Context: an optimization exercise on an open-source flow, tuned for small area, a short achievable clock period and few clock cycles. The choices shown serve that exercise and are no tape-out recipe.
At most, simulation tests tie the RTL to the original design; equivalence was not proved.
Some runs may be left out. An edit can pass the tests and still lose a function that they never use.
Only the layout flow was run in runs 3 to 5; the RTL was not checked for function there.
Power and IR-drop figures of this design are not reliable: the tool's default activity estimate is inflated in some of its runs.

**design/flow/design.v**
```verilog
module MandelbrotGen(
		input Clk_100M,           
		input  [4:0]BTNS,         
		input  SW0,               
		input  SW15,              
		output reg [18:0] addrA,  
		output reg [11:0] dinA,   
		output reg wea            
    );
reg rst_q;        
reg restart;      
reg pan_im;       
reg pan_re;       
reg pan_sub;      
reg zoom;         
reg sw0_q;        
wire raw_restart = SW15 | (|BTNS);
always @(posedge Clk_100M) begin
	rst_q   <= SW15;
	restart <= raw_restart;
	pan_im  <= ~SW15 & (BTNS[0] | BTNS[1]);
	pan_re  <= ~SW15 & ~BTNS[0] & ~BTNS[1] & (BTNS[3] | BTNS[4]);
	pan_sub <= BTNS[0] | (~BTNS[1] & BTNS[3]);
	zoom    <= BTNS[2];
	sw0_q   <= SW0;
end
reg [17:0] shift, re0, im0;    
reg [9:0] xn;                  
reg [8:0] yn;                  
reg col0;                      
reg pix0;                      
reg ipar;                      
reg hpar;                      
reg [17:0] zr1, zi1, cr1, ci1;
reg [7:0] n1;                  
reg v1, d1, t1;                
reg [0:0] xc_q;
reg [17:0] t0_q;
reg [17:0] t1_q;
reg [17:0] u0_q;
reg [17:0] u1_q;
reg [17:0] yh1_q;
reg [0:0] yc_q;
reg [17:0] zh0_q;
reg [17:0] zh1_q;
reg [12:0] zl0_q;
reg [12:0] zl1_q;
reg [17:0] cr2, ci2;
reg [7:0] n2;
reg v2, d2, t2;
wire p0, p1;
mha u_p0 ((zr1[0] & zr1[4]), (zr1[1] & zr1[3]), p0, p1);
wire p2, p3;
mfa u_p2 ((zr1[0] & zr1[5]), (zr1[1] & zr1[4]), (zr1[3] & ~zr1[2]), p2, p3);
wire p4, p5;
mfa u_p4 ((zr1[0] & zr1[6]), (zr1[1] & zr1[5]), (zr1[2] & zr1[4]), p4, p5);
wire p6, p7;
mha u_p6 ((zr1[2] & zr1[3]), p3, p6, p7);
wire p8, p9;
mfa u_p8 ((zr1[0] & zr1[7]), (zr1[1] & zr1[6]), (zr1[2] & zr1[5]), p8, p9);
wire p10, p11;
mfa u_p10 ((zr1[4] & ~zr1[3]), p5, p8, p10, p11);
wire p12, p13;
mfa u_p12 ((zr1[0] & zr1[8]), (zr1[1] & zr1[7]), (zr1[2] & zr1[6]), p12, p13);
wire p14, p15;
mfa u_p14 ((zr1[3] & zr1[5]), (zr1[3] & zr1[4]), p9, p14, p15);
wire p16, p17;
mha u_p16 (p12, p14, p16, p17);
wire p18, p19;
mfa u_p18 ((zr1[0] & zr1[9]), (zr1[1] & zr1[8]), (zr1[2] & zr1[7]), p18, p19);
wire p20, p21;
mfa u_p20 ((zr1[3] & zr1[6]), (zr1[5] & ~zr1[4]), p13, p20, p21);
wire p22, p23;
mfa u_p22 (p18, p15, p20, p22, p23);
wire p24, p25;
mfa u_p24 ((zr1[0] & zr1[10]), (zr1[1] & zr1[9]), (zr1[2] & zr1[8]), p24, p25);
wire p26, p27;
mfa u_p26 ((zr1[3] & zr1[7]), (zr1[4] & zr1[6]), (zr1[4] & zr1[5]), p26, p27);
wire p28, p29;
mfa u_p28 (p19, p24, p26, p28, p29);
wire p30, p31;
mha u_p30 (p21, p28, p30, p31);
wire p32, p33;
mfa u_p32 ((zr1[0] & zr1[11]), (zr1[1] & zr1[10]), (zr1[2] & zr1[9]), p32, p33);
wire p34, p35;
mfa u_p34 ((zr1[3] & zr1[8]), (zr1[4] & zr1[7]), (zr1[6] & ~zr1[5]), p34, p35);
wire p36, p37;
mfa u_p36 (p25, p27, p32, p36, p37);
wire p38, p39;
mfa u_p38 (p34, p29, p36, p38, p39);
wire p40, p41;
mfa u_p40 ((zr1[0] & zr1[12]), (zr1[1] & zr1[11]), (zr1[2] & zr1[10]), p40, p41);
wire p42, p43;
mfa u_p42 ((zr1[3] & zr1[9]), (zr1[4] & zr1[8]), (zr1[5] & zr1[7]), p42, p43);
wire p44, p45;
mfa u_p44 ((zr1[5] & zr1[6]), p33, p35, p44, p45);
wire p46, p47;
mfa u_p46 (p40, p42, p44, p46, p47);
wire p48, p49;
mha u_p48 (p37, p39, p48, p49);
wire p50, p51;
mfa u_p50 ((zr1[0] & zr1[13]), (zr1[1] & zr1[12]), (zr1[2] & zr1[11]), p50, p51);
wire p52, p53;
mfa u_p52 ((zr1[3] & zr1[10]), (zr1[4] & zr1[9]), (zr1[5] & zr1[8]), p52, p53);
wire p54, p55;
mfa u_p54 ((zr1[7] & ~zr1[6]), p41, p43, p54, p55);
wire p56, p57;
mfa u_p56 (p50, p52, p45, p56, p57);
wire p58, p59;
mfa u_p58 (p54, p47, p56, p58, p59);
wire p60, p61;
mfa u_p60 ((zr1[0] & zr1[14]), (zr1[1] & zr1[13]), (zr1[2] & zr1[12]), p60, p61);
wire p62, p63;
mfa u_p62 ((zr1[3] & zr1[11]), (zr1[4] & zr1[10]), (zr1[5] & zr1[9]), p62, p63);
wire p64, p65;
mfa u_p64 ((zr1[6] & zr1[8]), (zr1[6] & zr1[7]), p51, p64, p65);
wire p66, p67;
mfa u_p66 (p53, p60, p62, p66, p67);
wire p68, p69;
mfa u_p68 (p55, p64, p66, p68, p69);
wire p70, p71;
mha u_p70 (p57, p68, p70, p71);
wire p72, p73;
mfa u_p72 ((zr1[0] & zr1[15]), (zr1[1] & zr1[14]), (zr1[2] & zr1[13]), p72, p73);
wire p74, p75;
mfa u_p74 ((zr1[3] & zr1[12]), (zr1[4] & zr1[11]), (zr1[5] & zr1[10]), p74, p75);
wire p76, p77;
mfa u_p76 ((zr1[6] & zr1[9]), (zr1[8] & ~zr1[7]), p61, p76, p77);
wire p78, p79;
mfa u_p78 (p63, p72, p74, p78, p79);
wire p80, p81;
mfa u_p80 (p65, p76, p67, p80, p81);
wire p82, p83;
mfa u_p82 (p78, p69, p80, p82, p83);
wire p84, p85;
mfa u_p84 ((zr1[0] & zr1[16]), (zr1[1] & zr1[15]), (zr1[2] & zr1[14]), p84, p85);
wire p86, p87;
mfa u_p86 ((zr1[3] & zr1[13]), (zr1[4] & zr1[12]), (zr1[5] & zr1[11]), p86, p87);
wire p88, p89;
mfa u_p88 ((zr1[6] & zr1[10]), (zr1[7] & zr1[9]), (zr1[7] & zr1[8]), p88, p89);
wire p90, p91;
mfa u_p90 (p73, p75, p84, p90, p91);
wire p92, p93;
mfa u_p92 (p86, p88, p77, p92, p93);
wire p94, p95;
mfa u_p94 (p79, p90, p81, p94, p95);
wire p96, p97;
mha u_p96 (p92, p83, p96, p97);
wire p98, p99;
mfa u_p98 (1'b1, ~(zr1[0] & zr1[17]), (zr1[1] & zr1[16]), p98, p99);
wire p100, p101;
mfa u_p100 ((zr1[2] & zr1[15]), (zr1[3] & zr1[14]), (zr1[4] & zr1[13]), p100, p101);
wire p102, p103;
mfa u_p102 ((zr1[5] & zr1[12]), (zr1[6] & zr1[11]), (zr1[7] & zr1[10]), p102, p103);
wire p104, p105;
mfa u_p104 ((zr1[9] & ~zr1[8]), p85, p87, p104, p105);
wire p106, p107;
mfa u_p106 (p89, p98, p100, p106, p107);
wire p108, p109;
mfa u_p108 (p102, p104, p91, p108, p109);
wire p110, p111;
mfa u_p110 (p106, p93, p108, p110, p111);
wire p112, p113;
mha u_p112 (p95, p110, p112, p113);
wire p114, p115;
mfa u_p114 (~(zr1[1] & zr1[17]), (zr1[2] & zr1[16]), (zr1[3] & zr1[15]), p114, p115);
wire p116, p117;
mfa u_p116 ((zr1[4] & zr1[14]), (zr1[5] & zr1[13]), (zr1[6] & zr1[12]), p116, p117);
wire p118, p119;
mfa u_p118 ((zr1[7] & zr1[11]), (zr1[8] & zr1[10]), (zr1[8] & zr1[9]), p118, p119);
wire p120, p121;
mfa u_p120 (p99, p101, p103, p120, p121);
wire p122, p123;
mfa u_p122 (p114, p116, p118, p122, p123);
wire p124, p125;
mfa u_p124 (p105, p120, p107, p124, p125);
wire p126, p127;
mfa u_p126 (p122, p109, p124, p126, p127);
wire p128, p129;
mha u_p128 (p111, p126, p128, p129);
wire p130, p131;
mfa u_p130 (~(zr1[2] & zr1[17]), (zr1[3] & zr1[16]), (zr1[4] & zr1[15]), p130, p131);
wire p132, p133;
mfa u_p132 ((zr1[5] & zr1[14]), (zr1[6] & zr1[13]), (zr1[7] & zr1[12]), p132, p133);
wire p134, p135;
mfa u_p134 ((zr1[8] & zr1[11]), (zr1[10] & ~zr1[9]), p115, p134, p135);
wire p136, p137;
mfa u_p136 (p117, p119, p130, p136, p137);
wire p138, p139;
mfa u_p138 (p132, p121, p134, p138, p139);
wire p140, p141;
mfa u_p140 (p123, p136, p125, p140, p141);
wire p142, p143;
mfa u_p142 (p138, p127, p140, p142, p143);
wire p144, p145;
mfa u_p144 (~(zr1[3] & zr1[17]), (zr1[4] & zr1[16]), (zr1[5] & zr1[15]), p144, p145);
wire p146, p147;
mfa u_p146 ((zr1[6] & zr1[14]), (zr1[7] & zr1[13]), (zr1[8] & zr1[12]), p146, p147);
wire p148, p149;
mfa u_p148 ((zr1[9] & zr1[11]), (zr1[9] & zr1[10]), p131, p148, p149);
wire p150, p151;
mfa u_p150 (p133, p144, p146, p150, p151);
wire p152, p153;
mfa u_p152 (p135, p148, p137, p152, p153);
wire p154, p155;
mfa u_p154 (p150, p139, p152, p154, p155);
wire p156, p157;
mha u_p156 (p141, p154, p156, p157);
wire p158, p159;
mfa u_p158 (~(zr1[4] & zr1[17]), (zr1[5] & zr1[16]), (zr1[6] & zr1[15]), p158, p159);
wire p160, p161;
mfa u_p160 ((zr1[7] & zr1[14]), (zr1[8] & zr1[13]), (zr1[9] & zr1[12]), p160, p161);
wire p162, p163;
mfa u_p162 ((zr1[11] & ~zr1[10]), p145, p147, p162, p163);
wire p164, p165;
mfa u_p164 (p158, p160, p149, p164, p165);
wire p166, p167;
mfa u_p166 (p162, p151, p153, p166, p167);
wire p168, p169;
mfa u_p168 (p164, p155, p166, p168, p169);
wire p170, p171;
mfa u_p170 (~(zr1[5] & zr1[17]), (zr1[6] & zr1[16]), (zr1[7] & zr1[15]), p170, p171);
wire p172, p173;
mfa u_p172 ((zr1[8] & zr1[14]), (zr1[9] & zr1[13]), (zr1[10] & zr1[12]), p172, p173);
wire p174, p175;
mfa u_p174 ((zr1[10] & zr1[11]), p159, p161, p174, p175);
wire p176, p177;
mfa u_p176 (p170, p172, p163, p176, p177);
wire p178, p179;
mfa u_p178 (p174, p165, p176, p178, p179);
wire p180, p181;
mha u_p180 (p167, p178, p180, p181);
wire p182, p183;
mfa u_p182 (~(zr1[6] & zr1[17]), (zr1[7] & zr1[16]), (zr1[8] & zr1[15]), p182, p183);
wire p184, p185;
mfa u_p184 ((zr1[9] & zr1[14]), (zr1[10] & zr1[13]), (zr1[12] & ~zr1[11]), p184, p185);
wire p186, p187;
mfa u_p186 (p171, p173, p182, p186, p187);
wire p188, p189;
mfa u_p188 (p184, p175, p186, p188, p189);
wire p190, p191;
mfa u_p190 (p177, p188, p179, p190, p191);
wire p192, p193;
mfa u_p192 (~(zr1[7] & zr1[17]), (zr1[8] & zr1[16]), (zr1[9] & zr1[15]), p192, p193);
wire p194, p195;
mfa u_p194 ((zr1[10] & zr1[14]), (zr1[11] & zr1[13]), (zr1[11] & zr1[12]), p194, p195);
wire p196, p197;
mfa u_p196 (p183, p185, p192, p196, p197);
wire p198, p199;
mfa u_p198 (p194, p187, p196, p198, p199);
wire p200, p201;
mha u_p200 (p189, p198, p200, p201);
wire p202, p203;
mfa u_p202 (~(zr1[8] & zr1[17]), (zr1[9] & zr1[16]), (zr1[10] & zr1[15]), p202, p203);
wire p204, p205;
mfa u_p204 ((zr1[11] & zr1[14]), (zr1[13] & ~zr1[12]), p193, p204, p205);
wire p206, p207;
mfa u_p206 (p195, p202, p204, p206, p207);
wire p208, p209;
mfa u_p208 (p197, p199, p206, p208, p209);
wire p210, p211;
mfa u_p210 (~(zr1[9] & zr1[17]), (zr1[10] & zr1[16]), (zr1[11] & zr1[15]), p210, p211);
wire p212, p213;
mfa u_p212 ((zr1[12] & zr1[14]), (zr1[12] & zr1[13]), p203, p212, p213);
wire p214, p215;
mfa u_p214 (p210, p205, p212, p214, p215);
wire p216, p217;
mha u_p216 (p207, p214, p216, p217);
wire p218, p219;
mfa u_p218 (~(zr1[10] & zr1[17]), (zr1[11] & zr1[16]), (zr1[12] & zr1[15]), p218, p219);
wire p220, p221;
mfa u_p220 ((zr1[14] & ~zr1[13]), p211, p218, p220, p221);
wire p222, p223;
mfa u_p222 (p213, p220, p215, p222, p223);
wire p224, p225;
mfa u_p224 (~(zr1[11] & zr1[17]), (zr1[12] & zr1[16]), (zr1[13] & zr1[15]), p224, p225);
wire p226, p227;
mfa u_p226 ((zr1[13] & zr1[14]), p219, p224, p226, p227);
wire p228, p229;
mha u_p228 (p221, p226, p228, p229);
wire p230, p231;
mfa u_p230 (~(zr1[12] & zr1[17]), (zr1[13] & zr1[16]), (zr1[15] & ~zr1[14]), p230, p231);
wire p232, p233;
mfa u_p232 (p225, p230, p227, p232, p233);
wire p234, p235;
mfa u_p234 (~(zr1[13] & zr1[17]), (zr1[14] & zr1[16]), (zr1[14] & zr1[15]), p234, p235);
wire p236, p237;
mha u_p236 (p231, p234, p236, p237);
wire [14:0] x_lo = {1'b0, {p46, p31, p30, p17, p11, p7, p4, p1, (zr1[1] & zr1[2]), (zr1[0] & zr1[3]), (zr1[0] & zr1[2]), (zr1[1] & ~zr1[0]), 1'b0, zr1[0]}} + {1'b0, {p48, p38, p23, p22, p16, p10, p6, p2, p0, (zr1[2] & ~zr1[1]), (zr1[0] & zr1[1]), 1'b0, 1'b0, 1'b0}};
wire p238, p239;
mha u_p238 ((zi1[0] & zi1[4]), (zi1[1] & zi1[3]), p238, p239);
wire p240, p241;
mfa u_p240 ((zi1[0] & zi1[5]), (zi1[1] & zi1[4]), (zi1[3] & ~zi1[2]), p240, p241);
wire p242, p243;
mfa u_p242 ((zi1[0] & zi1[6]), (zi1[1] & zi1[5]), (zi1[2] & zi1[4]), p242, p243);
wire p244, p245;
mha u_p244 ((zi1[2] & zi1[3]), p241, p244, p245);
wire p246, p247;
mfa u_p246 ((zi1[0] & zi1[7]), (zi1[1] & zi1[6]), (zi1[2] & zi1[5]), p246, p247);
wire p248, p249;
mfa u_p248 ((zi1[4] & ~zi1[3]), p243, p246, p248, p249);
wire p250, p251;
mfa u_p250 ((zi1[0] & zi1[8]), (zi1[1] & zi1[7]), (zi1[2] & zi1[6]), p250, p251);
wire p252, p253;
mfa u_p252 ((zi1[3] & zi1[5]), (zi1[3] & zi1[4]), p247, p252, p253);
wire p254, p255;
mha u_p254 (p250, p252, p254, p255);
wire p256, p257;
mfa u_p256 ((zi1[0] & zi1[9]), (zi1[1] & zi1[8]), (zi1[2] & zi1[7]), p256, p257);
wire p258, p259;
mfa u_p258 ((zi1[3] & zi1[6]), (zi1[5] & ~zi1[4]), p251, p258, p259);
wire p260, p261;
mfa u_p260 (p256, p253, p258, p260, p261);
wire p262, p263;
mfa u_p262 ((zi1[0] & zi1[10]), (zi1[1] & zi1[9]), (zi1[2] & zi1[8]), p262, p263);
wire p264, p265;
mfa u_p264 ((zi1[3] & zi1[7]), (zi1[4] & zi1[6]), (zi1[4] & zi1[5]), p264, p265);
wire p266, p267;
mfa u_p266 (p257, p262, p264, p266, p267);
wire p268, p269;
mha u_p268 (p259, p266, p268, p269);
wire p270, p271;
mfa u_p270 ((zi1[0] & zi1[11]), (zi1[1] & zi1[10]), (zi1[2] & zi1[9]), p270, p271);
wire p272, p273;
mfa u_p272 ((zi1[3] & zi1[8]), (zi1[4] & zi1[7]), (zi1[6] & ~zi1[5]), p272, p273);
wire p274, p275;
mfa u_p274 (p263, p265, p270, p274, p275);
wire p276, p277;
mfa u_p276 (p272, p267, p274, p276, p277);
wire p278, p279;
mfa u_p278 ((zi1[0] & zi1[12]), (zi1[1] & zi1[11]), (zi1[2] & zi1[10]), p278, p279);
wire p280, p281;
mfa u_p280 ((zi1[3] & zi1[9]), (zi1[4] & zi1[8]), (zi1[5] & zi1[7]), p280, p281);
wire p282, p283;
mfa u_p282 ((zi1[5] & zi1[6]), p271, p273, p282, p283);
wire p284, p285;
mfa u_p284 (p278, p280, p282, p284, p285);
wire p286, p287;
mha u_p286 (p275, p277, p286, p287);
wire p288, p289;
mfa u_p288 ((zi1[0] & zi1[13]), (zi1[1] & zi1[12]), (zi1[2] & zi1[11]), p288, p289);
wire p290, p291;
mfa u_p290 ((zi1[3] & zi1[10]), (zi1[4] & zi1[9]), (zi1[5] & zi1[8]), p290, p291);
wire p292, p293;
mfa u_p292 ((zi1[7] & ~zi1[6]), p279, p281, p292, p293);
wire p294, p295;
mfa u_p294 (p288, p290, p283, p294, p295);
wire p296, p297;
mfa u_p296 (p292, p285, p294, p296, p297);
wire p298, p299;
mfa u_p298 ((zi1[0] & zi1[14]), (zi1[1] & zi1[13]), (zi1[2] & zi1[12]), p298, p299);
wire p300, p301;
mfa u_p300 ((zi1[3] & zi1[11]), (zi1[4] & zi1[10]), (zi1[5] & zi1[9]), p300, p301);
wire p302, p303;
mfa u_p302 ((zi1[6] & zi1[8]), (zi1[6] & zi1[7]), p289, p302, p303);
wire p304, p305;
mfa u_p304 (p291, p298, p300, p304, p305);
wire p306, p307;
mfa u_p306 (p293, p302, p304, p306, p307);
wire p308, p309;
mha u_p308 (p295, p306, p308, p309);
wire p310, p311;
mfa u_p310 ((zi1[0] & zi1[15]), (zi1[1] & zi1[14]), (zi1[2] & zi1[13]), p310, p311);
wire p312, p313;
mfa u_p312 ((zi1[3] & zi1[12]), (zi1[4] & zi1[11]), (zi1[5] & zi1[10]), p312, p313);
wire p314, p315;
mfa u_p314 ((zi1[6] & zi1[9]), (zi1[8] & ~zi1[7]), p299, p314, p315);
wire p316, p317;
mfa u_p316 (p301, p310, p312, p316, p317);
wire p318, p319;
mfa u_p318 (p303, p314, p305, p318, p319);
wire p320, p321;
mfa u_p320 (p316, p307, p318, p320, p321);
wire p322, p323;
mfa u_p322 ((zi1[0] & zi1[16]), (zi1[1] & zi1[15]), (zi1[2] & zi1[14]), p322, p323);
wire p324, p325;
mfa u_p324 ((zi1[3] & zi1[13]), (zi1[4] & zi1[12]), (zi1[5] & zi1[11]), p324, p325);
wire p326, p327;
mfa u_p326 ((zi1[6] & zi1[10]), (zi1[7] & zi1[9]), (zi1[7] & zi1[8]), p326, p327);
wire p328, p329;
mfa u_p328 (p311, p313, p322, p328, p329);
wire p330, p331;
mfa u_p330 (p324, p326, p315, p330, p331);
wire p332, p333;
mfa u_p332 (p317, p328, p319, p332, p333);
wire p334, p335;
mha u_p334 (p330, p321, p334, p335);
wire p336, p337;
mfa u_p336 (1'b1, ~(zi1[0] & zi1[17]), (zi1[1] & zi1[16]), p336, p337);
wire p338, p339;
mfa u_p338 ((zi1[2] & zi1[15]), (zi1[3] & zi1[14]), (zi1[4] & zi1[13]), p338, p339);
wire p340, p341;
mfa u_p340 ((zi1[5] & zi1[12]), (zi1[6] & zi1[11]), (zi1[7] & zi1[10]), p340, p341);
wire p342, p343;
mfa u_p342 ((zi1[9] & ~zi1[8]), p323, p325, p342, p343);
wire p344, p345;
mfa u_p344 (p327, p336, p338, p344, p345);
wire p346, p347;
mfa u_p346 (p340, p342, p329, p346, p347);
wire p348, p349;
mfa u_p348 (p344, p331, p346, p348, p349);
wire p350, p351;
mha u_p350 (p333, p348, p350, p351);
wire p352, p353;
mfa u_p352 (~(zi1[1] & zi1[17]), (zi1[2] & zi1[16]), (zi1[3] & zi1[15]), p352, p353);
wire p354, p355;
mfa u_p354 ((zi1[4] & zi1[14]), (zi1[5] & zi1[13]), (zi1[6] & zi1[12]), p354, p355);
wire p356, p357;
mfa u_p356 ((zi1[7] & zi1[11]), (zi1[8] & zi1[10]), (zi1[8] & zi1[9]), p356, p357);
wire p358, p359;
mfa u_p358 (p337, p339, p341, p358, p359);
wire p360, p361;
mfa u_p360 (p352, p354, p356, p360, p361);
wire p362, p363;
mfa u_p362 (p343, p358, p345, p362, p363);
wire p364, p365;
mfa u_p364 (p360, p347, p362, p364, p365);
wire p366, p367;
mha u_p366 (p349, p364, p366, p367);
wire p368, p369;
mfa u_p368 (~(zi1[2] & zi1[17]), (zi1[3] & zi1[16]), (zi1[4] & zi1[15]), p368, p369);
wire p370, p371;
mfa u_p370 ((zi1[5] & zi1[14]), (zi1[6] & zi1[13]), (zi1[7] & zi1[12]), p370, p371);
wire p372, p373;
mfa u_p372 ((zi1[8] & zi1[11]), (zi1[10] & ~zi1[9]), p353, p372, p373);
wire p374, p375;
mfa u_p374 (p355, p357, p368, p374, p375);
wire p376, p377;
mfa u_p376 (p370, p359, p372, p376, p377);
wire p378, p379;
mfa u_p378 (p361, p374, p363, p378, p379);
wire p380, p381;
mfa u_p380 (p376, p365, p378, p380, p381);
wire p382, p383;
mfa u_p382 (~(zi1[3] & zi1[17]), (zi1[4] & zi1[16]), (zi1[5] & zi1[15]), p382, p383);
wire p384, p385;
mfa u_p384 ((zi1[6] & zi1[14]), (zi1[7] & zi1[13]), (zi1[8] & zi1[12]), p384, p385);
wire p386, p387;
mfa u_p386 ((zi1[9] & zi1[11]), (zi1[9] & zi1[10]), p369, p386, p387);
wire p388, p389;
mfa u_p388 (p371, p382, p384, p388, p389);
wire p390, p391;
mfa u_p390 (p373, p386, p375, p390, p391);
wire p392, p393;
mfa u_p392 (p388, p377, p390, p392, p393);
wire p394, p395;
mha u_p394 (p379, p392, p394, p395);
wire p396, p397;
mfa u_p396 (~(zi1[4] & zi1[17]), (zi1[5] & zi1[16]), (zi1[6] & zi1[15]), p396, p397);
wire p398, p399;
mfa u_p398 ((zi1[7] & zi1[14]), (zi1[8] & zi1[13]), (zi1[9] & zi1[12]), p398, p399);
wire p400, p401;
mfa u_p400 ((zi1[11] & ~zi1[10]), p383, p385, p400, p401);
wire p402, p403;
mfa u_p402 (p396, p398, p387, p402, p403);
wire p404, p405;
mfa u_p404 (p400, p389, p391, p404, p405);
wire p406, p407;
mfa u_p406 (p402, p393, p404, p406, p407);
wire p408, p409;
mfa u_p408 (~(zi1[5] & zi1[17]), (zi1[6] & zi1[16]), (zi1[7] & zi1[15]), p408, p409);
wire p410, p411;
mfa u_p410 ((zi1[8] & zi1[14]), (zi1[9] & zi1[13]), (zi1[10] & zi1[12]), p410, p411);
wire p412, p413;
mfa u_p412 ((zi1[10] & zi1[11]), p397, p399, p412, p413);
wire p414, p415;
mfa u_p414 (p408, p410, p401, p414, p415);
wire p416, p417;
mfa u_p416 (p412, p403, p414, p416, p417);
wire p418, p419;
mha u_p418 (p405, p416, p418, p419);
wire p420, p421;
mfa u_p420 (~(zi1[6] & zi1[17]), (zi1[7] & zi1[16]), (zi1[8] & zi1[15]), p420, p421);
wire p422, p423;
mfa u_p422 ((zi1[9] & zi1[14]), (zi1[10] & zi1[13]), (zi1[12] & ~zi1[11]), p422, p423);
wire p424, p425;
mfa u_p424 (p409, p411, p420, p424, p425);
wire p426, p427;
mfa u_p426 (p422, p413, p424, p426, p427);
wire p428, p429;
mfa u_p428 (p415, p426, p417, p428, p429);
wire p430, p431;
mfa u_p430 (~(zi1[7] & zi1[17]), (zi1[8] & zi1[16]), (zi1[9] & zi1[15]), p430, p431);
wire p432, p433;
mfa u_p432 ((zi1[10] & zi1[14]), (zi1[11] & zi1[13]), (zi1[11] & zi1[12]), p432, p433);
wire p434, p435;
mfa u_p434 (p421, p423, p430, p434, p435);
wire p436, p437;
mfa u_p436 (p432, p425, p434, p436, p437);
wire p438, p439;
mha u_p438 (p427, p436, p438, p439);
wire p440, p441;
mfa u_p440 (~(zi1[8] & zi1[17]), (zi1[9] & zi1[16]), (zi1[10] & zi1[15]), p440, p441);
wire p442, p443;
mfa u_p442 ((zi1[11] & zi1[14]), (zi1[13] & ~zi1[12]), p431, p442, p443);
wire p444, p445;
mfa u_p444 (p433, p440, p442, p444, p445);
wire p446, p447;
mfa u_p446 (p435, p437, p444, p446, p447);
wire p448, p449;
mfa u_p448 (~(zi1[9] & zi1[17]), (zi1[10] & zi1[16]), (zi1[11] & zi1[15]), p448, p449);
wire p450, p451;
mfa u_p450 ((zi1[12] & zi1[14]), (zi1[12] & zi1[13]), p441, p450, p451);
wire p452, p453;
mfa u_p452 (p448, p443, p450, p452, p453);
wire p454, p455;
mha u_p454 (p445, p452, p454, p455);
wire p456, p457;
mfa u_p456 (~(zi1[10] & zi1[17]), (zi1[11] & zi1[16]), (zi1[12] & zi1[15]), p456, p457);
wire p458, p459;
mfa u_p458 ((zi1[14] & ~zi1[13]), p449, p456, p458, p459);
wire p460, p461;
mfa u_p460 (p451, p458, p453, p460, p461);
wire p462, p463;
mfa u_p462 (~(zi1[11] & zi1[17]), (zi1[12] & zi1[16]), (zi1[13] & zi1[15]), p462, p463);
wire p464, p465;
mfa u_p464 ((zi1[13] & zi1[14]), p457, p462, p464, p465);
wire p466, p467;
mha u_p466 (p459, p464, p466, p467);
wire p468, p469;
mfa u_p468 (~(zi1[12] & zi1[17]), (zi1[13] & zi1[16]), (zi1[15] & ~zi1[14]), p468, p469);
wire p470, p471;
mfa u_p470 (p463, p468, p465, p470, p471);
wire p472, p473;
mfa u_p472 (~(zi1[13] & zi1[17]), (zi1[14] & zi1[16]), (zi1[14] & zi1[15]), p472, p473);
wire p474, p475;
mha u_p474 (p469, p472, p474, p475);
wire p476, p477;
mfa u_p476 (p49, p58, p287, p476, p477);
wire p478, p479;
mfa u_p478 (p59, p70, p297, p478, p479);
wire p480, p481;
mfa u_p480 (p71, p82, p309, p480, p481);
wire p482, p483;
mfa u_p482 (p94, p96, p332, p482, p483);
wire p484, p485;
mfa u_p484 (p97, p112, p335, p484, p485);
wire p486, p487;
mfa u_p486 (p113, p128, p351, p486, p487);
wire p488, p489;
mfa u_p488 (p129, p142, p367, p488, p489);
wire p490, p491;
mfa u_p490 (p156, p143, p394, p490, p491);
wire p492, p493;
mfa u_p492 (p157, p168, p395, p492, p493);
wire p494, p495;
mfa u_p494 (p180, p169, p418, p494, p495);
wire p496, p497;
mfa u_p496 (p181, p190, p419, p496, p497);
wire p498, p499;
mfa u_p498 (p200, p191, p438, p498, p499);
wire p500, p501;
mfa u_p500 (p201, p208, p439, p500, p501);
wire p502, p503;
mfa u_p502 (p216, p209, p454, p502, p503);
wire p504, p505;
mfa u_p504 (p217, p222, p455, p504, p505);
wire p506, p507;
mfa u_p506 (p228, p223, p466, p506, p507);
wire p508, p509;
mfa u_p508 (p229, p232, p467, p508, p509);
wire p510, p511;
mfa u_p510 (p236, p233, p474, p510, p511);
wire p512, p513;
mfa u_p512 (p49, p58, ~p287, p512, p513);
wire p514, p515;
mfa u_p514 (p59, p70, ~p297, p514, p515);
wire p516, p517;
mfa u_p516 (p71, p82, ~p309, p516, p517);
wire p518, p519;
mfa u_p518 (p94, p96, ~p332, p518, p519);
wire p520, p521;
mfa u_p520 (p97, p112, ~p335, p520, p521);
wire p522, p523;
mfa u_p522 (p113, p128, ~p351, p522, p523);
wire p524, p525;
mfa u_p524 (p129, p142, ~p367, p524, p525);
wire p526, p527;
mfa u_p526 (p156, p143, ~p394, p526, p527);
wire p528, p529;
mfa u_p528 (p157, p168, ~p395, p528, p529);
wire p530, p531;
mfa u_p530 (p180, p169, ~p418, p530, p531);
wire p532, p533;
mfa u_p532 (p181, p190, ~p419, p532, p533);
wire p534, p535;
mfa u_p534 (p200, p191, ~p438, p534, p535);
wire p536, p537;
mfa u_p536 (p201, p208, ~p439, p536, p537);
wire p538, p539;
mfa u_p538 (p216, p209, ~p454, p538, p539);
wire p540, p541;
mfa u_p540 (p217, p222, ~p455, p540, p541);
wire p542, p543;
mfa u_p542 (p228, p223, ~p466, p542, p543);
wire p544, p545;
mfa u_p544 (p229, p232, ~p467, p544, p545);
wire p546, p547;
mfa u_p546 (p236, p233, ~p474, p546, p547);
wire [14:0] y_lo = {1'b0, {p284, p269, p268, p255, p249, p245, p242, p239, (zi1[1] & zi1[2]), (zi1[0] & zi1[3]), (zi1[0] & zi1[2]), (zi1[1] & ~zi1[0]), 1'b0, zi1[0]}} + {1'b0, {p286, p276, p261, p260, p254, p248, p244, p240, p238, (zi1[2] & ~zi1[1]), (zi1[0] & zi1[1]), 1'b0, 1'b0, 1'b0}};
wire p548 = zi1[0] ^ 1'b0;
wire p549 = (zi1[1] & ~zi1[0] & ~1'b0) | (~zi1[1] & zi1[0] & 1'b0);
wire p550 = zi1[1] ^ (p548 & zr1[0]);
wire p551 = zi1[1] ^ ((p548 & zr1[1]) | (p549 & zr1[0]));
wire p552 = zi1[1] ^ ((p548 & zr1[2]) | (p549 & zr1[1]));
wire p553 = zi1[1] ^ ((p548 & zr1[3]) | (p549 & zr1[2]));
wire p554 = zi1[1] ^ ((p548 & zr1[4]) | (p549 & zr1[3]));
wire p555 = zi1[1] ^ ((p548 & zr1[5]) | (p549 & zr1[4]));
wire p556 = zi1[1] ^ ((p548 & zr1[6]) | (p549 & zr1[5]));
wire p557 = zi1[1] ^ ((p548 & zr1[7]) | (p549 & zr1[6]));
wire p558 = zi1[1] ^ ((p548 & zr1[8]) | (p549 & zr1[7]));
wire p559 = zi1[1] ^ ((p548 & zr1[9]) | (p549 & zr1[8]));
wire p560 = zi1[1] ^ ((p548 & zr1[10]) | (p549 & zr1[9]));
wire p561 = zi1[1] ^ ((p548 & zr1[11]) | (p549 & zr1[10]));
wire p562 = zi1[1] ^ ((p548 & zr1[12]) | (p549 & zr1[11]));
wire p563 = zi1[1] ^ ((p548 & zr1[13]) | (p549 & zr1[12]));
wire p564 = zi1[1] ^ ((p548 & zr1[14]) | (p549 & zr1[13]));
wire p565 = zi1[1] ^ ((p548 & zr1[15]) | (p549 & zr1[14]));
wire p566 = zi1[1] ^ ((p548 & zr1[16]) | (p549 & zr1[15]));
wire p567 = zi1[1] ^ ((p548 & zr1[17]) | (p549 & zr1[16]));
wire p568 = ~(zi1[1] ^ ((p548 | p549) & zr1[17]));
wire p569 = zi1[2] ^ zi1[1];
wire p570 = (zi1[3] & ~zi1[2] & ~zi1[1]) | (~zi1[3] & zi1[2] & zi1[1]);
wire p571 = zi1[3] ^ (p569 & zr1[0]);
wire p572 = zi1[3] ^ ((p569 & zr1[1]) | (p570 & zr1[0]));
wire p573 = zi1[3] ^ ((p569 & zr1[2]) | (p570 & zr1[1]));
wire p574 = zi1[3] ^ ((p569 & zr1[3]) | (p570 & zr1[2]));
wire p575 = zi1[3] ^ ((p569 & zr1[4]) | (p570 & zr1[3]));
wire p576 = zi1[3] ^ ((p569 & zr1[5]) | (p570 & zr1[4]));
wire p577 = zi1[3] ^ ((p569 & zr1[6]) | (p570 & zr1[5]));
wire p578 = zi1[3] ^ ((p569 & zr1[7]) | (p570 & zr1[6]));
wire p579 = zi1[3] ^ ((p569 & zr1[8]) | (p570 & zr1[7]));
wire p580 = zi1[3] ^ ((p569 & zr1[9]) | (p570 & zr1[8]));
wire p581 = zi1[3] ^ ((p569 & zr1[10]) | (p570 & zr1[9]));
wire p582 = zi1[3] ^ ((p569 & zr1[11]) | (p570 & zr1[10]));
wire p583 = zi1[3] ^ ((p569 & zr1[12]) | (p570 & zr1[11]));
wire p584 = zi1[3] ^ ((p569 & zr1[13]) | (p570 & zr1[12]));
wire p585 = zi1[3] ^ ((p569 & zr1[14]) | (p570 & zr1[13]));
wire p586 = zi1[3] ^ ((p569 & zr1[15]) | (p570 & zr1[14]));
wire p587 = zi1[3] ^ ((p569 & zr1[16]) | (p570 & zr1[15]));
wire p588 = zi1[3] ^ ((p569 & zr1[17]) | (p570 & zr1[16]));
wire p589 = ~(zi1[3] ^ ((p569 | p570) & zr1[17]));
wire p590 = zi1[4] ^ zi1[3];
wire p591 = (zi1[5] & ~zi1[4] & ~zi1[3]) | (~zi1[5] & zi1[4] & zi1[3]);
wire p592 = zi1[5] ^ (p590 & zr1[0]);
wire p593 = zi1[5] ^ ((p590 & zr1[1]) | (p591 & zr1[0]));
wire p594 = zi1[5] ^ ((p590 & zr1[2]) | (p591 & zr1[1]));
wire p595 = zi1[5] ^ ((p590 & zr1[3]) | (p591 & zr1[2]));
wire p596 = zi1[5] ^ ((p590 & zr1[4]) | (p591 & zr1[3]));
wire p597 = zi1[5] ^ ((p590 & zr1[5]) | (p591 & zr1[4]));
wire p598 = zi1[5] ^ ((p590 & zr1[6]) | (p591 & zr1[5]));
wire p599 = zi1[5] ^ ((p590 & zr1[7]) | (p591 & zr1[6]));
wire p600 = zi1[5] ^ ((p590 & zr1[8]) | (p591 & zr1[7]));
wire p601 = zi1[5] ^ ((p590 & zr1[9]) | (p591 & zr1[8]));
wire p602 = zi1[5] ^ ((p590 & zr1[10]) | (p591 & zr1[9]));
wire p603 = zi1[5] ^ ((p590 & zr1[11]) | (p591 & zr1[10]));
wire p604 = zi1[5] ^ ((p590 & zr1[12]) | (p591 & zr1[11]));
wire p605 = zi1[5] ^ ((p590 & zr1[13]) | (p591 & zr1[12]));
wire p606 = zi1[5] ^ ((p590 & zr1[14]) | (p591 & zr1[13]));
wire p607 = zi1[5] ^ ((p590 & zr1[15]) | (p591 & zr1[14]));
wire p608 = zi1[5] ^ ((p590 & zr1[16]) | (p591 & zr1[15]));
wire p609 = zi1[5] ^ ((p590 & zr1[17]) | (p591 & zr1[16]));
wire p610 = ~(zi1[5] ^ ((p590 | p591) & zr1[17]));
wire p611 = zi1[6] ^ zi1[5];
wire p612 = (zi1[7] & ~zi1[6] & ~zi1[5]) | (~zi1[7] & zi1[6] & zi1[5]);
wire p613 = zi1[7] ^ (p611 & zr1[0]);
wire p614 = zi1[7] ^ ((p611 & zr1[1]) | (p612 & zr1[0]));
wire p615 = zi1[7] ^ ((p611 & zr1[2]) | (p612 & zr1[1]));
wire p616 = zi1[7] ^ ((p611 & zr1[3]) | (p612 & zr1[2]));
wire p617 = zi1[7] ^ ((p611 & zr1[4]) | (p612 & zr1[3]));
wire p618 = zi1[7] ^ ((p611 & zr1[5]) | (p612 & zr1[4]));
wire p619 = zi1[7] ^ ((p611 & zr1[6]) | (p612 & zr1[5]));
wire p620 = zi1[7] ^ ((p611 & zr1[7]) | (p612 & zr1[6]));
wire p621 = zi1[7] ^ ((p611 & zr1[8]) | (p612 & zr1[7]));
wire p622 = zi1[7] ^ ((p611 & zr1[9]) | (p612 & zr1[8]));
wire p623 = zi1[7] ^ ((p611 & zr1[10]) | (p612 & zr1[9]));
wire p624 = zi1[7] ^ ((p611 & zr1[11]) | (p612 & zr1[10]));
wire p625 = zi1[7] ^ ((p611 & zr1[12]) | (p612 & zr1[11]));
wire p626 = zi1[7] ^ ((p611 & zr1[13]) | (p612 & zr1[12]));
wire p627 = zi1[7] ^ ((p611 & zr1[14]) | (p612 & zr1[13]));
wire p628 = zi1[7] ^ ((p611 & zr1[15]) | (p612 & zr1[14]));
wire p629 = zi1[7] ^ ((p611 & zr1[16]) | (p612 & zr1[15]));
wire p630 = zi1[7] ^ ((p611 & zr1[17]) | (p612 & zr1[16]));
wire p631 = ~(zi1[7] ^ ((p611 | p612) & zr1[17]));
wire p632 = zi1[8] ^ zi1[7];
wire p633 = (zi1[9] & ~zi1[8] & ~zi1[7]) | (~zi1[9] & zi1[8] & zi1[7]);
wire p634 = zi1[9] ^ (p632 & zr1[0]);
wire p635 = zi1[9] ^ ((p632 & zr1[1]) | (p633 & zr1[0]));
wire p636 = zi1[9] ^ ((p632 & zr1[2]) | (p633 & zr1[1]));
wire p637 = zi1[9] ^ ((p632 & zr1[3]) | (p633 & zr1[2]));
wire p638 = zi1[9] ^ ((p632 & zr1[4]) | (p633 & zr1[3]));
wire p639 = zi1[9] ^ ((p632 & zr1[5]) | (p633 & zr1[4]));
wire p640 = zi1[9] ^ ((p632 & zr1[6]) | (p633 & zr1[5]));
wire p641 = zi1[9] ^ ((p632 & zr1[7]) | (p633 & zr1[6]));
wire p642 = zi1[9] ^ ((p632 & zr1[8]) | (p633 & zr1[7]));
wire p643 = zi1[9] ^ ((p632 & zr1[9]) | (p633 & zr1[8]));
wire p644 = zi1[9] ^ ((p632 & zr1[10]) | (p633 & zr1[9]));
wire p645 = zi1[9] ^ ((p632 & zr1[11]) | (p633 & zr1[10]));
wire p646 = zi1[9] ^ ((p632 & zr1[12]) | (p633 & zr1[11]));
wire p647 = zi1[9] ^ ((p632 & zr1[13]) | (p633 & zr1[12]));
wire p648 = zi1[9] ^ ((p632 & zr1[14]) | (p633 & zr1[13]));
wire p649 = zi1[9] ^ ((p632 & zr1[15]) | (p633 & zr1[14]));
wire p650 = zi1[9] ^ ((p632 & zr1[16]) | (p633 & zr1[15]));
wire p651 = zi1[9] ^ ((p632 & zr1[17]) | (p633 & zr1[16]));
wire p652 = ~(zi1[9] ^ ((p632 | p633) & zr1[17]));
wire p653 = zi1[10] ^ zi1[9];
wire p654 = (zi1[11] & ~zi1[10] & ~zi1[9]) | (~zi1[11] & zi1[10] & zi1[9]);
wire p655 = zi1[11] ^ (p653 & zr1[0]);
wire p656 = zi1[11] ^ ((p653 & zr1[1]) | (p654 & zr1[0]));
wire p657 = zi1[11] ^ ((p653 & zr1[2]) | (p654 & zr1[1]));
wire p658 = zi1[11] ^ ((p653 & zr1[3]) | (p654 & zr1[2]));
wire p659 = zi1[11] ^ ((p653 & zr1[4]) | (p654 & zr1[3]));
wire p660 = zi1[11] ^ ((p653 & zr1[5]) | (p654 & zr1[4]));
wire p661 = zi1[11] ^ ((p653 & zr1[6]) | (p654 & zr1[5]));
wire p662 = zi1[11] ^ ((p653 & zr1[7]) | (p654 & zr1[6]));
wire p663 = zi1[11] ^ ((p653 & zr1[8]) | (p654 & zr1[7]));
wire p664 = zi1[11] ^ ((p653 & zr1[9]) | (p654 & zr1[8]));
wire p665 = zi1[11] ^ ((p653 & zr1[10]) | (p654 & zr1[9]));
wire p666 = zi1[11] ^ ((p653 & zr1[11]) | (p654 & zr1[10]));
wire p667 = zi1[11] ^ ((p653 & zr1[12]) | (p654 & zr1[11]));
wire p668 = zi1[11] ^ ((p653 & zr1[13]) | (p654 & zr1[12]));
wire p669 = zi1[11] ^ ((p653 & zr1[14]) | (p654 & zr1[13]));
wire p670 = zi1[11] ^ ((p653 & zr1[15]) | (p654 & zr1[14]));
wire p671 = zi1[11] ^ ((p653 & zr1[16]) | (p654 & zr1[15]));
wire p672 = zi1[11] ^ ((p653 & zr1[17]) | (p654 & zr1[16]));
wire p673 = ~(zi1[11] ^ ((p653 | p654) & zr1[17]));
wire p674 = zi1[12] ^ zi1[11];
wire p675 = (zi1[13] & ~zi1[12] & ~zi1[11]) | (~zi1[13] & zi1[12] & zi1[11]);
wire p676 = zi1[13] ^ (p674 & zr1[0]);
wire p677 = zi1[13] ^ ((p674 & zr1[1]) | (p675 & zr1[0]));
wire p678 = zi1[13] ^ ((p674 & zr1[2]) | (p675 & zr1[1]));
wire p679 = zi1[13] ^ ((p674 & zr1[3]) | (p675 & zr1[2]));
wire p680 = zi1[13] ^ ((p674 & zr1[4]) | (p675 & zr1[3]));
wire p681 = zi1[13] ^ ((p674 & zr1[5]) | (p675 & zr1[4]));
wire p682 = zi1[13] ^ ((p674 & zr1[6]) | (p675 & zr1[5]));
wire p683 = zi1[13] ^ ((p674 & zr1[7]) | (p675 & zr1[6]));
wire p684 = zi1[13] ^ ((p674 & zr1[8]) | (p675 & zr1[7]));
wire p685 = zi1[13] ^ ((p674 & zr1[9]) | (p675 & zr1[8]));
wire p686 = zi1[13] ^ ((p674 & zr1[10]) | (p675 & zr1[9]));
wire p687 = zi1[13] ^ ((p674 & zr1[11]) | (p675 & zr1[10]));
wire p688 = zi1[13] ^ ((p674 & zr1[12]) | (p675 & zr1[11]));
wire p689 = zi1[13] ^ ((p674 & zr1[13]) | (p675 & zr1[12]));
wire p690 = zi1[13] ^ ((p674 & zr1[14]) | (p675 & zr1[13]));
wire p691 = zi1[13] ^ ((p674 & zr1[15]) | (p675 & zr1[14]));
wire p692 = zi1[13] ^ ((p674 & zr1[16]) | (p675 & zr1[15]));
wire p693 = zi1[13] ^ ((p674 & zr1[17]) | (p675 & zr1[16]));
wire p694 = ~(zi1[13] ^ ((p674 | p675) & zr1[17]));
wire p695 = zi1[14] ^ zi1[13];
wire p696 = (zi1[15] & ~zi1[14] & ~zi1[13]) | (~zi1[15] & zi1[14] & zi1[13]);
wire p697 = zi1[15] ^ (p695 & zr1[0]);
wire p698 = zi1[15] ^ ((p695 & zr1[1]) | (p696 & zr1[0]));
wire p699 = zi1[15] ^ ((p695 & zr1[2]) | (p696 & zr1[1]));
wire p700 = zi1[15] ^ ((p695 & zr1[3]) | (p696 & zr1[2]));
wire p701 = zi1[15] ^ ((p695 & zr1[4]) | (p696 & zr1[3]));
wire p702 = zi1[15] ^ ((p695 & zr1[5]) | (p696 & zr1[4]));
wire p703 = zi1[15] ^ ((p695 & zr1[6]) | (p696 & zr1[5]));
wire p704 = zi1[15] ^ ((p695 & zr1[7]) | (p696 & zr1[6]));
wire p705 = zi1[15] ^ ((p695 & zr1[8]) | (p696 & zr1[7]));
wire p706 = zi1[15] ^ ((p695 & zr1[9]) | (p696 & zr1[8]));
wire p707 = zi1[15] ^ ((p695 & zr1[10]) | (p696 & zr1[9]));
wire p708 = zi1[15] ^ ((p695 & zr1[11]) | (p696 & zr1[10]));
wire p709 = zi1[15] ^ ((p695 & zr1[12]) | (p696 & zr1[11]));
wire p710 = zi1[15] ^ ((p695 & zr1[13]) | (p696 & zr1[12]));
wire p711 = zi1[15] ^ ((p695 & zr1[14]) | (p696 & zr1[13]));
wire p712 = zi1[15] ^ ((p695 & zr1[15]) | (p696 & zr1[14]));
wire p713 = zi1[15] ^ ((p695 & zr1[16]) | (p696 & zr1[15]));
wire p714 = zi1[16] ^ zi1[15];
wire p715 = (zi1[17] & ~zi1[16] & ~zi1[15]) | (~zi1[17] & zi1[16] & zi1[15]);
wire p716 = zi1[17] ^ (p714 & zr1[0]);
wire p717 = zi1[17] ^ ((p714 & zr1[1]) | (p715 & zr1[0]));
wire p718 = zi1[17] ^ ((p714 & zr1[2]) | (p715 & zr1[1]));
wire p719 = zi1[17] ^ ((p714 & zr1[3]) | (p715 & zr1[2]));
wire p720 = zi1[17] ^ ((p714 & zr1[4]) | (p715 & zr1[3]));
wire p721 = zi1[17] ^ ((p714 & zr1[5]) | (p715 & zr1[4]));
wire p722 = zi1[17] ^ ((p714 & zr1[6]) | (p715 & zr1[5]));
wire p723 = zi1[17] ^ ((p714 & zr1[7]) | (p715 & zr1[6]));
wire p724 = zi1[17] ^ ((p714 & zr1[8]) | (p715 & zr1[7]));
wire p725 = zi1[17] ^ ((p714 & zr1[9]) | (p715 & zr1[8]));
wire p726 = zi1[17] ^ ((p714 & zr1[10]) | (p715 & zr1[9]));
wire p727 = zi1[17] ^ ((p714 & zr1[11]) | (p715 & zr1[10]));
wire p728 = zi1[17] ^ ((p714 & zr1[12]) | (p715 & zr1[11]));
wire p729 = zi1[17] ^ ((p714 & zr1[13]) | (p715 & zr1[12]));
wire p730 = zi1[17] ^ ((p714 & zr1[14]) | (p715 & zr1[13]));
wire p731, p732;
mha u_p731 (zi1[3], p552, p731, p732);
wire p733, p734;
mha u_p733 (p553, p572, p733, p734);
wire p735, p736;
mfa u_p735 (zi1[5], p554, p573, p735, p736);
wire p737, p738;
mha u_p737 (p592, p734, p737, p738);
wire p739, p740;
mfa u_p739 (p555, p574, p593, p739, p740);
wire p741, p742;
mha u_p741 (p736, p738, p741, p742);
wire p743, p744;
mfa u_p743 (zi1[7], p556, p575, p743, p744);
wire p745, p746;
mfa u_p745 (p594, p613, p740, p745, p746);
wire p747, p748;
mha u_p747 (p743, p742, p747, p748);
wire p749, p750;
mfa u_p749 (p557, p576, p595, p749, p750);
wire p751, p752;
mfa u_p751 (p614, p744, p749, p751, p752);
wire p753, p754;
mha u_p753 (p746, p748, p753, p754);
wire p755, p756;
mfa u_p755 (zi1[9], p558, p577, p755, p756);
wire p757, p758;
mfa u_p757 (p596, p615, p634, p757, p758);
wire p759, p760;
mfa u_p759 (p750, p755, p757, p759, p760);
wire p761, p762;
mha u_p761 (p752, p759, p761, p762);
wire p763, p764;
mfa u_p763 (p559, p578, p597, p763, p764);
wire p765, p766;
mfa u_p765 (p616, p635, p756, p765, p766);
wire p767, p768;
mfa u_p767 (p758, p763, p760, p767, p768);
wire p769, p770;
mha u_p769 (p765, p762, p769, p770);
wire p771, p772;
mfa u_p771 (zi1[11], p560, p579, p771, p772);
wire p773, p774;
mfa u_p773 (p598, p617, p636, p773, p774);
wire p775, p776;
mfa u_p775 (p655, p764, p771, p775, p776);
wire p777, p778;
mfa u_p777 (p773, p766, p775, p777, p778);
wire p779, p780;
mha u_p779 (p768, p770, p779, p780);
wire p781, p782;
mfa u_p781 (p561, p580, p599, p781, p782);
wire p783, p784;
mfa u_p783 (p618, p637, p656, p783, p784);
wire p785, p786;
mfa u_p785 (p772, p774, p781, p785, p786);
wire p787, p788;
mfa u_p787 (p783, p776, p785, p787, p788);
wire p789, p790;
mha u_p789 (p778, p787, p789, p790);
wire p791, p792;
mfa u_p791 (zi1[13], p562, p581, p791, p792);
wire p793, p794;
mfa u_p793 (p600, p619, p638, p793, p794);
wire p795, p796;
mfa u_p795 (p657, p676, p782, p795, p796);
wire p797, p798;
mfa u_p797 (p784, p791, p793, p797, p798);
wire p799, p800;
mfa u_p799 (p786, p795, p797, p799, p800);
wire p801, p802;
mha u_p801 (p788, p799, p801, p802);
wire p803, p804;
mfa u_p803 (p563, p582, p601, p803, p804);
wire p805, p806;
mfa u_p805 (p620, p639, p658, p805, p806);
wire p807, p808;
mfa u_p807 (p677, p792, p794, p807, p808);
wire p809, p810;
mfa u_p809 (p803, p805, p796, p809, p810);
wire p811, p812;
mfa u_p811 (p798, p807, p809, p811, p812);
wire p813, p814;
mha u_p813 (p800, p802, p813, p814);
wire p815, p816;
mfa u_p815 (zi1[15], p564, p583, p815, p816);
wire p817, p818;
mfa u_p817 (p602, p621, p640, p817, p818);
wire p819, p820;
mfa u_p819 (p659, p678, p697, p819, p820);
wire p821, p822;
mfa u_p821 (p804, p806, p815, p821, p822);
wire p823, p824;
mfa u_p823 (p817, p819, p808, p823, p824);
wire p825, p826;
mfa u_p825 (p821, p810, p823, p825, p826);
wire p827, p828;
mha u_p827 (p812, p825, p827, p828);
wire p829, p830;
mfa u_p829 (p565, p584, p603, p829, p830);
wire p831, p832;
mfa u_p831 (p622, p641, p660, p831, p832);
wire p833, p834;
mfa u_p833 (p679, p698, p816, p833, p834);
wire p835, p836;
mfa u_p835 (p818, p820, p829, p835, p836);
wire p837, p838;
mfa u_p837 (p831, p822, p833, p837, p838);
wire p839, p840;
mfa u_p839 (p835, p824, p837, p839, p840);
wire p841, p842;
mha u_p841 (p826, p839, p841, p842);
wire p843, p844;
mfa u_p843 (zi1[17], p566, p585, p843, p844);
wire p845, p846;
mfa u_p845 (p604, p623, p642, p845, p846);
wire p847, p848;
mfa u_p847 (p661, p680, p699, p847, p848);
wire p849, p850;
mfa u_p849 (p716, p830, p832, p849, p850);
wire p851, p852;
mfa u_p851 (p843, p845, p847, p851, p852);
wire p853, p854;
mfa u_p853 (p834, p836, p849, p853, p854);
wire p855, p856;
mfa u_p855 (p851, p838, p853, p855, p856);
wire p857, p858;
mha u_p857 (p840, p855, p857, p858);
wire p859, p860;
mfa u_p859 (p567, p586, p605, p859, p860);
wire p861, p862;
mfa u_p861 (p624, p643, p662, p861, p862);
wire p863, p864;
mfa u_p863 (p681, p700, p717, p863, p864);
wire p865, p866;
mfa u_p865 (p844, p846, p848, p865, p866);
wire p867, p868;
mfa u_p867 (p859, p861, p863, p867, p868);
wire p869, p870;
mfa u_p869 (p850, p852, p865, p869, p870);
wire p871, p872;
mfa u_p871 (p867, p854, p869, p871, p872);
wire p873, p874;
mha u_p873 (p856, p871, p873, p874);
wire p875, p876;
mfa u_p875 (1'b1, p568, p587, p875, p876);
wire p877, p878;
mfa u_p877 (p606, p625, p644, p877, p878);
wire p879, p880;
mfa u_p879 (p663, p682, p701, p879, p880);
wire p881, p882;
mfa u_p881 (p718, p860, p862, p881, p882);
wire p883, p884;
mfa u_p883 (p864, p875, p877, p883, p884);
wire p885, p886;
mfa u_p885 (p879, p866, p868, p885, p886);
wire p887, p888;
mfa u_p887 (p881, p883, p870, p887, p888);
wire p889, p890;
mfa u_p889 (p885, p872, p887, p889, p890);
wire p891, p892;
mfa u_p891 (1'b1, p588, p607, p891, p892);
wire p893, p894;
mfa u_p893 (p626, p645, p664, p893, p894);
wire p895, p896;
mfa u_p895 (p683, p702, p719, p895, p896);
wire p897, p898;
mfa u_p897 (p876, p878, p880, p897, p898);
wire p899, p900;
mfa u_p899 (p891, p893, p895, p899, p900);
wire p901, p902;
mfa u_p901 (p882, p884, p897, p901, p902);
wire p903, p904;
mfa u_p903 (p899, p886, p901, p903, p904);
wire p905, p906;
mha u_p905 (p888, p903, p905, p906);
wire p907, p908;
mfa u_p907 (p589, p608, p627, p907, p908);
wire p909, p910;
mfa u_p909 (p646, p665, p684, p909, p910);
wire p911, p912;
mfa u_p911 (p703, p720, p892, p911, p912);
wire p913, p914;
mfa u_p913 (p894, p896, p907, p913, p914);
wire p915, p916;
mfa u_p915 (p909, p898, p900, p915, p916);
wire p917, p918;
mfa u_p917 (p911, p913, p902, p917, p918);
wire p919, p920;
mfa u_p919 (p915, p904, p917, p919, p920);
wire p921, p922;
mfa u_p921 (1'b1, p609, p628, p921, p922);
wire p923, p924;
mfa u_p923 (p647, p666, p685, p923, p924);
wire p925, p926;
mfa u_p925 (p704, p721, p908, p925, p926);
wire p927, p928;
mfa u_p927 (p910, p921, p923, p927, p928);
wire p929, p930;
mfa u_p929 (p912, p914, p925, p929, p930);
wire p931, p932;
mfa u_p931 (p927, p916, p929, p931, p932);
wire p933, p934;
mha u_p933 (p918, p931, p933, p934);
wire p935, p936;
mfa u_p935 (p610, p629, p648, p935, p936);
wire p937, p938;
mfa u_p937 (p667, p686, p705, p937, p938);
wire p939, p940;
mfa u_p939 (p722, p922, p924, p939, p940);
wire p941, p942;
mfa u_p941 (p935, p937, p926, p941, p942);
wire p943, p944;
mfa u_p943 (p928, p939, p930, p943, p944);
wire p945, p946;
mfa u_p945 (p941, p932, p943, p945, p946);
wire p947, p948;
mfa u_p947 (1'b1, p630, p649, p947, p948);
wire p949, p950;
mfa u_p949 (p668, p687, p706, p949, p950);
wire p951, p952;
mfa u_p951 (p723, p936, p938, p951, p952);
wire p953, p954;
mfa u_p953 (p947, p949, p940, p953, p954);
wire p955, p956;
mfa u_p955 (p951, p942, p953, p955, p956);
wire p957, p958;
mha u_p957 (p944, p955, p957, p958);
wire p959, p960;
mfa u_p959 (p631, p650, p669, p959, p960);
wire p961, p962;
mfa u_p961 (p688, p707, p724, p961, p962);
wire p963, p964;
mfa u_p963 (p948, p950, p959, p963, p964);
wire p965, p966;
mfa u_p965 (p961, p952, p963, p965, p966);
wire p967, p968;
mfa u_p967 (p954, p965, p956, p967, p968);
wire p969, p970;
mfa u_p969 (1'b1, p651, p670, p969, p970);
wire p971, p972;
mfa u_p971 (p689, p708, p725, p971, p972);
wire p973, p974;
mfa u_p973 (p960, p962, p969, p973, p974);
wire p975, p976;
mfa u_p975 (p971, p964, p973, p975, p976);
wire p977, p978;
mha u_p977 (p966, p975, p977, p978);
wire p979, p980;
mfa u_p979 (p652, p671, p690, p979, p980);
wire p981, p982;
mfa u_p981 (p709, p726, p970, p981, p982);
wire p983, p984;
mfa u_p983 (p972, p979, p974, p983, p984);
wire p985, p986;
mfa u_p985 (p981, p976, p983, p985, p986);
wire p987, p988;
mfa u_p987 (1'b1, p672, p691, p987, p988);
wire p989, p990;
mfa u_p989 (p710, p727, p980, p989, p990);
wire p991, p992;
mfa u_p991 (p987, p982, p989, p991, p992);
wire p993, p994;
mha u_p993 (p984, p991, p993, p994);
wire p995, p996;
mfa u_p995 (p673, p692, p711, p995, p996);
wire p997, p998;
mfa u_p997 (p728, p988, p995, p997, p998);
wire p999, p1000;
mfa u_p999 (p990, p997, p992, p999, p1000);
wire p1001, p1002;
mfa u_p1001 (1'b1, p693, p712, p1001, p1002);
wire p1003, p1004;
mfa u_p1003 (p729, p996, p1001, p1003, p1004);
wire p1005, p1006;
mha u_p1005 (p998, p1003, p1005, p1006);
wire p1007, p1008;
mfa u_p1007 (p694, p713, p730, p1007, p1008);
wire p1009, p1010;
mfa u_p1009 (p1002, p1007, p1004, p1009, p1010);
wire [0:0] xc_w = {x_lo[14]};
wire [17:0] t0_w = {p510, p508, p506, p504, p502, p500, p498, p496, p494, p492, p490, p488, p486, p484, p482, p480, p478, p476};
wire [17:0] t1_w = {p509, p507, p505, p503, p501, p499, p497, p495, p493, p491, p489, p487, p485, p483, p481, p479, p477, 1'b0};
wire [17:0] u0_w = {p546, p544, p542, p540, p538, p536, p534, p532, p530, p528, p526, p524, p522, p520, p518, p516, p514, p512};
wire [17:0] u1_w = {p545, p543, p541, p539, p537, p535, p533, p531, p529, p527, p525, p523, p521, p519, p517, p515, p513, 1'b1};
wire [17:0] yh1_w = {p471, p470, p461, p460, p447, p446, p429, p428, p407, p406, p381, p380, p366, p350, p334, p320, p308, p296};
wire [0:0] yc_w = {y_lo[14]};
wire [17:0] zh0_w = {p1006, p1005, p994, p993, p978, p977, p958, p957, p934, p933, p906, p905, p874, p858, p842, p828, p814, p811};
wire [17:0] zh1_w = {p1009, p1000, p999, p986, p985, p968, p967, p946, p945, p920, p919, p890, p889, p873, p857, p841, p827, p813};
wire [12:0] zl0_w = {p790, p780, p777, p767, p754, p751, p745, p739, p735, p732, p571, p551, zi1[1]};
wire [12:0] zl1_w = {p801, p789, p779, p769, p761, p753, p747, p741, p737, p733, p731, 1'b0, p550};
wire [13:0] z_lo = {1'b0, zl0_q} + {1'b0, zl1_q};
wire q0, q1;
mfa u_q0 (t0_q[0], t1_q[0], yh1_q[0], q0, q1);
wire q2, q3;
mfa u_q2 (t0_q[1], t1_q[1], yh1_q[1], q2, q3);
wire q4, q5;
mfa u_q4 (t0_q[2], t1_q[2], yh1_q[2], q4, q5);
wire q6, q7;
mfa u_q6 (t0_q[3], t1_q[3], yh1_q[3], q6, q7);
wire q8, q9;
mfa u_q8 (t0_q[4], t1_q[4], yh1_q[4], q8, q9);
wire q10, q11;
mfa u_q10 (t0_q[5], t1_q[5], yh1_q[5], q10, q11);
wire q12, q13;
mfa u_q12 (t0_q[6], t1_q[6], yh1_q[6], q12, q13);
wire q14, q15;
mfa u_q14 (t0_q[7], t1_q[7], yh1_q[7], q14, q15);
wire q16, q17;
mfa u_q16 (t0_q[8], t1_q[8], yh1_q[8], q16, q17);
wire q18, q19;
mfa u_q18 (t0_q[9], t1_q[9], yh1_q[9], q18, q19);
wire q20, q21;
mfa u_q20 (t0_q[10], t1_q[10], yh1_q[10], q20, q21);
wire q22, q23;
mfa u_q22 (t0_q[11], t1_q[11], yh1_q[11], q22, q23);
wire q24, q25;
mfa u_q24 (t0_q[12], t1_q[12], yh1_q[12], q24, q25);
wire q26, q27;
mfa u_q26 (t0_q[13], t1_q[13], yh1_q[13], q26, q27);
wire q28, q29;
mfa u_q28 (t0_q[14], t1_q[14], yh1_q[14], q28, q29);
wire q30, q31;
mfa u_q30 (t0_q[15], t1_q[15], yh1_q[15], q30, q31);
wire q32, q33;
mfa u_q32 (t0_q[16], t1_q[16], yh1_q[16], q32, q33);
wire q34, q35;
mfa u_q34 (t0_q[17], t1_q[17], yh1_q[17], q34, q35);
wire q36, q37;
mfa u_q36 (u0_q[0], u1_q[0], ~yh1_q[0], q36, q37);
wire q38, q39;
mfa u_q38 (u0_q[1], u1_q[1], ~yh1_q[1], q38, q39);
wire q40, q41;
mfa u_q40 (u0_q[2], u1_q[2], ~yh1_q[2], q40, q41);
wire q42, q43;
mfa u_q42 (u0_q[3], u1_q[3], ~yh1_q[3], q42, q43);
wire q44, q45;
mfa u_q44 (u0_q[4], u1_q[4], ~yh1_q[4], q44, q45);
wire q46, q47;
mfa u_q46 (u0_q[5], u1_q[5], ~yh1_q[5], q46, q47);
wire q48, q49;
mfa u_q48 (u0_q[6], u1_q[6], ~yh1_q[6], q48, q49);
wire q50, q51;
mfa u_q50 (u0_q[7], u1_q[7], ~yh1_q[7], q50, q51);
wire q52, q53;
mfa u_q52 (u0_q[8], u1_q[8], ~yh1_q[8], q52, q53);
wire q54, q55;
mfa u_q54 (u0_q[9], u1_q[9], ~yh1_q[9], q54, q55);
wire q56, q57;
mfa u_q56 (u0_q[10], u1_q[10], ~yh1_q[10], q56, q57);
wire q58, q59;
mfa u_q58 (u0_q[11], u1_q[11], ~yh1_q[11], q58, q59);
wire q60, q61;
mfa u_q60 (u0_q[12], u1_q[12], ~yh1_q[12], q60, q61);
wire q62, q63;
mfa u_q62 (u0_q[13], u1_q[13], ~yh1_q[13], q62, q63);
wire q64, q65;
mfa u_q64 (u0_q[14], u1_q[14], ~yh1_q[14], q64, q65);
wire q66, q67;
mfa u_q66 (u0_q[15], u1_q[15], ~yh1_q[15], q66, q67);
wire q68, q69;
mfa u_q68 (u0_q[16], u1_q[16], ~yh1_q[16], q68, q69);
wire q70, q71;
mfa u_q70 (u0_q[17], u1_q[17], ~yh1_q[17], q70, q71);
wire q72, q73;
mfa u_q72 (q36, xc_q[0], cr2[0], q72, q73);
wire q74, q75;
mfa u_q74 (q38, q37, cr2[1], q74, q75);
wire q76, q77;
mfa u_q76 (q40, q39, cr2[2], q76, q77);
wire q78, q79;
mfa u_q78 (q42, q41, cr2[3], q78, q79);
wire q80, q81;
mfa u_q80 (q44, q43, cr2[4], q80, q81);
wire q82, q83;
mfa u_q82 (q46, q45, cr2[5], q82, q83);
wire q84, q85;
mfa u_q84 (q48, q47, cr2[6], q84, q85);
wire q86, q87;
mfa u_q86 (q50, q49, cr2[7], q86, q87);
wire q88, q89;
mfa u_q88 (q52, q51, cr2[8], q88, q89);
wire q90, q91;
mfa u_q90 (q54, q53, cr2[9], q90, q91);
wire q92, q93;
mfa u_q92 (q56, q55, cr2[10], q92, q93);
wire q94, q95;
mfa u_q94 (q58, q57, cr2[11], q94, q95);
wire q96, q97;
mfa u_q96 (q60, q59, cr2[12], q96, q97);
wire q98, q99;
mfa u_q98 (q62, q61, cr2[13], q98, q99);
wire q100, q101;
mfa u_q100 (q64, q63, cr2[14], q100, q101);
wire q102, q103;
mfa u_q102 (q66, q65, cr2[15], q102, q103);
wire q104, q105;
mfa u_q104 (q68, q67, cr2[16], q104, q105);
wire q106, q107;
mfa u_q106 (q70, q69, cr2[17], q106, q107);
wire q108, q109;
mfa u_q108 (zh0_q[0], zh1_q[0], ci2[0], q108, q109);
wire q110, q111;
mfa u_q110 (zh0_q[1], zh1_q[1], ci2[1], q110, q111);
wire q112, q113;
mfa u_q112 (zh0_q[2], zh1_q[2], ci2[2], q112, q113);
wire q114, q115;
mfa u_q114 (zh0_q[3], zh1_q[3], ci2[3], q114, q115);
wire q116, q117;
mfa u_q116 (zh0_q[4], zh1_q[4], ci2[4], q116, q117);
wire q118, q119;
mfa u_q118 (zh0_q[5], zh1_q[5], ci2[5], q118, q119);
wire q120, q121;
mfa u_q120 (zh0_q[6], zh1_q[6], ci2[6], q120, q121);
wire q122, q123;
mfa u_q122 (zh0_q[7], zh1_q[7], ci2[7], q122, q123);
wire q124, q125;
mfa u_q124 (zh0_q[8], zh1_q[8], ci2[8], q124, q125);
wire q126, q127;
mfa u_q126 (zh0_q[9], zh1_q[9], ci2[9], q126, q127);
wire q128, q129;
mfa u_q128 (zh0_q[10], zh1_q[10], ci2[10], q128, q129);
wire q130, q131;
mfa u_q130 (zh0_q[11], zh1_q[11], ci2[11], q130, q131);
wire q132, q133;
mfa u_q132 (zh0_q[12], zh1_q[12], ci2[12], q132, q133);
wire q134, q135;
mfa u_q134 (zh0_q[13], zh1_q[13], ci2[13], q134, q135);
wire q136, q137;
mfa u_q136 (zh0_q[14], zh1_q[14], ci2[14], q136, q137);
wire q138, q139;
mfa u_q138 (zh0_q[15], zh1_q[15], ci2[15], q138, q139);
wire q140, q141;
mfa u_q140 (zh0_q[16], zh1_q[16], ci2[16], q140, q141);
wire q142, q143;
mfa u_q142 (zh0_q[17], zh1_q[17], ci2[17], q142, q143);
wire [18:0] s_sum_t = {{q34, q32, q30, q28, q26, q24, q22, q20, q18, q16, q14, q12, q10, q8, q6, q4, q2, q0}, yc_q[0]} + {{q33, q31, q29, q27, q25, q23, q21, q19, q17, q15, q13, q11, q9, q7, q5, q3, q1, xc_q[0]}, yc_q[0]};
wire [17:0] s_sum = s_sum_t[18:1];
wire [18:0] nzr_t = {{q106, q104, q102, q100, q98, q96, q94, q92, q90, q88, q86, q84, q82, q80, q78, q76, q74, q72}, 1'b0} + {{q105, q103, q101, q99, q97, q95, q93, q91, q89, q87, q85, q83, q81, q79, q77, q75, q73, ~yc_q[0]}, 1'b0};
wire [17:0] nzr = nzr_t[18:1];
wire [18:0] nzi_t = {{q142, q140, q138, q136, q134, q132, q130, q128, q126, q124, q122, q120, q118, q116, q114, q112, q110, q108}, 1'b0} + {{q141, q139, q137, q135, q133, q131, q129, q127, q125, q123, q121, q119, q117, q115, q113, q111, q109, z_lo[13]}, 1'b0};
wire [17:0] nzi = nzi_t[18:1];
wire esc_s  = ~s_sum[17] & s_sum[16] & (|s_sum[15:0]);
wire stop   = esc_s | (n2 == 8'd149);
wire retire = v2 & d2 & (t2 == hpar) & ~restart;
wire take   = (~v2 | retire) & ~restart;
wire pan = pan_im | pan_re;
wire [17:0] add_a = pan_im ? im0 : pan_re ? re0 : col0 ? ci1 : cr1;
wire [17:0] add_b = pan ? {shift[12:0], 5'b0} : shift;
wire add_sub = pan ? pan_sub : col0;
wire [17:0] add_r = add_a + (add_b ^ {18{add_sub}}) + {17'b0, add_sub};
wire [17:0] crn = col0 ? re0 : add_r;
wire [17:0] cin = pix0 ? im0 : col0 ? add_r : ci1;
wire [17:0] pre0 = pan_re ? add_r : re0;
wire [17:0] pim0 = pan_im ? add_r : im0;
reg [17:0] nshift, nre0, nim0;
always @* begin
	nshift = shift; nre0 = pre0; nim0 = pim0;
	if (zoom) begin
		if (!sw0_q) begin
			nshift = {shift[16:0], 1'b0};
			nre0   = {pre0[16:0], 1'b0};
			nim0   = {pim0[16:0], 1'b0};
		end else begin
			nshift = {1'b0, shift[17:1]};
			nre0   = {pre0[17], pre0[17:1]};
			nim0   = {pim0[17], pim0[17:1]};
		end
	end
	if (rst_q) begin
		nshift = 18'd64;
		nre0   = 18'h3B000;    
		nim0   = 18'h03C00;    
	end
end
wire [17:0] zr_nx = take ? crn : nzr;
wire [17:0] zi_nx = take ? cin : nzi;
always @(posedge Clk_100M) begin
	xc_q <= xc_w;
	t0_q <= t0_w;
	t1_q <= t1_w;
	u0_q <= u0_w;
	u1_q <= u1_w;
	yh1_q <= yh1_w;
	yc_q <= yc_w;
	zh0_q <= zh0_w;
	zh1_q <= zh1_w;
	zl0_q <= zl0_w;
	zl1_q <= zl1_w;
	cr2 <= cr1; ci2 <= ci1; n2 <= n1; d2 <= d1; t2 <= t1;
	v2 <= v1 & ~restart;
	zr1 <= zr_nx;
	zi1 <= zi_nx;
		if (take) begin
		cr1 <= crn; ci1 <= cin;
		n1 <= 8'd0; d1 <= 1'b0; t1 <= ipar;
	end else begin
		cr1 <= cr2; ci1 <= ci2;
		n1 <= d2 ? n2 : n2 + 8'd1;
		d1 <= d2 | stop; t1 <= t2;
	end
	v1 <= ~restart & (v2 | take);
	if (restart) begin
		shift <= nshift; re0 <= nre0; im0 <= nim0;
		xn <= 10'd0; yn <= 9'd0; col0 <= 1'b1; pix0 <= 1'b1; ipar <= 1'b0;
	end else if (take) begin
		ipar <= ~ipar;
		pix0 <= 1'b0;
		if (xn == 10'd639) begin
			xn   <= 10'd0;
			col0 <= 1'b1;
			if (yn == 9'd479) begin
				yn   <= 9'd0;
				pix0 <= 1'b1;
			end else begin
				yn   <= yn + 9'd1;
			end
		end else begin
			xn   <= xn + 10'd1;
			col0 <= 1'b0;
		end
	end
	wea <= retire & ~raw_restart;
	if (restart) begin
		addrA <= 19'd307199;
		hpar  <= 1'b0;
	end else if (retire) begin
		addrA <= (addrA == 19'd307199) ? 19'd0 : addrA + 19'd1;
		hpar  <= ~hpar;
	end
	dinA <= (n2 == 8'd150) ? 12'h000 : {4'b0100, n2};
end
endmodule
module mfa(input a, input b, input c, output s, output co);
	assign s  = a ^ b ^ c;
	assign co = (a & b) | (a & c) | (b & c);
endmodule
module mha(input a, input b, output s, output co);
	assign s  = a ^ b;
	assign co = a & b;
endmodule
```
**design/flow/flow/run.sh**
```bash
#!/bin/bash
# Layout flow: the standard synthesis (standard.sh synth), then the
# standard ORFS layout steps (standard.sh's make command) with these changes:
#  - the resizer's timing repair aims for a larger setup slack margin, so that
#    it shortens the critical paths below the clock period;
#  - extra ORFS variables given in EXTRA below.
# Each tool's output goes to a log file in this folder.
set -euo pipefail
MARGIN=7.5
EXTRA=''
bash standard.sh synth > synth.log 2>&1
sed -e "s/SETUP_SLACK_MARGIN=[0-9.]*/SETUP_SLACK_MARGIN=$MARGIN/" \
    -e "s|\"\${@:-finish}\"|$EXTRA \"\${@:-finish}\"|" standard.sh > layout.sh
bash layout.sh > layout.log 2>&1
```
**design/flow/standard.sh**
```bash
#!/bin/bash
# synth_recipe.tcl (not shown) runs the flow's synth.tcl, then flattens the netlist and writes it again
# the make line also repeats each setting of config.mk as NAME=value (left out here)
make -C /OpenROAD-flow-scripts/flow DESIGN_CONFIG=/design/flow/config.mk WORK_HOME=/design/flow/orfs CLKGATE_MAP_FILE= SYNTH_SCRIPT=/design/flow/synth_recipe.tcl "${@:-finish}"
```
**design/flow/config.mk**
```make
export PLATFORM = sky130hd
export DESIGN_NAME = MandelbrotGen
export DESIGN_NICKNAME = MandelbrotGen
export VERILOG_FILES = /design/flow/design.v
export SDC_FILE = /design/flow/constraint.sdc
export NUM_CORES = 8
export LEC_CHECK = 0
export ABC_AREA = 1
export CAP_MARGIN = 70
export CORE_MARGIN = 2
export CORE_UTILIZATION = 40
export SETUP_SLACK_MARGIN = 5
export SLEW_MARGIN = 70
export SYNTH_HIERARCHICAL = 1
export SYNTH_MINIMUM_KEEP_SIZE = 0
export TNS_END_PERCENT = 0
```
**design/flow/constraint.sdc**
```tcl
create_clock -name core_clock -period 11.0 [get_ports {Clk_100M}]
set_input_delay 2.2000 -clock core_clock [delete_from_list [all_inputs] [get_ports {Clk_100M}]]
set_output_delay 2.2000 -clock core_clock [all_outputs]
set_load 0.01 [all_outputs]
```
Run 1, static IR drop:
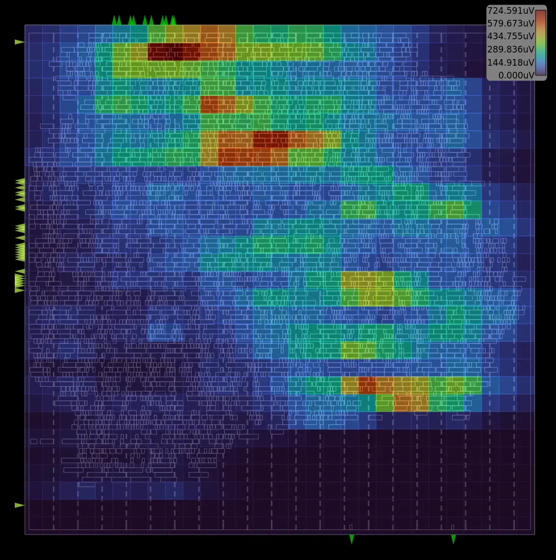

Run 1, zoomed window:
Region (135, 135) to (155, 155) um. Cells in gray, sequential cells in the stronger gray; small squares are vias.
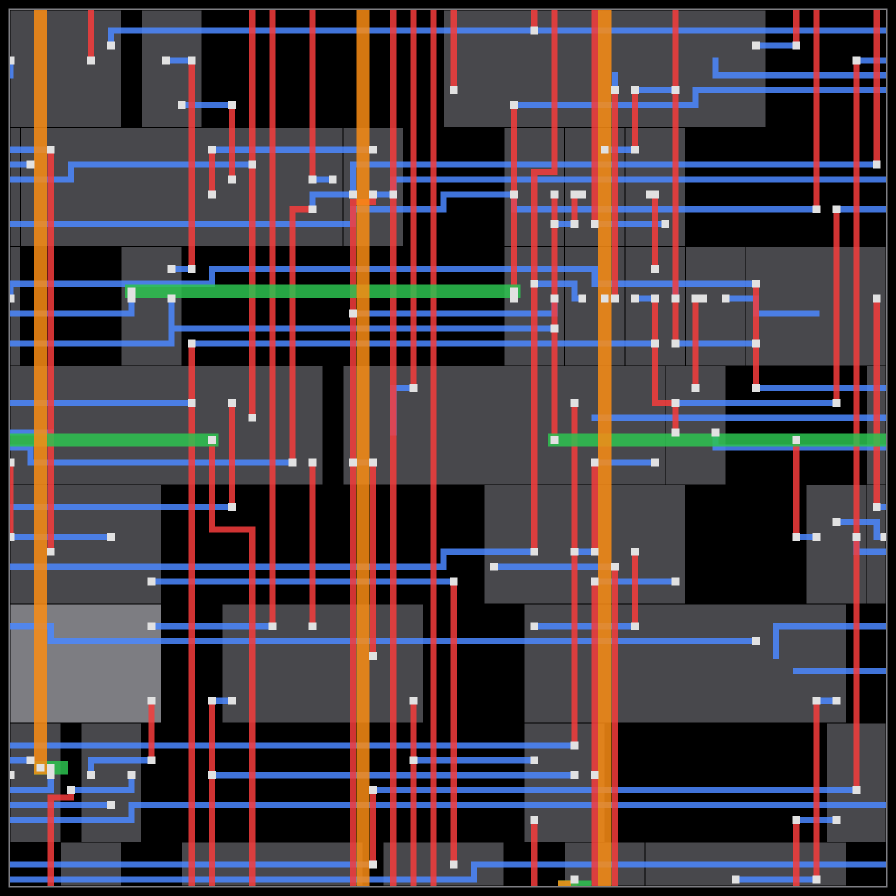
met1 -> blue
met3 -> green
met4 -> orange
met2 -> red
sequential cells in the window = 0
most frequent = nand2_1 (9), inv_1 (5), fa_1 (5)
cells with their middle in the window = 24

==> results.py, run 1 <==
metrics = {
    "synth": {
        "synthArstFlopShare_pct": 0,
        "synth_edf_count": 54,
        "synth_area_sq_um": 32800,
        "synth_common_cells": "788 x nand2_1, 543 x inv_1, 438 x fa_1",
        "synth.distinct_cells": 64,
        "synthMostInstantiatedCell": "nand2_1",
        "yosysSeqAreaShare_pct": 25.7,
        "syn_inst": 3794,
        "yosys-top-cells-area": "fa_1 27%, dfxtp_1 21%, nand2_1 9.0%, ha_1 6.5%, inv_1 6.2%",
    },
    "hold_path": {
        "min_from": "n1[4]",
        "hold-path-endpoint": "n2[4]",
    },
    "setup_path": {
        "crit_type": "flip-flop to flip-flop",
        "cp-start-kind": "flip-flop",
        "endpoint": "zh1_q[9]",
        "cp.depth": 11,
        "timing.rr.end": "zh1_q[9]",
        "crit_chain": "buf_12 -> clkinvlp_4 -> ha_4 -> inv_1 -> o21ai_4 -> xor2_2 -> fa_1 -> fa_2 -> fa_1 -> fa_1 -> fa_1",
        "r2r_slack_ns": 7.23,
        "critPathTopFamily": "adder cells",
        "crit_required_ns": 11.47,
        "reg2reg_depth": 11,
    },
    "final_layout": {
        "nFillCells": 7626,
        "fin_nets": 4450,
        "fin_util_pct": 47.0,
        "final_cells": 4931,
        "final_common_cell": "nand2_1",
        "multi_input_area_sq_um": 22200,
        "diodes": 0,
        "drive_gt1_share_pct": 12.1,
        "layout_common_cells": "777 x nand2_1, 526 x inv_1, 405 x fa_1",
    },
    "grt": {
        "grtUsageMet2_pct": 36.5,
        "grt.overflow.total": 0,
        "grt_busiest_layer": "met2",
    },
    "floorplanning": {
        "start_util_pct": 40.6,
        "rows": 104,
        "ios": 40,
        "core_area_sq_um": 80800,
        "die_area_sq_um": 84200,
    },
    "timing": {
        "setup_viol": 0,
        "hold_viol": 0,
        "whs_ns": 0.318,
        "setup_tns_ns": 0,
        "fin_crit_sh_pct": 34.3,
    },
    "placed_design": {
        "post-place-ws_ns": 6.60,
        "routabilityCongestion": 0.893,
        "place_area_sq_um": 34500,
    },
    "clock_network": {
        "clk_pin_slew_ns": 0.06,
        "htreeDepth": 2,
        "cts.sinks": 394,
        "worstSkewPairLatency_ns": 0.61,
        "postCtsHoldBufs": 0,
    },
    "drt": {
        "remaining_drc_errors": 0,
        "viasPerCell": 5.29,
    },
    "status": {
        "status": "complete, no violations",
    },
}
Testbench counts for the RTL of run 1, summed over its fixed seeds: cycles 10,830,570.
Run 1, wires after detailed routing:
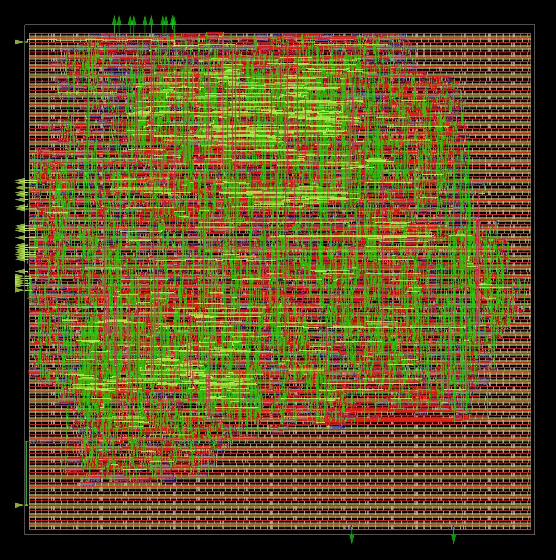
DR WL met2: 44.7 mm
routed vias: 26100
met3 WL post-DR: 7.77 mm
Top Metal Used: met4
routed len/inst: 19.8 um

-- run 1: cells by family after synthesis --
logic type	Yosys count	synth area share, %
AOI/OAI and AO/OA	603	10.7
adders and majority gates	608	33.2
muxes	2	0.0611
xor gates and xnor gates	225	6.04
other	2	0.0229
and+or+nand+nor	1193	15.3
buffers and inverters	767	8.95
DFF	394	25.7
-- run 1: repair_timing --
action,in CTS,in global routing
pin swaps,7,42
buffers inserted,43,33
setup endpoints to repair,169,190
resized for setup,82,126
cloned,8,9
-- run 1: per-module statistics from Yosys (local to each module, per instance) --
module | cells | area, sq um | times used | flops+latches
mha | 1 | 12.5 | 52 | 0
MandelbrotGen | 3308 | 23400 | 1 | 394
mfa | 1 | 20.0 | 434 | 0
-- run 1: area by class of cell --
class,instances,area share (%)
tap,1060,3.49
sequential,394,22.4
multi-input combinational,2645,58.6
clock inverter,24,0.827
clock buffer,60,3.46
timing repair inverter,4,0.0593
timing repair buffer,171,5.11
inverter,573,6.01
Run 1, placed cells, one color a class:
(2 px per um)
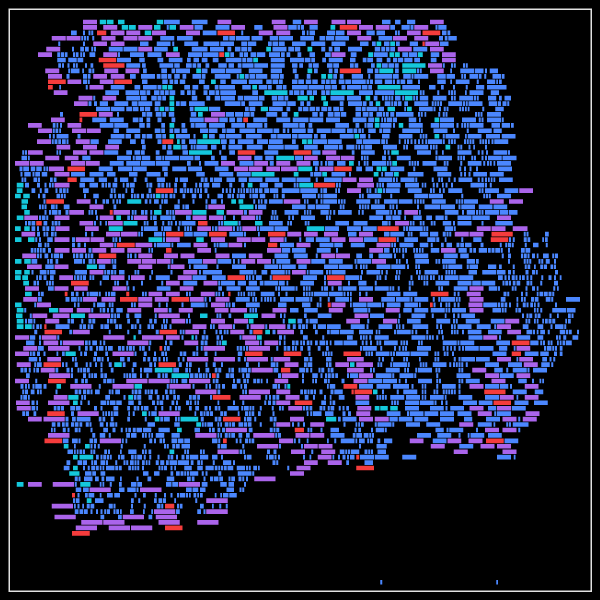

==> run 2, diff against run 1 <==
--- a/design/flow/flow/run.sh
+++ b/design/flow/flow/run.sh
@@ -7,6 +7,6 @@
 # Each tool's output goes to a log file in this folder.
 set -euo pipefail
-MARGIN=7.5
-EXTRA=''
+MARGIN=7.2
+EXTRA='BUFFER_PORTS_ARGS="-buffer_cell sky130_fd_sc_hd__buf_2"'
 bash standard.sh synth > synth.log 2>&1
 sed -e "s/SETUP_SLACK_MARGIN=[0-9.]*/SETUP_SLACK_MARGIN=$MARGIN/" \
Run 2, placed cells, one color a class:
(2 px per um)
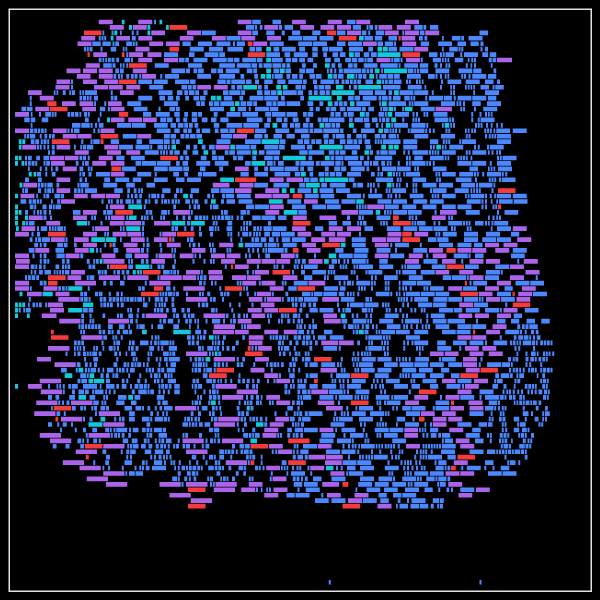
all other logic -> blue  # cells 3220
clock drivers and dummy loads -> red  # cells 85
other buffers and delay cells -> cyan  # cells 155
flip-flops -> purple  # cells 394
final instance area: 37200 sq um
CORE AREA: 80800 sq um

Run 2, sizing map:
(2 px per um)
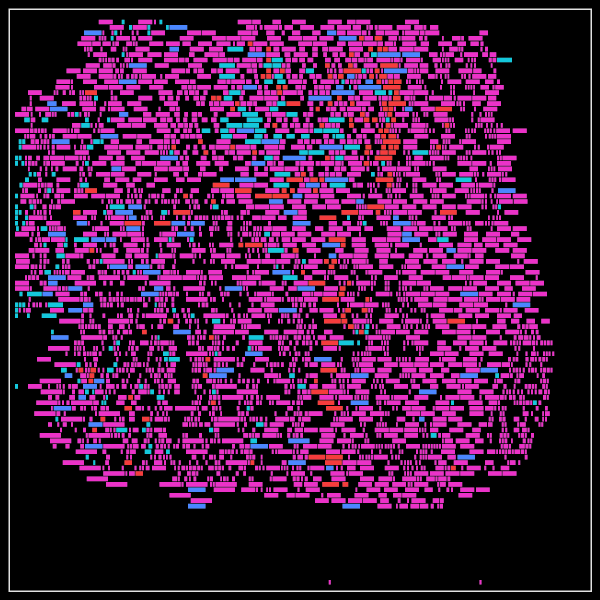
drive 3 to 4 -> red  # cells 158, share 4.1%, most used buf_4
drive 6 and up -> blue  # cells 104, share 2.7%, most used clkbuf_16
drive 1 or less -> magenta  # cells 3403, share 88%, most used nand2_1
drive 2 -> cyan  # cells 189, share 4.9%, most used buf_2
Buffers, non-clock: 155
Setup WS post-layout: 7.12 ns

Run 2, static IR drop:
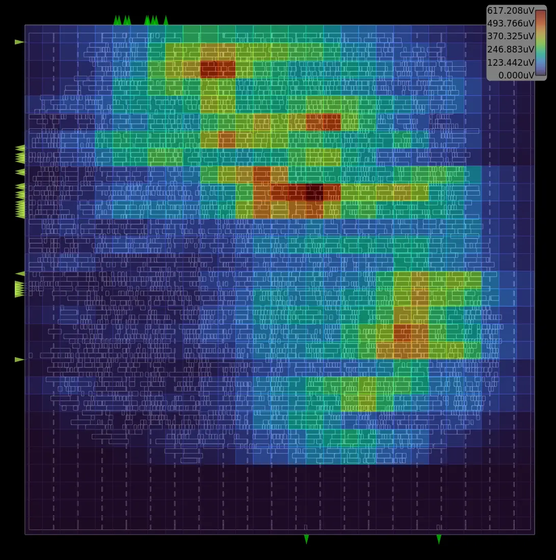

Run 2, wires after detailed routing:
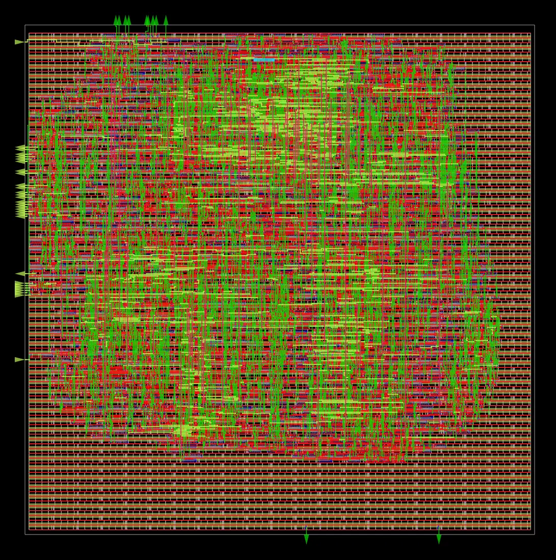
met3 WL post-DR: 7.15 mm
All-Layer GR Usage: 22.2%
routed len/inst: 19.3 um

==> run 2 against run 1 <==
  * Final area fell by 1.9%
  * Clock-buffer cell count rose by 6
  * Final cell count down 0.34%
  * Sequential cell count unchanged
==> results.py, run 2 <==
metrics = {
    "final_layout": {
        "largest_reg_flops": 19,
        "drive_gt1_share_pct": 11.7,
        "diodes": 0,
        "fin_nets": 4433,
        "final_cells": 4914,
        "area_delta_synth_final_pct": 13.6,
        "multi_input_area_sq_um": 22000,
        "largest_register": "addrA",
        "final_common_cell": "nand2_1",
        "fin_util_pct": 46.1,
        "seq_area_sq_um": 8540,
        "nFillCells": 7685,
        "layout_common_cells": "777 x nand2_1, 527 x inv_1, 420 x fa_1",
    },
    "drt": {
        "highest-signal-layer": "met5",
        "remaining_drc_errors": 0,
        "wl_met2_mm": 42.8,
        "ant_nets": 0,
        "viasPerCell": 5.27,
        "routed_wl_mm": 94.7,
        "dr.pass1.iters": 6,
        "dr_total_vias": 25900,
    },
    "placed_design": {
        "dp.cells": 4745,
        "routabilityCongestion": 0.886,
        "dpl.hpwl_mm": 68.1,
        "post-place-ws_ns": 6.58,
        "place_area_sq_um": 34100,
    },
    "timing": {
        "rsz0062_at_grt": "yes",
        "whs_ns": 0.322,
        "setup_viol": 0,
        "fmax_mhz": 257,
        "setup_tns_ns": 0,
        "min_period_ns": 3.88,
        "fin_crit_sh_pct": 35.3,
        "hold_viol": 0,
        "fin_skew_ns": 0.0210,
    },
    "setup_path": {
        "crit_top_cell": "fa_1",
        "critPathLaunch": "zi1[7]",
        "endpoint": "zh1_q[0]",
        "crit_chain": "buf_12 -> clkinvlp_4 -> buf_4 -> ha_4 -> buf_6 -> buf_4 -> o22ai_1 -> xor2_1 -> fa_1 -> fa_1 -> fa_1 -> ha_1 -> ha_1",
        "cp-start-kind": "flip-flop",
        "critical_path_buf_inv_count": 5,
        "crit_path_end_kind": "flip-flop",
        "crit_required_ns": 11.45,
        "cp.depth": 13,
        "timing.rr.end": "zh1_q[0]",
        "cp_max_fo": 7,
        "critPathTopFamily": "adder cells",
        "crit_arrival_ns": 4.34,
        "reg2reg_depth": 13,
        "crit_type": "flip-flop to flip-flop",
        "r2r_slack_ns": 7.12,
        "crit_path_max_incr_delay_ns": 0.53,
        "slowest_stage": "fa_1",
    },
    "hold_path": {
        "hold-path-endpoint": "n2[7]",
        "hold-path-cell-count": 0,
        "min_from": "n1[7]",
    },
    "floorplanning": {
        "rows": 104,
        "start_util_pct": 40.6,
        "die_w_um": 290,
        "ios": 40,
        "die_area_sq_um": 84200,
    },
    "grt": {
        "antenna_found_initial": 2,
        "grt_pass1_vias": 25800,
        "grtUsageMet2_pct": 35.2,
        "grt_busiest_layer": "met2",
        "grt.overflow.total": 0,
        "grt_max_degree": 68,
        "grt_first_pass_wirelength_mm": 147,
        "met3_usage_pct": 3.66,
    },
    "synth": {
        "synth_area_sq_um": 32800,
        "synth.distinct_cells": 64,
        "yosysWarnings": 7,
        "syn_inst": 3794,
        "synth_common_cells": "788 x nand2_1, 543 x inv_1, 438 x fa_1",
        "yosysTopAreaCell": "fa_1",
        "yosys-top-cells-area": "fa_1 27%, dfxtp_1 21%, nand2_1 9.0%, ha_1 6.5%, inv_1 6.2%",
        "synthMostInstantiatedCell": "nand2_1",
        "yosysSeqAreaShare_pct": 25.7,
        "synthArstFlopShare_pct": 0,
        "synth_seq_cells": 394,
        "syn_area_per_cell_sq_um": 8.64,
        "synth_ff_type": "dfxtp_1",
        "synth_edf_count": 54,
    },
    "clock_network": {
        "worstSkewPairLatency_ns": 0.59,
        "cts_made_buffers": 46,
        "htreeDepth": 2,
        "clk_pin_slew_ns": 0.06,
        "cts.sinks": 394,
    },
    "run": {
        "max_cap_viol_count": 0,
    },
    "status": {
        "status": "complete, no violations",
    },
}
-- run 2: changes by cell type in the layout (fill, tap and decap cells not counted), sizes merged --
cell | previous run | this run
clkdlybuf4s50 | 26 | 0
buf | 118 | 141
dlygate4sd2 | 10 | 0
inv | 556 | 548
bufinv | 5 | 2
clkbuf | 67 | 70
clkinvlp | 7 | 10
clkdlybuf4s15 | 2 | 1
clkdlybuf4s18 | 0 | 1
clkinv | 33 | 34
-- run 2: what timing repair did --
action | CTS | global route
resized for setup | 71 | 95
cloned | 8 | 4
hold buffers | 0 | 0
endpoints found under the setup margin | 85 | 105
setup buffers | 44 | 24
pin swaps | 19 | 57
-- run 2: kinds of logic after synthesis --
| group | share of synthesized area [%] |
|---|---|
| simple gates | 15.3 |
| flops | 25.7 |
| compound gates | 10.7 |
| xor+xnor | 6.04 |
| mux | 0.0611 |
| buf+inv | 8.95 |
| fa+ha+maj | 33.2 |
| other cells | 0.0229 |
-- run 2: area by class of cell --
cell class / count / area share [%]
clock buffers: 66 / 3.73
well taps: 1060 / 3.56
clock inverters: 19 / 0.450
flip-flops and latches: 394 / 22.9
repair buffers: 155 / 4.19
inverters: 573 / 6.12
multi-input cells: 2645 / 59.0
repair inverters: 2 / 0.0302
Run 2, zoomed window:
Region (135, 135) to (155, 155) um. Cells in gray, sequential cells in the stronger gray; small squares are vias.
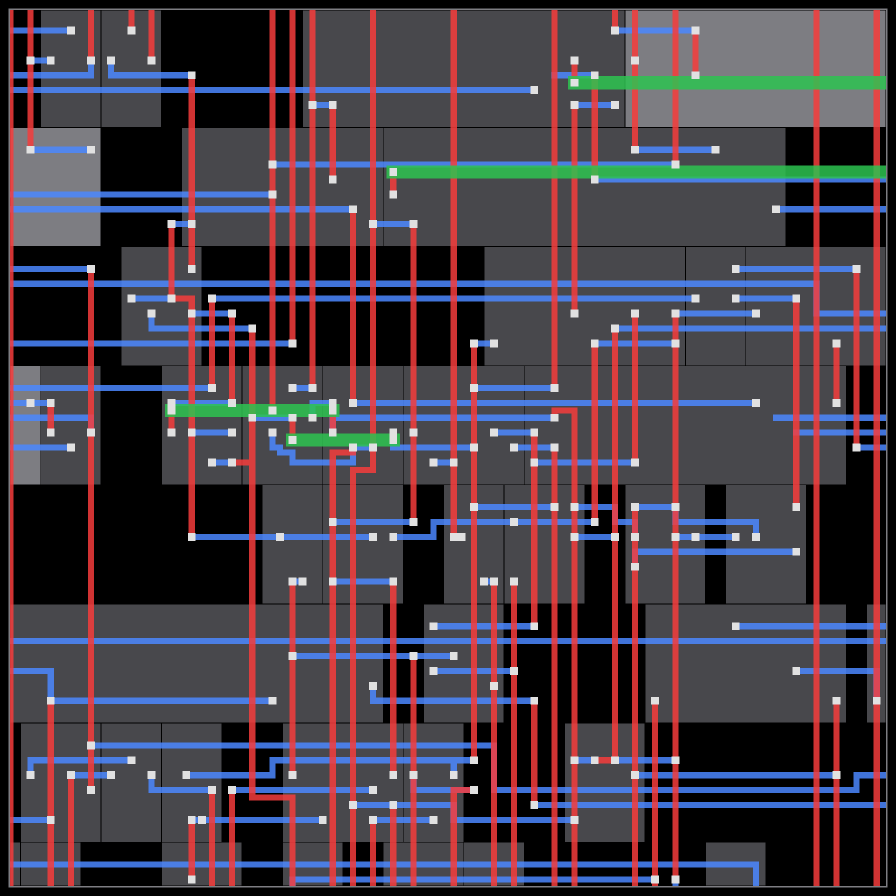

==> run 3, diff against run 2 <==
--- a/design/flow/design.v
+++ b/design/flow/design.v
@@ -44,6 +44,5 @@
 reg [17:0] zh0_q;
 reg [17:0] zh1_q;
-reg [12:0] zl0_q;
-reg [12:0] zl1_q;
+reg [0:0] zc_q;
 reg [17:0] cr2, ci2;
 reg [7:0] n2;
@@ -1062,4 +1061,5 @@
 wire p1009, p1010;
 mfa u_p1009 (p1002, p1007, p1004, p1009, p1010);
+wire [13:0] z_lo = {1'b0, {p790, p780, p777, p767, p754, p751, p745, p739, p735, p732, p571, p551, zi1[1]}} + {1'b0, {p801, p789, p779, p769, p761, p753, p747, p741, p737, p733, p731, 1'b0, p550}};
 wire [0:0] xc_w = {x_lo[14]};
 wire [17:0] t0_w = {p510, p508, p506, p504, p502, p500, p498, p496, p494, p492, p490, p488, p486, p484, p482, p480, p478, p476};
@@ -1071,7 +1071,5 @@
 wire [17:0] zh0_w = {p1006, p1005, p994, p993, p978, p977, p958, p957, p934, p933, p906, p905, p874, p858, p842, p828, p814, p811};
 wire [17:0] zh1_w = {p1009, p1000, p999, p986, p985, p968, p967, p946, p945, p920, p919, p890, p889, p873, p857, p841, p827, p813};
-wire [12:0] zl0_w = {p790, p780, p777, p767, p754, p751, p745, p739, p735, p732, p571, p551, zi1[1]};
-wire [12:0] zl1_w = {p801, p789, p779, p769, p761, p753, p747, p741, p737, p733, p731, 1'b0, p550};
-wire [13:0] z_lo = {1'b0, zl0_q} + {1'b0, zl1_q};
+wire [0:0] zc_w = {z_lo[13]};
 wire q0, q1;
 mfa u_q0 (t0_q[0], t1_q[0], yh1_q[0], q0, q1);
@@ -1222,5 +1220,5 @@
 wire [18:0] nzr_t = {{q106, q104, q102, q100, q98, q96, q94, q92, q90, q88, q86, q84, q82, q80, q78, q76, q74, q72}, 1'b0} + {{q105, q103, q101, q99, q97, q95, q93, q91, q89, q87, q85, q83, q81, q79, q77, q75, q73, ~yc_q[0]}, 1'b0};
 wire [17:0] nzr = nzr_t[18:1];
-wire [18:0] nzi_t = {{q142, q140, q138, q136, q134, q132, q130, q128, q126, q124, q122, q120, q118, q116, q114, q112, q110, q108}, 1'b0} + {{q141, q139, q137, q135, q133, q131, q129, q127, q125, q123, q121, q119, q117, q115, q113, q111, q109, z_lo[13]}, 1'b0};
+wire [18:0] nzi_t = {{q142, q140, q138, q136, q134, q132, q130, q128, q126, q124, q122, q120, q118, q116, q114, q112, q110, q108}, 1'b0} + {{q141, q139, q137, q135, q133, q131, q129, q127, q125, q123, q121, q119, q117, q115, q113, q111, q109, zc_q[0]}, 1'b0};
 wire [17:0] nzi = nzi_t[18:1];
 wire esc_s  = ~s_sum[17] & s_sum[16] & (|s_sum[15:0]);
@@ -1269,6 +1267,5 @@
 	zh0_q <= zh0_w;
 	zh1_q <= zh1_w;
-	zl0_q <= zl0_w;
-	zl1_q <= zl1_w;
+	zc_q <= zc_w;
 	cr2 <= cr1; ci2 <= ci1; n2 <= n1; d2 <= d1; t2 <= t1;
 	v2 <= v1 & ~restart;
@@ -1310,7 +1307,7 @@
 	end else if (retire) begin
 		addrA <= (addrA == 19'd307199) ? 19'd0 : addrA + 19'd1;
+		dinA  <= (n2 == 8'd150) ? 12'h000 : {4'b0100, n2};
 		hpar  <= ~hpar;
 	end
-	dinA <= (n2 == 8'd150) ? 12'h000 : {4'b0100, n2};
 end
 endmodule
==> design/flow/run.sh (new file) <==
#!/bin/bash
# synth_recipe.tcl (not shown) runs the flow's synth.tcl, then flattens the netlist and writes it again
# the make line also repeats each setting of config.mk as NAME=value (left out here)
make -C /OpenROAD-flow-scripts/flow DESIGN_CONFIG=/design/flow/config.mk WORK_HOME=/design/flow/orfs CLKGATE_MAP_FILE= SYNTH_SCRIPT=/design/flow/synth_recipe.tcl finish
--- a/design/flow/config.mk
+++ b/design/flow/config.mk
@@ -6,5 +6,4 @@
 export NUM_CORES = 8
 export LEC_CHECK = 0
-export ABC_AREA = 1
 export CAP_MARGIN = 70
 export CORE_MARGIN = 2
@@ -14,3 +13,2 @@
 export SYNTH_HIERARCHICAL = 1
 export SYNTH_MINIMUM_KEEP_SIZE = 0
-export TNS_END_PERCENT = 0
removed: design/flow/flow/run.sh
removed: design/flow/standard.sh
Run 3, zoomed window:
Region (134, 134) to (154, 154) um. Cells in gray, sequential cells in the stronger gray; small squares are vias.
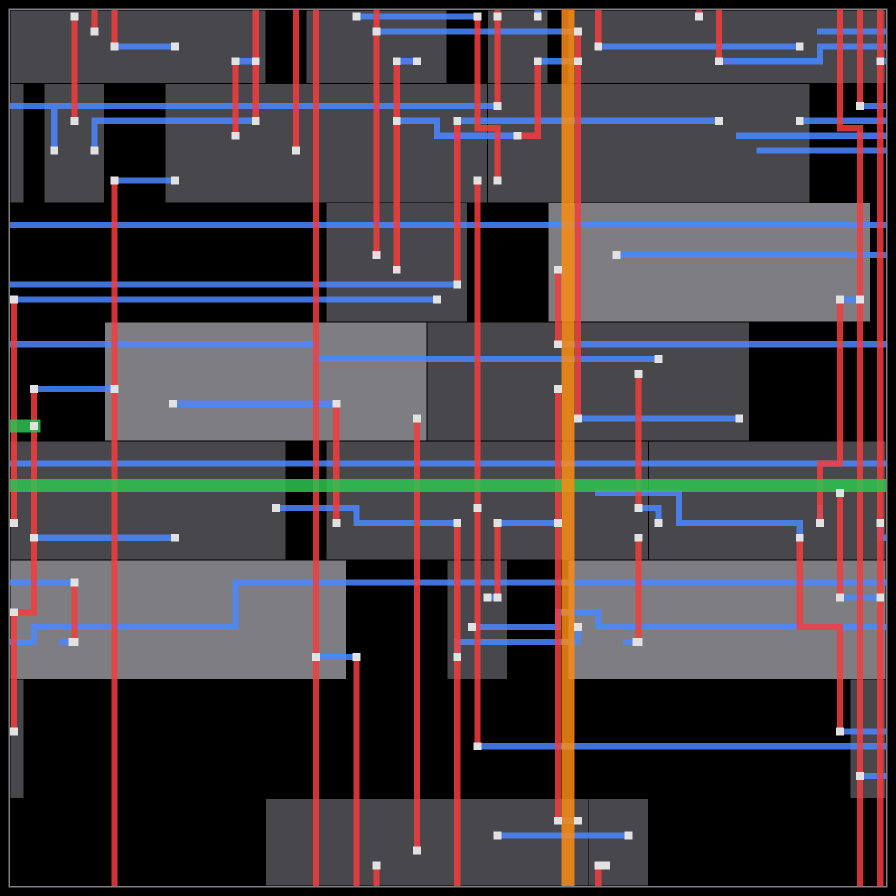
met4 -> orange
met1 -> blue
met3 -> green
met2 -> red
cells with their middle in the window = 19
most frequent = fa_1 (8), dfxtp_1 (3)
sequential cells in the window = 4
netlist names of flops here include = `u1_q` (2)

Run 3, placed cells, one color a class:
(2 px per um)
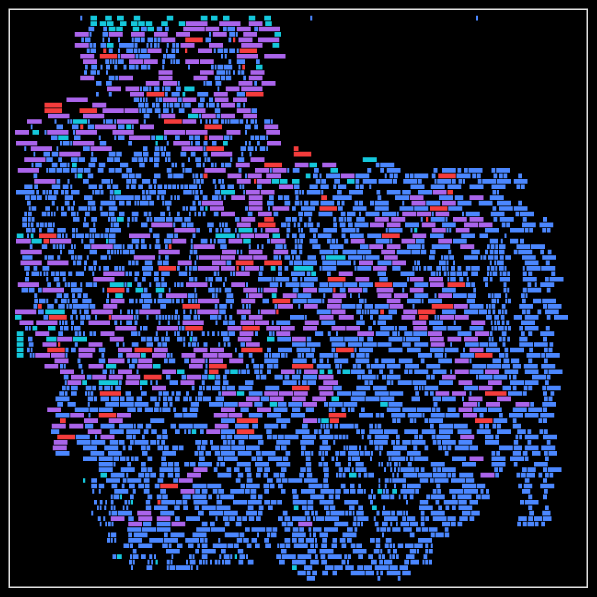
Core Util, Final: 44.7%
Core Rows: 104
CORE AREA: 80300 sq um
final instance area: 35900 sq um
sequential share of cell area: 22.5%

==> run 3 against run 2 <==
  * Still clean
  * Wire length is 4.1% lower
  * Highest routed layer is now met4
  * Critical path depth is 6 higher
  * Final area is 3.6% lower
  * Worst hold slack better by 0.0013 ns
  * Synthesized cell count is 15% lower
  * Clock-buffer cell count is 8 lower
  * Clock skew is 0.011 ns higher
  * First-iteration DRC count is 25% lower
==> results.py, run 3 <==
metrics = {
    "setup_path": {
        "crit_chain": "buf_6 -> buf_12 -> nor2_2 -> buf_4 -> nor2_1 -> a21o_1 -> inv_1 -> ha_1 -> and2_1 -> a221oi_2 -> dlymetal6s2s_1 -> and2_1 -> o31ai_2 -> a31o_2 -> a221oi_1 -> clkdlybuf4s50_1 -> buf_1 -> nor2b_1 -> a211oi_1",
        "crit_arrival_ns": 5.31,
        "crit_path_max_incr_delay_ns": 0.58,
        "slowest_stage": "dfxtp_2",
        "cp_max_fo": 35,
        "crit_type": "flip-flop to flip-flop",
        "crit_top_cell": "and2_1",
    },
    "clock_network": {
        "worstSkewPairLatency_ns": 0.58,
        "cts.sinks": 370,
        "postCtsHoldBufs": 0,
        "clk_pin_slew_ns": 0.06,
        "htreeDepth": 2,
    },
    "drt": {
        "dr.pass1.iters": 5,
        "dr_total_vias": 23700,
        "met3_length_mm": 5.42,
        "remaining_drc_errors": 0,
        "ant_nets": 0,
    },
    "synth": {
        "synth_seq_cells": 370,
        "yosysTopAreaCell": "fa_1",
        "synth_edf_count": 63,
        "synth.distinct_cells": 86,
        "yosysWarnings": 7,
    },
    "final_layout": {
        "clock_cell_area_share_pct": 4.14,
        "multi_input_area_share_pct": 65.2,
        "fin_nets": 3795,
        "seq_cells": 370,
        "drive_gt1_share_pct": 7.94,
        "diodes": 1,
        "buffer_area_share_pct": 3.45,
    },
    "grt": {
        "grt_use_total_pct": 22.3,
        "met3_usage_pct": 3.05,
        "grt_busiest_layer": "met2",
    },
    "hold_path": {
        "hold-path-endpoint": "n2[4]",
        "hold-path-cell-count": 0,
    },
    "floorplanning": {
        "start_util_pct": 40.3,
        "ios": 40,
    },
    "placed_design": {
        "routabilityCongestion": 0.894,
        "post-place-ws_ns": 6.30,
    },
    "status": {
        "status": "complete, no violations",
    },
    "timing": {
        "setup_viol": 0,
    },
}
Run 3, sizing map:
(2 px per um)
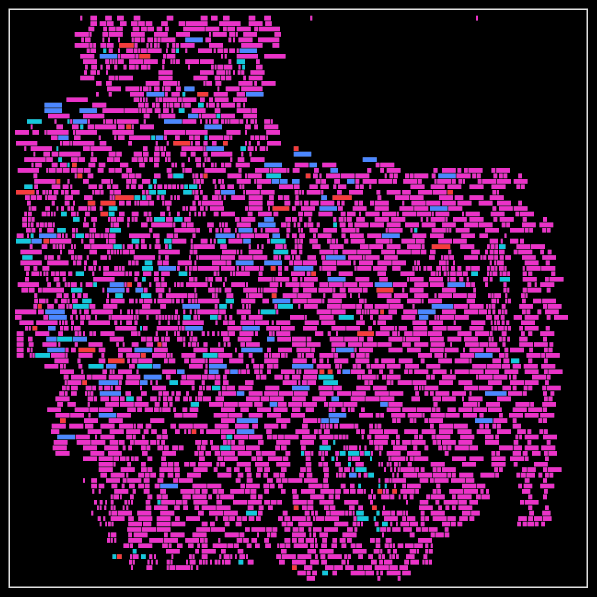
drive 6 and up -> blue  # cells 96, share 3.0%, most used clkbuf_16
drive 1 or less -> magenta  # cells 2957, share 92%, most used fa_1
drive 2 -> cyan  # cells 113, share 3.5%, most used dfxtp_2
drive 3 to 4 -> red  # cells 46, share 1.4%, most used buf_4
Buffers, non-clock: 115
Setup WS post-layout: 6.00 ns
area delta synth->final: 11.1%

Run 3, static IR drop:
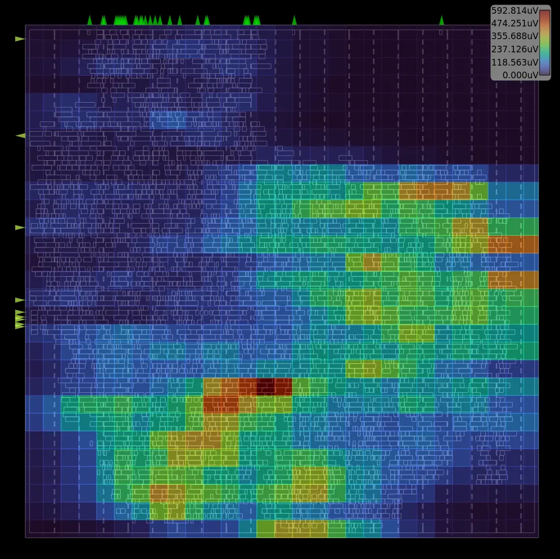

-- run 3: cell types whose count changed after synthesis, moves of 133 or more --
cell	change
xnor2_1	+143
o22ai_1	-165
nand2_1	-553
inv_1	-461
and2_1	+245
xor2_1	-133
-- run 3: worst max-delay path by stage --
stage | startpoint | endpoint | slack (ns)
after floorplan | zi1[1] | zc_q | 6.84
after global placement | zi1[3] | zc_q | 6.03
after detailed placement | pan_re | re0[15] | 6.30
after CTS | pan_re | re0[15] | 6.30
after global routing | pan_re | im0[12] | 5.77
final | pan_re | im0[12] | 6.00
-- run 3: kinds of logic (layout without fill, tap and decap cells) --
logic type,Yosys count,in the layout,share of synthesized area (%)
compound gates,654,654,13.7
xor+xnor,235,235,6.39
fa+ha+maj,608,608,33.7
buf+inv,321,285,3.85
flops,370,370,24.9
mux,85,85,2.70
other cells,2,15,0.0232
simple gates,961,961,14.8
-- run 3: per-stage QoR --
| step | instances | utilization, % |
|---|---|---|
| after floorplan | 3248 | - |
| after global placement | 4163 | 41.8 |
| after detailed placement | 4178 | 42.4 |
| after CTS | 4256 | 44.2 |
| after global routing | 4272 | 44.7 |
| final | 4273 | 44.7 |
Run 3, wires after detailed routing:
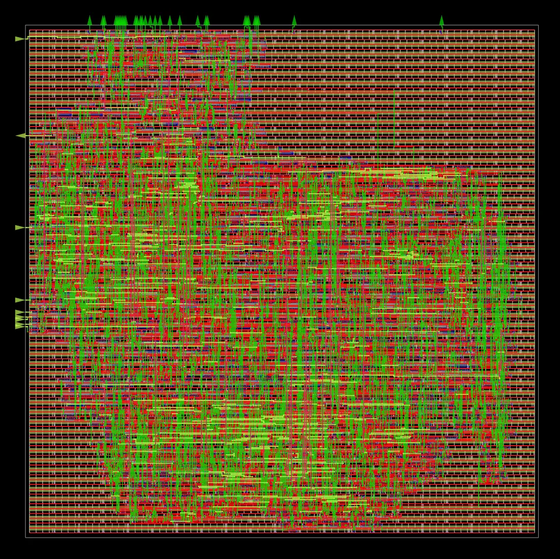

## Run 4: files that changed since run 3, shown whole
removed: design/flow/run.sh
==> design/flow/design.v <==
module MandelbrotGen(
		input Clk_100M,           
		input  [4:0]BTNS,         
		input  SW0,               
		input  SW15,              
		output reg [18:0] addrA,  
		output reg [11:0] dinA,   
		output reg wea            
    );
reg rst_q;        
reg restart;      
reg pan_im;       
reg pan_re;       
reg pan_sub;      
reg zoom;         
reg sw0_q;        
wire raw_restart = SW15 | (|BTNS);
always @(posedge Clk_100M) begin
	rst_q   <= SW15;
	restart <= raw_restart;
	pan_im  <= ~SW15 & (BTNS[0] | BTNS[1]);
	pan_re  <= ~SW15 & ~BTNS[0] & ~BTNS[1] & (BTNS[3] | BTNS[4]);
	pan_sub <= BTNS[0] | (~BTNS[1] & BTNS[3]);
	zoom    <= BTNS[2];
	sw0_q   <= SW0;
end
reg [17:0] shift, re0, im0;    
reg [17:0] crn, cin;           
reg [9:0] xn;                  
reg [8:0] yn;                  
reg row_end;                   
reg ipar;                      
reg hpar;                      
reg [17:0] zr1, zi1, cr1, ci1;
reg [7:0] n1;                  
reg v1, d1, t1;                
reg [0:0] xc_q;
reg [17:0] t0_q;
reg [17:0] t1_q;
reg [17:0] u0_q;
reg [17:0] u1_q;
reg [17:0] yh1_q;
reg [0:0] yc_q;
reg [17:0] zh0_q;
reg [17:0] zh1_q;
reg [12:0] zl0_q;
reg [12:0] zl1_q;
reg [17:0] cr2, ci2;
reg [7:0] n2;
reg v2, d2, t2;
wire retire = v1 & d1 & (t1 == hpar) & ~restart;
wire take   = (~v1 | retire) & ~restart;
wire [17:0] zr_e = take ? crn : zr1;
wire [17:0] zi_e = take ? cin : zi1;
wire p0, p1;
mha u_p0 ((zr_e[0] & zr_e[4]), (zr_e[1] & zr_e[3]), p0, p1);
wire p2, p3;
mfa u_p2 ((zr_e[0] & zr_e[5]), (zr_e[1] & zr_e[4]), (zr_e[3] & ~zr_e[2]), p2, p3);
wire p4, p5;
mfa u_p4 ((zr_e[0] & zr_e[6]), (zr_e[1] & zr_e[5]), (zr_e[2] & zr_e[4]), p4, p5);
wire p6, p7;
mha u_p6 ((zr_e[2] & zr_e[3]), p3, p6, p7);
wire p8, p9;
mfa u_p8 ((zr_e[0] & zr_e[7]), (zr_e[1] & zr_e[6]), (zr_e[2] & zr_e[5]), p8, p9);
wire p10, p11;
mfa u_p10 ((zr_e[4] & ~zr_e[3]), p5, p8, p10, p11);
wire p12, p13;
mfa u_p12 ((zr_e[0] & zr_e[8]), (zr_e[1] & zr_e[7]), (zr_e[2] & zr_e[6]), p12, p13);
wire p14, p15;
mfa u_p14 ((zr_e[3] & zr_e[5]), (zr_e[3] & zr_e[4]), p9, p14, p15);
wire p16, p17;
mha u_p16 (p12, p14, p16, p17);
wire p18, p19;
mfa u_p18 ((zr_e[0] & zr_e[9]), (zr_e[1] & zr_e[8]), (zr_e[2] & zr_e[7]), p18, p19);
wire p20, p21;
mfa u_p20 ((zr_e[3] & zr_e[6]), (zr_e[5] & ~zr_e[4]), p13, p20, p21);
wire p22, p23;
mfa u_p22 (p18, p15, p20, p22, p23);
wire p24, p25;
mfa u_p24 ((zr_e[0] & zr_e[10]), (zr_e[1] & zr_e[9]), (zr_e[2] & zr_e[8]), p24, p25);
wire p26, p27;
mfa u_p26 ((zr_e[3] & zr_e[7]), (zr_e[4] & zr_e[6]), (zr_e[4] & zr_e[5]), p26, p27);
wire p28, p29;
mfa u_p28 (p19, p24, p26, p28, p29);
wire p30, p31;
mha u_p30 (p21, p28, p30, p31);
wire p32, p33;
mfa u_p32 ((zr_e[0] & zr_e[11]), (zr_e[1] & zr_e[10]), (zr_e[2] & zr_e[9]), p32, p33);
wire p34, p35;
mfa u_p34 ((zr_e[3] & zr_e[8]), (zr_e[4] & zr_e[7]), (zr_e[6] & ~zr_e[5]), p34, p35);
wire p36, p37;
mfa u_p36 (p25, p27, p32, p36, p37);
wire p38, p39;
mfa u_p38 (p34, p29, p36, p38, p39);
wire p40, p41;
mfa u_p40 ((zr_e[0] & zr_e[12]), (zr_e[1] & zr_e[11]), (zr_e[2] & zr_e[10]), p40, p41);
wire p42, p43;
mfa u_p42 ((zr_e[3] & zr_e[9]), (zr_e[4] & zr_e[8]), (zr_e[5] & zr_e[7]), p42, p43);
wire p44, p45;
mfa u_p44 ((zr_e[5] & zr_e[6]), p33, p35, p44, p45);
wire p46, p47;
mfa u_p46 (p40, p42, p44, p46, p47);
wire p48, p49;
mha u_p48 (p37, p39, p48, p49);
wire p50, p51;
mfa u_p50 ((zr_e[0] & zr_e[13]), (zr_e[1] & zr_e[12]), (zr_e[2] & zr_e[11]), p50, p51);
wire p52, p53;
mfa u_p52 ((zr_e[3] & zr_e[10]), (zr_e[4] & zr_e[9]), (zr_e[5] & zr_e[8]), p52, p53);
wire p54, p55;
mfa u_p54 ((zr_e[7] & ~zr_e[6]), p41, p43, p54, p55);
wire p56, p57;
mfa u_p56 (p50, p52, p45, p56, p57);
wire p58, p59;
mfa u_p58 (p54, p47, p56, p58, p59);
wire p60, p61;
mfa u_p60 ((zr_e[0] & zr_e[14]), (zr_e[1] & zr_e[13]), (zr_e[2] & zr_e[12]), p60, p61);
wire p62, p63;
mfa u_p62 ((zr_e[3] & zr_e[11]), (zr_e[4] & zr_e[10]), (zr_e[5] & zr_e[9]), p62, p63);
wire p64, p65;
mfa u_p64 ((zr_e[6] & zr_e[8]), (zr_e[6] & zr_e[7]), p51, p64, p65);
wire p66, p67;
mfa u_p66 (p53, p60, p62, p66, p67);
wire p68, p69;
mfa u_p68 (p55, p64, p66, p68, p69);
wire p70, p71;
mha u_p70 (p57, p68, p70, p71);
wire p72, p73;
mfa u_p72 ((zr_e[0] & zr_e[15]), (zr_e[1] & zr_e[14]), (zr_e[2] & zr_e[13]), p72, p73);
wire p74, p75;
mfa u_p74 ((zr_e[3] & zr_e[12]), (zr_e[4] & zr_e[11]), (zr_e[5] & zr_e[10]), p74, p75);
wire p76, p77;
mfa u_p76 ((zr_e[6] & zr_e[9]), (zr_e[8] & ~zr_e[7]), p61, p76, p77);
wire p78, p79;
mfa u_p78 (p63, p72, p74, p78, p79);
wire p80, p81;
mfa u_p80 (p65, p76, p67, p80, p81);
wire p82, p83;
mfa u_p82 (p78, p69, p80, p82, p83);
wire p84, p85;
mfa u_p84 ((zr_e[0] & zr_e[16]), (zr_e[1] & zr_e[15]), (zr_e[2] & zr_e[14]), p84, p85);
wire p86, p87;
mfa u_p86 ((zr_e[3] & zr_e[13]), (zr_e[4] & zr_e[12]), (zr_e[5] & zr_e[11]), p86, p87);
wire p88, p89;
mfa u_p88 ((zr_e[6] & zr_e[10]), (zr_e[7] & zr_e[9]), (zr_e[7] & zr_e[8]), p88, p89);
wire p90, p91;
mfa u_p90 (p73, p75, p84, p90, p91);
wire p92, p93;
mfa u_p92 (p86, p88, p77, p92, p93);
wire p94, p95;
mfa u_p94 (p79, p90, p81, p94, p95);
wire p96, p97;
mha u_p96 (p92, p83, p96, p97);
wire p98, p99;
mfa u_p98 (1'b1, ~(zr_e[0] & zr_e[17]), (zr_e[1] & zr_e[16]), p98, p99);
wire p100, p101;
mfa u_p100 ((zr_e[2] & zr_e[15]), (zr_e[3] & zr_e[14]), (zr_e[4] & zr_e[13]), p100, p101);
wire p102, p103;
mfa u_p102 ((zr_e[5] & zr_e[12]), (zr_e[6] & zr_e[11]), (zr_e[7] & zr_e[10]), p102, p103);
wire p104, p105;
mfa u_p104 ((zr_e[9] & ~zr_e[8]), p85, p87, p104, p105);
wire p106, p107;
mfa u_p106 (p89, p98, p100, p106, p107);
wire p108, p109;
mfa u_p108 (p102, p104, p91, p108, p109);
wire p110, p111;
mfa u_p110 (p106, p93, p108, p110, p111);
wire p112, p113;
mha u_p112 (p95, p110, p112, p113);
wire p114, p115;
mfa u_p114 (~(zr_e[1] & zr_e[17]), (zr_e[2] & zr_e[16]), (zr_e[3] & zr_e[15]), p114, p115);
wire p116, p117;
mfa u_p116 ((zr_e[4] & zr_e[14]), (zr_e[5] & zr_e[13]), (zr_e[6] & zr_e[12]), p116, p117);
wire p118, p119;
mfa u_p118 ((zr_e[7] & zr_e[11]), (zr_e[8] & zr_e[10]), (zr_e[8] & zr_e[9]), p118, p119);
wire p120, p121;
mfa u_p120 (p99, p101, p103, p120, p121);
wire p122, p123;
mfa u_p122 (p114, p116, p118, p122, p123);
wire p124, p125;
mfa u_p124 (p105, p120, p107, p124, p125);
wire p126, p127;
mfa u_p126 (p122, p109, p124, p126, p127);
wire p128, p129;
mha u_p128 (p111, p126, p128, p129);
wire p130, p131;
mfa u_p130 (~(zr_e[2] & zr_e[17]), (zr_e[3] & zr_e[16]), (zr_e[4] & zr_e[15]), p130, p131);
wire p132, p133;
mfa u_p132 ((zr_e[5] & zr_e[14]), (zr_e[6] & zr_e[13]), (zr_e[7] & zr_e[12]), p132, p133);
wire p134, p135;
mfa u_p134 ((zr_e[8] & zr_e[11]), (zr_e[10] & ~zr_e[9]), p115, p134, p135);
wire p136, p137;
mfa u_p136 (p117, p119, p130, p136, p137);
wire p138, p139;
mfa u_p138 (p132, p121, p134, p138, p139);
wire p140, p141;
mfa u_p140 (p123, p136, p125, p140, p141);
wire p142, p143;
mfa u_p142 (p138, p127, p140, p142, p143);
wire p144, p145;
mfa u_p144 (~(zr_e[3] & zr_e[17]), (zr_e[4] & zr_e[16]), (zr_e[5] & zr_e[15]), p144, p145);
wire p146, p147;
mfa u_p146 ((zr_e[6] & zr_e[14]), (zr_e[7] & zr_e[13]), (zr_e[8] & zr_e[12]), p146, p147);
wire p148, p149;
mfa u_p148 ((zr_e[9] & zr_e[11]), (zr_e[9] & zr_e[10]), p131, p148, p149);
wire p150, p151;
mfa u_p150 (p133, p144, p146, p150, p151);
wire p152, p153;
mfa u_p152 (p135, p148, p137, p152, p153);
wire p154, p155;
mfa u_p154 (p150, p139, p152, p154, p155);
wire p156, p157;
mha u_p156 (p141, p154, p156, p157);
wire p158, p159;
mfa u_p158 (~(zr_e[4] & zr_e[17]), (zr_e[5] & zr_e[16]), (zr_e[6] & zr_e[15]), p158, p159);
wire p160, p161;
mfa u_p160 ((zr_e[7] & zr_e[14]), (zr_e[8] & zr_e[13]), (zr_e[9] & zr_e[12]), p160, p161);
wire p162, p163;
mfa u_p162 ((zr_e[11] & ~zr_e[10]), p145, p147, p162, p163);
wire p164, p165;
mfa u_p164 (p158, p160, p149, p164, p165);
wire p166, p167;
mfa u_p166 (p162, p151, p153, p166, p167);
wire p168, p169;
mfa u_p168 (p164, p155, p166, p168, p169);
wire p170, p171;
mfa u_p170 (~(zr_e[5] & zr_e[17]), (zr_e[6] & zr_e[16]), (zr_e[7] & zr_e[15]), p170, p171);
wire p172, p173;
mfa u_p172 ((zr_e[8] & zr_e[14]), (zr_e[9] & zr_e[13]), (zr_e[10] & zr_e[12]), p172, p173);
wire p174, p175;
mfa u_p174 ((zr_e[10] & zr_e[11]), p159, p161, p174, p175);
wire p176, p177;
mfa u_p176 (p170, p172, p163, p176, p177);
wire p178, p179;
mfa u_p178 (p174, p165, p176, p178, p179);
wire p180, p181;
mha u_p180 (p167, p178, p180, p181);
wire p182, p183;
mfa u_p182 (~(zr_e[6] & zr_e[17]), (zr_e[7] & zr_e[16]), (zr_e[8] & zr_e[15]), p182, p183);
wire p184, p185;
mfa u_p184 ((zr_e[9] & zr_e[14]), (zr_e[10] & zr_e[13]), (zr_e[12] & ~zr_e[11]), p184, p185);
wire p186, p187;
mfa u_p186 (p171, p173, p182, p186, p187);
wire p188, p189;
mfa u_p188 (p184, p175, p186, p188, p189);
wire p190, p191;
mfa u_p190 (p177, p188, p179, p190, p191);
wire p192, p193;
mfa u_p192 (~(zr_e[7] & zr_e[17]), (zr_e[8] & zr_e[16]), (zr_e[9] & zr_e[15]), p192, p193);
wire p194, p195;
mfa u_p194 ((zr_e[10] & zr_e[14]), (zr_e[11] & zr_e[13]), (zr_e[11] & zr_e[12]), p194, p195);
wire p196, p197;
mfa u_p196 (p183, p185, p192, p196, p197);
wire p198, p199;
mfa u_p198 (p194, p187, p196, p198, p199);
wire p200, p201;
mha u_p200 (p189, p198, p200, p201);
wire p202, p203;
mfa u_p202 (~(zr_e[8] & zr_e[17]), (zr_e[9] & zr_e[16]), (zr_e[10] & zr_e[15]), p202, p203);
wire p204, p205;
mfa u_p204 ((zr_e[11] & zr_e[14]), (zr_e[13] & ~zr_e[12]), p193, p204, p205);
wire p206, p207;
mfa u_p206 (p195, p202, p204, p206, p207);
wire p208, p209;
mfa u_p208 (p197, p199, p206, p208, p209);
wire p210, p211;
mfa u_p210 (~(zr_e[9] & zr_e[17]), (zr_e[10] & zr_e[16]), (zr_e[11] & zr_e[15]), p210, p211);
wire p212, p213;
mfa u_p212 ((zr_e[12] & zr_e[14]), (zr_e[12] & zr_e[13]), p203, p212, p213);
wire p214, p215;
mfa u_p214 (p210, p205, p212, p214, p215);
wire p216, p217;
mha u_p216 (p207, p214, p216, p217);
wire p218, p219;
mfa u_p218 (~(zr_e[10] & zr_e[17]), (zr_e[11] & zr_e[16]), (zr_e[12] & zr_e[15]), p218, p219);
wire p220, p221;
mfa u_p220 ((zr_e[14] & ~zr_e[13]), p211, p218, p220, p221);
wire p222, p223;
mfa u_p222 (p213, p220, p215, p222, p223);
wire p224, p225;
mfa u_p224 (~(zr_e[11] & zr_e[17]), (zr_e[12] & zr_e[16]), (zr_e[13] & zr_e[15]), p224, p225);
wire p226, p227;
mfa u_p226 ((zr_e[13] & zr_e[14]), p219, p224, p226, p227);
wire p228, p229;
mha u_p228 (p221, p226, p228, p229);
wire p230, p231;
mfa u_p230 (~(zr_e[12] & zr_e[17]), (zr_e[13] & zr_e[16]), (zr_e[15] & ~zr_e[14]), p230, p231);
wire p232, p233;
mfa u_p232 (p225, p230, p227, p232, p233);
wire p234, p235;
mfa u_p234 (~(zr_e[13] & zr_e[17]), (zr_e[14] & zr_e[16]), (zr_e[14] & zr_e[15]), p234, p235);
wire p236, p237;
mha u_p236 (p231, p234, p236, p237);
wire [14:0] x_lo = {1'b0, {p46, p31, p30, p17, p11, p7, p4, p1, (zr_e[1] & zr_e[2]), (zr_e[0] & zr_e[3]), (zr_e[0] & zr_e[2]), (zr_e[1] & ~zr_e[0]), 1'b0, zr_e[0]}} + {1'b0, {p48, p38, p23, p22, p16, p10, p6, p2, p0, (zr_e[2] & ~zr_e[1]), (zr_e[0] & zr_e[1]), 1'b0, 1'b0, 1'b0}};
wire p238, p239;
mha u_p238 ((zi_e[0] & zi_e[4]), (zi_e[1] & zi_e[3]), p238, p239);
wire p240, p241;
mfa u_p240 ((zi_e[0] & zi_e[5]), (zi_e[1] & zi_e[4]), (zi_e[3] & ~zi_e[2]), p240, p241);
wire p242, p243;
mfa u_p242 ((zi_e[0] & zi_e[6]), (zi_e[1] & zi_e[5]), (zi_e[2] & zi_e[4]), p242, p243);
wire p244, p245;
mha u_p244 ((zi_e[2] & zi_e[3]), p241, p244, p245);
wire p246, p247;
mfa u_p246 ((zi_e[0] & zi_e[7]), (zi_e[1] & zi_e[6]), (zi_e[2] & zi_e[5]), p246, p247);
wire p248, p249;
mfa u_p248 ((zi_e[4] & ~zi_e[3]), p243, p246, p248, p249);
wire p250, p251;
mfa u_p250 ((zi_e[0] & zi_e[8]), (zi_e[1] & zi_e[7]), (zi_e[2] & zi_e[6]), p250, p251);
wire p252, p253;
mfa u_p252 ((zi_e[3] & zi_e[5]), (zi_e[3] & zi_e[4]), p247, p252, p253);
wire p254, p255;
mha u_p254 (p250, p252, p254, p255);
wire p256, p257;
mfa u_p256 ((zi_e[0] & zi_e[9]), (zi_e[1] & zi_e[8]), (zi_e[2] & zi_e[7]), p256, p257);
wire p258, p259;
mfa u_p258 ((zi_e[3] & zi_e[6]), (zi_e[5] & ~zi_e[4]), p251, p258, p259);
wire p260, p261;
mfa u_p260 (p256, p253, p258, p260, p261);
wire p262, p263;
mfa u_p262 ((zi_e[0] & zi_e[10]), (zi_e[1] & zi_e[9]), (zi_e[2] & zi_e[8]), p262, p263);
wire p264, p265;
mfa u_p264 ((zi_e[3] & zi_e[7]), (zi_e[4] & zi_e[6]), (zi_e[4] & zi_e[5]), p264, p265);
wire p266, p267;
mfa u_p266 (p257, p262, p264, p266, p267);
wire p268, p269;
mha u_p268 (p259, p266, p268, p269);
wire p270, p271;
mfa u_p270 ((zi_e[0] & zi_e[11]), (zi_e[1] & zi_e[10]), (zi_e[2] & zi_e[9]), p270, p271);
wire p272, p273;
mfa u_p272 ((zi_e[3] & zi_e[8]), (zi_e[4] & zi_e[7]), (zi_e[6] & ~zi_e[5]), p272, p273);
wire p274, p275;
mfa u_p274 (p263, p265, p270, p274, p275);
wire p276, p277;
mfa u_p276 (p272, p267, p274, p276, p277);
wire p278, p279;
mfa u_p278 ((zi_e[0] & zi_e[12]), (zi_e[1] & zi_e[11]), (zi_e[2] & zi_e[10]), p278, p279);
wire p280, p281;
mfa u_p280 ((zi_e[3] & zi_e[9]), (zi_e[4] & zi_e[8]), (zi_e[5] & zi_e[7]), p280, p281);
wire p282, p283;
mfa u_p282 ((zi_e[5] & zi_e[6]), p271, p273, p282, p283);
wire p284, p285;
mfa u_p284 (p278, p280, p282, p284, p285);
wire p286, p287;
mha u_p286 (p275, p277, p286, p287);
wire p288, p289;
mfa u_p288 ((zi_e[0] & zi_e[13]), (zi_e[1] & zi_e[12]), (zi_e[2] & zi_e[11]), p288, p289);
wire p290, p291;
mfa u_p290 ((zi_e[3] & zi_e[10]), (zi_e[4] & zi_e[9]), (zi_e[5] & zi_e[8]), p290, p291);
wire p292, p293;
mfa u_p292 ((zi_e[7] & ~zi_e[6]), p279, p281, p292, p293);
wire p294, p295;
mfa u_p294 (p288, p290, p283, p294, p295);
wire p296, p297;
mfa u_p296 (p292, p285, p294, p296, p297);
wire p298, p299;
mfa u_p298 ((zi_e[0] & zi_e[14]), (zi_e[1] & zi_e[13]), (zi_e[2] & zi_e[12]), p298, p299);
wire p300, p301;
mfa u_p300 ((zi_e[3] & zi_e[11]), (zi_e[4] & zi_e[10]), (zi_e[5] & zi_e[9]), p300, p301);
wire p302, p303;
mfa u_p302 ((zi_e[6] & zi_e[8]), (zi_e[6] & zi_e[7]), p289, p302, p303);
wire p304, p305;
mfa u_p304 (p291, p298, p300, p304, p305);
wire p306, p307;
mfa u_p306 (p293, p302, p304, p306, p307);
wire p308, p309;
mha u_p308 (p295, p306, p308, p309);
wire p310, p311;
mfa u_p310 ((zi_e[0] & zi_e[15]), (zi_e[1] & zi_e[14]), (zi_e[2] & zi_e[13]), p310, p311);
wire p312, p313;
mfa u_p312 ((zi_e[3] & zi_e[12]), (zi_e[4] & zi_e[11]), (zi_e[5] & zi_e[10]), p312, p313);
wire p314, p315;
mfa u_p314 ((zi_e[6] & zi_e[9]), (zi_e[8] & ~zi_e[7]), p299, p314, p315);
wire p316, p317;
mfa u_p316 (p301, p310, p312, p316, p317);
wire p318, p319;
mfa u_p318 (p303, p314, p305, p318, p319);
wire p320, p321;
mfa u_p320 (p316, p307, p318, p320, p321);
wire p322, p323;
mfa u_p322 ((zi_e[0] & zi_e[16]), (zi_e[1] & zi_e[15]), (zi_e[2] & zi_e[14]), p322, p323);
wire p324, p325;
mfa u_p324 ((zi_e[3] & zi_e[13]), (zi_e[4] & zi_e[12]), (zi_e[5] & zi_e[11]), p324, p325);
wire p326, p327;
mfa u_p326 ((zi_e[6] & zi_e[10]), (zi_e[7] & zi_e[9]), (zi_e[7] & zi_e[8]), p326, p327);
wire p328, p329;
mfa u_p328 (p311, p313, p322, p328, p329);
wire p330, p331;
mfa u_p330 (p324, p326, p315, p330, p331);
wire p332, p333;
mfa u_p332 (p317, p328, p319, p332, p333);
wire p334, p335;
mha u_p334 (p330, p321, p334, p335);
wire p336, p337;
mfa u_p336 (1'b1, ~(zi_e[0] & zi_e[17]), (zi_e[1] & zi_e[16]), p336, p337);
wire p338, p339;
mfa u_p338 ((zi_e[2] & zi_e[15]), (zi_e[3] & zi_e[14]), (zi_e[4] & zi_e[13]), p338, p339);
wire p340, p341;
mfa u_p340 ((zi_e[5] & zi_e[12]), (zi_e[6] & zi_e[11]), (zi_e[7] & zi_e[10]), p340, p341);
wire p342, p343;
mfa u_p342 ((zi_e[9] & ~zi_e[8]), p323, p325, p342, p343);
wire p344, p345;
mfa u_p344 (p327, p336, p338, p344, p345);
wire p346, p347;
mfa u_p346 (p340, p342, p329, p346, p347);
wire p348, p349;
mfa u_p348 (p344, p331, p346, p348, p349);
wire p350, p351;
mha u_p350 (p333, p348, p350, p351);
wire p352, p353;
mfa u_p352 (~(zi_e[1] & zi_e[17]), (zi_e[2] & zi_e[16]), (zi_e[3] & zi_e[15]), p352, p353);
wire p354, p355;
mfa u_p354 ((zi_e[4] & zi_e[14]), (zi_e[5] & zi_e[13]), (zi_e[6] & zi_e[12]), p354, p355);
wire p356, p357;
mfa u_p356 ((zi_e[7] & zi_e[11]), (zi_e[8] & zi_e[10]), (zi_e[8] & zi_e[9]), p356, p357);
wire p358, p359;
mfa u_p358 (p337, p339, p341, p358, p359);
wire p360, p361;
mfa u_p360 (p352, p354, p356, p360, p361);
wire p362, p363;
mfa u_p362 (p343, p358, p345, p362, p363);
wire p364, p365;
mfa u_p364 (p360, p347, p362, p364, p365);
wire p366, p367;
mha u_p366 (p349, p364, p366, p367);
wire p368, p369;
mfa u_p368 (~(zi_e[2] & zi_e[17]), (zi_e[3] & zi_e[16]), (zi_e[4] & zi_e[15]), p368, p369);
wire p370, p371;
mfa u_p370 ((zi_e[5] & zi_e[14]), (zi_e[6] & zi_e[13]), (zi_e[7] & zi_e[12]), p370, p371);
wire p372, p373;
mfa u_p372 ((zi_e[8] & zi_e[11]), (zi_e[10] & ~zi_e[9]), p353, p372, p373);
wire p374, p375;
mfa u_p374 (p355, p357, p368, p374, p375);
wire p376, p377;
mfa u_p376 (p370, p359, p372, p376, p377);
wire p378, p379;
mfa u_p378 (p361, p374, p363, p378, p379);
wire p380, p381;
mfa u_p380 (p376, p365, p378, p380, p381);
wire p382, p383;
mfa u_p382 (~(zi_e[3] & zi_e[17]), (zi_e[4] & zi_e[16]), (zi_e[5] & zi_e[15]), p382, p383);
wire p384, p385;
mfa u_p384 ((zi_e[6] & zi_e[14]), (zi_e[7] & zi_e[13]), (zi_e[8] & zi_e[12]), p384, p385);
wire p386, p387;
mfa u_p386 ((zi_e[9] & zi_e[11]), (zi_e[9] & zi_e[10]), p369, p386, p387);
wire p388, p389;
mfa u_p388 (p371, p382, p384, p388, p389);
wire p390, p391;
mfa u_p390 (p373, p386, p375, p390, p391);
wire p392, p393;
mfa u_p392 (p388, p377, p390, p392, p393);
wire p394, p395;
mha u_p394 (p379, p392, p394, p395);
wire p396, p397;
mfa u_p396 (~(zi_e[4] & zi_e[17]), (zi_e[5] & zi_e[16]), (zi_e[6] & zi_e[15]), p396, p397);
wire p398, p399;
mfa u_p398 ((zi_e[7] & zi_e[14]), (zi_e[8] & zi_e[13]), (zi_e[9] & zi_e[12]), p398, p399);
wire p400, p401;
mfa u_p400 ((zi_e[11] & ~zi_e[10]), p383, p385, p400, p401);
wire p402, p403;
mfa u_p402 (p396, p398, p387, p402, p403);
wire p404, p405;
mfa u_p404 (p400, p389, p391, p404, p405);
wire p406, p407;
mfa u_p406 (p402, p393, p404, p406, p407);
wire p408, p409;
mfa u_p408 (~(zi_e[5] & zi_e[17]), (zi_e[6] & zi_e[16]), (zi_e[7] & zi_e[15]), p408, p409);
wire p410, p411;
mfa u_p410 ((zi_e[8] & zi_e[14]), (zi_e[9] & zi_e[13]), (zi_e[10] & zi_e[12]), p410, p411);
wire p412, p413;
mfa u_p412 ((zi_e[10] & zi_e[11]), p397, p399, p412, p413);
wire p414, p415;
mfa u_p414 (p408, p410, p401, p414, p415);
wire p416, p417;
mfa u_p416 (p412, p403, p414, p416, p417);
wire p418, p419;
mha u_p418 (p405, p416, p418, p419);
wire p420, p421;
mfa u_p420 (~(zi_e[6] & zi_e[17]), (zi_e[7] & zi_e[16]), (zi_e[8] & zi_e[15]), p420, p421);
wire p422, p423;
mfa u_p422 ((zi_e[9] & zi_e[14]), (zi_e[10] & zi_e[13]), (zi_e[12] & ~zi_e[11]), p422, p423);
wire p424, p425;
mfa u_p424 (p409, p411, p420, p424, p425);
wire p426, p427;
mfa u_p426 (p422, p413, p424, p426, p427);
wire p428, p429;
mfa u_p428 (p415, p426, p417, p428, p429);
wire p430, p431;
mfa u_p430 (~(zi_e[7] & zi_e[17]), (zi_e[8] & zi_e[16]), (zi_e[9] & zi_e[15]), p430, p431);
wire p432, p433;
mfa u_p432 ((zi_e[10] & zi_e[14]), (zi_e[11] & zi_e[13]), (zi_e[11] & zi_e[12]), p432, p433);
wire p434, p435;
mfa u_p434 (p421, p423, p430, p434, p435);
wire p436, p437;
mfa u_p436 (p432, p425, p434, p436, p437);
wire p438, p439;
mha u_p438 (p427, p436, p438, p439);
wire p440, p441;
mfa u_p440 (~(zi_e[8] & zi_e[17]), (zi_e[9] & zi_e[16]), (zi_e[10] & zi_e[15]), p440, p441);
wire p442, p443;
mfa u_p442 ((zi_e[11] & zi_e[14]), (zi_e[13] & ~zi_e[12]), p431, p442, p443);
wire p444, p445;
mfa u_p444 (p433, p440, p442, p444, p445);
wire p446, p447;
mfa u_p446 (p435, p437, p444, p446, p447);
wire p448, p449;
mfa u_p448 (~(zi_e[9] & zi_e[17]), (zi_e[10] & zi_e[16]), (zi_e[11] & zi_e[15]), p448, p449);
wire p450, p451;
mfa u_p450 ((zi_e[12] & zi_e[14]), (zi_e[12] & zi_e[13]), p441, p450, p451);
wire p452, p453;
mfa u_p452 (p448, p443, p450, p452, p453);
wire p454, p455;
mha u_p454 (p445, p452, p454, p455);
wire p456, p457;
mfa u_p456 (~(zi_e[10] & zi_e[17]), (zi_e[11] & zi_e[16]), (zi_e[12] & zi_e[15]), p456, p457);
wire p458, p459;
mfa u_p458 ((zi_e[14] & ~zi_e[13]), p449, p456, p458, p459);
wire p460, p461;
mfa u_p460 (p451, p458, p453, p460, p461);
wire p462, p463;
mfa u_p462 (~(zi_e[11] & zi_e[17]), (zi_e[12] & zi_e[16]), (zi_e[13] & zi_e[15]), p462, p463);
wire p464, p465;
mfa u_p464 ((zi_e[13] & zi_e[14]), p457, p462, p464, p465);
wire p466, p467;
mha u_p466 (p459, p464, p466, p467);
wire p468, p469;
mfa u_p468 (~(zi_e[12] & zi_e[17]), (zi_e[13] & zi_e[16]), (zi_e[15] & ~zi_e[14]), p468, p469);
wire p470, p471;
mfa u_p470 (p463, p468, p465, p470, p471);
wire p472, p473;
mfa u_p472 (~(zi_e[13] & zi_e[17]), (zi_e[14] & zi_e[16]), (zi_e[14] & zi_e[15]), p472, p473);
wire p474, p475;
mha u_p474 (p469, p472, p474, p475);
wire p476, p477;
mfa u_p476 (p49, p58, p287, p476, p477);
wire p478, p479;
mfa u_p478 (p59, p70, p297, p478, p479);
wire p480, p481;
mfa u_p480 (p71, p82, p309, p480, p481);
wire p482, p483;
mfa u_p482 (p94, p96, p332, p482, p483);
wire p484, p485;
mfa u_p484 (p97, p112, p335, p484, p485);
wire p486, p487;
mfa u_p486 (p113, p128, p351, p486, p487);
wire p488, p489;
mfa u_p488 (p129, p142, p367, p488, p489);
wire p490, p491;
mfa u_p490 (p156, p143, p394, p490, p491);
wire p492, p493;
mfa u_p492 (p157, p168, p395, p492, p493);
wire p494, p495;
mfa u_p494 (p180, p169, p418, p494, p495);
wire p496, p497;
mfa u_p496 (p181, p190, p419, p496, p497);
wire p498, p499;
mfa u_p498 (p200, p191, p438, p498, p499);
wire p500, p501;
mfa u_p500 (p201, p208, p439, p500, p501);
wire p502, p503;
mfa u_p502 (p216, p209, p454, p502, p503);
wire p504, p505;
mfa u_p504 (p217, p222, p455, p504, p505);
wire p506, p507;
mfa u_p506 (p228, p223, p466, p506, p507);
wire p508, p509;
mfa u_p508 (p229, p232, p467, p508, p509);
wire p510, p511;
mfa u_p510 (p236, p233, p474, p510, p511);
wire p512, p513;
mfa u_p512 (p49, p58, ~p287, p512, p513);
wire p514, p515;
mfa u_p514 (p59, p70, ~p297, p514, p515);
wire p516, p517;
mfa u_p516 (p71, p82, ~p309, p516, p517);
wire p518, p519;
mfa u_p518 (p94, p96, ~p332, p518, p519);
wire p520, p521;
mfa u_p520 (p97, p112, ~p335, p520, p521);
wire p522, p523;
mfa u_p522 (p113, p128, ~p351, p522, p523);
wire p524, p525;
mfa u_p524 (p129, p142, ~p367, p524, p525);
wire p526, p527;
mfa u_p526 (p156, p143, ~p394, p526, p527);
wire p528, p529;
mfa u_p528 (p157, p168, ~p395, p528, p529);
wire p530, p531;
mfa u_p530 (p180, p169, ~p418, p530, p531);
wire p532, p533;
mfa u_p532 (p181, p190, ~p419, p532, p533);
wire p534, p535;
mfa u_p534 (p200, p191, ~p438, p534, p535);
wire p536, p537;
mfa u_p536 (p201, p208, ~p439, p536, p537);
wire p538, p539;
mfa u_p538 (p216, p209, ~p454, p538, p539);
wire p540, p541;
mfa u_p540 (p217, p222, ~p455, p540, p541);
wire p542, p543;
mfa u_p542 (p228, p223, ~p466, p542, p543);
wire p544, p545;
mfa u_p544 (p229, p232, ~p467, p544, p545);
wire p546, p547;
mfa u_p546 (p236, p233, ~p474, p546, p547);
wire [14:0] y_lo = {1'b0, {p284, p269, p268, p255, p249, p245, p242, p239, (zi_e[1] & zi_e[2]), (zi_e[0] & zi_e[3]), (zi_e[0] & zi_e[2]), (zi_e[1] & ~zi_e[0]), 1'b0, zi_e[0]}} + {1'b0, {p286, p276, p261, p260, p254, p248, p244, p240, p238, (zi_e[2] & ~zi_e[1]), (zi_e[0] & zi_e[1]), 1'b0, 1'b0, 1'b0}};
wire p548 = zi_e[0] ^ 1'b0;
wire p549 = (zi_e[1] & ~zi_e[0] & ~1'b0) | (~zi_e[1] & zi_e[0] & 1'b0);
wire p550 = zi_e[1] ^ (p548 & zr_e[0]);
wire p551 = zi_e[1] ^ ((p548 & zr_e[1]) | (p549 & zr_e[0]));
wire p552 = zi_e[1] ^ ((p548 & zr_e[2]) | (p549 & zr_e[1]));
wire p553 = zi_e[1] ^ ((p548 & zr_e[3]) | (p549 & zr_e[2]));
wire p554 = zi_e[1] ^ ((p548 & zr_e[4]) | (p549 & zr_e[3]));
wire p555 = zi_e[1] ^ ((p548 & zr_e[5]) | (p549 & zr_e[4]));
wire p556 = zi_e[1] ^ ((p548 & zr_e[6]) | (p549 & zr_e[5]));
wire p557 = zi_e[1] ^ ((p548 & zr_e[7]) | (p549 & zr_e[6]));
wire p558 = zi_e[1] ^ ((p548 & zr_e[8]) | (p549 & zr_e[7]));
wire p559 = zi_e[1] ^ ((p548 & zr_e[9]) | (p549 & zr_e[8]));
wire p560 = zi_e[1] ^ ((p548 & zr_e[10]) | (p549 & zr_e[9]));
wire p561 = zi_e[1] ^ ((p548 & zr_e[11]) | (p549 & zr_e[10]));
wire p562 = zi_e[1] ^ ((p548 & zr_e[12]) | (p549 & zr_e[11]));
wire p563 = zi_e[1] ^ ((p548 & zr_e[13]) | (p549 & zr_e[12]));
wire p564 = zi_e[1] ^ ((p548 & zr_e[14]) | (p549 & zr_e[13]));
wire p565 = zi_e[1] ^ ((p548 & zr_e[15]) | (p549 & zr_e[14]));
wire p566 = zi_e[1] ^ ((p548 & zr_e[16]) | (p549 & zr_e[15]));
wire p567 = zi_e[1] ^ ((p548 & zr_e[17]) | (p549 & zr_e[16]));
wire p568 = ~(zi_e[1] ^ ((p548 | p549) & zr_e[17]));
wire p569 = zi_e[2] ^ zi_e[1];
wire p570 = (zi_e[3] & ~zi_e[2] & ~zi_e[1]) | (~zi_e[3] & zi_e[2] & zi_e[1]);
wire p571 = zi_e[3] ^ (p569 & zr_e[0]);
wire p572 = zi_e[3] ^ ((p569 & zr_e[1]) | (p570 & zr_e[0]));
wire p573 = zi_e[3] ^ ((p569 & zr_e[2]) | (p570 & zr_e[1]));
wire p574 = zi_e[3] ^ ((p569 & zr_e[3]) | (p570 & zr_e[2]));
wire p575 = zi_e[3] ^ ((p569 & zr_e[4]) | (p570 & zr_e[3]));
wire p576 = zi_e[3] ^ ((p569 & zr_e[5]) | (p570 & zr_e[4]));
wire p577 = zi_e[3] ^ ((p569 & zr_e[6]) | (p570 & zr_e[5]));
wire p578 = zi_e[3] ^ ((p569 & zr_e[7]) | (p570 & zr_e[6]));
wire p579 = zi_e[3] ^ ((p569 & zr_e[8]) | (p570 & zr_e[7]));
wire p580 = zi_e[3] ^ ((p569 & zr_e[9]) | (p570 & zr_e[8]));
wire p581 = zi_e[3] ^ ((p569 & zr_e[10]) | (p570 & zr_e[9]));
wire p582 = zi_e[3] ^ ((p569 & zr_e[11]) | (p570 & zr_e[10]));
wire p583 = zi_e[3] ^ ((p569 & zr_e[12]) | (p570 & zr_e[11]));
wire p584 = zi_e[3] ^ ((p569 & zr_e[13]) | (p570 & zr_e[12]));
wire p585 = zi_e[3] ^ ((p569 & zr_e[14]) | (p570 & zr_e[13]));
wire p586 = zi_e[3] ^ ((p569 & zr_e[15]) | (p570 & zr_e[14]));
wire p587 = zi_e[3] ^ ((p569 & zr_e[16]) | (p570 & zr_e[15]));
wire p588 = zi_e[3] ^ ((p569 & zr_e[17]) | (p570 & zr_e[16]));
wire p589 = ~(zi_e[3] ^ ((p569 | p570) & zr_e[17]));
wire p590 = zi_e[4] ^ zi_e[3];
wire p591 = (zi_e[5] & ~zi_e[4] & ~zi_e[3]) | (~zi_e[5] & zi_e[4] & zi_e[3]);
wire p592 = zi_e[5] ^ (p590 & zr_e[0]);
wire p593 = zi_e[5] ^ ((p590 & zr_e[1]) | (p591 & zr_e[0]));
wire p594 = zi_e[5] ^ ((p590 & zr_e[2]) | (p591 & zr_e[1]));
wire p595 = zi_e[5] ^ ((p590 & zr_e[3]) | (p591 & zr_e[2]));
wire p596 = zi_e[5] ^ ((p590 & zr_e[4]) | (p591 & zr_e[3]));
wire p597 = zi_e[5] ^ ((p590 & zr_e[5]) | (p591 & zr_e[4]));
wire p598 = zi_e[5] ^ ((p590 & zr_e[6]) | (p591 & zr_e[5]));
wire p599 = zi_e[5] ^ ((p590 & zr_e[7]) | (p591 & zr_e[6]));
wire p600 = zi_e[5] ^ ((p590 & zr_e[8]) | (p591 & zr_e[7]));
wire p601 = zi_e[5] ^ ((p590 & zr_e[9]) | (p591 & zr_e[8]));
wire p602 = zi_e[5] ^ ((p590 & zr_e[10]) | (p591 & zr_e[9]));
wire p603 = zi_e[5] ^ ((p590 & zr_e[11]) | (p591 & zr_e[10]));
wire p604 = zi_e[5] ^ ((p590 & zr_e[12]) | (p591 & zr_e[11]));
wire p605 = zi_e[5] ^ ((p590 & zr_e[13]) | (p591 & zr_e[12]));
wire p606 = zi_e[5] ^ ((p590 & zr_e[14]) | (p591 & zr_e[13]));
wire p607 = zi_e[5] ^ ((p590 & zr_e[15]) | (p591 & zr_e[14]));
wire p608 = zi_e[5] ^ ((p590 & zr_e[16]) | (p591 & zr_e[15]));
wire p609 = zi_e[5] ^ ((p590 & zr_e[17]) | (p591 & zr_e[16]));
wire p610 = ~(zi_e[5] ^ ((p590 | p591) & zr_e[17]));
wire p611 = zi_e[6] ^ zi_e[5];
wire p612 = (zi_e[7] & ~zi_e[6] & ~zi_e[5]) | (~zi_e[7] & zi_e[6] & zi_e[5]);
wire p613 = zi_e[7] ^ (p611 & zr_e[0]);
wire p614 = zi_e[7] ^ ((p611 & zr_e[1]) | (p612 & zr_e[0]));
wire p615 = zi_e[7] ^ ((p611 & zr_e[2]) | (p612 & zr_e[1]));
wire p616 = zi_e[7] ^ ((p611 & zr_e[3]) | (p612 & zr_e[2]));
wire p617 = zi_e[7] ^ ((p611 & zr_e[4]) | (p612 & zr_e[3]));
wire p618 = zi_e[7] ^ ((p611 & zr_e[5]) | (p612 & zr_e[4]));
wire p619 = zi_e[7] ^ ((p611 & zr_e[6]) | (p612 & zr_e[5]));
wire p620 = zi_e[7] ^ ((p611 & zr_e[7]) | (p612 & zr_e[6]));
wire p621 = zi_e[7] ^ ((p611 & zr_e[8]) | (p612 & zr_e[7]));
wire p622 = zi_e[7] ^ ((p611 & zr_e[9]) | (p612 & zr_e[8]));
wire p623 = zi_e[7] ^ ((p611 & zr_e[10]) | (p612 & zr_e[9]));
wire p624 = zi_e[7] ^ ((p611 & zr_e[11]) | (p612 & zr_e[10]));
wire p625 = zi_e[7] ^ ((p611 & zr_e[12]) | (p612 & zr_e[11]));
wire p626 = zi_e[7] ^ ((p611 & zr_e[13]) | (p612 & zr_e[12]));
wire p627 = zi_e[7] ^ ((p611 & zr_e[14]) | (p612 & zr_e[13]));
wire p628 = zi_e[7] ^ ((p611 & zr_e[15]) | (p612 & zr_e[14]));
wire p629 = zi_e[7] ^ ((p611 & zr_e[16]) | (p612 & zr_e[15]));
wire p630 = zi_e[7] ^ ((p611 & zr_e[17]) | (p612 & zr_e[16]));
wire p631 = ~(zi_e[7] ^ ((p611 | p612) & zr_e[17]));
wire p632 = zi_e[8] ^ zi_e[7];
wire p633 = (zi_e[9] & ~zi_e[8] & ~zi_e[7]) | (~zi_e[9] & zi_e[8] & zi_e[7]);
wire p634 = zi_e[9] ^ (p632 & zr_e[0]);
wire p635 = zi_e[9] ^ ((p632 & zr_e[1]) | (p633 & zr_e[0]));
wire p636 = zi_e[9] ^ ((p632 & zr_e[2]) | (p633 & zr_e[1]));
wire p637 = zi_e[9] ^ ((p632 & zr_e[3]) | (p633 & zr_e[2]));
wire p638 = zi_e[9] ^ ((p632 & zr_e[4]) | (p633 & zr_e[3]));
wire p639 = zi_e[9] ^ ((p632 & zr_e[5]) | (p633 & zr_e[4]));
wire p640 = zi_e[9] ^ ((p632 & zr_e[6]) | (p633 & zr_e[5]));
wire p641 = zi_e[9] ^ ((p632 & zr_e[7]) | (p633 & zr_e[6]));
wire p642 = zi_e[9] ^ ((p632 & zr_e[8]) | (p633 & zr_e[7]));
wire p643 = zi_e[9] ^ ((p632 & zr_e[9]) | (p633 & zr_e[8]));
wire p644 = zi_e[9] ^ ((p632 & zr_e[10]) | (p633 & zr_e[9]));
wire p645 = zi_e[9] ^ ((p632 & zr_e[11]) | (p633 & zr_e[10]));
wire p646 = zi_e[9] ^ ((p632 & zr_e[12]) | (p633 & zr_e[11]));
wire p647 = zi_e[9] ^ ((p632 & zr_e[13]) | (p633 & zr_e[12]));
wire p648 = zi_e[9] ^ ((p632 & zr_e[14]) | (p633 & zr_e[13]));
wire p649 = zi_e[9] ^ ((p632 & zr_e[15]) | (p633 & zr_e[14]));
wire p650 = zi_e[9] ^ ((p632 & zr_e[16]) | (p633 & zr_e[15]));
wire p651 = zi_e[9] ^ ((p632 & zr_e[17]) | (p633 & zr_e[16]));
wire p652 = ~(zi_e[9] ^ ((p632 | p633) & zr_e[17]));
wire p653 = zi_e[10] ^ zi_e[9];
wire p654 = (zi_e[11] & ~zi_e[10] & ~zi_e[9]) | (~zi_e[11] & zi_e[10] & zi_e[9]);
wire p655 = zi_e[11] ^ (p653 & zr_e[0]);
wire p656 = zi_e[11] ^ ((p653 & zr_e[1]) | (p654 & zr_e[0]));
wire p657 = zi_e[11] ^ ((p653 & zr_e[2]) | (p654 & zr_e[1]));
wire p658 = zi_e[11] ^ ((p653 & zr_e[3]) | (p654 & zr_e[2]));
wire p659 = zi_e[11] ^ ((p653 & zr_e[4]) | (p654 & zr_e[3]));
wire p660 = zi_e[11] ^ ((p653 & zr_e[5]) | (p654 & zr_e[4]));
wire p661 = zi_e[11] ^ ((p653 & zr_e[6]) | (p654 & zr_e[5]));
wire p662 = zi_e[11] ^ ((p653 & zr_e[7]) | (p654 & zr_e[6]));
wire p663 = zi_e[11] ^ ((p653 & zr_e[8]) | (p654 & zr_e[7]));
wire p664 = zi_e[11] ^ ((p653 & zr_e[9]) | (p654 & zr_e[8]));
wire p665 = zi_e[11] ^ ((p653 & zr_e[10]) | (p654 & zr_e[9]));
wire p666 = zi_e[11] ^ ((p653 & zr_e[11]) | (p654 & zr_e[10]));
wire p667 = zi_e[11] ^ ((p653 & zr_e[12]) | (p654 & zr_e[11]));
wire p668 = zi_e[11] ^ ((p653 & zr_e[13]) | (p654 & zr_e[12]));
wire p669 = zi_e[11] ^ ((p653 & zr_e[14]) | (p654 & zr_e[13]));
wire p670 = zi_e[11] ^ ((p653 & zr_e[15]) | (p654 & zr_e[14]));
wire p671 = zi_e[11] ^ ((p653 & zr_e[16]) | (p654 & zr_e[15]));
wire p672 = zi_e[11] ^ ((p653 & zr_e[17]) | (p654 & zr_e[16]));
wire p673 = ~(zi_e[11] ^ ((p653 | p654) & zr_e[17]));
wire p674 = zi_e[12] ^ zi_e[11];
wire p675 = (zi_e[13] & ~zi_e[12] & ~zi_e[11]) | (~zi_e[13] & zi_e[12] & zi_e[11]);
wire p676 = zi_e[13] ^ (p674 & zr_e[0]);
wire p677 = zi_e[13] ^ ((p674 & zr_e[1]) | (p675 & zr_e[0]));
wire p678 = zi_e[13] ^ ((p674 & zr_e[2]) | (p675 & zr_e[1]));
wire p679 = zi_e[13] ^ ((p674 & zr_e[3]) | (p675 & zr_e[2]));
wire p680 = zi_e[13] ^ ((p674 & zr_e[4]) | (p675 & zr_e[3]));
wire p681 = zi_e[13] ^ ((p674 & zr_e[5]) | (p675 & zr_e[4]));
wire p682 = zi_e[13] ^ ((p674 & zr_e[6]) | (p675 & zr_e[5]));
wire p683 = zi_e[13] ^ ((p674 & zr_e[7]) | (p675 & zr_e[6]));
wire p684 = zi_e[13] ^ ((p674 & zr_e[8]) | (p675 & zr_e[7]));
wire p685 = zi_e[13] ^ ((p674 & zr_e[9]) | (p675 & zr_e[8]));
wire p686 = zi_e[13] ^ ((p674 & zr_e[10]) | (p675 & zr_e[9]));
wire p687 = zi_e[13] ^ ((p674 & zr_e[11]) | (p675 & zr_e[10]));
wire p688 = zi_e[13] ^ ((p674 & zr_e[12]) | (p675 & zr_e[11]));
wire p689 = zi_e[13] ^ ((p674 & zr_e[13]) | (p675 & zr_e[12]));
wire p690 = zi_e[13] ^ ((p674 & zr_e[14]) | (p675 & zr_e[13]));
wire p691 = zi_e[13] ^ ((p674 & zr_e[15]) | (p675 & zr_e[14]));
wire p692 = zi_e[13] ^ ((p674 & zr_e[16]) | (p675 & zr_e[15]));
wire p693 = zi_e[13] ^ ((p674 & zr_e[17]) | (p675 & zr_e[16]));
wire p694 = ~(zi_e[13] ^ ((p674 | p675) & zr_e[17]));
wire p695 = zi_e[14] ^ zi_e[13];
wire p696 = (zi_e[15] & ~zi_e[14] & ~zi_e[13]) | (~zi_e[15] & zi_e[14] & zi_e[13]);
wire p697 = zi_e[15] ^ (p695 & zr_e[0]);
wire p698 = zi_e[15] ^ ((p695 & zr_e[1]) | (p696 & zr_e[0]));
wire p699 = zi_e[15] ^ ((p695 & zr_e[2]) | (p696 & zr_e[1]));
wire p700 = zi_e[15] ^ ((p695 & zr_e[3]) | (p696 & zr_e[2]));
wire p701 = zi_e[15] ^ ((p695 & zr_e[4]) | (p696 & zr_e[3]));
wire p702 = zi_e[15] ^ ((p695 & zr_e[5]) | (p696 & zr_e[4]));
wire p703 = zi_e[15] ^ ((p695 & zr_e[6]) | (p696 & zr_e[5]));
wire p704 = zi_e[15] ^ ((p695 & zr_e[7]) | (p696 & zr_e[6]));
wire p705 = zi_e[15] ^ ((p695 & zr_e[8]) | (p696 & zr_e[7]));
wire p706 = zi_e[15] ^ ((p695 & zr_e[9]) | (p696 & zr_e[8]));
wire p707 = zi_e[15] ^ ((p695 & zr_e[10]) | (p696 & zr_e[9]));
wire p708 = zi_e[15] ^ ((p695 & zr_e[11]) | (p696 & zr_e[10]));
wire p709 = zi_e[15] ^ ((p695 & zr_e[12]) | (p696 & zr_e[11]));
wire p710 = zi_e[15] ^ ((p695 & zr_e[13]) | (p696 & zr_e[12]));
wire p711 = zi_e[15] ^ ((p695 & zr_e[14]) | (p696 & zr_e[13]));
wire p712 = zi_e[15] ^ ((p695 & zr_e[15]) | (p696 & zr_e[14]));
wire p713 = zi_e[15] ^ ((p695 & zr_e[16]) | (p696 & zr_e[15]));
wire p714 = zi_e[16] ^ zi_e[15];
wire p715 = (zi_e[17] & ~zi_e[16] & ~zi_e[15]) | (~zi_e[17] & zi_e[16] & zi_e[15]);
wire p716 = zi_e[17] ^ (p714 & zr_e[0]);
wire p717 = zi_e[17] ^ ((p714 & zr_e[1]) | (p715 & zr_e[0]));
wire p718 = zi_e[17] ^ ((p714 & zr_e[2]) | (p715 & zr_e[1]));
wire p719 = zi_e[17] ^ ((p714 & zr_e[3]) | (p715 & zr_e[2]));
wire p720 = zi_e[17] ^ ((p714 & zr_e[4]) | (p715 & zr_e[3]));
wire p721 = zi_e[17] ^ ((p714 & zr_e[5]) | (p715 & zr_e[4]));
wire p722 = zi_e[17] ^ ((p714 & zr_e[6]) | (p715 & zr_e[5]));
wire p723 = zi_e[17] ^ ((p714 & zr_e[7]) | (p715 & zr_e[6]));
wire p724 = zi_e[17] ^ ((p714 & zr_e[8]) | (p715 & zr_e[7]));
wire p725 = zi_e[17] ^ ((p714 & zr_e[9]) | (p715 & zr_e[8]));
wire p726 = zi_e[17] ^ ((p714 & zr_e[10]) | (p715 & zr_e[9]));
wire p727 = zi_e[17] ^ ((p714 & zr_e[11]) | (p715 & zr_e[10]));
wire p728 = zi_e[17] ^ ((p714 & zr_e[12]) | (p715 & zr_e[11]));
wire p729 = zi_e[17] ^ ((p714 & zr_e[13]) | (p715 & zr_e[12]));
wire p730 = zi_e[17] ^ ((p714 & zr_e[14]) | (p715 & zr_e[13]));
wire p731, p732;
mha u_p731 (zi_e[3], p552, p731, p732);
wire p733, p734;
mha u_p733 (p553, p572, p733, p734);
wire p735, p736;
mfa u_p735 (zi_e[5], p554, p573, p735, p736);
wire p737, p738;
mha u_p737 (p592, p734, p737, p738);
wire p739, p740;
mfa u_p739 (p555, p574, p593, p739, p740);
wire p741, p742;
mha u_p741 (p736, p738, p741, p742);
wire p743, p744;
mfa u_p743 (zi_e[7], p556, p575, p743, p744);
wire p745, p746;
mfa u_p745 (p594, p613, p740, p745, p746);
wire p747, p748;
mha u_p747 (p743, p742, p747, p748);
wire p749, p750;
mfa u_p749 (p557, p576, p595, p749, p750);
wire p751, p752;
mfa u_p751 (p614, p744, p749, p751, p752);
wire p753, p754;
mha u_p753 (p746, p748, p753, p754);
wire p755, p756;
mfa u_p755 (zi_e[9], p558, p577, p755, p756);
wire p757, p758;
mfa u_p757 (p596, p615, p634, p757, p758);
wire p759, p760;
mfa u_p759 (p750, p755, p757, p759, p760);
wire p761, p762;
mha u_p761 (p752, p759, p761, p762);
wire p763, p764;
mfa u_p763 (p559, p578, p597, p763, p764);
wire p765, p766;
mfa u_p765 (p616, p635, p756, p765, p766);
wire p767, p768;
mfa u_p767 (p758, p763, p760, p767, p768);
wire p769, p770;
mha u_p769 (p765, p762, p769, p770);
wire p771, p772;
mfa u_p771 (zi_e[11], p560, p579, p771, p772);
wire p773, p774;
mfa u_p773 (p598, p617, p636, p773, p774);
wire p775, p776;
mfa u_p775 (p655, p764, p771, p775, p776);
wire p777, p778;
mfa u_p777 (p773, p766, p775, p777, p778);
wire p779, p780;
mha u_p779 (p768, p770, p779, p780);
wire p781, p782;
mfa u_p781 (p561, p580, p599, p781, p782);
wire p783, p784;
mfa u_p783 (p618, p637, p656, p783, p784);
wire p785, p786;
mfa u_p785 (p772, p774, p781, p785, p786);
wire p787, p788;
mfa u_p787 (p783, p776, p785, p787, p788);
wire p789, p790;
mha u_p789 (p778, p787, p789, p790);
wire p791, p792;
mfa u_p791 (zi_e[13], p562, p581, p791, p792);
wire p793, p794;
mfa u_p793 (p600, p619, p638, p793, p794);
wire p795, p796;
mfa u_p795 (p657, p676, p782, p795, p796);
wire p797, p798;
mfa u_p797 (p784, p791, p793, p797, p798);
wire p799, p800;
mfa u_p799 (p786, p795, p797, p799, p800);
wire p801, p802;
mha u_p801 (p788, p799, p801, p802);
wire p803, p804;
mfa u_p803 (p563, p582, p601, p803, p804);
wire p805, p806;
mfa u_p805 (p620, p639, p658, p805, p806);
wire p807, p808;
mfa u_p807 (p677, p792, p794, p807, p808);
wire p809, p810;
mfa u_p809 (p803, p805, p796, p809, p810);
wire p811, p812;
mfa u_p811 (p798, p807, p809, p811, p812);
wire p813, p814;
mha u_p813 (p800, p802, p813, p814);
wire p815, p816;
mfa u_p815 (zi_e[15], p564, p583, p815, p816);
wire p817, p818;
mfa u_p817 (p602, p621, p640, p817, p818);
wire p819, p820;
mfa u_p819 (p659, p678, p697, p819, p820);
wire p821, p822;
mfa u_p821 (p804, p806, p815, p821, p822);
wire p823, p824;
mfa u_p823 (p817, p819, p808, p823, p824);
wire p825, p826;
mfa u_p825 (p821, p810, p823, p825, p826);
wire p827, p828;
mha u_p827 (p812, p825, p827, p828);
wire p829, p830;
mfa u_p829 (p565, p584, p603, p829, p830);
wire p831, p832;
mfa u_p831 (p622, p641, p660, p831, p832);
wire p833, p834;
mfa u_p833 (p679, p698, p816, p833, p834);
wire p835, p836;
mfa u_p835 (p818, p820, p829, p835, p836);
wire p837, p838;
mfa u_p837 (p831, p822, p833, p837, p838);
wire p839, p840;
mfa u_p839 (p835, p824, p837, p839, p840);
wire p841, p842;
mha u_p841 (p826, p839, p841, p842);
wire p843, p844;
mfa u_p843 (zi_e[17], p566, p585, p843, p844);
wire p845, p846;
mfa u_p845 (p604, p623, p642, p845, p846);
wire p847, p848;
mfa u_p847 (p661, p680, p699, p847, p848);
wire p849, p850;
mfa u_p849 (p716, p830, p832, p849, p850);
wire p851, p852;
mfa u_p851 (p843, p845, p847, p851, p852);
wire p853, p854;
mfa u_p853 (p834, p836, p849, p853, p854);
wire p855, p856;
mfa u_p855 (p851, p838, p853, p855, p856);
wire p857, p858;
mha u_p857 (p840, p855, p857, p858);
wire p859, p860;
mfa u_p859 (p567, p586, p605, p859, p860);
wire p861, p862;
mfa u_p861 (p624, p643, p662, p861, p862);
wire p863, p864;
mfa u_p863 (p681, p700, p717, p863, p864);
wire p865, p866;
mfa u_p865 (p844, p846, p848, p865, p866);
wire p867, p868;
mfa u_p867 (p859, p861, p863, p867, p868);
wire p869, p870;
mfa u_p869 (p850, p852, p865, p869, p870);
wire p871, p872;
mfa u_p871 (p867, p854, p869, p871, p872);
wire p873, p874;
mha u_p873 (p856, p871, p873, p874);
wire p875, p876;
mfa u_p875 (1'b1, p568, p587, p875, p876);
wire p877, p878;
mfa u_p877 (p606, p625, p644, p877, p878);
wire p879, p880;
mfa u_p879 (p663, p682, p701, p879, p880);
wire p881, p882;
mfa u_p881 (p718, p860, p862, p881, p882);
wire p883, p884;
mfa u_p883 (p864, p875, p877, p883, p884);
wire p885, p886;
mfa u_p885 (p879, p866, p868, p885, p886);
wire p887, p888;
mfa u_p887 (p881, p883, p870, p887, p888);
wire p889, p890;
mfa u_p889 (p885, p872, p887, p889, p890);
wire p891, p892;
mfa u_p891 (1'b1, p588, p607, p891, p892);
wire p893, p894;
mfa u_p893 (p626, p645, p664, p893, p894);
wire p895, p896;
mfa u_p895 (p683, p702, p719, p895, p896);
wire p897, p898;
mfa u_p897 (p876, p878, p880, p897, p898);
wire p899, p900;
mfa u_p899 (p891, p893, p895, p899, p900);
wire p901, p902;
mfa u_p901 (p882, p884, p897, p901, p902);
wire p903, p904;
mfa u_p903 (p899, p886, p901, p903, p904);
wire p905, p906;
mha u_p905 (p888, p903, p905, p906);
wire p907, p908;
mfa u_p907 (p589, p608, p627, p907, p908);
wire p909, p910;
mfa u_p909 (p646, p665, p684, p909, p910);
wire p911, p912;
mfa u_p911 (p703, p720, p892, p911, p912);
wire p913, p914;
mfa u_p913 (p894, p896, p907, p913, p914);
wire p915, p916;
mfa u_p915 (p909, p898, p900, p915, p916);
wire p917, p918;
mfa u_p917 (p911, p913, p902, p917, p918);
wire p919, p920;
mfa u_p919 (p915, p904, p917, p919, p920);
wire p921, p922;
mfa u_p921 (1'b1, p609, p628, p921, p922);
wire p923, p924;
mfa u_p923 (p647, p666, p685, p923, p924);
wire p925, p926;
mfa u_p925 (p704, p721, p908, p925, p926);
wire p927, p928;
mfa u_p927 (p910, p921, p923, p927, p928);
wire p929, p930;
mfa u_p929 (p912, p914, p925, p929, p930);
wire p931, p932;
mfa u_p931 (p927, p916, p929, p931, p932);
wire p933, p934;
mha u_p933 (p918, p931, p933, p934);
wire p935, p936;
mfa u_p935 (p610, p629, p648, p935, p936);
wire p937, p938;
mfa u_p937 (p667, p686, p705, p937, p938);
wire p939, p940;
mfa u_p939 (p722, p922, p924, p939, p940);
wire p941, p942;
mfa u_p941 (p935, p937, p926, p941, p942);
wire p943, p944;
mfa u_p943 (p928, p939, p930, p943, p944);
wire p945, p946;
mfa u_p945 (p941, p932, p943, p945, p946);
wire p947, p948;
mfa u_p947 (1'b1, p630, p649, p947, p948);
wire p949, p950;
mfa u_p949 (p668, p687, p706, p949, p950);
wire p951, p952;
mfa u_p951 (p723, p936, p938, p951, p952);
wire p953, p954;
mfa u_p953 (p947, p949, p940, p953, p954);
wire p955, p956;
mfa u_p955 (p951, p942, p953, p955, p956);
wire p957, p958;
mha u_p957 (p944, p955, p957, p958);
wire p959, p960;
mfa u_p959 (p631, p650, p669, p959, p960);
wire p961, p962;
mfa u_p961 (p688, p707, p724, p961, p962);
wire p963, p964;
mfa u_p963 (p948, p950, p959, p963, p964);
wire p965, p966;
mfa u_p965 (p961, p952, p963, p965, p966);
wire p967, p968;
mfa u_p967 (p954, p965, p956, p967, p968);
wire p969, p970;
mfa u_p969 (1'b1, p651, p670, p969, p970);
wire p971, p972;
mfa u_p971 (p689, p708, p725, p971, p972);
wire p973, p974;
mfa u_p973 (p960, p962, p969, p973, p974);
wire p975, p976;
mfa u_p975 (p971, p964, p973, p975, p976);
wire p977, p978;
mha u_p977 (p966, p975, p977, p978);
wire p979, p980;
mfa u_p979 (p652, p671, p690, p979, p980);
wire p981, p982;
mfa u_p981 (p709, p726, p970, p981, p982);
wire p983, p984;
mfa u_p983 (p972, p979, p974, p983, p984);
wire p985, p986;
mfa u_p985 (p981, p976, p983, p985, p986);
wire p987, p988;
mfa u_p987 (1'b1, p672, p691, p987, p988);
wire p989, p990;
mfa u_p989 (p710, p727, p980, p989, p990);
wire p991, p992;
mfa u_p991 (p987, p982, p989, p991, p992);
wire p993, p994;
mha u_p993 (p984, p991, p993, p994);
wire p995, p996;
mfa u_p995 (p673, p692, p711, p995, p996);
wire p997, p998;
mfa u_p997 (p728, p988, p995, p997, p998);
wire p999, p1000;
mfa u_p999 (p990, p997, p992, p999, p1000);
wire p1001, p1002;
mfa u_p1001 (1'b1, p693, p712, p1001, p1002);
wire p1003, p1004;
mfa u_p1003 (p729, p996, p1001, p1003, p1004);
wire p1005, p1006;
mha u_p1005 (p998, p1003, p1005, p1006);
wire p1007, p1008;
mfa u_p1007 (p694, p713, p730, p1007, p1008);
wire p1009, p1010;
mfa u_p1009 (p1002, p1007, p1004, p1009, p1010);
wire [0:0] xc_w = {x_lo[14]};
wire [17:0] t0_w = {p510, p508, p506, p504, p502, p500, p498, p496, p494, p492, p490, p488, p486, p484, p482, p480, p478, p476};
wire [17:0] t1_w = {p509, p507, p505, p503, p501, p499, p497, p495, p493, p491, p489, p487, p485, p483, p481, p479, p477, 1'b0};
wire [17:0] u0_w = {p546, p544, p542, p540, p538, p536, p534, p532, p530, p528, p526, p524, p522, p520, p518, p516, p514, p512};
wire [17:0] u1_w = {p545, p543, p541, p539, p537, p535, p533, p531, p529, p527, p525, p523, p521, p519, p517, p515, p513, 1'b1};
wire [17:0] yh1_w = {p471, p470, p461, p460, p447, p446, p429, p428, p407, p406, p381, p380, p366, p350, p334, p320, p308, p296};
wire [0:0] yc_w = {y_lo[14]};
wire [17:0] zh0_w = {p1006, p1005, p994, p993, p978, p977, p958, p957, p934, p933, p906, p905, p874, p858, p842, p828, p814, p811};
wire [17:0] zh1_w = {p1009, p1000, p999, p986, p985, p968, p967, p946, p945, p920, p919, p890, p889, p873, p857, p841, p827, p813};
wire [12:0] zl0_w = {p790, p780, p777, p767, p754, p751, p745, p739, p735, p732, p571, p551, zi_e[1]};
wire [12:0] zl1_w = {p801, p789, p779, p769, p761, p753, p747, p741, p737, p733, p731, 1'b0, p550};
wire [13:0] z_lo = {1'b0, zl0_q} + {1'b0, zl1_q};
wire q0, q1;
mfa u_q0 (t0_q[0], t1_q[0], yh1_q[0], q0, q1);
wire q2, q3;
mfa u_q2 (t0_q[1], t1_q[1], yh1_q[1], q2, q3);
wire q4, q5;
mfa u_q4 (t0_q[2], t1_q[2], yh1_q[2], q4, q5);
wire q6, q7;
mfa u_q6 (t0_q[3], t1_q[3], yh1_q[3], q6, q7);
wire q8, q9;
mfa u_q8 (t0_q[4], t1_q[4], yh1_q[4], q8, q9);
wire q10, q11;
mfa u_q10 (t0_q[5], t1_q[5], yh1_q[5], q10, q11);
wire q12, q13;
mfa u_q12 (t0_q[6], t1_q[6], yh1_q[6], q12, q13);
wire q14, q15;
mfa u_q14 (t0_q[7], t1_q[7], yh1_q[7], q14, q15);
wire q16, q17;
mfa u_q16 (t0_q[8], t1_q[8], yh1_q[8], q16, q17);
wire q18, q19;
mfa u_q18 (t0_q[9], t1_q[9], yh1_q[9], q18, q19);
wire q20, q21;
mfa u_q20 (t0_q[10], t1_q[10], yh1_q[10], q20, q21);
wire q22, q23;
mfa u_q22 (t0_q[11], t1_q[11], yh1_q[11], q22, q23);
wire q24, q25;
mfa u_q24 (t0_q[12], t1_q[12], yh1_q[12], q24, q25);
wire q26, q27;
mfa u_q26 (t0_q[13], t1_q[13], yh1_q[13], q26, q27);
wire q28, q29;
mfa u_q28 (t0_q[14], t1_q[14], yh1_q[14], q28, q29);
wire q30, q31;
mfa u_q30 (t0_q[15], t1_q[15], yh1_q[15], q30, q31);
wire q32, q33;
mfa u_q32 (t0_q[16], t1_q[16], yh1_q[16], q32, q33);
wire q34, q35;
mfa u_q34 (t0_q[17], t1_q[17], yh1_q[17], q34, q35);
wire q36, q37;
mfa u_q36 (u0_q[0], u1_q[0], ~yh1_q[0], q36, q37);
wire q38, q39;
mfa u_q38 (u0_q[1], u1_q[1], ~yh1_q[1], q38, q39);
wire q40, q41;
mfa u_q40 (u0_q[2], u1_q[2], ~yh1_q[2], q40, q41);
wire q42, q43;
mfa u_q42 (u0_q[3], u1_q[3], ~yh1_q[3], q42, q43);
wire q44, q45;
mfa u_q44 (u0_q[4], u1_q[4], ~yh1_q[4], q44, q45);
wire q46, q47;
mfa u_q46 (u0_q[5], u1_q[5], ~yh1_q[5], q46, q47);
wire q48, q49;
mfa u_q48 (u0_q[6], u1_q[6], ~yh1_q[6], q48, q49);
wire q50, q51;
mfa u_q50 (u0_q[7], u1_q[7], ~yh1_q[7], q50, q51);
wire q52, q53;
mfa u_q52 (u0_q[8], u1_q[8], ~yh1_q[8], q52, q53);
wire q54, q55;
mfa u_q54 (u0_q[9], u1_q[9], ~yh1_q[9], q54, q55);
wire q56, q57;
mfa u_q56 (u0_q[10], u1_q[10], ~yh1_q[10], q56, q57);
wire q58, q59;
mfa u_q58 (u0_q[11], u1_q[11], ~yh1_q[11], q58, q59);
wire q60, q61;
mfa u_q60 (u0_q[12], u1_q[12], ~yh1_q[12], q60, q61);
wire q62, q63;
mfa u_q62 (u0_q[13], u1_q[13], ~yh1_q[13], q62, q63);
wire q64, q65;
mfa u_q64 (u0_q[14], u1_q[14], ~yh1_q[14], q64, q65);
wire q66, q67;
mfa u_q66 (u0_q[15], u1_q[15], ~yh1_q[15], q66, q67);
wire q68, q69;
mfa u_q68 (u0_q[16], u1_q[16], ~yh1_q[16], q68, q69);
wire q70, q71;
mfa u_q70 (u0_q[17], u1_q[17], ~yh1_q[17], q70, q71);
wire q72, q73;
mfa u_q72 (q36, xc_q[0], cr2[0], q72, q73);
wire q74, q75;
mfa u_q74 (q38, q37, cr2[1], q74, q75);
wire q76, q77;
mfa u_q76 (q40, q39, cr2[2], q76, q77);
wire q78, q79;
mfa u_q78 (q42, q41, cr2[3], q78, q79);
wire q80, q81;
mfa u_q80 (q44, q43, cr2[4], q80, q81);
wire q82, q83;
mfa u_q82 (q46, q45, cr2[5], q82, q83);
wire q84, q85;
mfa u_q84 (q48, q47, cr2[6], q84, q85);
wire q86, q87;
mfa u_q86 (q50, q49, cr2[7], q86, q87);
wire q88, q89;
mfa u_q88 (q52, q51, cr2[8], q88, q89);
wire q90, q91;
mfa u_q90 (q54, q53, cr2[9], q90, q91);
wire q92, q93;
mfa u_q92 (q56, q55, cr2[10], q92, q93);
wire q94, q95;
mfa u_q94 (q58, q57, cr2[11], q94, q95);
wire q96, q97;
mfa u_q96 (q60, q59, cr2[12], q96, q97);
wire q98, q99;
mfa u_q98 (q62, q61, cr2[13], q98, q99);
wire q100, q101;
mfa u_q100 (q64, q63, cr2[14], q100, q101);
wire q102, q103;
mfa u_q102 (q66, q65, cr2[15], q102, q103);
wire q104, q105;
mfa u_q104 (q68, q67, cr2[16], q104, q105);
wire q106, q107;
mfa u_q106 (q70, q69, cr2[17], q106, q107);
wire q108, q109;
mfa u_q108 (zh0_q[0], zh1_q[0], ci2[0], q108, q109);
wire q110, q111;
mfa u_q110 (zh0_q[1], zh1_q[1], ci2[1], q110, q111);
wire q112, q113;
mfa u_q112 (zh0_q[2], zh1_q[2], ci2[2], q112, q113);
wire q114, q115;
mfa u_q114 (zh0_q[3], zh1_q[3], ci2[3], q114, q115);
wire q116, q117;
mfa u_q116 (zh0_q[4], zh1_q[4], ci2[4], q116, q117);
wire q118, q119;
mfa u_q118 (zh0_q[5], zh1_q[5], ci2[5], q118, q119);
wire q120, q121;
mfa u_q120 (zh0_q[6], zh1_q[6], ci2[6], q120, q121);
wire q122, q123;
mfa u_q122 (zh0_q[7], zh1_q[7], ci2[7], q122, q123);
wire q124, q125;
mfa u_q124 (zh0_q[8], zh1_q[8], ci2[8], q124, q125);
wire q126, q127;
mfa u_q126 (zh0_q[9], zh1_q[9], ci2[9], q126, q127);
wire q128, q129;
mfa u_q128 (zh0_q[10], zh1_q[10], ci2[10], q128, q129);
wire q130, q131;
mfa u_q130 (zh0_q[11], zh1_q[11], ci2[11], q130, q131);
wire q132, q133;
mfa u_q132 (zh0_q[12], zh1_q[12], ci2[12], q132, q133);
wire q134, q135;
mfa u_q134 (zh0_q[13], zh1_q[13], ci2[13], q134, q135);
wire q136, q137;
mfa u_q136 (zh0_q[14], zh1_q[14], ci2[14], q136, q137);
wire q138, q139;
mfa u_q138 (zh0_q[15], zh1_q[15], ci2[15], q138, q139);
wire q140, q141;
mfa u_q140 (zh0_q[16], zh1_q[16], ci2[16], q140, q141);
wire q142, q143;
mfa u_q142 (zh0_q[17], zh1_q[17], ci2[17], q142, q143);
wire [18:0] s_sum_t = {{q34, q32, q30, q28, q26, q24, q22, q20, q18, q16, q14, q12, q10, q8, q6, q4, q2, q0}, yc_q[0]} + {{q33, q31, q29, q27, q25, q23, q21, q19, q17, q15, q13, q11, q9, q7, q5, q3, q1, xc_q[0]}, yc_q[0]};
wire [17:0] s_sum = s_sum_t[18:1];
wire [18:0] nzr_t = {{q106, q104, q102, q100, q98, q96, q94, q92, q90, q88, q86, q84, q82, q80, q78, q76, q74, q72}, 1'b0} + {{q105, q103, q101, q99, q97, q95, q93, q91, q89, q87, q85, q83, q81, q79, q77, q75, q73, ~yc_q[0]}, 1'b0};
wire [17:0] nzr = nzr_t[18:1];
wire [18:0] nzi_t = {{q142, q140, q138, q136, q134, q132, q130, q128, q126, q124, q122, q120, q118, q116, q114, q112, q110, q108}, 1'b0} + {{q141, q139, q137, q135, q133, q131, q129, q127, q125, q123, q121, q119, q117, q115, q113, q111, q109, z_lo[13]}, 1'b0};
wire [17:0] nzi = nzi_t[18:1];
wire esc_s = ~s_sum[17] & s_sum[16] & (|s_sum[15:0]);
wire stop  = esc_s | (n2 == 8'd149);
wire pan = pan_im | pan_re;
wire [17:0] add_a = pan_im ? im0 : pan_re ? re0 : row_end ? cin : crn;
wire [17:0] add_b = pan ? {shift[12:0], 5'b0} : shift;
wire add_sub = pan ? pan_sub : row_end;
wire [17:0] add_r = add_a + (add_b ^ {18{add_sub}}) + {17'b0, add_sub};
wire [17:0] pre0 = pan_re ? add_r : re0;
wire [17:0] pim0 = pan_im ? add_r : im0;
reg [17:0] nshift, nre0, nim0;
always @* begin
	nshift = shift; nre0 = pre0; nim0 = pim0;
	if (zoom) begin
		if (!sw0_q) begin
			nshift = {shift[16:0], 1'b0};
			nre0   = {pre0[16:0], 1'b0};
			nim0   = {pim0[16:0], 1'b0};
		end else begin
			nshift = {1'b0, shift[17:1]};
			nre0   = {pre0[17], pre0[17:1]};
			nim0   = {pim0[17], pim0[17:1]};
		end
	end
	if (rst_q) begin
		nshift = 18'd64;
		nre0   = 18'h3B000;    
		nim0   = 18'h03C00;    
	end
end
always @(posedge Clk_100M) begin
	xc_q <= xc_w;
	t0_q <= t0_w;
	t1_q <= t1_w;
	u0_q <= u0_w;
	u1_q <= u1_w;
	yh1_q <= yh1_w;
	yc_q <= yc_w;
	zh0_q <= zh0_w;
	zh1_q <= zh1_w;
	zl0_q <= zl0_w;
	zl1_q <= zl1_w;
	cr2 <= take ? crn : cr1;
	ci2 <= take ? cin : ci1;
	n2  <= take ? 8'd0 : n1;
	d2  <= ~take & d1;
	t2  <= take ? ipar : t1;
	v2  <= ~restart & (v1 | take);
	zr1 <= nzr;
	zi1 <= nzi;
	cr1 <= cr2;
	ci1 <= ci2;
	n1  <= d2 ? n2 : n2 + 8'd1;
	d1  <= d2 | stop;
	t1  <= t2;
	v1  <= ~restart & v2;
	if (restart) begin
		shift <= nshift; re0 <= nre0; im0 <= nim0;
		crn <= nre0; cin <= nim0; xn <= 10'd0; yn <= 9'd0;
		row_end <= 1'b0; ipar <= 1'b0;
	end else if (take) begin
		ipar <= ~ipar;
		row_end <= (xn == 10'd638);
		if (row_end) begin
			xn  <= 10'd0;
			crn <= re0;
			if (yn == 9'd479) begin
				yn  <= 9'd0;
				cin <= im0;
			end else begin
				yn  <= yn + 9'd1;
				cin <= add_r;
			end
		end else begin
			xn  <= xn + 10'd1;
			crn <= add_r;
		end
	end
	wea <= retire & ~raw_restart;
	if (restart) begin
		addrA <= 19'd307199;
		hpar  <= 1'b0;
	end else if (retire) begin
		addrA <= (addrA == 19'd307199) ? 19'd0 : addrA + 19'd1;
		hpar  <= ~hpar;
	end
	dinA <= (n1 == 8'd150) ? 12'h000 : {4'b0100, n1};
end
endmodule
module mfa(input a, input b, input c, output s, output co);
	assign s  = a ^ b ^ c;
	assign co = (a & b) | (a & c) | (b & c);
endmodule
module mha(input a, input b, output s, output co);
	assign s  = a ^ b;
	assign co = a & b;
endmodule
==> design/flow/flow/run.sh <==
#!/bin/bash
# Standard synthesis, then the standard layout steps with a larger setup
# margin for the resizer's timing repair.
set -euo pipefail
MARGIN=7
bash standard.sh synth > synth.log 2>&1
sed "s/SETUP_SLACK_MARGIN=[0-9.]*/SETUP_SLACK_MARGIN=$MARGIN/" standard.sh > layout.sh
bash layout.sh > layout.log 2>&1
==> design/flow/standard.sh <==
#!/bin/bash
# synth_recipe.tcl (not shown) runs the flow's synth.tcl, then flattens the netlist and writes it again
# the make line also repeats each setting of config.mk as NAME=value (left out here)
make -C /OpenROAD-flow-scripts/flow DESIGN_CONFIG=/design/flow/config.mk WORK_HOME=/design/flow/orfs CLKGATE_MAP_FILE= SYNTH_SCRIPT=/design/flow/synth_recipe.tcl "${@:-finish}"
==> design/flow/config.mk <==
export PLATFORM = sky130hd
export DESIGN_NAME = MandelbrotGen
export DESIGN_NICKNAME = MandelbrotGen
export VERILOG_FILES = /design/flow/design.v
export SDC_FILE = /design/flow/constraint.sdc
export NUM_CORES = 8
export LEC_CHECK = 0
export CAP_MARGIN = 70
export CORE_MARGIN = 2
export CORE_UTILIZATION = 40
export SETUP_SLACK_MARGIN = 5
export SLEW_MARGIN = 70
export SYNTH_HIERARCHICAL = 1
export SYNTH_MINIMUM_KEEP_SIZE = 0
export TNS_END_PERCENT = 0
Run 4, wires after detailed routing:
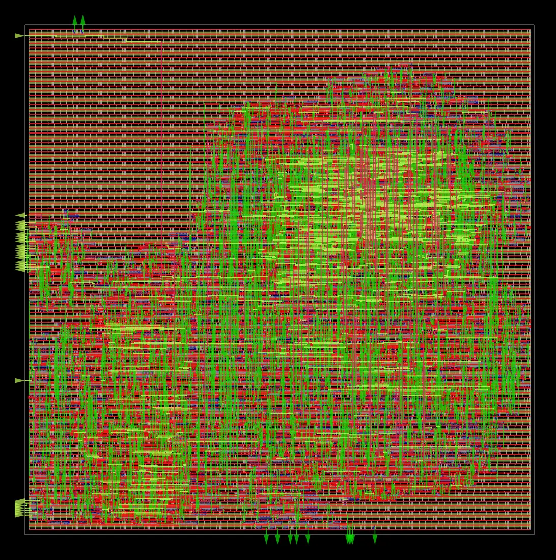
drt total wl: 101 mm
All-Layer GR Usage: 22.3%
wl on met1: 42.1 mm

Run 4, zoomed window:
Region (137, 137) to (157, 157) um. Cells in gray, sequential cells in the stronger gray; small squares are vias.
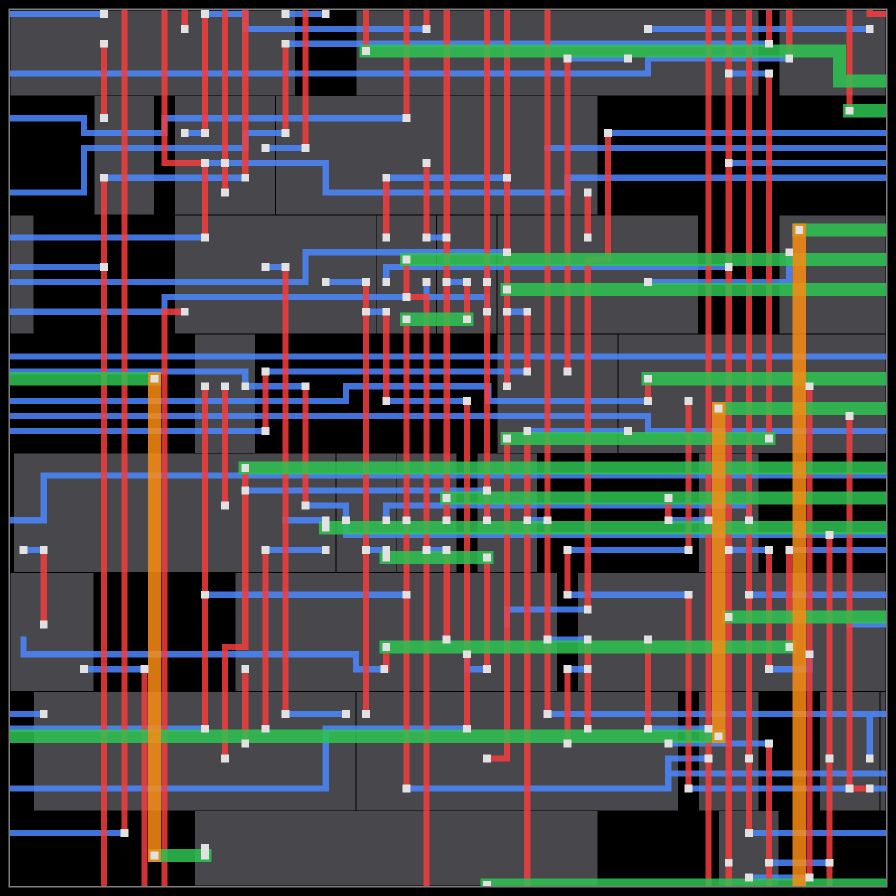

Run 4, static IR drop:
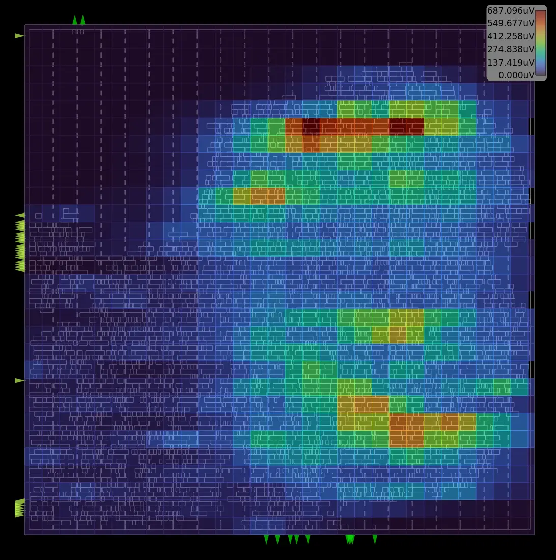

Run 4, PDN straps and rails:
(1.5 px per um) Pins as bars on the die edge.
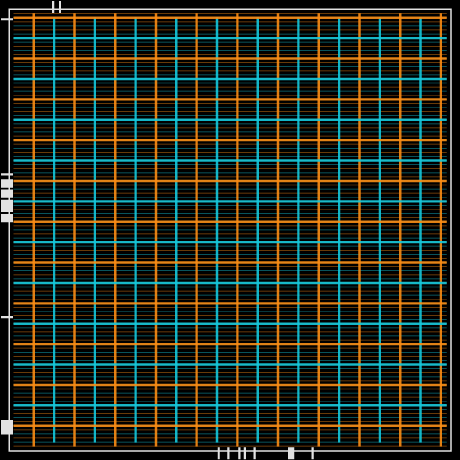
VDD -> cyan
VSS -> orange
met4 straps = 21
rows = 106
signal pins = 40
die width: 293 um

==> run 4 against run 3 <==
  * Still clean
  * Via count rose by 8.2%
  * Sequential share of layout area increased by 0.99 points
  * Die area up 3.6%
  * Worst hold slack improved by 0.021 ns
  * Critical path type unchanged
  * Highest routed layer unchanged
==> results.py, run 4 <==
metrics = {
    "grt": {
        "grt.overflow.total": 0,
        "grt_first_pass_wirelength_mm": 149,
        "grt_busiest_layer": "met2",
        "met3_usage_pct": 3.68,
        "gr-usage-met1_pct": 30.5,
        "antenna_found_initial": 0,
        "grt_max_degree": 61,
        "grt_pass1_vias": 24900,
    },
    "setup_path": {
        "timing.rr.end": "zh1_q[9]",
        "crit_path_end_kind": "flip-flop",
        "crit_type": "flip-flop to flip-flop",
        "cp-start-kind": "flip-flop",
        "reg2reg_depth": 21,
        "crit_path_max_incr_delay_ns": 0.53,
        "crit_chain": "buf_16 -> buf_16 -> o31ai_4 -> buf_6 -> and2_4 -> buf_16 -> buf_16 -> nand2_2 -> and2_4 -> buf_12 -> buf_4 -> nor3_4 -> nor2_4 -> buf_12 -> o22ai_2 -> xnor2_1 -> fa_1 -> fa_2 -> fa_2 -> fa_1 -> fa_1",
        "critical_path_buf_inv_count": 8,
        "crit_arrival_ns": 5.66,
        "crit_required_ns": 11.50,
        "r2r_slack_ns": 5.84,
        "critPathTopFamily": "adder cells",
        "cp_max_fo": 11,
        "slowest_stage": "fa_1",
        "crit_top_cell": "buf_16",
    },
    "drt": {
        "dr.pass1.iters": 6,
        "ant_nets": 0,
        "remaining_drc_errors": 0,
        "highest-signal-layer": "met4",
        "wl_met2_mm": 46.6,
        "dr_total_vias": 25600,
        "wl_per_cell_um": 22.0,
        "viasPerCell": 5.59,
        "met3_length_mm": 7.85,
    },
    "synth": {
        "synth.distinct_cells": 88,
        "synthMuxAreaShare_pct": 3.46,
        "synth_edf_count": 90,
        "synth_xor_area_share_pct": 6.14,
        "synth_seq_cells": 429,
        "synth_compound_area_share_pct": 11.9,
        "synthAdderAreaFrac_pct": 32.8,
        "synth_ff_type": "dfxtp_1",
        "yosysSeqAreaShare_pct": 28.3,
        "syn_inst": 3343,
        "yosysTopAreaCell": "fa_1",
        "synth_simple_gate_area_share_pct": 13.1,
        "synth_top_family_by_area": "adder cells",
        "syn_area_per_cell_sq_um": 10.0,
        "synthMostInstantiatedCell": "nor2_1",
        "synth_common_cells": "468 x nor2_1, 438 x fa_1, 339 x dfxtp_1",
        "yosysWarnings": 7,
        "synth_top_cell_area_share_pct": 26.2,
        "synth_area_sq_um": 33500,
    },
    "hold_path": {
        "min_from": "cr2[7]",
        "hold_path.class": "flip-flop to flip-flop",
        "hold-path-endpoint": "cr1[7]",
        "hold-path-cell-count": 0,
    },
    "floorplanning": {
        "rows": 106,
        "start_util_pct": 40.2,
        "ios": 40,
        "core_area_sq_um": 83300,
    },
    "final_layout": {
        "diodes": 0,
        "final_common_cell": "nor2_1",
        "stdcell_area_sq_um": 40400,
        "fin_nets": 4083,
        "largest_register": "addrA",
        "largest_reg_flops": 19,
        "drive_gt1_share_pct": 18.5,
        "nFillCells": 7441,
        "area_delta_synth_final_pct": 20.7,
        "fin_util_pct": 48.6,
        "final_cells": 4584,
    },
    "placed_design": {
        "port_buffers": 36,
        "routabilityCongestion": 0.843,
        "dpl.hpwl_mm": 67.2,
        "post-place-ws_ns": 4.83,
        "dp.cells": 4306,
        "place_area_sq_um": 35700,
    },
    "timing": {
        "fmax_mhz": 194,
        "fin_skew_ns": 0.0374,
        "setup_tns_ns": 0,
        "hold_viol": 0,
        "whs_ns": 0.345,
        "setup_slack_ns": 5.84,
        "setup_viol": 0,
        "finalMaxSlewViolations": 0,
        "min_period_ns": 5.16,
        "rsz0062_at_grt": "yes",
    },
    "run": {
        "max_cap_viol_count": 0,
    },
    "clock_network": {
        "clk_path_buf_depth": 3,
        "clk_pin_slew_ns": 0.07,
        "postCtsHoldBufs": 0,
        "postCtsSetupBuffers": 42,
        "worstSkewPairLatency_ns": 0.65,
        "cts_tree": "yes",
        "cts_made_buffers": 49,
        "cts.sinks": 429,
        "cts_root_buffer": "clkbuf_16",
        "htreeDepth": 2,
        "cts-resized-gates": 79,
    },
    "status": {
        "status": "complete, no violations",
    },
}
-- run 4: changes by cell type after synthesis, sizes merged, moves of 19 or more --
cell	delta
nor2	+246
buf	+89
nor2b	-32
mux2	+20
a22oi	-91
clkbuf	-84
dfxtp	+32
nand2	+62
a21o	-28
edfxtp	+27
o21ai	-19
and2	-198
o22ai	+137
-- run 4: worst max-delay path by stage --
stage	from	to	slack (ns)	depth (start not counted)
floorplan	restart	t0_q[6]	6.01	16
global placement	restart	zh1_q[5]	4.04	17
detailed placement	restart	zh1_q[7]	4.83	21
CTS	restart	zh1_q[9]	5.69	19
global route	restart	zh1_q[7]	5.71	21
finish	restart	zh1_q[9]	5.84	21
-- run 4: layout make-up --
class                           instances  area [sq um]  share of cell area (%)
Multi-Input combinational cell       2596         24100                    59.5
Sequential cell                       429          9500                    23.5
Timing Repair Buffer                  294          3350                    8.28
Tap cell                             1080          1350                    3.34
Clock buffer                           61          1340                    3.32
Inverter                               97           424                    1.05
Clock inverter                         27           398                   0.984
Run 4, sizing map:
(2 px per um)
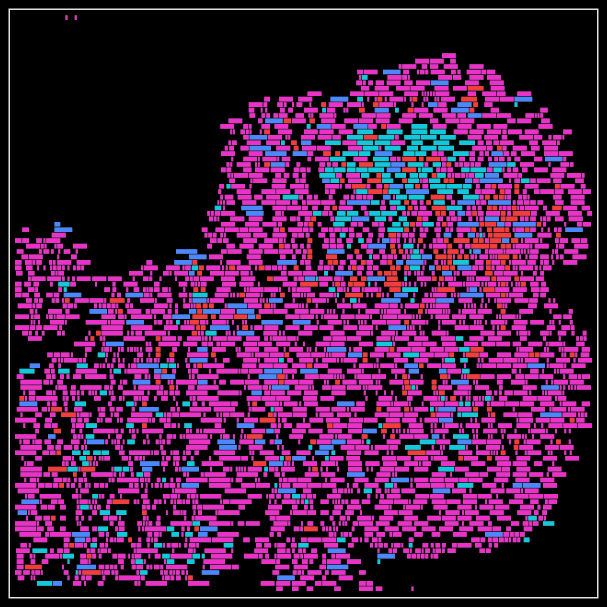

==> run 5, diff against run 4 <==
==> design/flow/run.sh (new file) <==
#!/bin/bash
# synth_recipe.tcl (not shown) runs the flow's synth.tcl, then flattens the netlist and writes it again
# the make line also repeats each setting of config.mk as NAME=value (left out here)
make -C /OpenROAD-flow-scripts/flow DESIGN_CONFIG=/design/flow/config.mk WORK_HOME=/design/flow/orfs CLKGATE_MAP_FILE= SYNTH_SCRIPT=/design/flow/synth_recipe.tcl finish
--- a/design/flow/config.mk
+++ b/design/flow/config.mk
@@ -13,3 +13,2 @@
 export SYNTH_HIERARCHICAL = 1
 export SYNTH_MINIMUM_KEEP_SIZE = 0
-export TNS_END_PERCENT = 0
removed: design/flow/flow/run.sh
removed: design/flow/standard.sh
Run 5, sizing map:
(2 px per um)
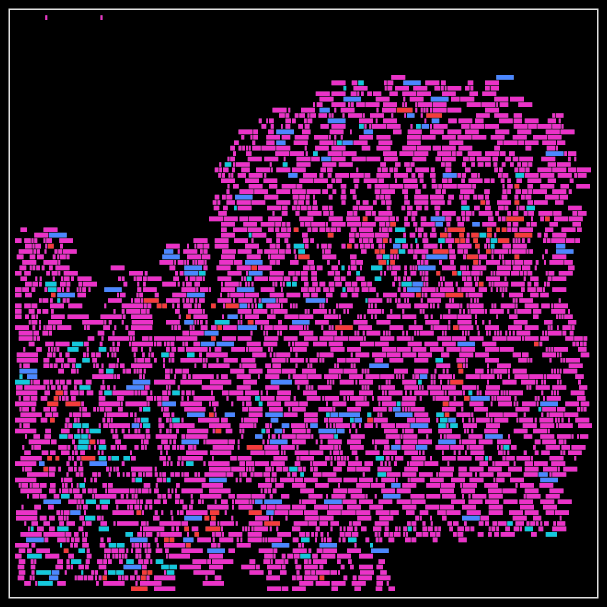
final instance area: 37500 sq um
Buffers, non-clock: 131

Run 5, zoomed window:
Region (137, 137) to (157, 157) um. Cells in gray, sequential cells in the stronger gray; small squares are vias.
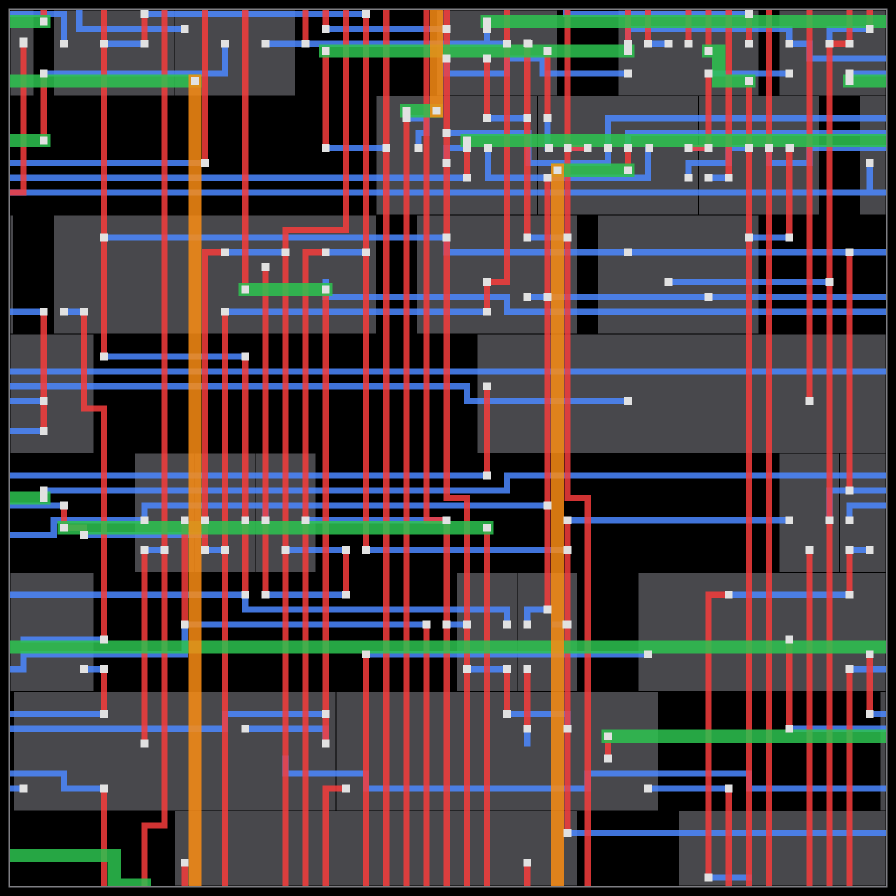
met4 -> orange
met3 -> green
met1 -> blue
met2 -> red
most frequent = nor2_1 (7), fa_1 (5)
sequential cells in the window = 0
cells with their middle in the window = 24

==> run 5 against run 4 <==
  * Still clean on timing, DRC and antenna
  * Non-clock buffer count fell by 163
  * Die area did not move
  * Worst hold slack got worse by 0.016 ns
  * Synthesized area did not move
  * Critical path type unchanged
  * Critical endpoint unchanged
==> results.py, run 5 <==
metrics = {
    "drt": {
        "drtIter0Drc": 2098,
        "dr.pass1.iters": 6,
        "wl_per_cell_um": 20.9,
        "viasPerCell": 5.55,
        "dr_total_vias": 24500,
        "routed_wl_mm": 92.3,
        "ant_nets": 0,
        "remaining_drc_errors": 0,
    },
    "final_layout": {
        "final_common_cell": "nor2_1",
        "largest_reg_flops": 19,
        "layout_common_cells": "465 x nor2_1, 438 x fa_1, 333 x dfxtp_1",
        "drive_gt1_share_pct": 10.0,
        "largest_register": "addrA",
        "final_cells": 4423,
        "fin_nets": 3918,
        "fin_util_pct": 45.0,
        "area_delta_synth_final_pct": 11.8,
    },
    "setup_path": {
        "r2r_slack_ns": 5.26,
        "crit_path_max_incr_delay_ns": 0.51,
        "crit_required_ns": 11.48,
        "cp-start-kind": "flip-flop",
        "crit_chain": "clkinvlp_4 -> buf_12 -> and2_4 -> buf_8 -> buf_16 -> buf_16 -> nand2_1 -> and2_4 -> clkinvlp_4 -> nor2_2 -> a21oi_4 -> buf_4 -> buf_4 -> o22ai_1 -> xnor2_1 -> fa_1 -> fa_1 -> fa_1 -> fa_1 -> fa_1",
        "crit_path_end_kind": "flip-flop",
        "critPathLaunch": "restart",
        "crit_type": "flip-flop to flip-flop",
        "cp_max_fo": 37,
        "critPathTopFamily": "adder cells",
        "slowest_stage": "fa_1",
        "timing.rr.end": "zh1_q[9]",
        "crit_arrival_ns": 6.21,
        "critical_path_buf_inv_count": 8,
        "crit_top_cell": "fa_1",
        "cp.depth": 20,
        "reg2reg_depth": 20,
        "endpoint": "zh1_q[9]",
        "regToRegStartpoint": "restart",
    },
    "timing": {
        "setup_tns_ns": 0,
        "rsz0062_at_grt": "no",
        "whs_ns": 0.329,
        "hold_viol": 0,
        "fmax_mhz": 174,
        "fin_skew_ns": 0.0335,
        "finalMaxSlewViolations": 0,
        "fin_crit_sh_pct": 52.1,
        "setup_slack_ns": 5.26,
        "min_period_ns": 5.74,
        "setup_viol": 0,
    },
    "hold_path": {
        "hold-path-cell-count": 0,
        "min_from": "t2",
        "hold_path.class": "flip-flop to flip-flop",
        "hold-path-endpoint": "t1",
    },
    "clock_network": {
        "cts.sinks": 429,
        "worstSkewPairLatency_ns": 0.63,
        "cts_made_buffers": 48,
        "clk_pin_slew_ns": 0.06,
        "postCtsHoldBufs": 0,
        "htreeDepth": 2,
        "cts_root_buffer": "clkbuf_16",
        "clk_path_buf_depth": 3,
        "cts_tree": "yes",
    },
    "grt": {
        "grt.overflow.total": 0,
        "grt_max_degree": 61,
        "antenna_found_initial": 1,
        "grt_pass1_vias": 24500,
        "grt_first_pass_wirelength_mm": 144,
    },
    "floorplanning": {
        "die_h_um": 293,
        "ios": 40,
        "die_w_um": 293,
        "start_util_pct": 40.2,
        "die_area_sq_um": 86100,
    },
    "placed_design": {
        "dp.cells": 4310,
        "post-place-ws_ns": 4.83,
        "port_buffers": 36,
        "routabilityCongestion": 0.859,
        "place_area_sq_um": 35400,
        "dpl.hpwl_mm": 67.1,
    },
    "run": {
        "max_cap_viol_count": 0,
    },
    "synth": {
        "synthMostInstantiatedCell": "nor2_1",
        "synth_area_sq_um": 33500,
        "synth_ff_type": "dfxtp_1",
        "yosysSeqAreaShare_pct": 28.3,
        "yosysWarnings": 7,
        "yosys-top-cells-area": "fa_1 26%, dfxtp_1 20%, edfxtp_1 8.1%, ha_1 6.3%, nor2_1 5.2%",
        "synthArstFlopShare_pct": 0,
        "synth_edf_count": 90,
        "yosysTopAreaCell": "fa_1",
        "synth.distinct_cells": 88,
        "synth_common_cells": "468 x nor2_1, 438 x fa_1, 339 x dfxtp_1",
        "syn_inst": 3343,
        "synth_seq_cells": 429,
        "synth_top_cell_area_share_pct": 26.2,
        "syn_area_per_cell_sq_um": 10.0,
    },
    "status": {
        "status": "complete, no violations",
    },
}
Run 5, wires after detailed routing:
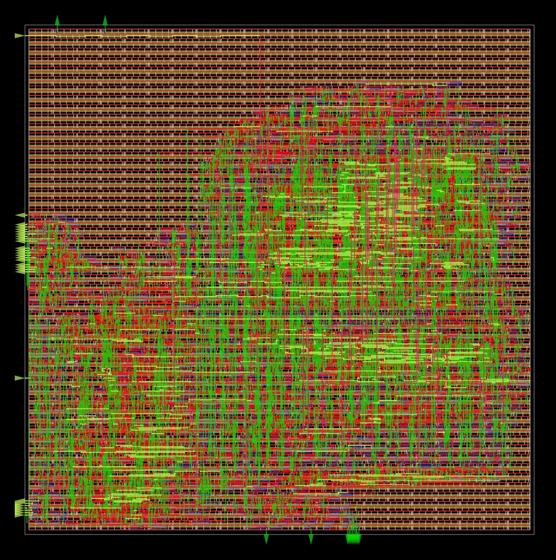
met3 WL post-DR: 6.73 mm
All-Layer GR Usage: 21.5%

Run 5, placed cells, one color a class:
(2 px per um)
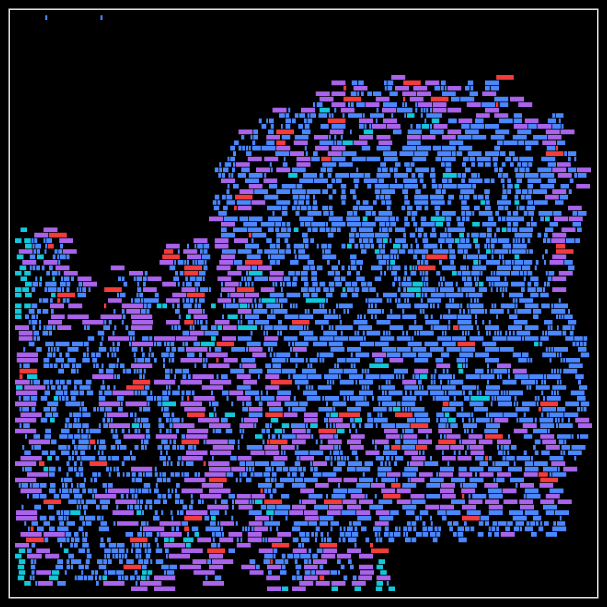
flip-flops -> purple  # cells 429
other buffers and delay cells -> cyan  # cells 131
all other logic -> blue  # cells 2692
clock drivers and dummy loads -> red  # cells 90
Core Rows: 106
CORE AREA: 83300 sq um

## run 5: what timing repair did
item,4_1_cts,5_1_grt
resized for setup,11,19
buffers inserted,0,20
pin swaps,0,2
endpoints found under the setup margin,11,16
## run 5: per-layer routing
metal / routed length, um / track usage, %
met1: 39300 / 29.4
met2: 42900 / 34.4
met3: 6730 / 3.54
met4: 3370 / 7.75
met5: 0 / 0
## run 5: logic make-up (layout without fill, tap and decap cells)
family / after synthesis / count (layout) / share of synthesized area, %
DFF: 429 / 429 / 28.3
and+or+nand+nor: 1012 / 1012 / 13.1
muxes: 112 / 112 / 3.46
other: 2 / 15 / 0.0224
buffers and inverters: 331 / 318 / 4.21
AOI/OAI and AO/OA: 603 / 603 / 11.9
adders and majority gates: 619 / 619 / 32.8
xor gates and xnor gates: 235 / 235 / 6.14
## run 5: area by class of cell
type                            instances  area, sq um
Antenna cell                            1         2.50
Clock buffer                           67         1400
Clock inverter                         23          238
Fill cell                            7850        45800
Inverter                               97          395
Multi-Input combinational cell       2595        23200
Sequential cell                       429         9500
Tap cell                             1080         1350
Timing Repair Buffer                  131         1390
Run 5, PDN straps and rails:
(1.5 px per um) Pins as bars on the die edge.
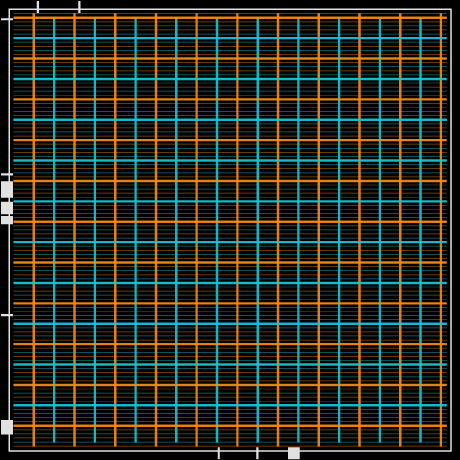

==> run 6: too many edits to list; what changed since run 5 <==
design/flow/design.v: 1325 -> 1302 lines; modules unchanged: 2
  MandelbrotGen: edited, 1317 -> 1294 lines
==> design/flow/flow/run.sh (new file) <==
#!/bin/bash
# Layout flow: the standard synthesis (standard.sh synth), then the
# standard ORFS layout steps (standard.sh's make command) with these changes:
#  - the resizer's timing repair aims for a larger setup slack margin, so that
#    it shortens the critical paths below the clock period;
#  - extra ORFS variables given in EXTRA below.
# Each tool's output goes to a log file in this folder.
set -euo pipefail
MARGIN=7.2
EXTRA='BUFFER_PORTS_ARGS="-buffer_cell sky130_fd_sc_hd__buf_2"'
bash standard.sh synth > synth.log 2>&1
sed -e "s/SETUP_SLACK_MARGIN=[0-9.]*/SETUP_SLACK_MARGIN=$MARGIN/" \
    -e "s|\"\${@:-finish}\"|$EXTRA \"\${@:-finish}\"|" standard.sh > layout.sh
bash layout.sh > layout.log 2>&1
==> design/flow/standard.sh (new file) <==
#!/bin/bash
# synth_recipe.tcl (not shown) runs the flow's synth.tcl, then flattens the netlist and writes it again
# the make line also repeats each setting of config.mk as NAME=value (left out here)
make -C /OpenROAD-flow-scripts/flow DESIGN_CONFIG=/design/flow/config.mk WORK_HOME=/design/flow/orfs CLKGATE_MAP_FILE= SYNTH_SCRIPT=/design/flow/synth_recipe.tcl "${@:-finish}"
--- a/design/flow/config.mk
+++ b/design/flow/config.mk
@@ -6,4 +6,5 @@
 export NUM_CORES = 8
 export LEC_CHECK = 0
+export ABC_AREA = 1
 export CAP_MARGIN = 70
 export CORE_MARGIN = 2
@@ -13,2 +14,3 @@
 export SYNTH_HIERARCHICAL = 1
 export SYNTH_MINIMUM_KEEP_SIZE = 0
+export TNS_END_PERCENT = 0
removed: design/flow/run.sh
Run 6, PDN straps and rails:
(1.5 px per um) Pins as bars on the die edge.
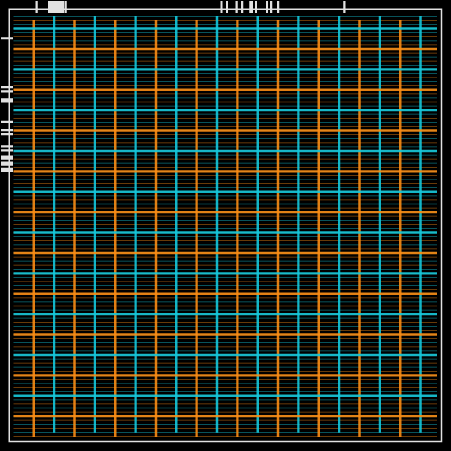
VDD -> cyan
VSS -> orange
met4 straps = 20
met1 rails = 104
signal pins = 40
rows = 103
met5 straps = 20
CORE AREA: 79100 sq um

Run 6, static IR drop:
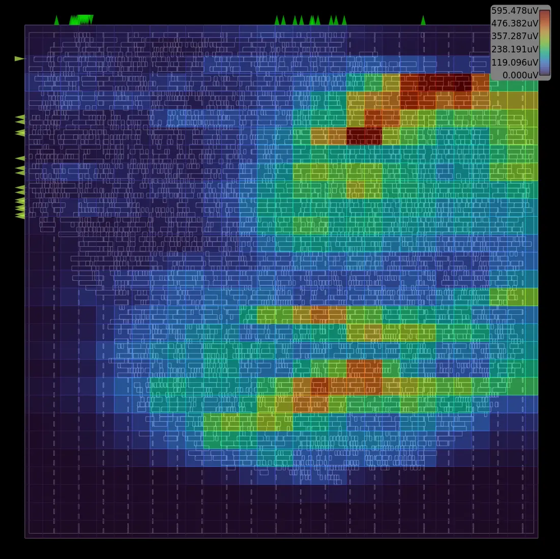

==> run 6 against run 5 <==
  * Still clean
  * Fmax grew 49%
  * Die area shrank 4.3%
  * Critical path depth shrank 10
  * Worst hold slack lost 0.0040 ns
  * Synthesized area shrank 4.4%
  * Sequential cell count shrank 53
  * Critical path type unchanged
  * Critical endpoint is now zh1_q[7]
==> results.py, run 6 <==
metrics = {
    "synth": {
        "synth_simple_gate_area_share_pct": 15.9,
        "synth_ff_type": "dfxtp_1",
        "synth_area_sq_um": 32100,
        "synth_xor_area_share_pct": 5.98,
        "syn_area_per_cell_sq_um": 8.46,
        "yosysTopAreaCell": "fa_1",
        "synth_common_cells": "774 x nand2_1, 528 x inv_1, 420 x fa_1",
        "synth.distinct_cells": 54,
        "yosys-top-cells-area": "fa_1 26%, dfxtp_1 20%, nand2_1 9.1%, ha_1 6.6%, inv_1 6.2%",
        "synthMuxAreaShare_pct": 0,
        "synth_seq_cells": 376,
        "syn_inst": 3790,
        "synth_compound_area_share_pct": 11.2,
    },
    "final_layout": {
        "multi_input_area_sq_um": 21700,
        "fin_nets": 4414,
        "final_common_cell": "nand2_1",
        "clkbuf_count": 61,
        "drive_gt1_share_pct": 10.8,
        "nFillCells": 7691,
        "multi_input_area_share_pct": 59.5,
        "area_delta_synth_final_pct": 13.6,
        "n_all_buffers": 160,
    },
    "grt": {
        "grt_first_pass_wirelength_mm": 148,
        "grt_busiest_layer": "met2",
        "grt_use_total_pct": 23.2,
        "grt.overflow.total": 0,
        "gr-usage-met1_pct": 31.1,
    },
    "setup_path": {
        "cp_max_fo": 19,
        "regToRegStartpoint": "zi1[0]",
        "crit_arrival_ns": 4.33,
        "endpoint": "zh1_q[7]",
        "crit_required_ns": 11.47,
        "crit_path_end_kind": "flip-flop",
        "timing.rr.end": "zh1_q[7]",
        "cp-start-kind": "flip-flop",
    },
    "drt": {
        "highest-signal-layer": "met4",
        "met3_length_mm": 7.12,
        "wl_met2_mm": 44.1,
        "viasPerCell": 5.31,
        "wl_per_cell_um": 19.6,
        "met1Wirelength_mm": 40.2,
        "ant_nets": 0,
        "routed_wl_mm": 95.8,
    },
    "hold_path": {
        "hold_path.class": "flip-flop to flip-flop",
        "hold-path-cell-count": 0,
        "min_from": "n1[0]",
        "hold-path-endpoint": "n2[0]",
    },
    "clock_network": {
        "cts_root_buffer": "clkbuf_16",
        "cts_tree": "yes",
        "cts_made_buffers": 43,
        "cts.sinks": 376,
        "htreeDepth": 2,
        "postCtsHoldBufs": 0,
        "cts-resized-gates": 52,
    },
    "status": {
        "status": "complete, no violations",
    },
    "floorplanning": {
        "tap_cells": 1050,
        "die_h_um": 287,
        "ios": 40,
        "start_util_pct": 40.5,
        "die_w_um": 287,
    },
    "placed_design": {
        "routabilityCongestion": 0.945,
        "port_buffers": 36,
        "dpl.hpwl_mm": 69.0,
    },
    "timing": {
        "min_period_ns": 3.86,
        "setup_tns_ns": 0,
        "fmax_mhz": 259,
        "fin_skew_ns": 0.0210,
        "setup_viol": 0,
    },
}
Testbench counts for the RTL of run 6, summed over its fixed seeds: cycles 10,830,570.
Run 6, zoomed window:
Region (134, 134) to (154, 154) um. Cells in gray, sequential cells in the stronger gray; small squares are vias.
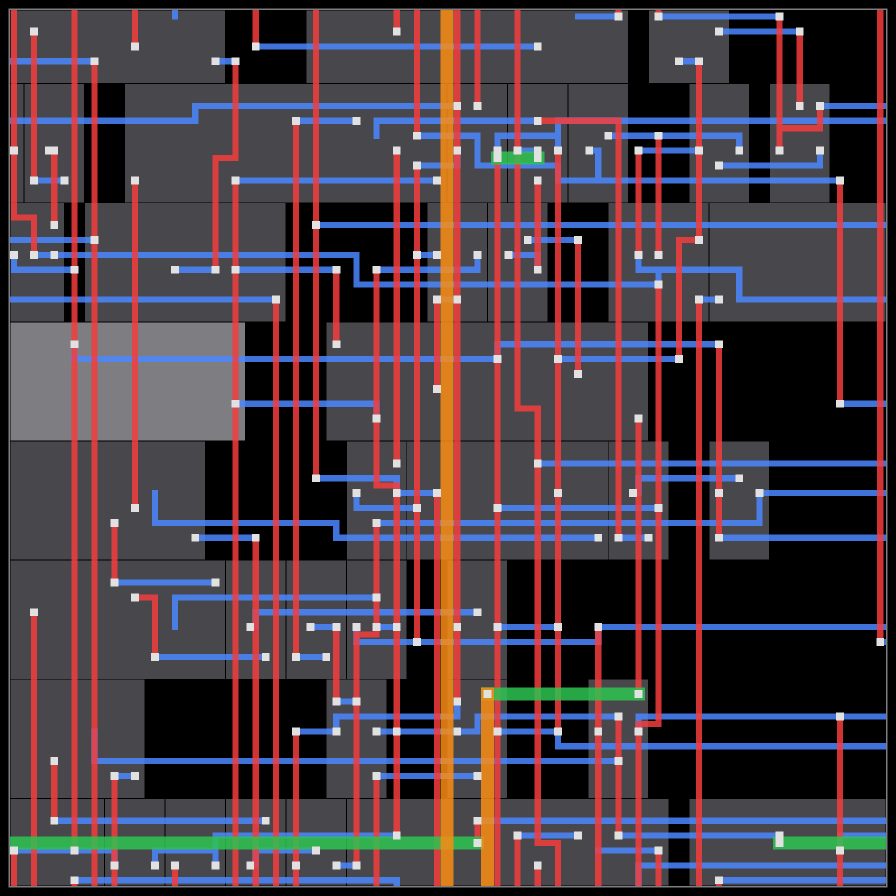
met3 -> green
met1 -> blue
met2 -> red
met4 -> orange
netlist names of flops here include = `zi1` (1)
cells with their middle in the window = 37
most frequent = nand2_1 (16), fa_1 (8), inv_1 (7)
sequential cells in the window = 1

Run 6, placed cells, one color a class:
(2 px per um)
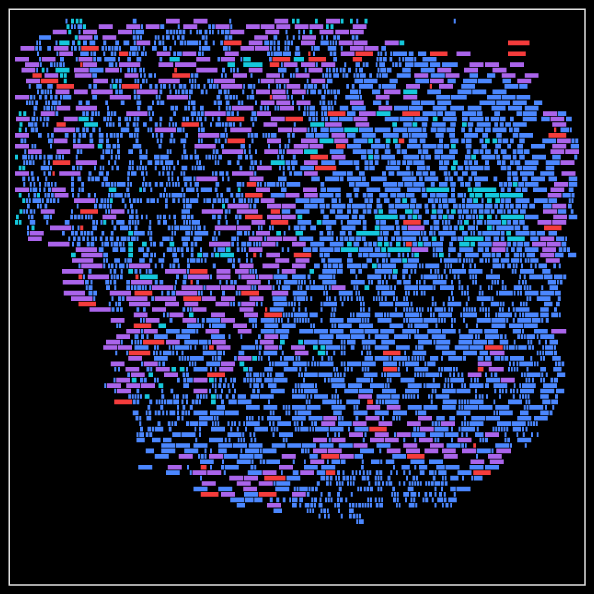
other buffers and delay cells -> cyan  # cells 160
flip-flops -> purple  # cells 376
clock drivers and dummy loads -> red  # cells 79
all other logic -> blue  # cells 3235
Core Util, Final: 46.0%
final instance area: 36400 sq um
Core Rows: 103
sequential share of cell area: 22.3%

==> run 6: changes by cell type after synthesis, moves of 42 or more <==
cell,change
and2_1,-47
buf_2,-42
inv_1,+438
mux2i_1,-83
nand2_1,+478
nand3_1,+125
nor2_1,-271
o21ai_0,+105
xnor2_1,-176
xor2_1,+160
==> run 6: through the flow <==
| stage | util (%) | setup slack [ns] | cells | hold slack, ns |
|---|---|---|---|---|
| after global routing | 46.0 | 7.09 | 4900 | 0.334 |
| final | 46.0 | 7.14 | 4900 | 0.325 |
| after detailed placement | 42.3 | 6.59 | 4747 | 0.312 |
| after CTS | 45.2 | 7.10 | 4871 | 0.326 |
| after floorplan | - | 7.12 | 3802 | 0.310 |
| after global placement | 42.0 | 6.10 | 4740 | 0.310 |
==> run 6: worst max-delay path: stages, from the launching register on <==
cell	delay, ns
dfxtp_1	0.31
buf_4	0.21
inv_4	0.22
nand2_4	0.18
o22ai_1	0.18
xor2_1	0.39
fa_1	0.50
fa_1	0.45
fa_1	0.40
fa_1	0.42
fa_1	0.45
Run 6, sizing map:
(2 px per um)
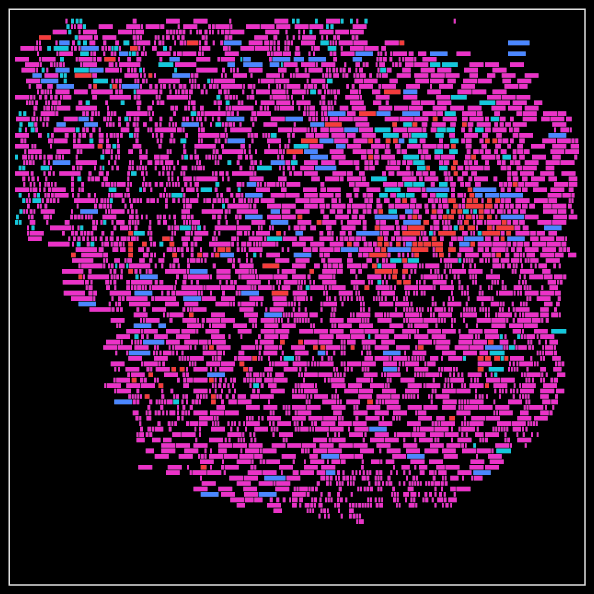

==> run 7, diff against run 6 <==
--- a/design/flow/flow/run.sh
+++ b/design/flow/flow/run.sh
@@ -7,5 +7,5 @@
 # Each tool's output goes to a log file in this folder.
 set -euo pipefail
-MARGIN=7.2
+MARGIN=7.8
 EXTRA='BUFFER_PORTS_ARGS="-buffer_cell sky130_fd_sc_hd__buf_2"'
 bash standard.sh synth > synth.log 2>&1
Run 7, sizing map:
(2 px per um)
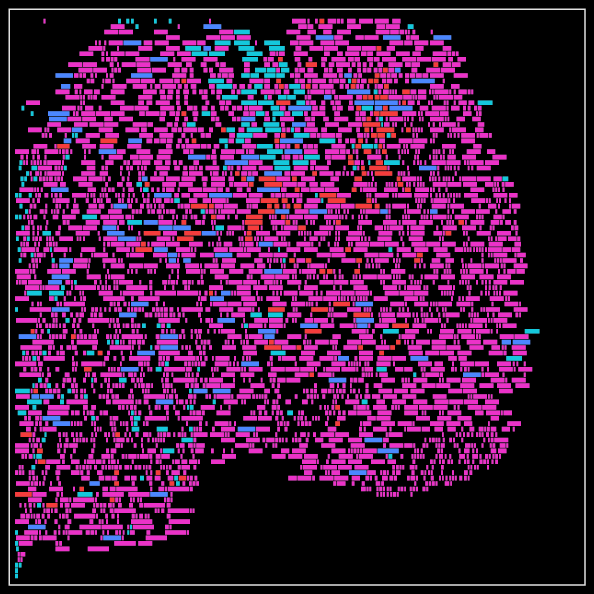
area delta synth->final: 14.3%
Buffers, non-clock: 154

Run 7, static IR drop:
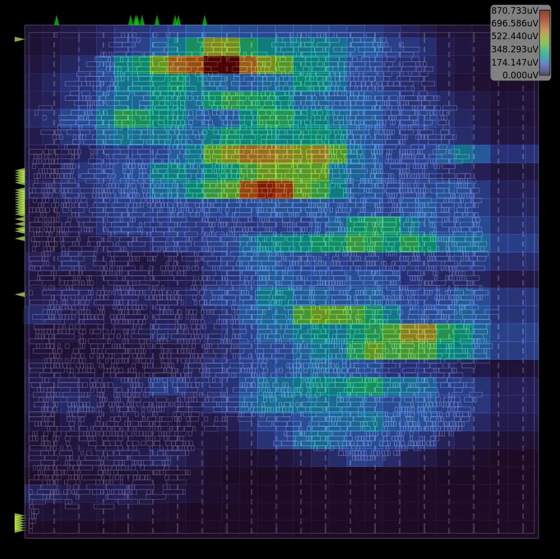

==> run 7 against run 6 <==
  * Critical path depth unchanged
  * Die area unchanged
  * Via count decreased by 0.45%
  * Worst setup slack improved by 0.14 ns
  * Non-clock buffer count decreased by 6
  * Fmax increased by 3.6%
==> results.py, run 7 <==
metrics = {
    "grt": {
        "grt_use_total_pct": 23.2,
        "antenna_found_initial": 1,
        "grt_busiest_layer": "met2",
        "grt_first_pass_wirelength_mm": 148,
        "grt.overflow.total": 0,
        "gr-usage-met1_pct": 31.2,
        "grt_pass1_vias": 25700,
    },
    "final_layout": {
        "final_common_cell": "nand2_1",
        "nFillCells": 7693,
        "stdcell_area_sq_um": 36600,
        "fin_util_pct": 46.3,
        "final_cells": 4899,
        "fin_nets": 4412,
        "drive_gt1_share_pct": 11.6,
    },
    "placed_design": {
        "dp.cells": 4738,
        "routabilityCongestion": 0.914,
        "port_buffers": 36,
        "post-place-ws_ns": 6.61,
        "dpl.hpwl_mm": 67.8,
        "place_area_sq_um": 33600,
    },
    "status": {
        "status": "complete, no violations",
    },
    "synth": {
        "synth_xor_area_share_pct": 5.98,
        "synth_seq_cells": 376,
        "yosysTopAreaCell": "fa_1",
        "synth_compound_area_share_pct": 11.2,
        "yosysWarnings": 7,
        "synth_simple_gate_area_share_pct": 15.9,
        "syn_inst": 3790,
        "yosys-top-cells-area": "fa_1 26%, dfxtp_1 20%, nand2_1 9.1%, ha_1 6.6%, inv_1 6.2%",
        "synth_common_cells": "774 x nand2_1, 528 x inv_1, 420 x fa_1",
        "synth.distinct_cells": 54,
        "syn_area_per_cell_sq_um": 8.46,
        "synth_ff_type": "dfxtp_1",
        "synth_area_sq_um": 32100,
        "synthMuxAreaShare_pct": 0,
        "synth_top_family_by_area": "adder cells",
        "synth_top_cell_area_share_pct": 26.2,
    },
    "drt": {
        "dr.pass1.iters": 6,
        "highest-signal-layer": "met5",
        "viasPerCell": 5.28,
        "ant_nets": 0,
        "wl_per_cell_um": 19.4,
    },
    "timing": {
        "min_period_ns": 3.73,
        "setup_tns_ns": 0,
        "fin_skew_ns": 0.0384,
        "fin_crit_sh_pct": 33.9,
        "setup_slack_ns": 7.27,
        "whs_ns": 0.325,
        "setup_viol": 0,
        "fmax_mhz": 268,
    },
    "floorplanning": {
        "die_h_um": 287,
        "die_w_um": 287,
        "start_util_pct": 40.5,
        "core_area_sq_um": 79100,
        "die_area_sq_um": 82400,
        "rows": 103,
        "ios": 40,
    },
    "hold_path": {
        "min_from": "n1[2]",
        "hold_path.class": "flip-flop to flip-flop",
        "hold-path-cell-count": 0,
        "hold-path-endpoint": "n2[2]",
    },
    "setup_path": {
        "timing.rr.end": "zh1_q[11]",
        "regToRegStartpoint": "zi1[5]",
        "endpoint": "zh1_q[11]",
        "r2r_slack_ns": 7.27,
        "crit_path_end_kind": "flip-flop",
        "cp_max_fo": 13,
        "crit_arrival_ns": 4.18,
        "crit_required_ns": 11.45,
        "cp-start-kind": "flip-flop",
    },
    "clock_network": {
        "cts_root_buffer": "clkbuf_16",
        "postCtsHoldBufs": 0,
        "htreeDepth": 2,
        "cts-resized-gates": 105,
        "cts_tree": "yes",
        "clk_path_buf_depth": 3,
        "cts.sinks": 376,
        "cts_made_buffers": 44,
    },
}
Run 7, zoomed window:
Region (134, 134) to (154, 154) um. Cells in gray, sequential cells in the stronger gray; small squares are vias.
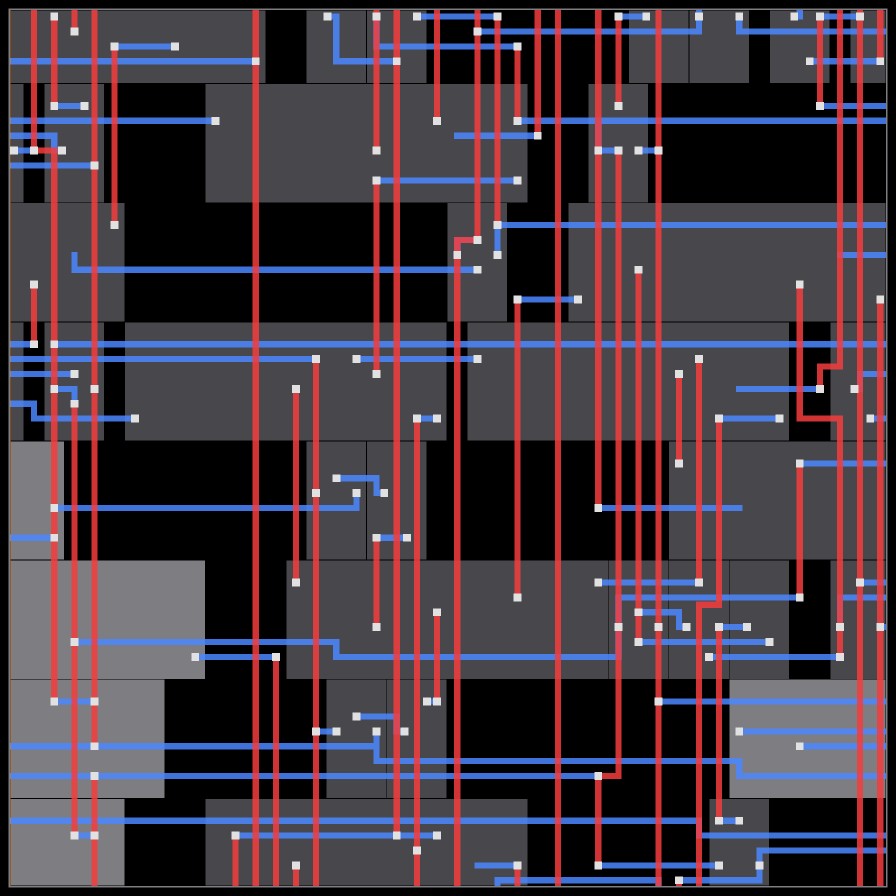
met1 -> blue
met4 -> orange
met2 -> red
netlist names of flops here include = `yh1_q` (1)
cells with their middle in the window = 29
sequential cells in the window = 1
most frequent = nand2_1 (11), inv_1 (9), fa_1 (8)

Run 7, wires after detailed routing:
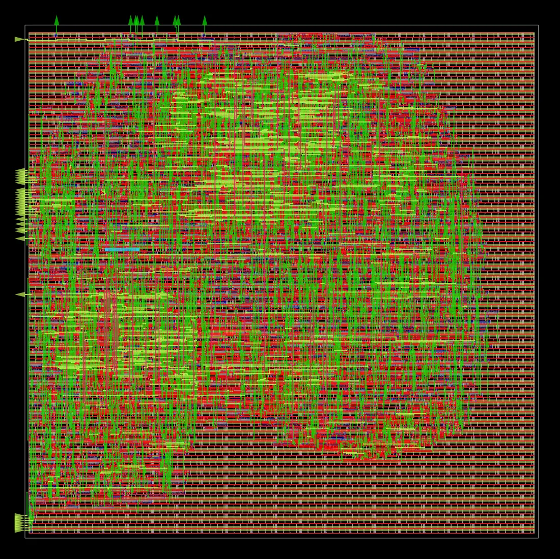
wl on met1: 39.7 mm
met3 WL post-DR: 7.79 mm
DR WL met2: 44.6 mm
drt total wl: 95.1 mm

[run 7: per-module statistics from Yosys, one instance, submodules excluded]
module | cells | flip-flops and latches | cell area, sq um | copies in the design
mha | 1 | 0 | 12.5 | 52
MandelbrotGen | 3322 | 376 | 23100 | 1
mfa | 1 | 0 | 20.0 | 416
[run 7: area by class of cell]
| cell class | instances | area [sq um] | share of cell area [%] |
|---|---|---|---|
| clock buffer | 62 | 1290 | 3.53 |
| clock inverter | 19 | 225 | 0.615 |
| inverter | 558 | 2220 | 6.06 |
| multi-input combinational | 2676 | 21800 | 59.5 |
| sequential | 376 | 8150 | 22.3 |
| tap | 1050 | 1310 | 3.59 |
| timing repair buffer | 154 | 1610 | 4.40 |
| timing repair inverter | 4 | 20.0 | 0.0547 |
[run 7: critical path: stages, from the launching register on]
cell	delay, ns
dfxtp_4	0.40
buf_12	0.13
inv_2	0.07
ha_4	0.39
inv_1	0.08
o21ai_1	0.22
xor2_2	0.35
fa_1	0.53
fa_1	0.52
fa_1	0.44
fa_1	0.46
==> run 8, diff against run 7 <==
--- a/design/flow/flow/run.sh
+++ b/design/flow/flow/run.sh
@@ -7,5 +7,5 @@
 # Each tool's output goes to a log file in this folder.
 set -euo pipefail
-MARGIN=7.8
+MARGIN=7.5
 EXTRA='BUFFER_PORTS_ARGS="-buffer_cell sky130_fd_sc_hd__buf_2"'
 bash standard.sh synth > synth.log 2>&1
Run 8, PDN straps and rails:
(1.5 px per um) Pins as bars on the die edge.
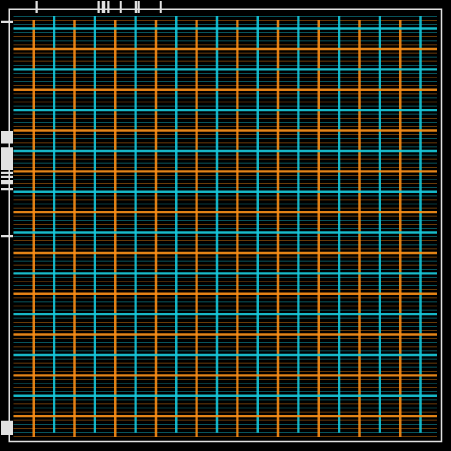
Die H: 287 um
die width: 287 um

==> run 8 against run 7 <==
  * Still clean on timing, DRC and antenna
  * Utilization did not move
  * Worst hold slack unchanged
  * Synthesized cell count stayed put
==> results.py, run 8 <==
metrics = {
    "status": {
        "status": "complete, no violations",
    },
    "drt": {
        "routed_wl_mm": 95.1,
        "viasPerCell": 5.28,
        "wl_per_cell_um": 19.4,
        "dr.pass1.iters": 6,
        "dr_total_vias": 25900,
        "ant_nets": 0,
    },
    "timing": {
        "setup_tns_ns": 0,
        "fin_crit_sh_pct": 33.9,
        "fin_skew_ns": 0.0384,
        "whs_ns": 0.325,
        "setup_slack_ns": 7.27,
        "fmax_mhz": 268,
        "min_period_ns": 3.73,
        "setup_viol": 0,
    },
    "synth": {
        "synth_top_cell_area_share_pct": 26.2,
        "synth_seq_cells": 376,
        "syn_inst": 3790,
        "syn_area_per_cell_sq_um": 8.46,
        "synth_simple_gate_area_share_pct": 15.9,
        "yosysWarnings": 7,
        "synth_xor_area_share_pct": 5.98,
        "yosysTopAreaCell": "fa_1",
        "synthMuxAreaShare_pct": 0,
        "synth_area_sq_um": 32100,
        "synth_common_cells": "774 x nand2_1, 528 x inv_1, 420 x fa_1",
        "synth_ff_type": "dfxtp_1",
        "synth_top_family_by_area": "adder cells",
        "synth_compound_area_share_pct": 11.2,
        "synth.distinct_cells": 54,
        "yosys-top-cells-area": "fa_1 26%, dfxtp_1 20%, nand2_1 9.1%, ha_1 6.6%, inv_1 6.2%",
    },
    "final_layout": {
        "multi_input_area_share_pct": 59.5,
        "multi_input_cells": 2676,
        "final_common_cell": "nand2_1",
        "seq_cells": 376,
        "seq_area_sq_um": 8150,
        "final_cells": 4899,
        "drive_gt1_share_pct": 11.6,
        "fin_nets": 4412,
        "buffer_area_share_pct": 4.40,
        "dominant_cells": "multi-input gates",
        "clock_cell_area_share_pct": 4.15,
        "area_delta_synth_final_pct": 14.3,
        "nNonClkInverters": 562,
        "clkbuf_count": 62,
    },
    "placed_design": {
        "port_buffers": 36,
        "dpl.hpwl_mm": 67.8,
        "post-place-ws_ns": 6.61,
        "routabilityCongestion": 0.914,
        "dp.cells": 4738,
        "place_area_sq_um": 33600,
    },
    "grt": {
        "grt_pass1_vias": 25700,
        "antenna_found_initial": 1,
        "grt_busiest_layer": "met2",
        "gr-usage-met1_pct": 31.2,
        "grt_use_total_pct": 23.2,
        "grt.overflow.total": 0,
    },
    "floorplanning": {
        "ios": 40,
        "core_area_sq_um": 79100,
        "start_util_pct": 40.5,
        "die_area_sq_um": 82400,
        "tap_cells": 1050,
        "rows": 103,
    },
    "clock_network": {
        "htreeDepth": 2,
        "cts_root_buffer": "clkbuf_16",
        "postCtsHoldBufs": 0,
        "cts-resized-gates": 105,
        "clk_path_buf_depth": 3,
        "cts.sinks": 376,
        "cts_made_buffers": 44,
        "cts_tree": "yes",
    },
    "setup_path": {
        "crit_arrival_ns": 4.18,
        "critical_path_buf_inv_count": 3,
        "crit_path_max_incr_delay_ns": 0.53,
        "crit_required_ns": 11.45,
        "critPathTopFamily": "adder cells",
        "crit_path_end_kind": "flip-flop",
        "crit_chain": "buf_12 -> inv_2 -> ha_4 -> inv_1 -> o21ai_1 -> xor2_2 -> fa_1 -> fa_1 -> fa_1 -> fa_1",
        "slowest_stage": "fa_1",
    },
    "hold_path": {
        "hold_path.class": "flip-flop to flip-flop",
    },
}
Run 8, placed cells, one color a class:
(2 px per um)
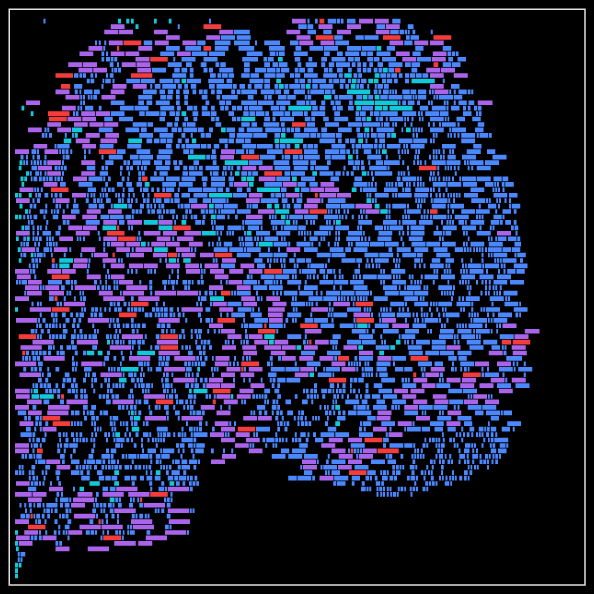
other buffers and delay cells -> cyan  # cells 154
clock drivers and dummy loads -> red  # cells 81
all other logic -> blue  # cells 3238
flip-flops -> purple  # cells 376
final instance area: 36600 sq um
sequential share of cell area: 22.3%
Core Util, Final: 46.3%

run 8: cell counts in the layout (fill, tap and decap cells not counted):
Identical to the previous run, type by type.
run 8: per-layer routing:
| layer | vias to the layer above | wire length [um] |
|---|---|---|
| met5 | - | 17 |
| met4 | 2 | 2980 |
| met3 | 168 | 7790 |
| met2 | 1062 | 44600 |
| met1 | 12500 | 39700 |
| li1 | 12100 | - |
run 8: worst paths after layout:
| kind | slack, ns | endpoint | cells past startpoint | startpoint |
|---|---|---|---|---|
| setup / recovery | 7.27 | zh1_q[11] | 10 | zi1[5] |
| hold / removal | 0.32 | n2[2] | 0 | n1[2] |
| setup reg to reg | 7.27 | zh1_q[11] | 10 | zi1[5] |
| hold reg to reg | 0.32 | n2[2] | 0 | n1[2] |
==> run 9, diff against run 8 <==
--- a/design/flow/config.mk
+++ b/design/flow/config.mk
@@ -9,5 +9,5 @@
 export CAP_MARGIN = 70
 export CORE_MARGIN = 2
-export CORE_UTILIZATION = 40
+export CORE_UTILIZATION = 50
 export SETUP_SLACK_MARGIN = 5
 export SLEW_MARGIN = 70
Run 9, static IR drop:
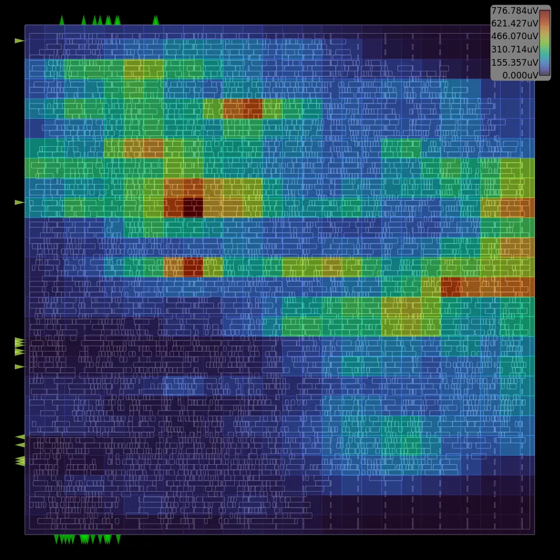

Run 9, sizing map:
(2 px per um)
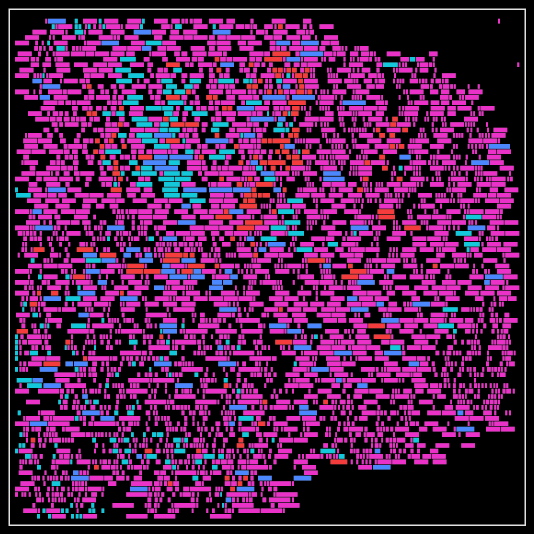
drive 3 to 4 -> red  # cells 165, share 4.3%, most used buf_4
drive 2 -> cyan  # cells 222, share 5.7%, most used fa_2
drive 6 and up -> blue  # cells 129, share 3.3%, most used clkbuf_16
drive 1 or less -> magenta  # cells 3354, share 87%, most used nand2_1
Buffers, non-clock: 173
area delta synth->final: 15.2%

==> run 9 against run 8 <==
  * Global-route usage up 6.8 points
  * Sequential cell count unchanged
  * Worst hold slack worse by 0.00072 ns
  * Via count up 1.9%
==> results.py, run 9 <==
metrics = {
    "final_layout": {
        "final_common_cell": "nand2_1",
        "multi_input_cells": 2675,
        "seq_cells": 376,
        "clock_cell_area_share_pct": 4.18,
        "diodes": 0,
        "fin_util_pct": 58.4,
        "dominant_cells": "multi-input gates",
        "seq_area_sq_um": 8150,
        "nNonClkInverters": 562,
        "largest_register": "addrA",
        "final_cells": 4716,
        "buffer_area_share_pct": 5.12,
        "fin_nets": 4431,
        "clkbuf_count": 57,
        "drive_gt1_share_pct": 13.3,
        "multi_input_area_share_pct": 59.6,
        "stdcell_area_sq_um": 36900,
    },
    "setup_path": {
        "crit_path_end_kind": "flip-flop",
        "crit_chain": "buf_12 -> clkinvlp_4 -> ha_4 -> buf_12 -> o22ai_4 -> xor2_2 -> fa_2 -> fa_1 -> fa_2 -> fa_1 -> fa_1",
        "crit_path_max_incr_delay_ns": 0.54,
        "crit_required_ns": 11.47,
        "crit_arrival_ns": 4.17,
        "crit_top_cell": "fa_1",
        "critPathTopFamily": "adder cells",
        "crit_type": "flip-flop to flip-flop",
        "cp_max_fo": 6,
        "critical_path_buf_inv_count": 3,
        "slowest_stage": "fa_1",
    },
    "clock_network": {
        "worstSkewPairLatency_ns": 0.61,
        "postCtsHoldBufs": 0,
        "cts-resized-gates": 162,
        "cts_tree": "yes",
        "cts_root_buffer": "clkbuf_16",
        "cts_made_buffers": 45,
        "clk_path_buf_depth": 3,
        "htreeDepth": 2,
        "cts.sinks": 376,
    },
    "synth": {
        "synth_seq_cells": 376,
        "syn_area_per_cell_sq_um": 8.46,
        "synth_area_sq_um": 32100,
        "syn_inst": 3790,
        "synth_common_cells": "774 x nand2_1, 528 x inv_1, 420 x fa_1",
        "yosysTopAreaCell": "fa_1",
        "synth_top_cell_area_share_pct": 26.2,
        "synth_ff_type": "dfxtp_1",
        "yosys-top-cells-area": "fa_1 26%, dfxtp_1 20%, nand2_1 9.1%, ha_1 6.6%, inv_1 6.2%",
        "synth.distinct_cells": 54,
        "yosysWarnings": 7,
    },
    "drt": {
        "ant_nets": 0,
        "dr.pass1.iters": 6,
        "viasPerCell": 5.59,
        "highest-signal-layer": "met4",
        "met3_length_mm": 7.78,
        "wl_met2_mm": 45.9,
        "met1Wirelength_mm": 41.7,
        "wl_per_cell_um": 21.1,
        "routed_wl_mm": 99.4,
        "dr_total_vias": 26400,
        "remaining_drc_errors": 0,
    },
    "timing": {
        "fin_skew_ns": 0.0279,
        "setup_slack_ns": 7.30,
        "whs_ns": 0.324,
        "fmax_mhz": 270,
        "min_period_ns": 3.70,
        "rsz0062_at_grt": "yes",
        "setup_tns_ns": 0,
        "fin_crit_sh_pct": 33.7,
        "setup_viol": 0,
    },
    "status": {
        "status": "complete, no violations",
    },
    "grt": {
        "antenna_found_initial": 0,
        "grtUsageMet2_pct": 47.6,
        "met3_usage_pct": 5.06,
        "grt_busiest_layer": "met2",
        "grt_pass1_vias": 26100,
        "grt_first_pass_wirelength_mm": 153,
        "gr-usage-met1_pct": 41.2,
        "grt_use_total_pct": 30.0,
        "grt.overflow.total": 0,
    },
    "placed_design": {
        "dp.cells": 4537,
        "place_area_sq_um": 33300,
        "post-place-ws_ns": 6.58,
        "routabilityCongestion": 0.927,
        "port_buffers": 36,
        "dpl.hpwl_mm": 69.5,
    },
    "floorplanning": {
        "die_w_um": 257,
        "rows": 92,
        "ios": 40,
        "die_h_um": 257,
        "die_area_sq_um": 66100,
        "tap_cells": 846,
        "start_util_pct": 50.7,
    },
    "hold_path": {
        "hold_path.class": "flip-flop to flip-flop",
    },
}
Run 9, zoomed window:
Region (119, 119) to (139, 139) um. Cells in gray, sequential cells in the stronger gray; small squares are vias.
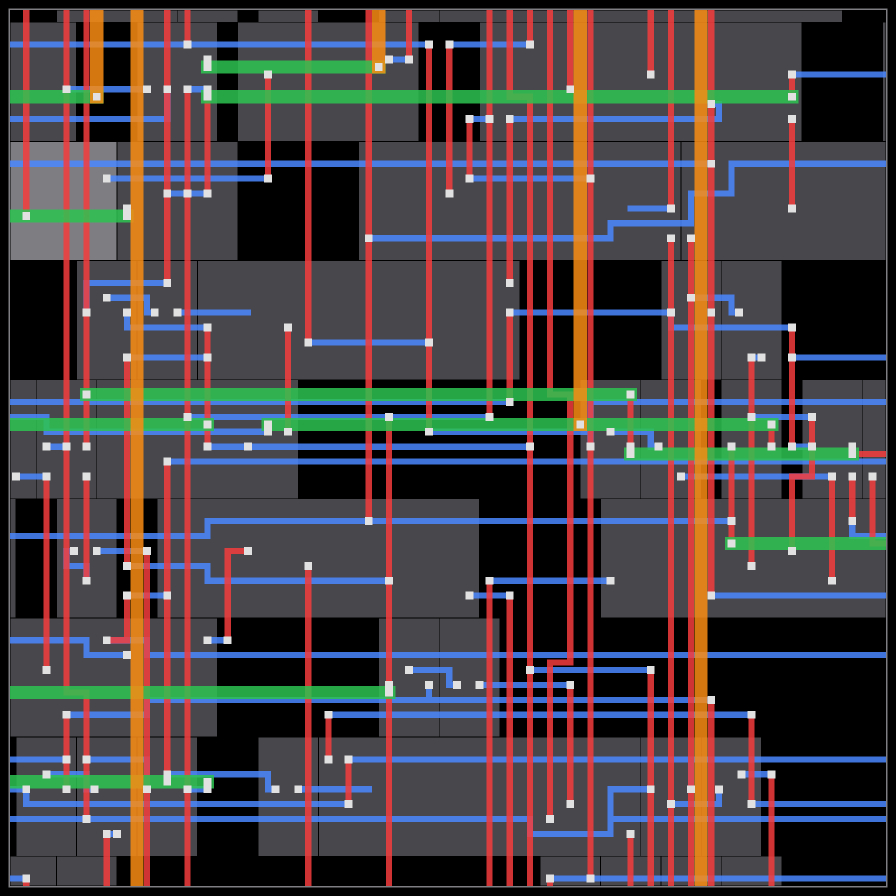
met1 -> blue
met4 -> orange
met2 -> red
met3 -> green
cells with their middle in the window = 30
most frequent = nand2_1 (10), inv_1 (8), fa_1 (8)
sequential cells in the window = 0

Run 9, placed cells, one color a class:
(2 px per um)
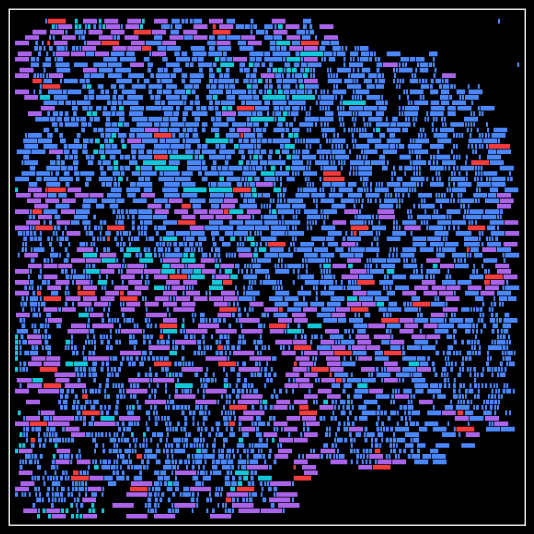
clock drivers and dummy loads -> red  # cells 84
other buffers and delay cells -> cyan  # cells 173
all other logic -> blue  # cells 3237
flip-flops -> purple  # cells 376
CORE AREA: 63200 sq um
sequential share of cell area: 22.1%

run 9: logic make-up (layout without fill, tap and decap cells):
family | count (synthesis) | count (layout) | share of synthesized area [%]
compound gates | 620 | 620 | 11.2
xor+xnor | 219 | 219 | 5.98
fa+ha+maj | 590 | 590 | 32.9
buf+inv | 751 | 819 | 8.89
flops | 376 | 376 | 25.2
other cells | 2 | 14 | 0.0234
simple gates | 1232 | 1232 | 15.9
run 9: worst paths after layout:
check / from / end / slack [ns] / cells past startpoint
max reg2reg: zi1[3] / zh1_q[5] / 7.30 / 11
min reg2reg: n1[3] / n2[3] / 0.32 / 0
min: n1[3] / n2[3] / 0.32 / 0
max: zi1[3] / zh1_q[5] / 7.30 / 11
run 9: per-module statistics from Yosys, one instance, submodules excluded:
module	flip-flops and latches	area (sq um)	cells inside	copies in the design
MandelbrotGen	376	23100	3322	1
mfa	0	20.0	1	416
mha	0	12.5	1	52
Run 9, wires after detailed routing:
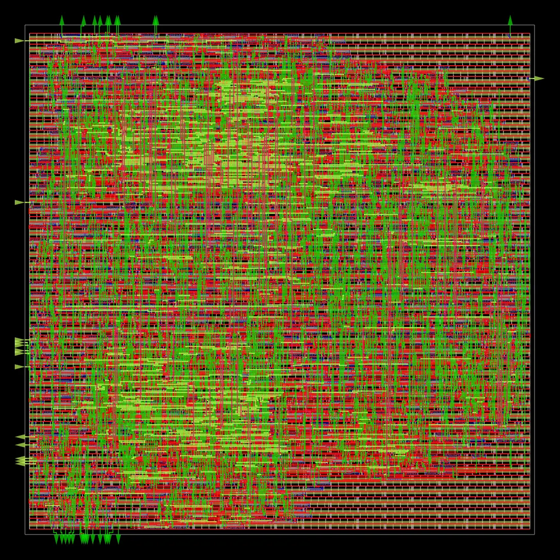

==> run 10, diff against run 9 <==
--- a/design/flow/config.mk
+++ b/design/flow/config.mk
@@ -9,5 +9,6 @@
 export CAP_MARGIN = 70
 export CORE_MARGIN = 2
-export CORE_UTILIZATION = 50
+export CORE_UTILIZATION = 40
+export GPL_ROUTABILITY_DRIVEN = 0
 export SETUP_SLACK_MARGIN = 5
 export SLEW_MARGIN = 70
Run 10, wires after detailed routing:
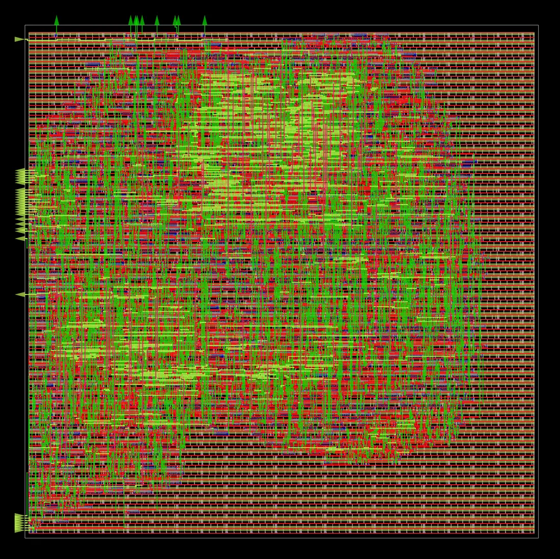
routed len/inst: 19.6 um
DR WL met2: 44.7 mm
met3 WL post-DR: 8.12 mm

Run 10, sizing map:
(2 px per um)
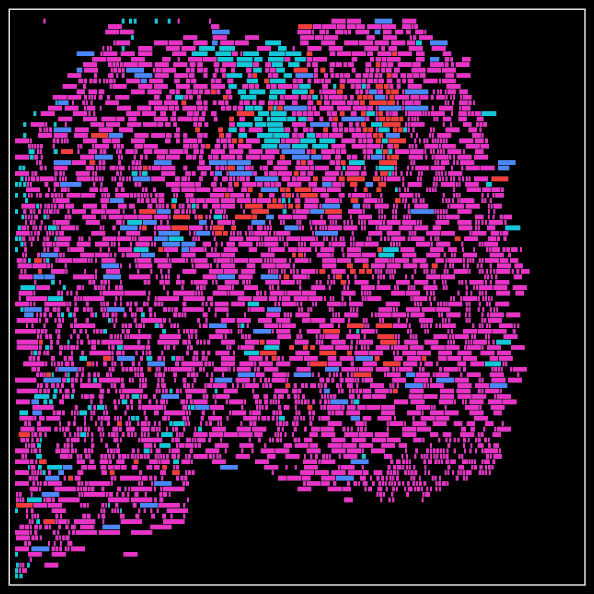
drive 6 and up -> blue  # cells 109, share 2.8%, most used clkbuf_16
drive 2 -> cyan  # cells 205, share 5.3%, most used buf_2
drive 3 to 4 -> red  # cells 164, share 4.2%, most used buf_4
drive 1 or less -> magenta  # cells 3384, share 88%, most used nand2_1
final instance area: 36900 sq um
Setup WS post-layout: 7.28 ns
area delta synth->final: 15.0%

Run 10, placed cells, one color a class:
(2 px per um)
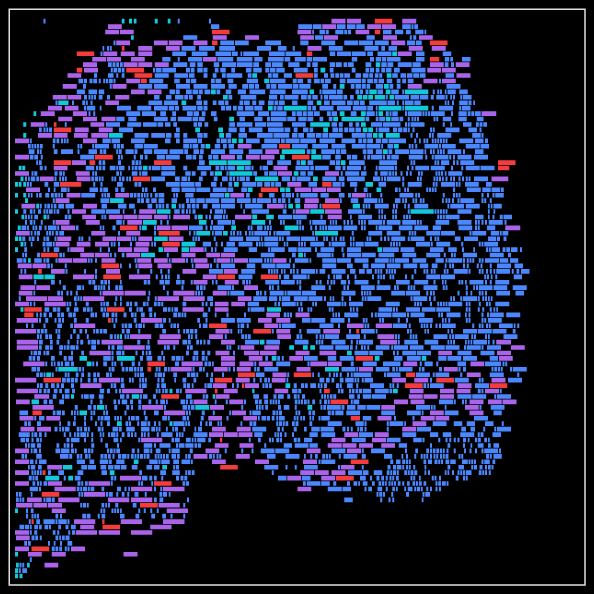
all other logic -> blue  # cells 3237
flip-flops -> purple  # cells 376
other buffers and delay cells -> cyan  # cells 173
clock drivers and dummy loads -> red  # cells 76
CORE AREA: 79100 sq um
sequential share of cell area: 22.1%
Core Util, Final: 46.6%

Run 10, static IR drop:
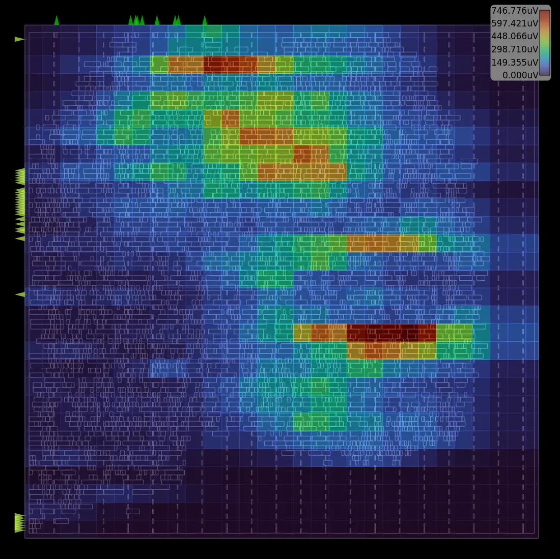

==> run 10 against run 9 <==
  * Clock-buffer cell count down 1
  * Sequential cell count unchanged
  * Still clean on timing, DRC and antenna
  * Largest cell class unchanged
  * Critical path depth did not move
  * First-iteration DRC count shrank 12%
  * Wire length shrank 3.4%
  * Worst setup slack worse by 0.016 ns
  * Final cell count is 4.2% higher
==> results.py, run 10 <==
metrics = {
    "clock_network": {
        "htreeDepth": 2,
        "cts_tree": "yes",
        "cts.sinks": 376,
        "clk_path_buf_depth": 3,
        "cts-resized-gates": 148,
        "postCtsSetupBuffers": 64,
        "cts_root_buffer": "clkbuf_16",
        "postCtsHoldBufs": 0,
        "worstSkewPairLatency_ns": 0.60,
        "cts_made_buffers": 43,
    },
    "synth": {
        "synth.distinct_cells": 54,
        "synth_ff_type": "dfxtp_1",
        "syn_area_per_cell_sq_um": 8.46,
        "yosysWarnings": 7,
        "synth_common_cells": "774 x nand2_1, 528 x inv_1, 420 x fa_1",
        "syn_inst": 3790,
        "synth_area_sq_um": 32100,
        "yosysTopAreaCell": "fa_1",
        "yosys-top-cells-area": "fa_1 26%, dfxtp_1 20%, nand2_1 9.1%, ha_1 6.6%, inv_1 6.2%",
        "synth_seq_cells": 376,
        "synth_top_cell_area_share_pct": 26.2,
    },
    "placed_design": {
        "port_buffers": 36,
        "dp.cells": 4743,
        "place_area_sq_um": 33600,
        "post-place-ws_ns": 6.67,
        "dpl.hpwl_mm": 67.6,
    },
    "timing": {
        "rsz0062_at_grt": "yes",
        "whs_ns": 0.325,
        "setup_tns_ns": 0,
        "fin_crit_sh_pct": 33.8,
        "fmax_mhz": 269,
        "min_period_ns": 3.72,
        "setup_viol": 0,
        "fin_skew_ns": 0.0469,
    },
    "setup_path": {
        "crit_required_ns": 11.46,
        "critPathLaunch": "zi1[3]",
        "slowest_stage": "fa_1",
        "regToRegStartpoint": "zi1[3]",
        "crit_type": "flip-flop to flip-flop",
        "cp_max_fo": 5,
        "crit_top_cell": "fa_1",
        "critPathTopFamily": "adder cells",
        "crit_chain": "buf_12 -> clkinvlp_4 -> ha_4 -> buf_12 -> o22ai_2 -> xor2_2 -> fa_1 -> fa_2 -> fa_2 -> fa_1 -> fa_1",
        "critical_path_buf_inv_count": 3,
        "crit_arrival_ns": 4.18,
        "crit_path_end_kind": "flip-flop",
        "crit_path_max_incr_delay_ns": 0.50,
    },
    "final_layout": {
        "n_all_buffers": 173,
        "multi_input_area_share_pct": 59.3,
        "fin_nets": 4429,
        "dominant_cells": "multi-input gates",
        "largest_register": "addrA",
        "clock_cell_area_share_pct": 3.94,
        "final_cells": 4912,
        "final_common_cell": "nand2_1",
        "drive_gt1_share_pct": 12.4,
        "buffer_area_share_pct": 4.97,
        "seq_area_sq_um": 8150,
        "seq_cells": 376,
        "nNonClkInverters": 562,
        "multi_input_cells": 2675,
        "clkbuf_count": 56,
    },
    "floorplanning": {
        "rows": 103,
        "ios": 40,
        "die_area_sq_um": 82400,
        "start_util_pct": 40.5,
        "tap_cells": 1050,
        "die_h_um": 287,
    },
    "drt": {
        "routed_wl_mm": 96.1,
        "ant_nets": 0,
        "dr.pass1.iters": 6,
        "remaining_drc_errors": 0,
        "viasPerCell": 5.32,
        "dr_total_vias": 26100,
    },
    "status": {
        "status": "complete, no violations",
    },
    "grt": {
        "antenna_found_initial": 0,
        "grt_use_total_pct": 23.6,
        "grt_pass1_vias": 26100,
        "grt.overflow.total": 0,
        "grt_first_pass_wirelength_mm": 151,
    },
    "hold_path": {
        "hold_path.class": "flip-flop to flip-flop",
        "min_from": "n1[0]",
    },
}
run 10: cell count changes in the layout (fill, tap and decap cells not counted), sizes merged:
| cell | before | now |
|---|---|---|
| buf | 157 | 153 |
| bufinv | 1 | 2 |
| clkdlybuf4s15 | 1 | 4 |
| clkinv | 37 | 39 |
| clkinvlp | 5 | 2 |
| inv | 546 | 539 |
run 10: path summary, 6_finish.rpt:
| kind | slack (ns) | to | cells after the start |
|---|---|---|---|
| worst min register to register | 0.32 | n2[0] | 0 |
| worst max register to register | 7.28 | zh1_q[9] | 11 |
| worst min-delay path | 0.32 | n2[0] | 0 |
| worst max-delay path | 7.28 | zh1_q[9] | 11 |
run 10: cell families after synthesis:
kind of cell             after synthesis  share of synthesized area [%]
AND/OR/NAND/NOR                     1232                           15.9
XOR/XNOR                             219                           5.98
buffers and inverters                751                           8.89
AO/OA/AOI/OAI                        620                           11.2
other                                  2                         0.0234
flip-flops                           376                           25.2
adder cells (fa/ha/maj)              590                           32.9
run 10: layer usage:
layer	vias up	share of wire (%)	GRT usage (%)
li1	12200	-	-
met1	12600	41	31.8
met2	1107	47	38.3
met3	216	8.5	4.12
met4	0	3.6	8.10
met5	-	0	0

==> screenshots <==
PDN straps and rails.
panel A
(2 px per um) Pins as bars on the die edge.
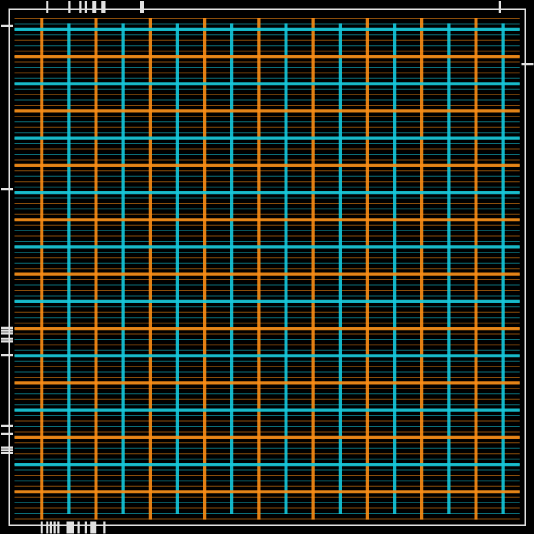
panel B
(1.5 px per um) Pins as bars on the die edge.
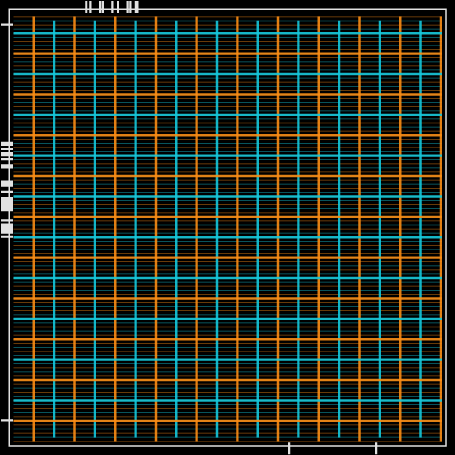
panel C
(1.5 px per um) Pins as bars on the die edge.
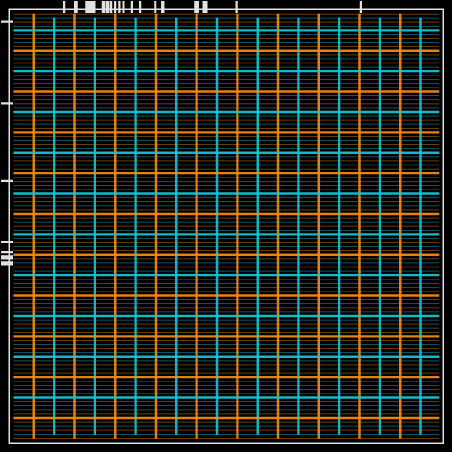
| picture | from |
|---|---|
| panel B | run 1 |
| panel C | run 3 |
| panel A | run 9 |
- smallest die: panel A

re-timing with driven ports:
In the flow no input, the clock included, has a driving cell. The finished layouts below were timed again as built, in two steps. Step 1: set_driving_cell puts a clkbuf_16 on Clk_100M and a buf_2 on each other input, an assumption about the parent block. Step 2 adds t to the input delays and takes it off the output delays; t is the mean of the earliest and latest rising clock arrival at the registers after step 1. Input paths then give back, and output paths get back, about the clock's delay inside the block. Three values: ideal ports, drivers, drivers and shift; two values: the first two.
| run | t (ns) | setup WS [ns] | worst register clock-pin slew, ns |
|---|---|---|---|
| run 1 | 0.663 | 7.231 / 7.202 / 7.231 | 0.06 / 0.06 |
| run 2 | 0.642 | 7.116 / 7.116 / 7.116 | 0.07 / 0.07 |
| run 3 | 0.627 | 6.000 / 6.000 / 6.000 | 0.08 / 0.08 |
| run 4 | 0.697 | 5.838 / 5.838 / 5.838 | 0.07 / 0.07 |
| run 5 | 0.677 | 5.265 / 5.265 / 5.265 | 0.06 / 0.06 |
| run 6 | 0.658 | 7.138 / 7.138 / 7.138 | 0.08 / 0.08 |
| run 7 | 0.647 | 7.274 / 7.274 / 7.274 | 0.07 / 0.07 |
| run 8 | 0.647 | 7.274 / 7.274 / 7.274 | 0.07 / 0.07 |
| run 9 | 0.661 | 7.296 / 7.296 / 7.296 | 0.07 / 0.07 |
| run 10 | 0.641 | 7.280 / 7.280 / 7.280 | 0.07 / 0.07 |
After both steps every run listed still meets setup and hold.
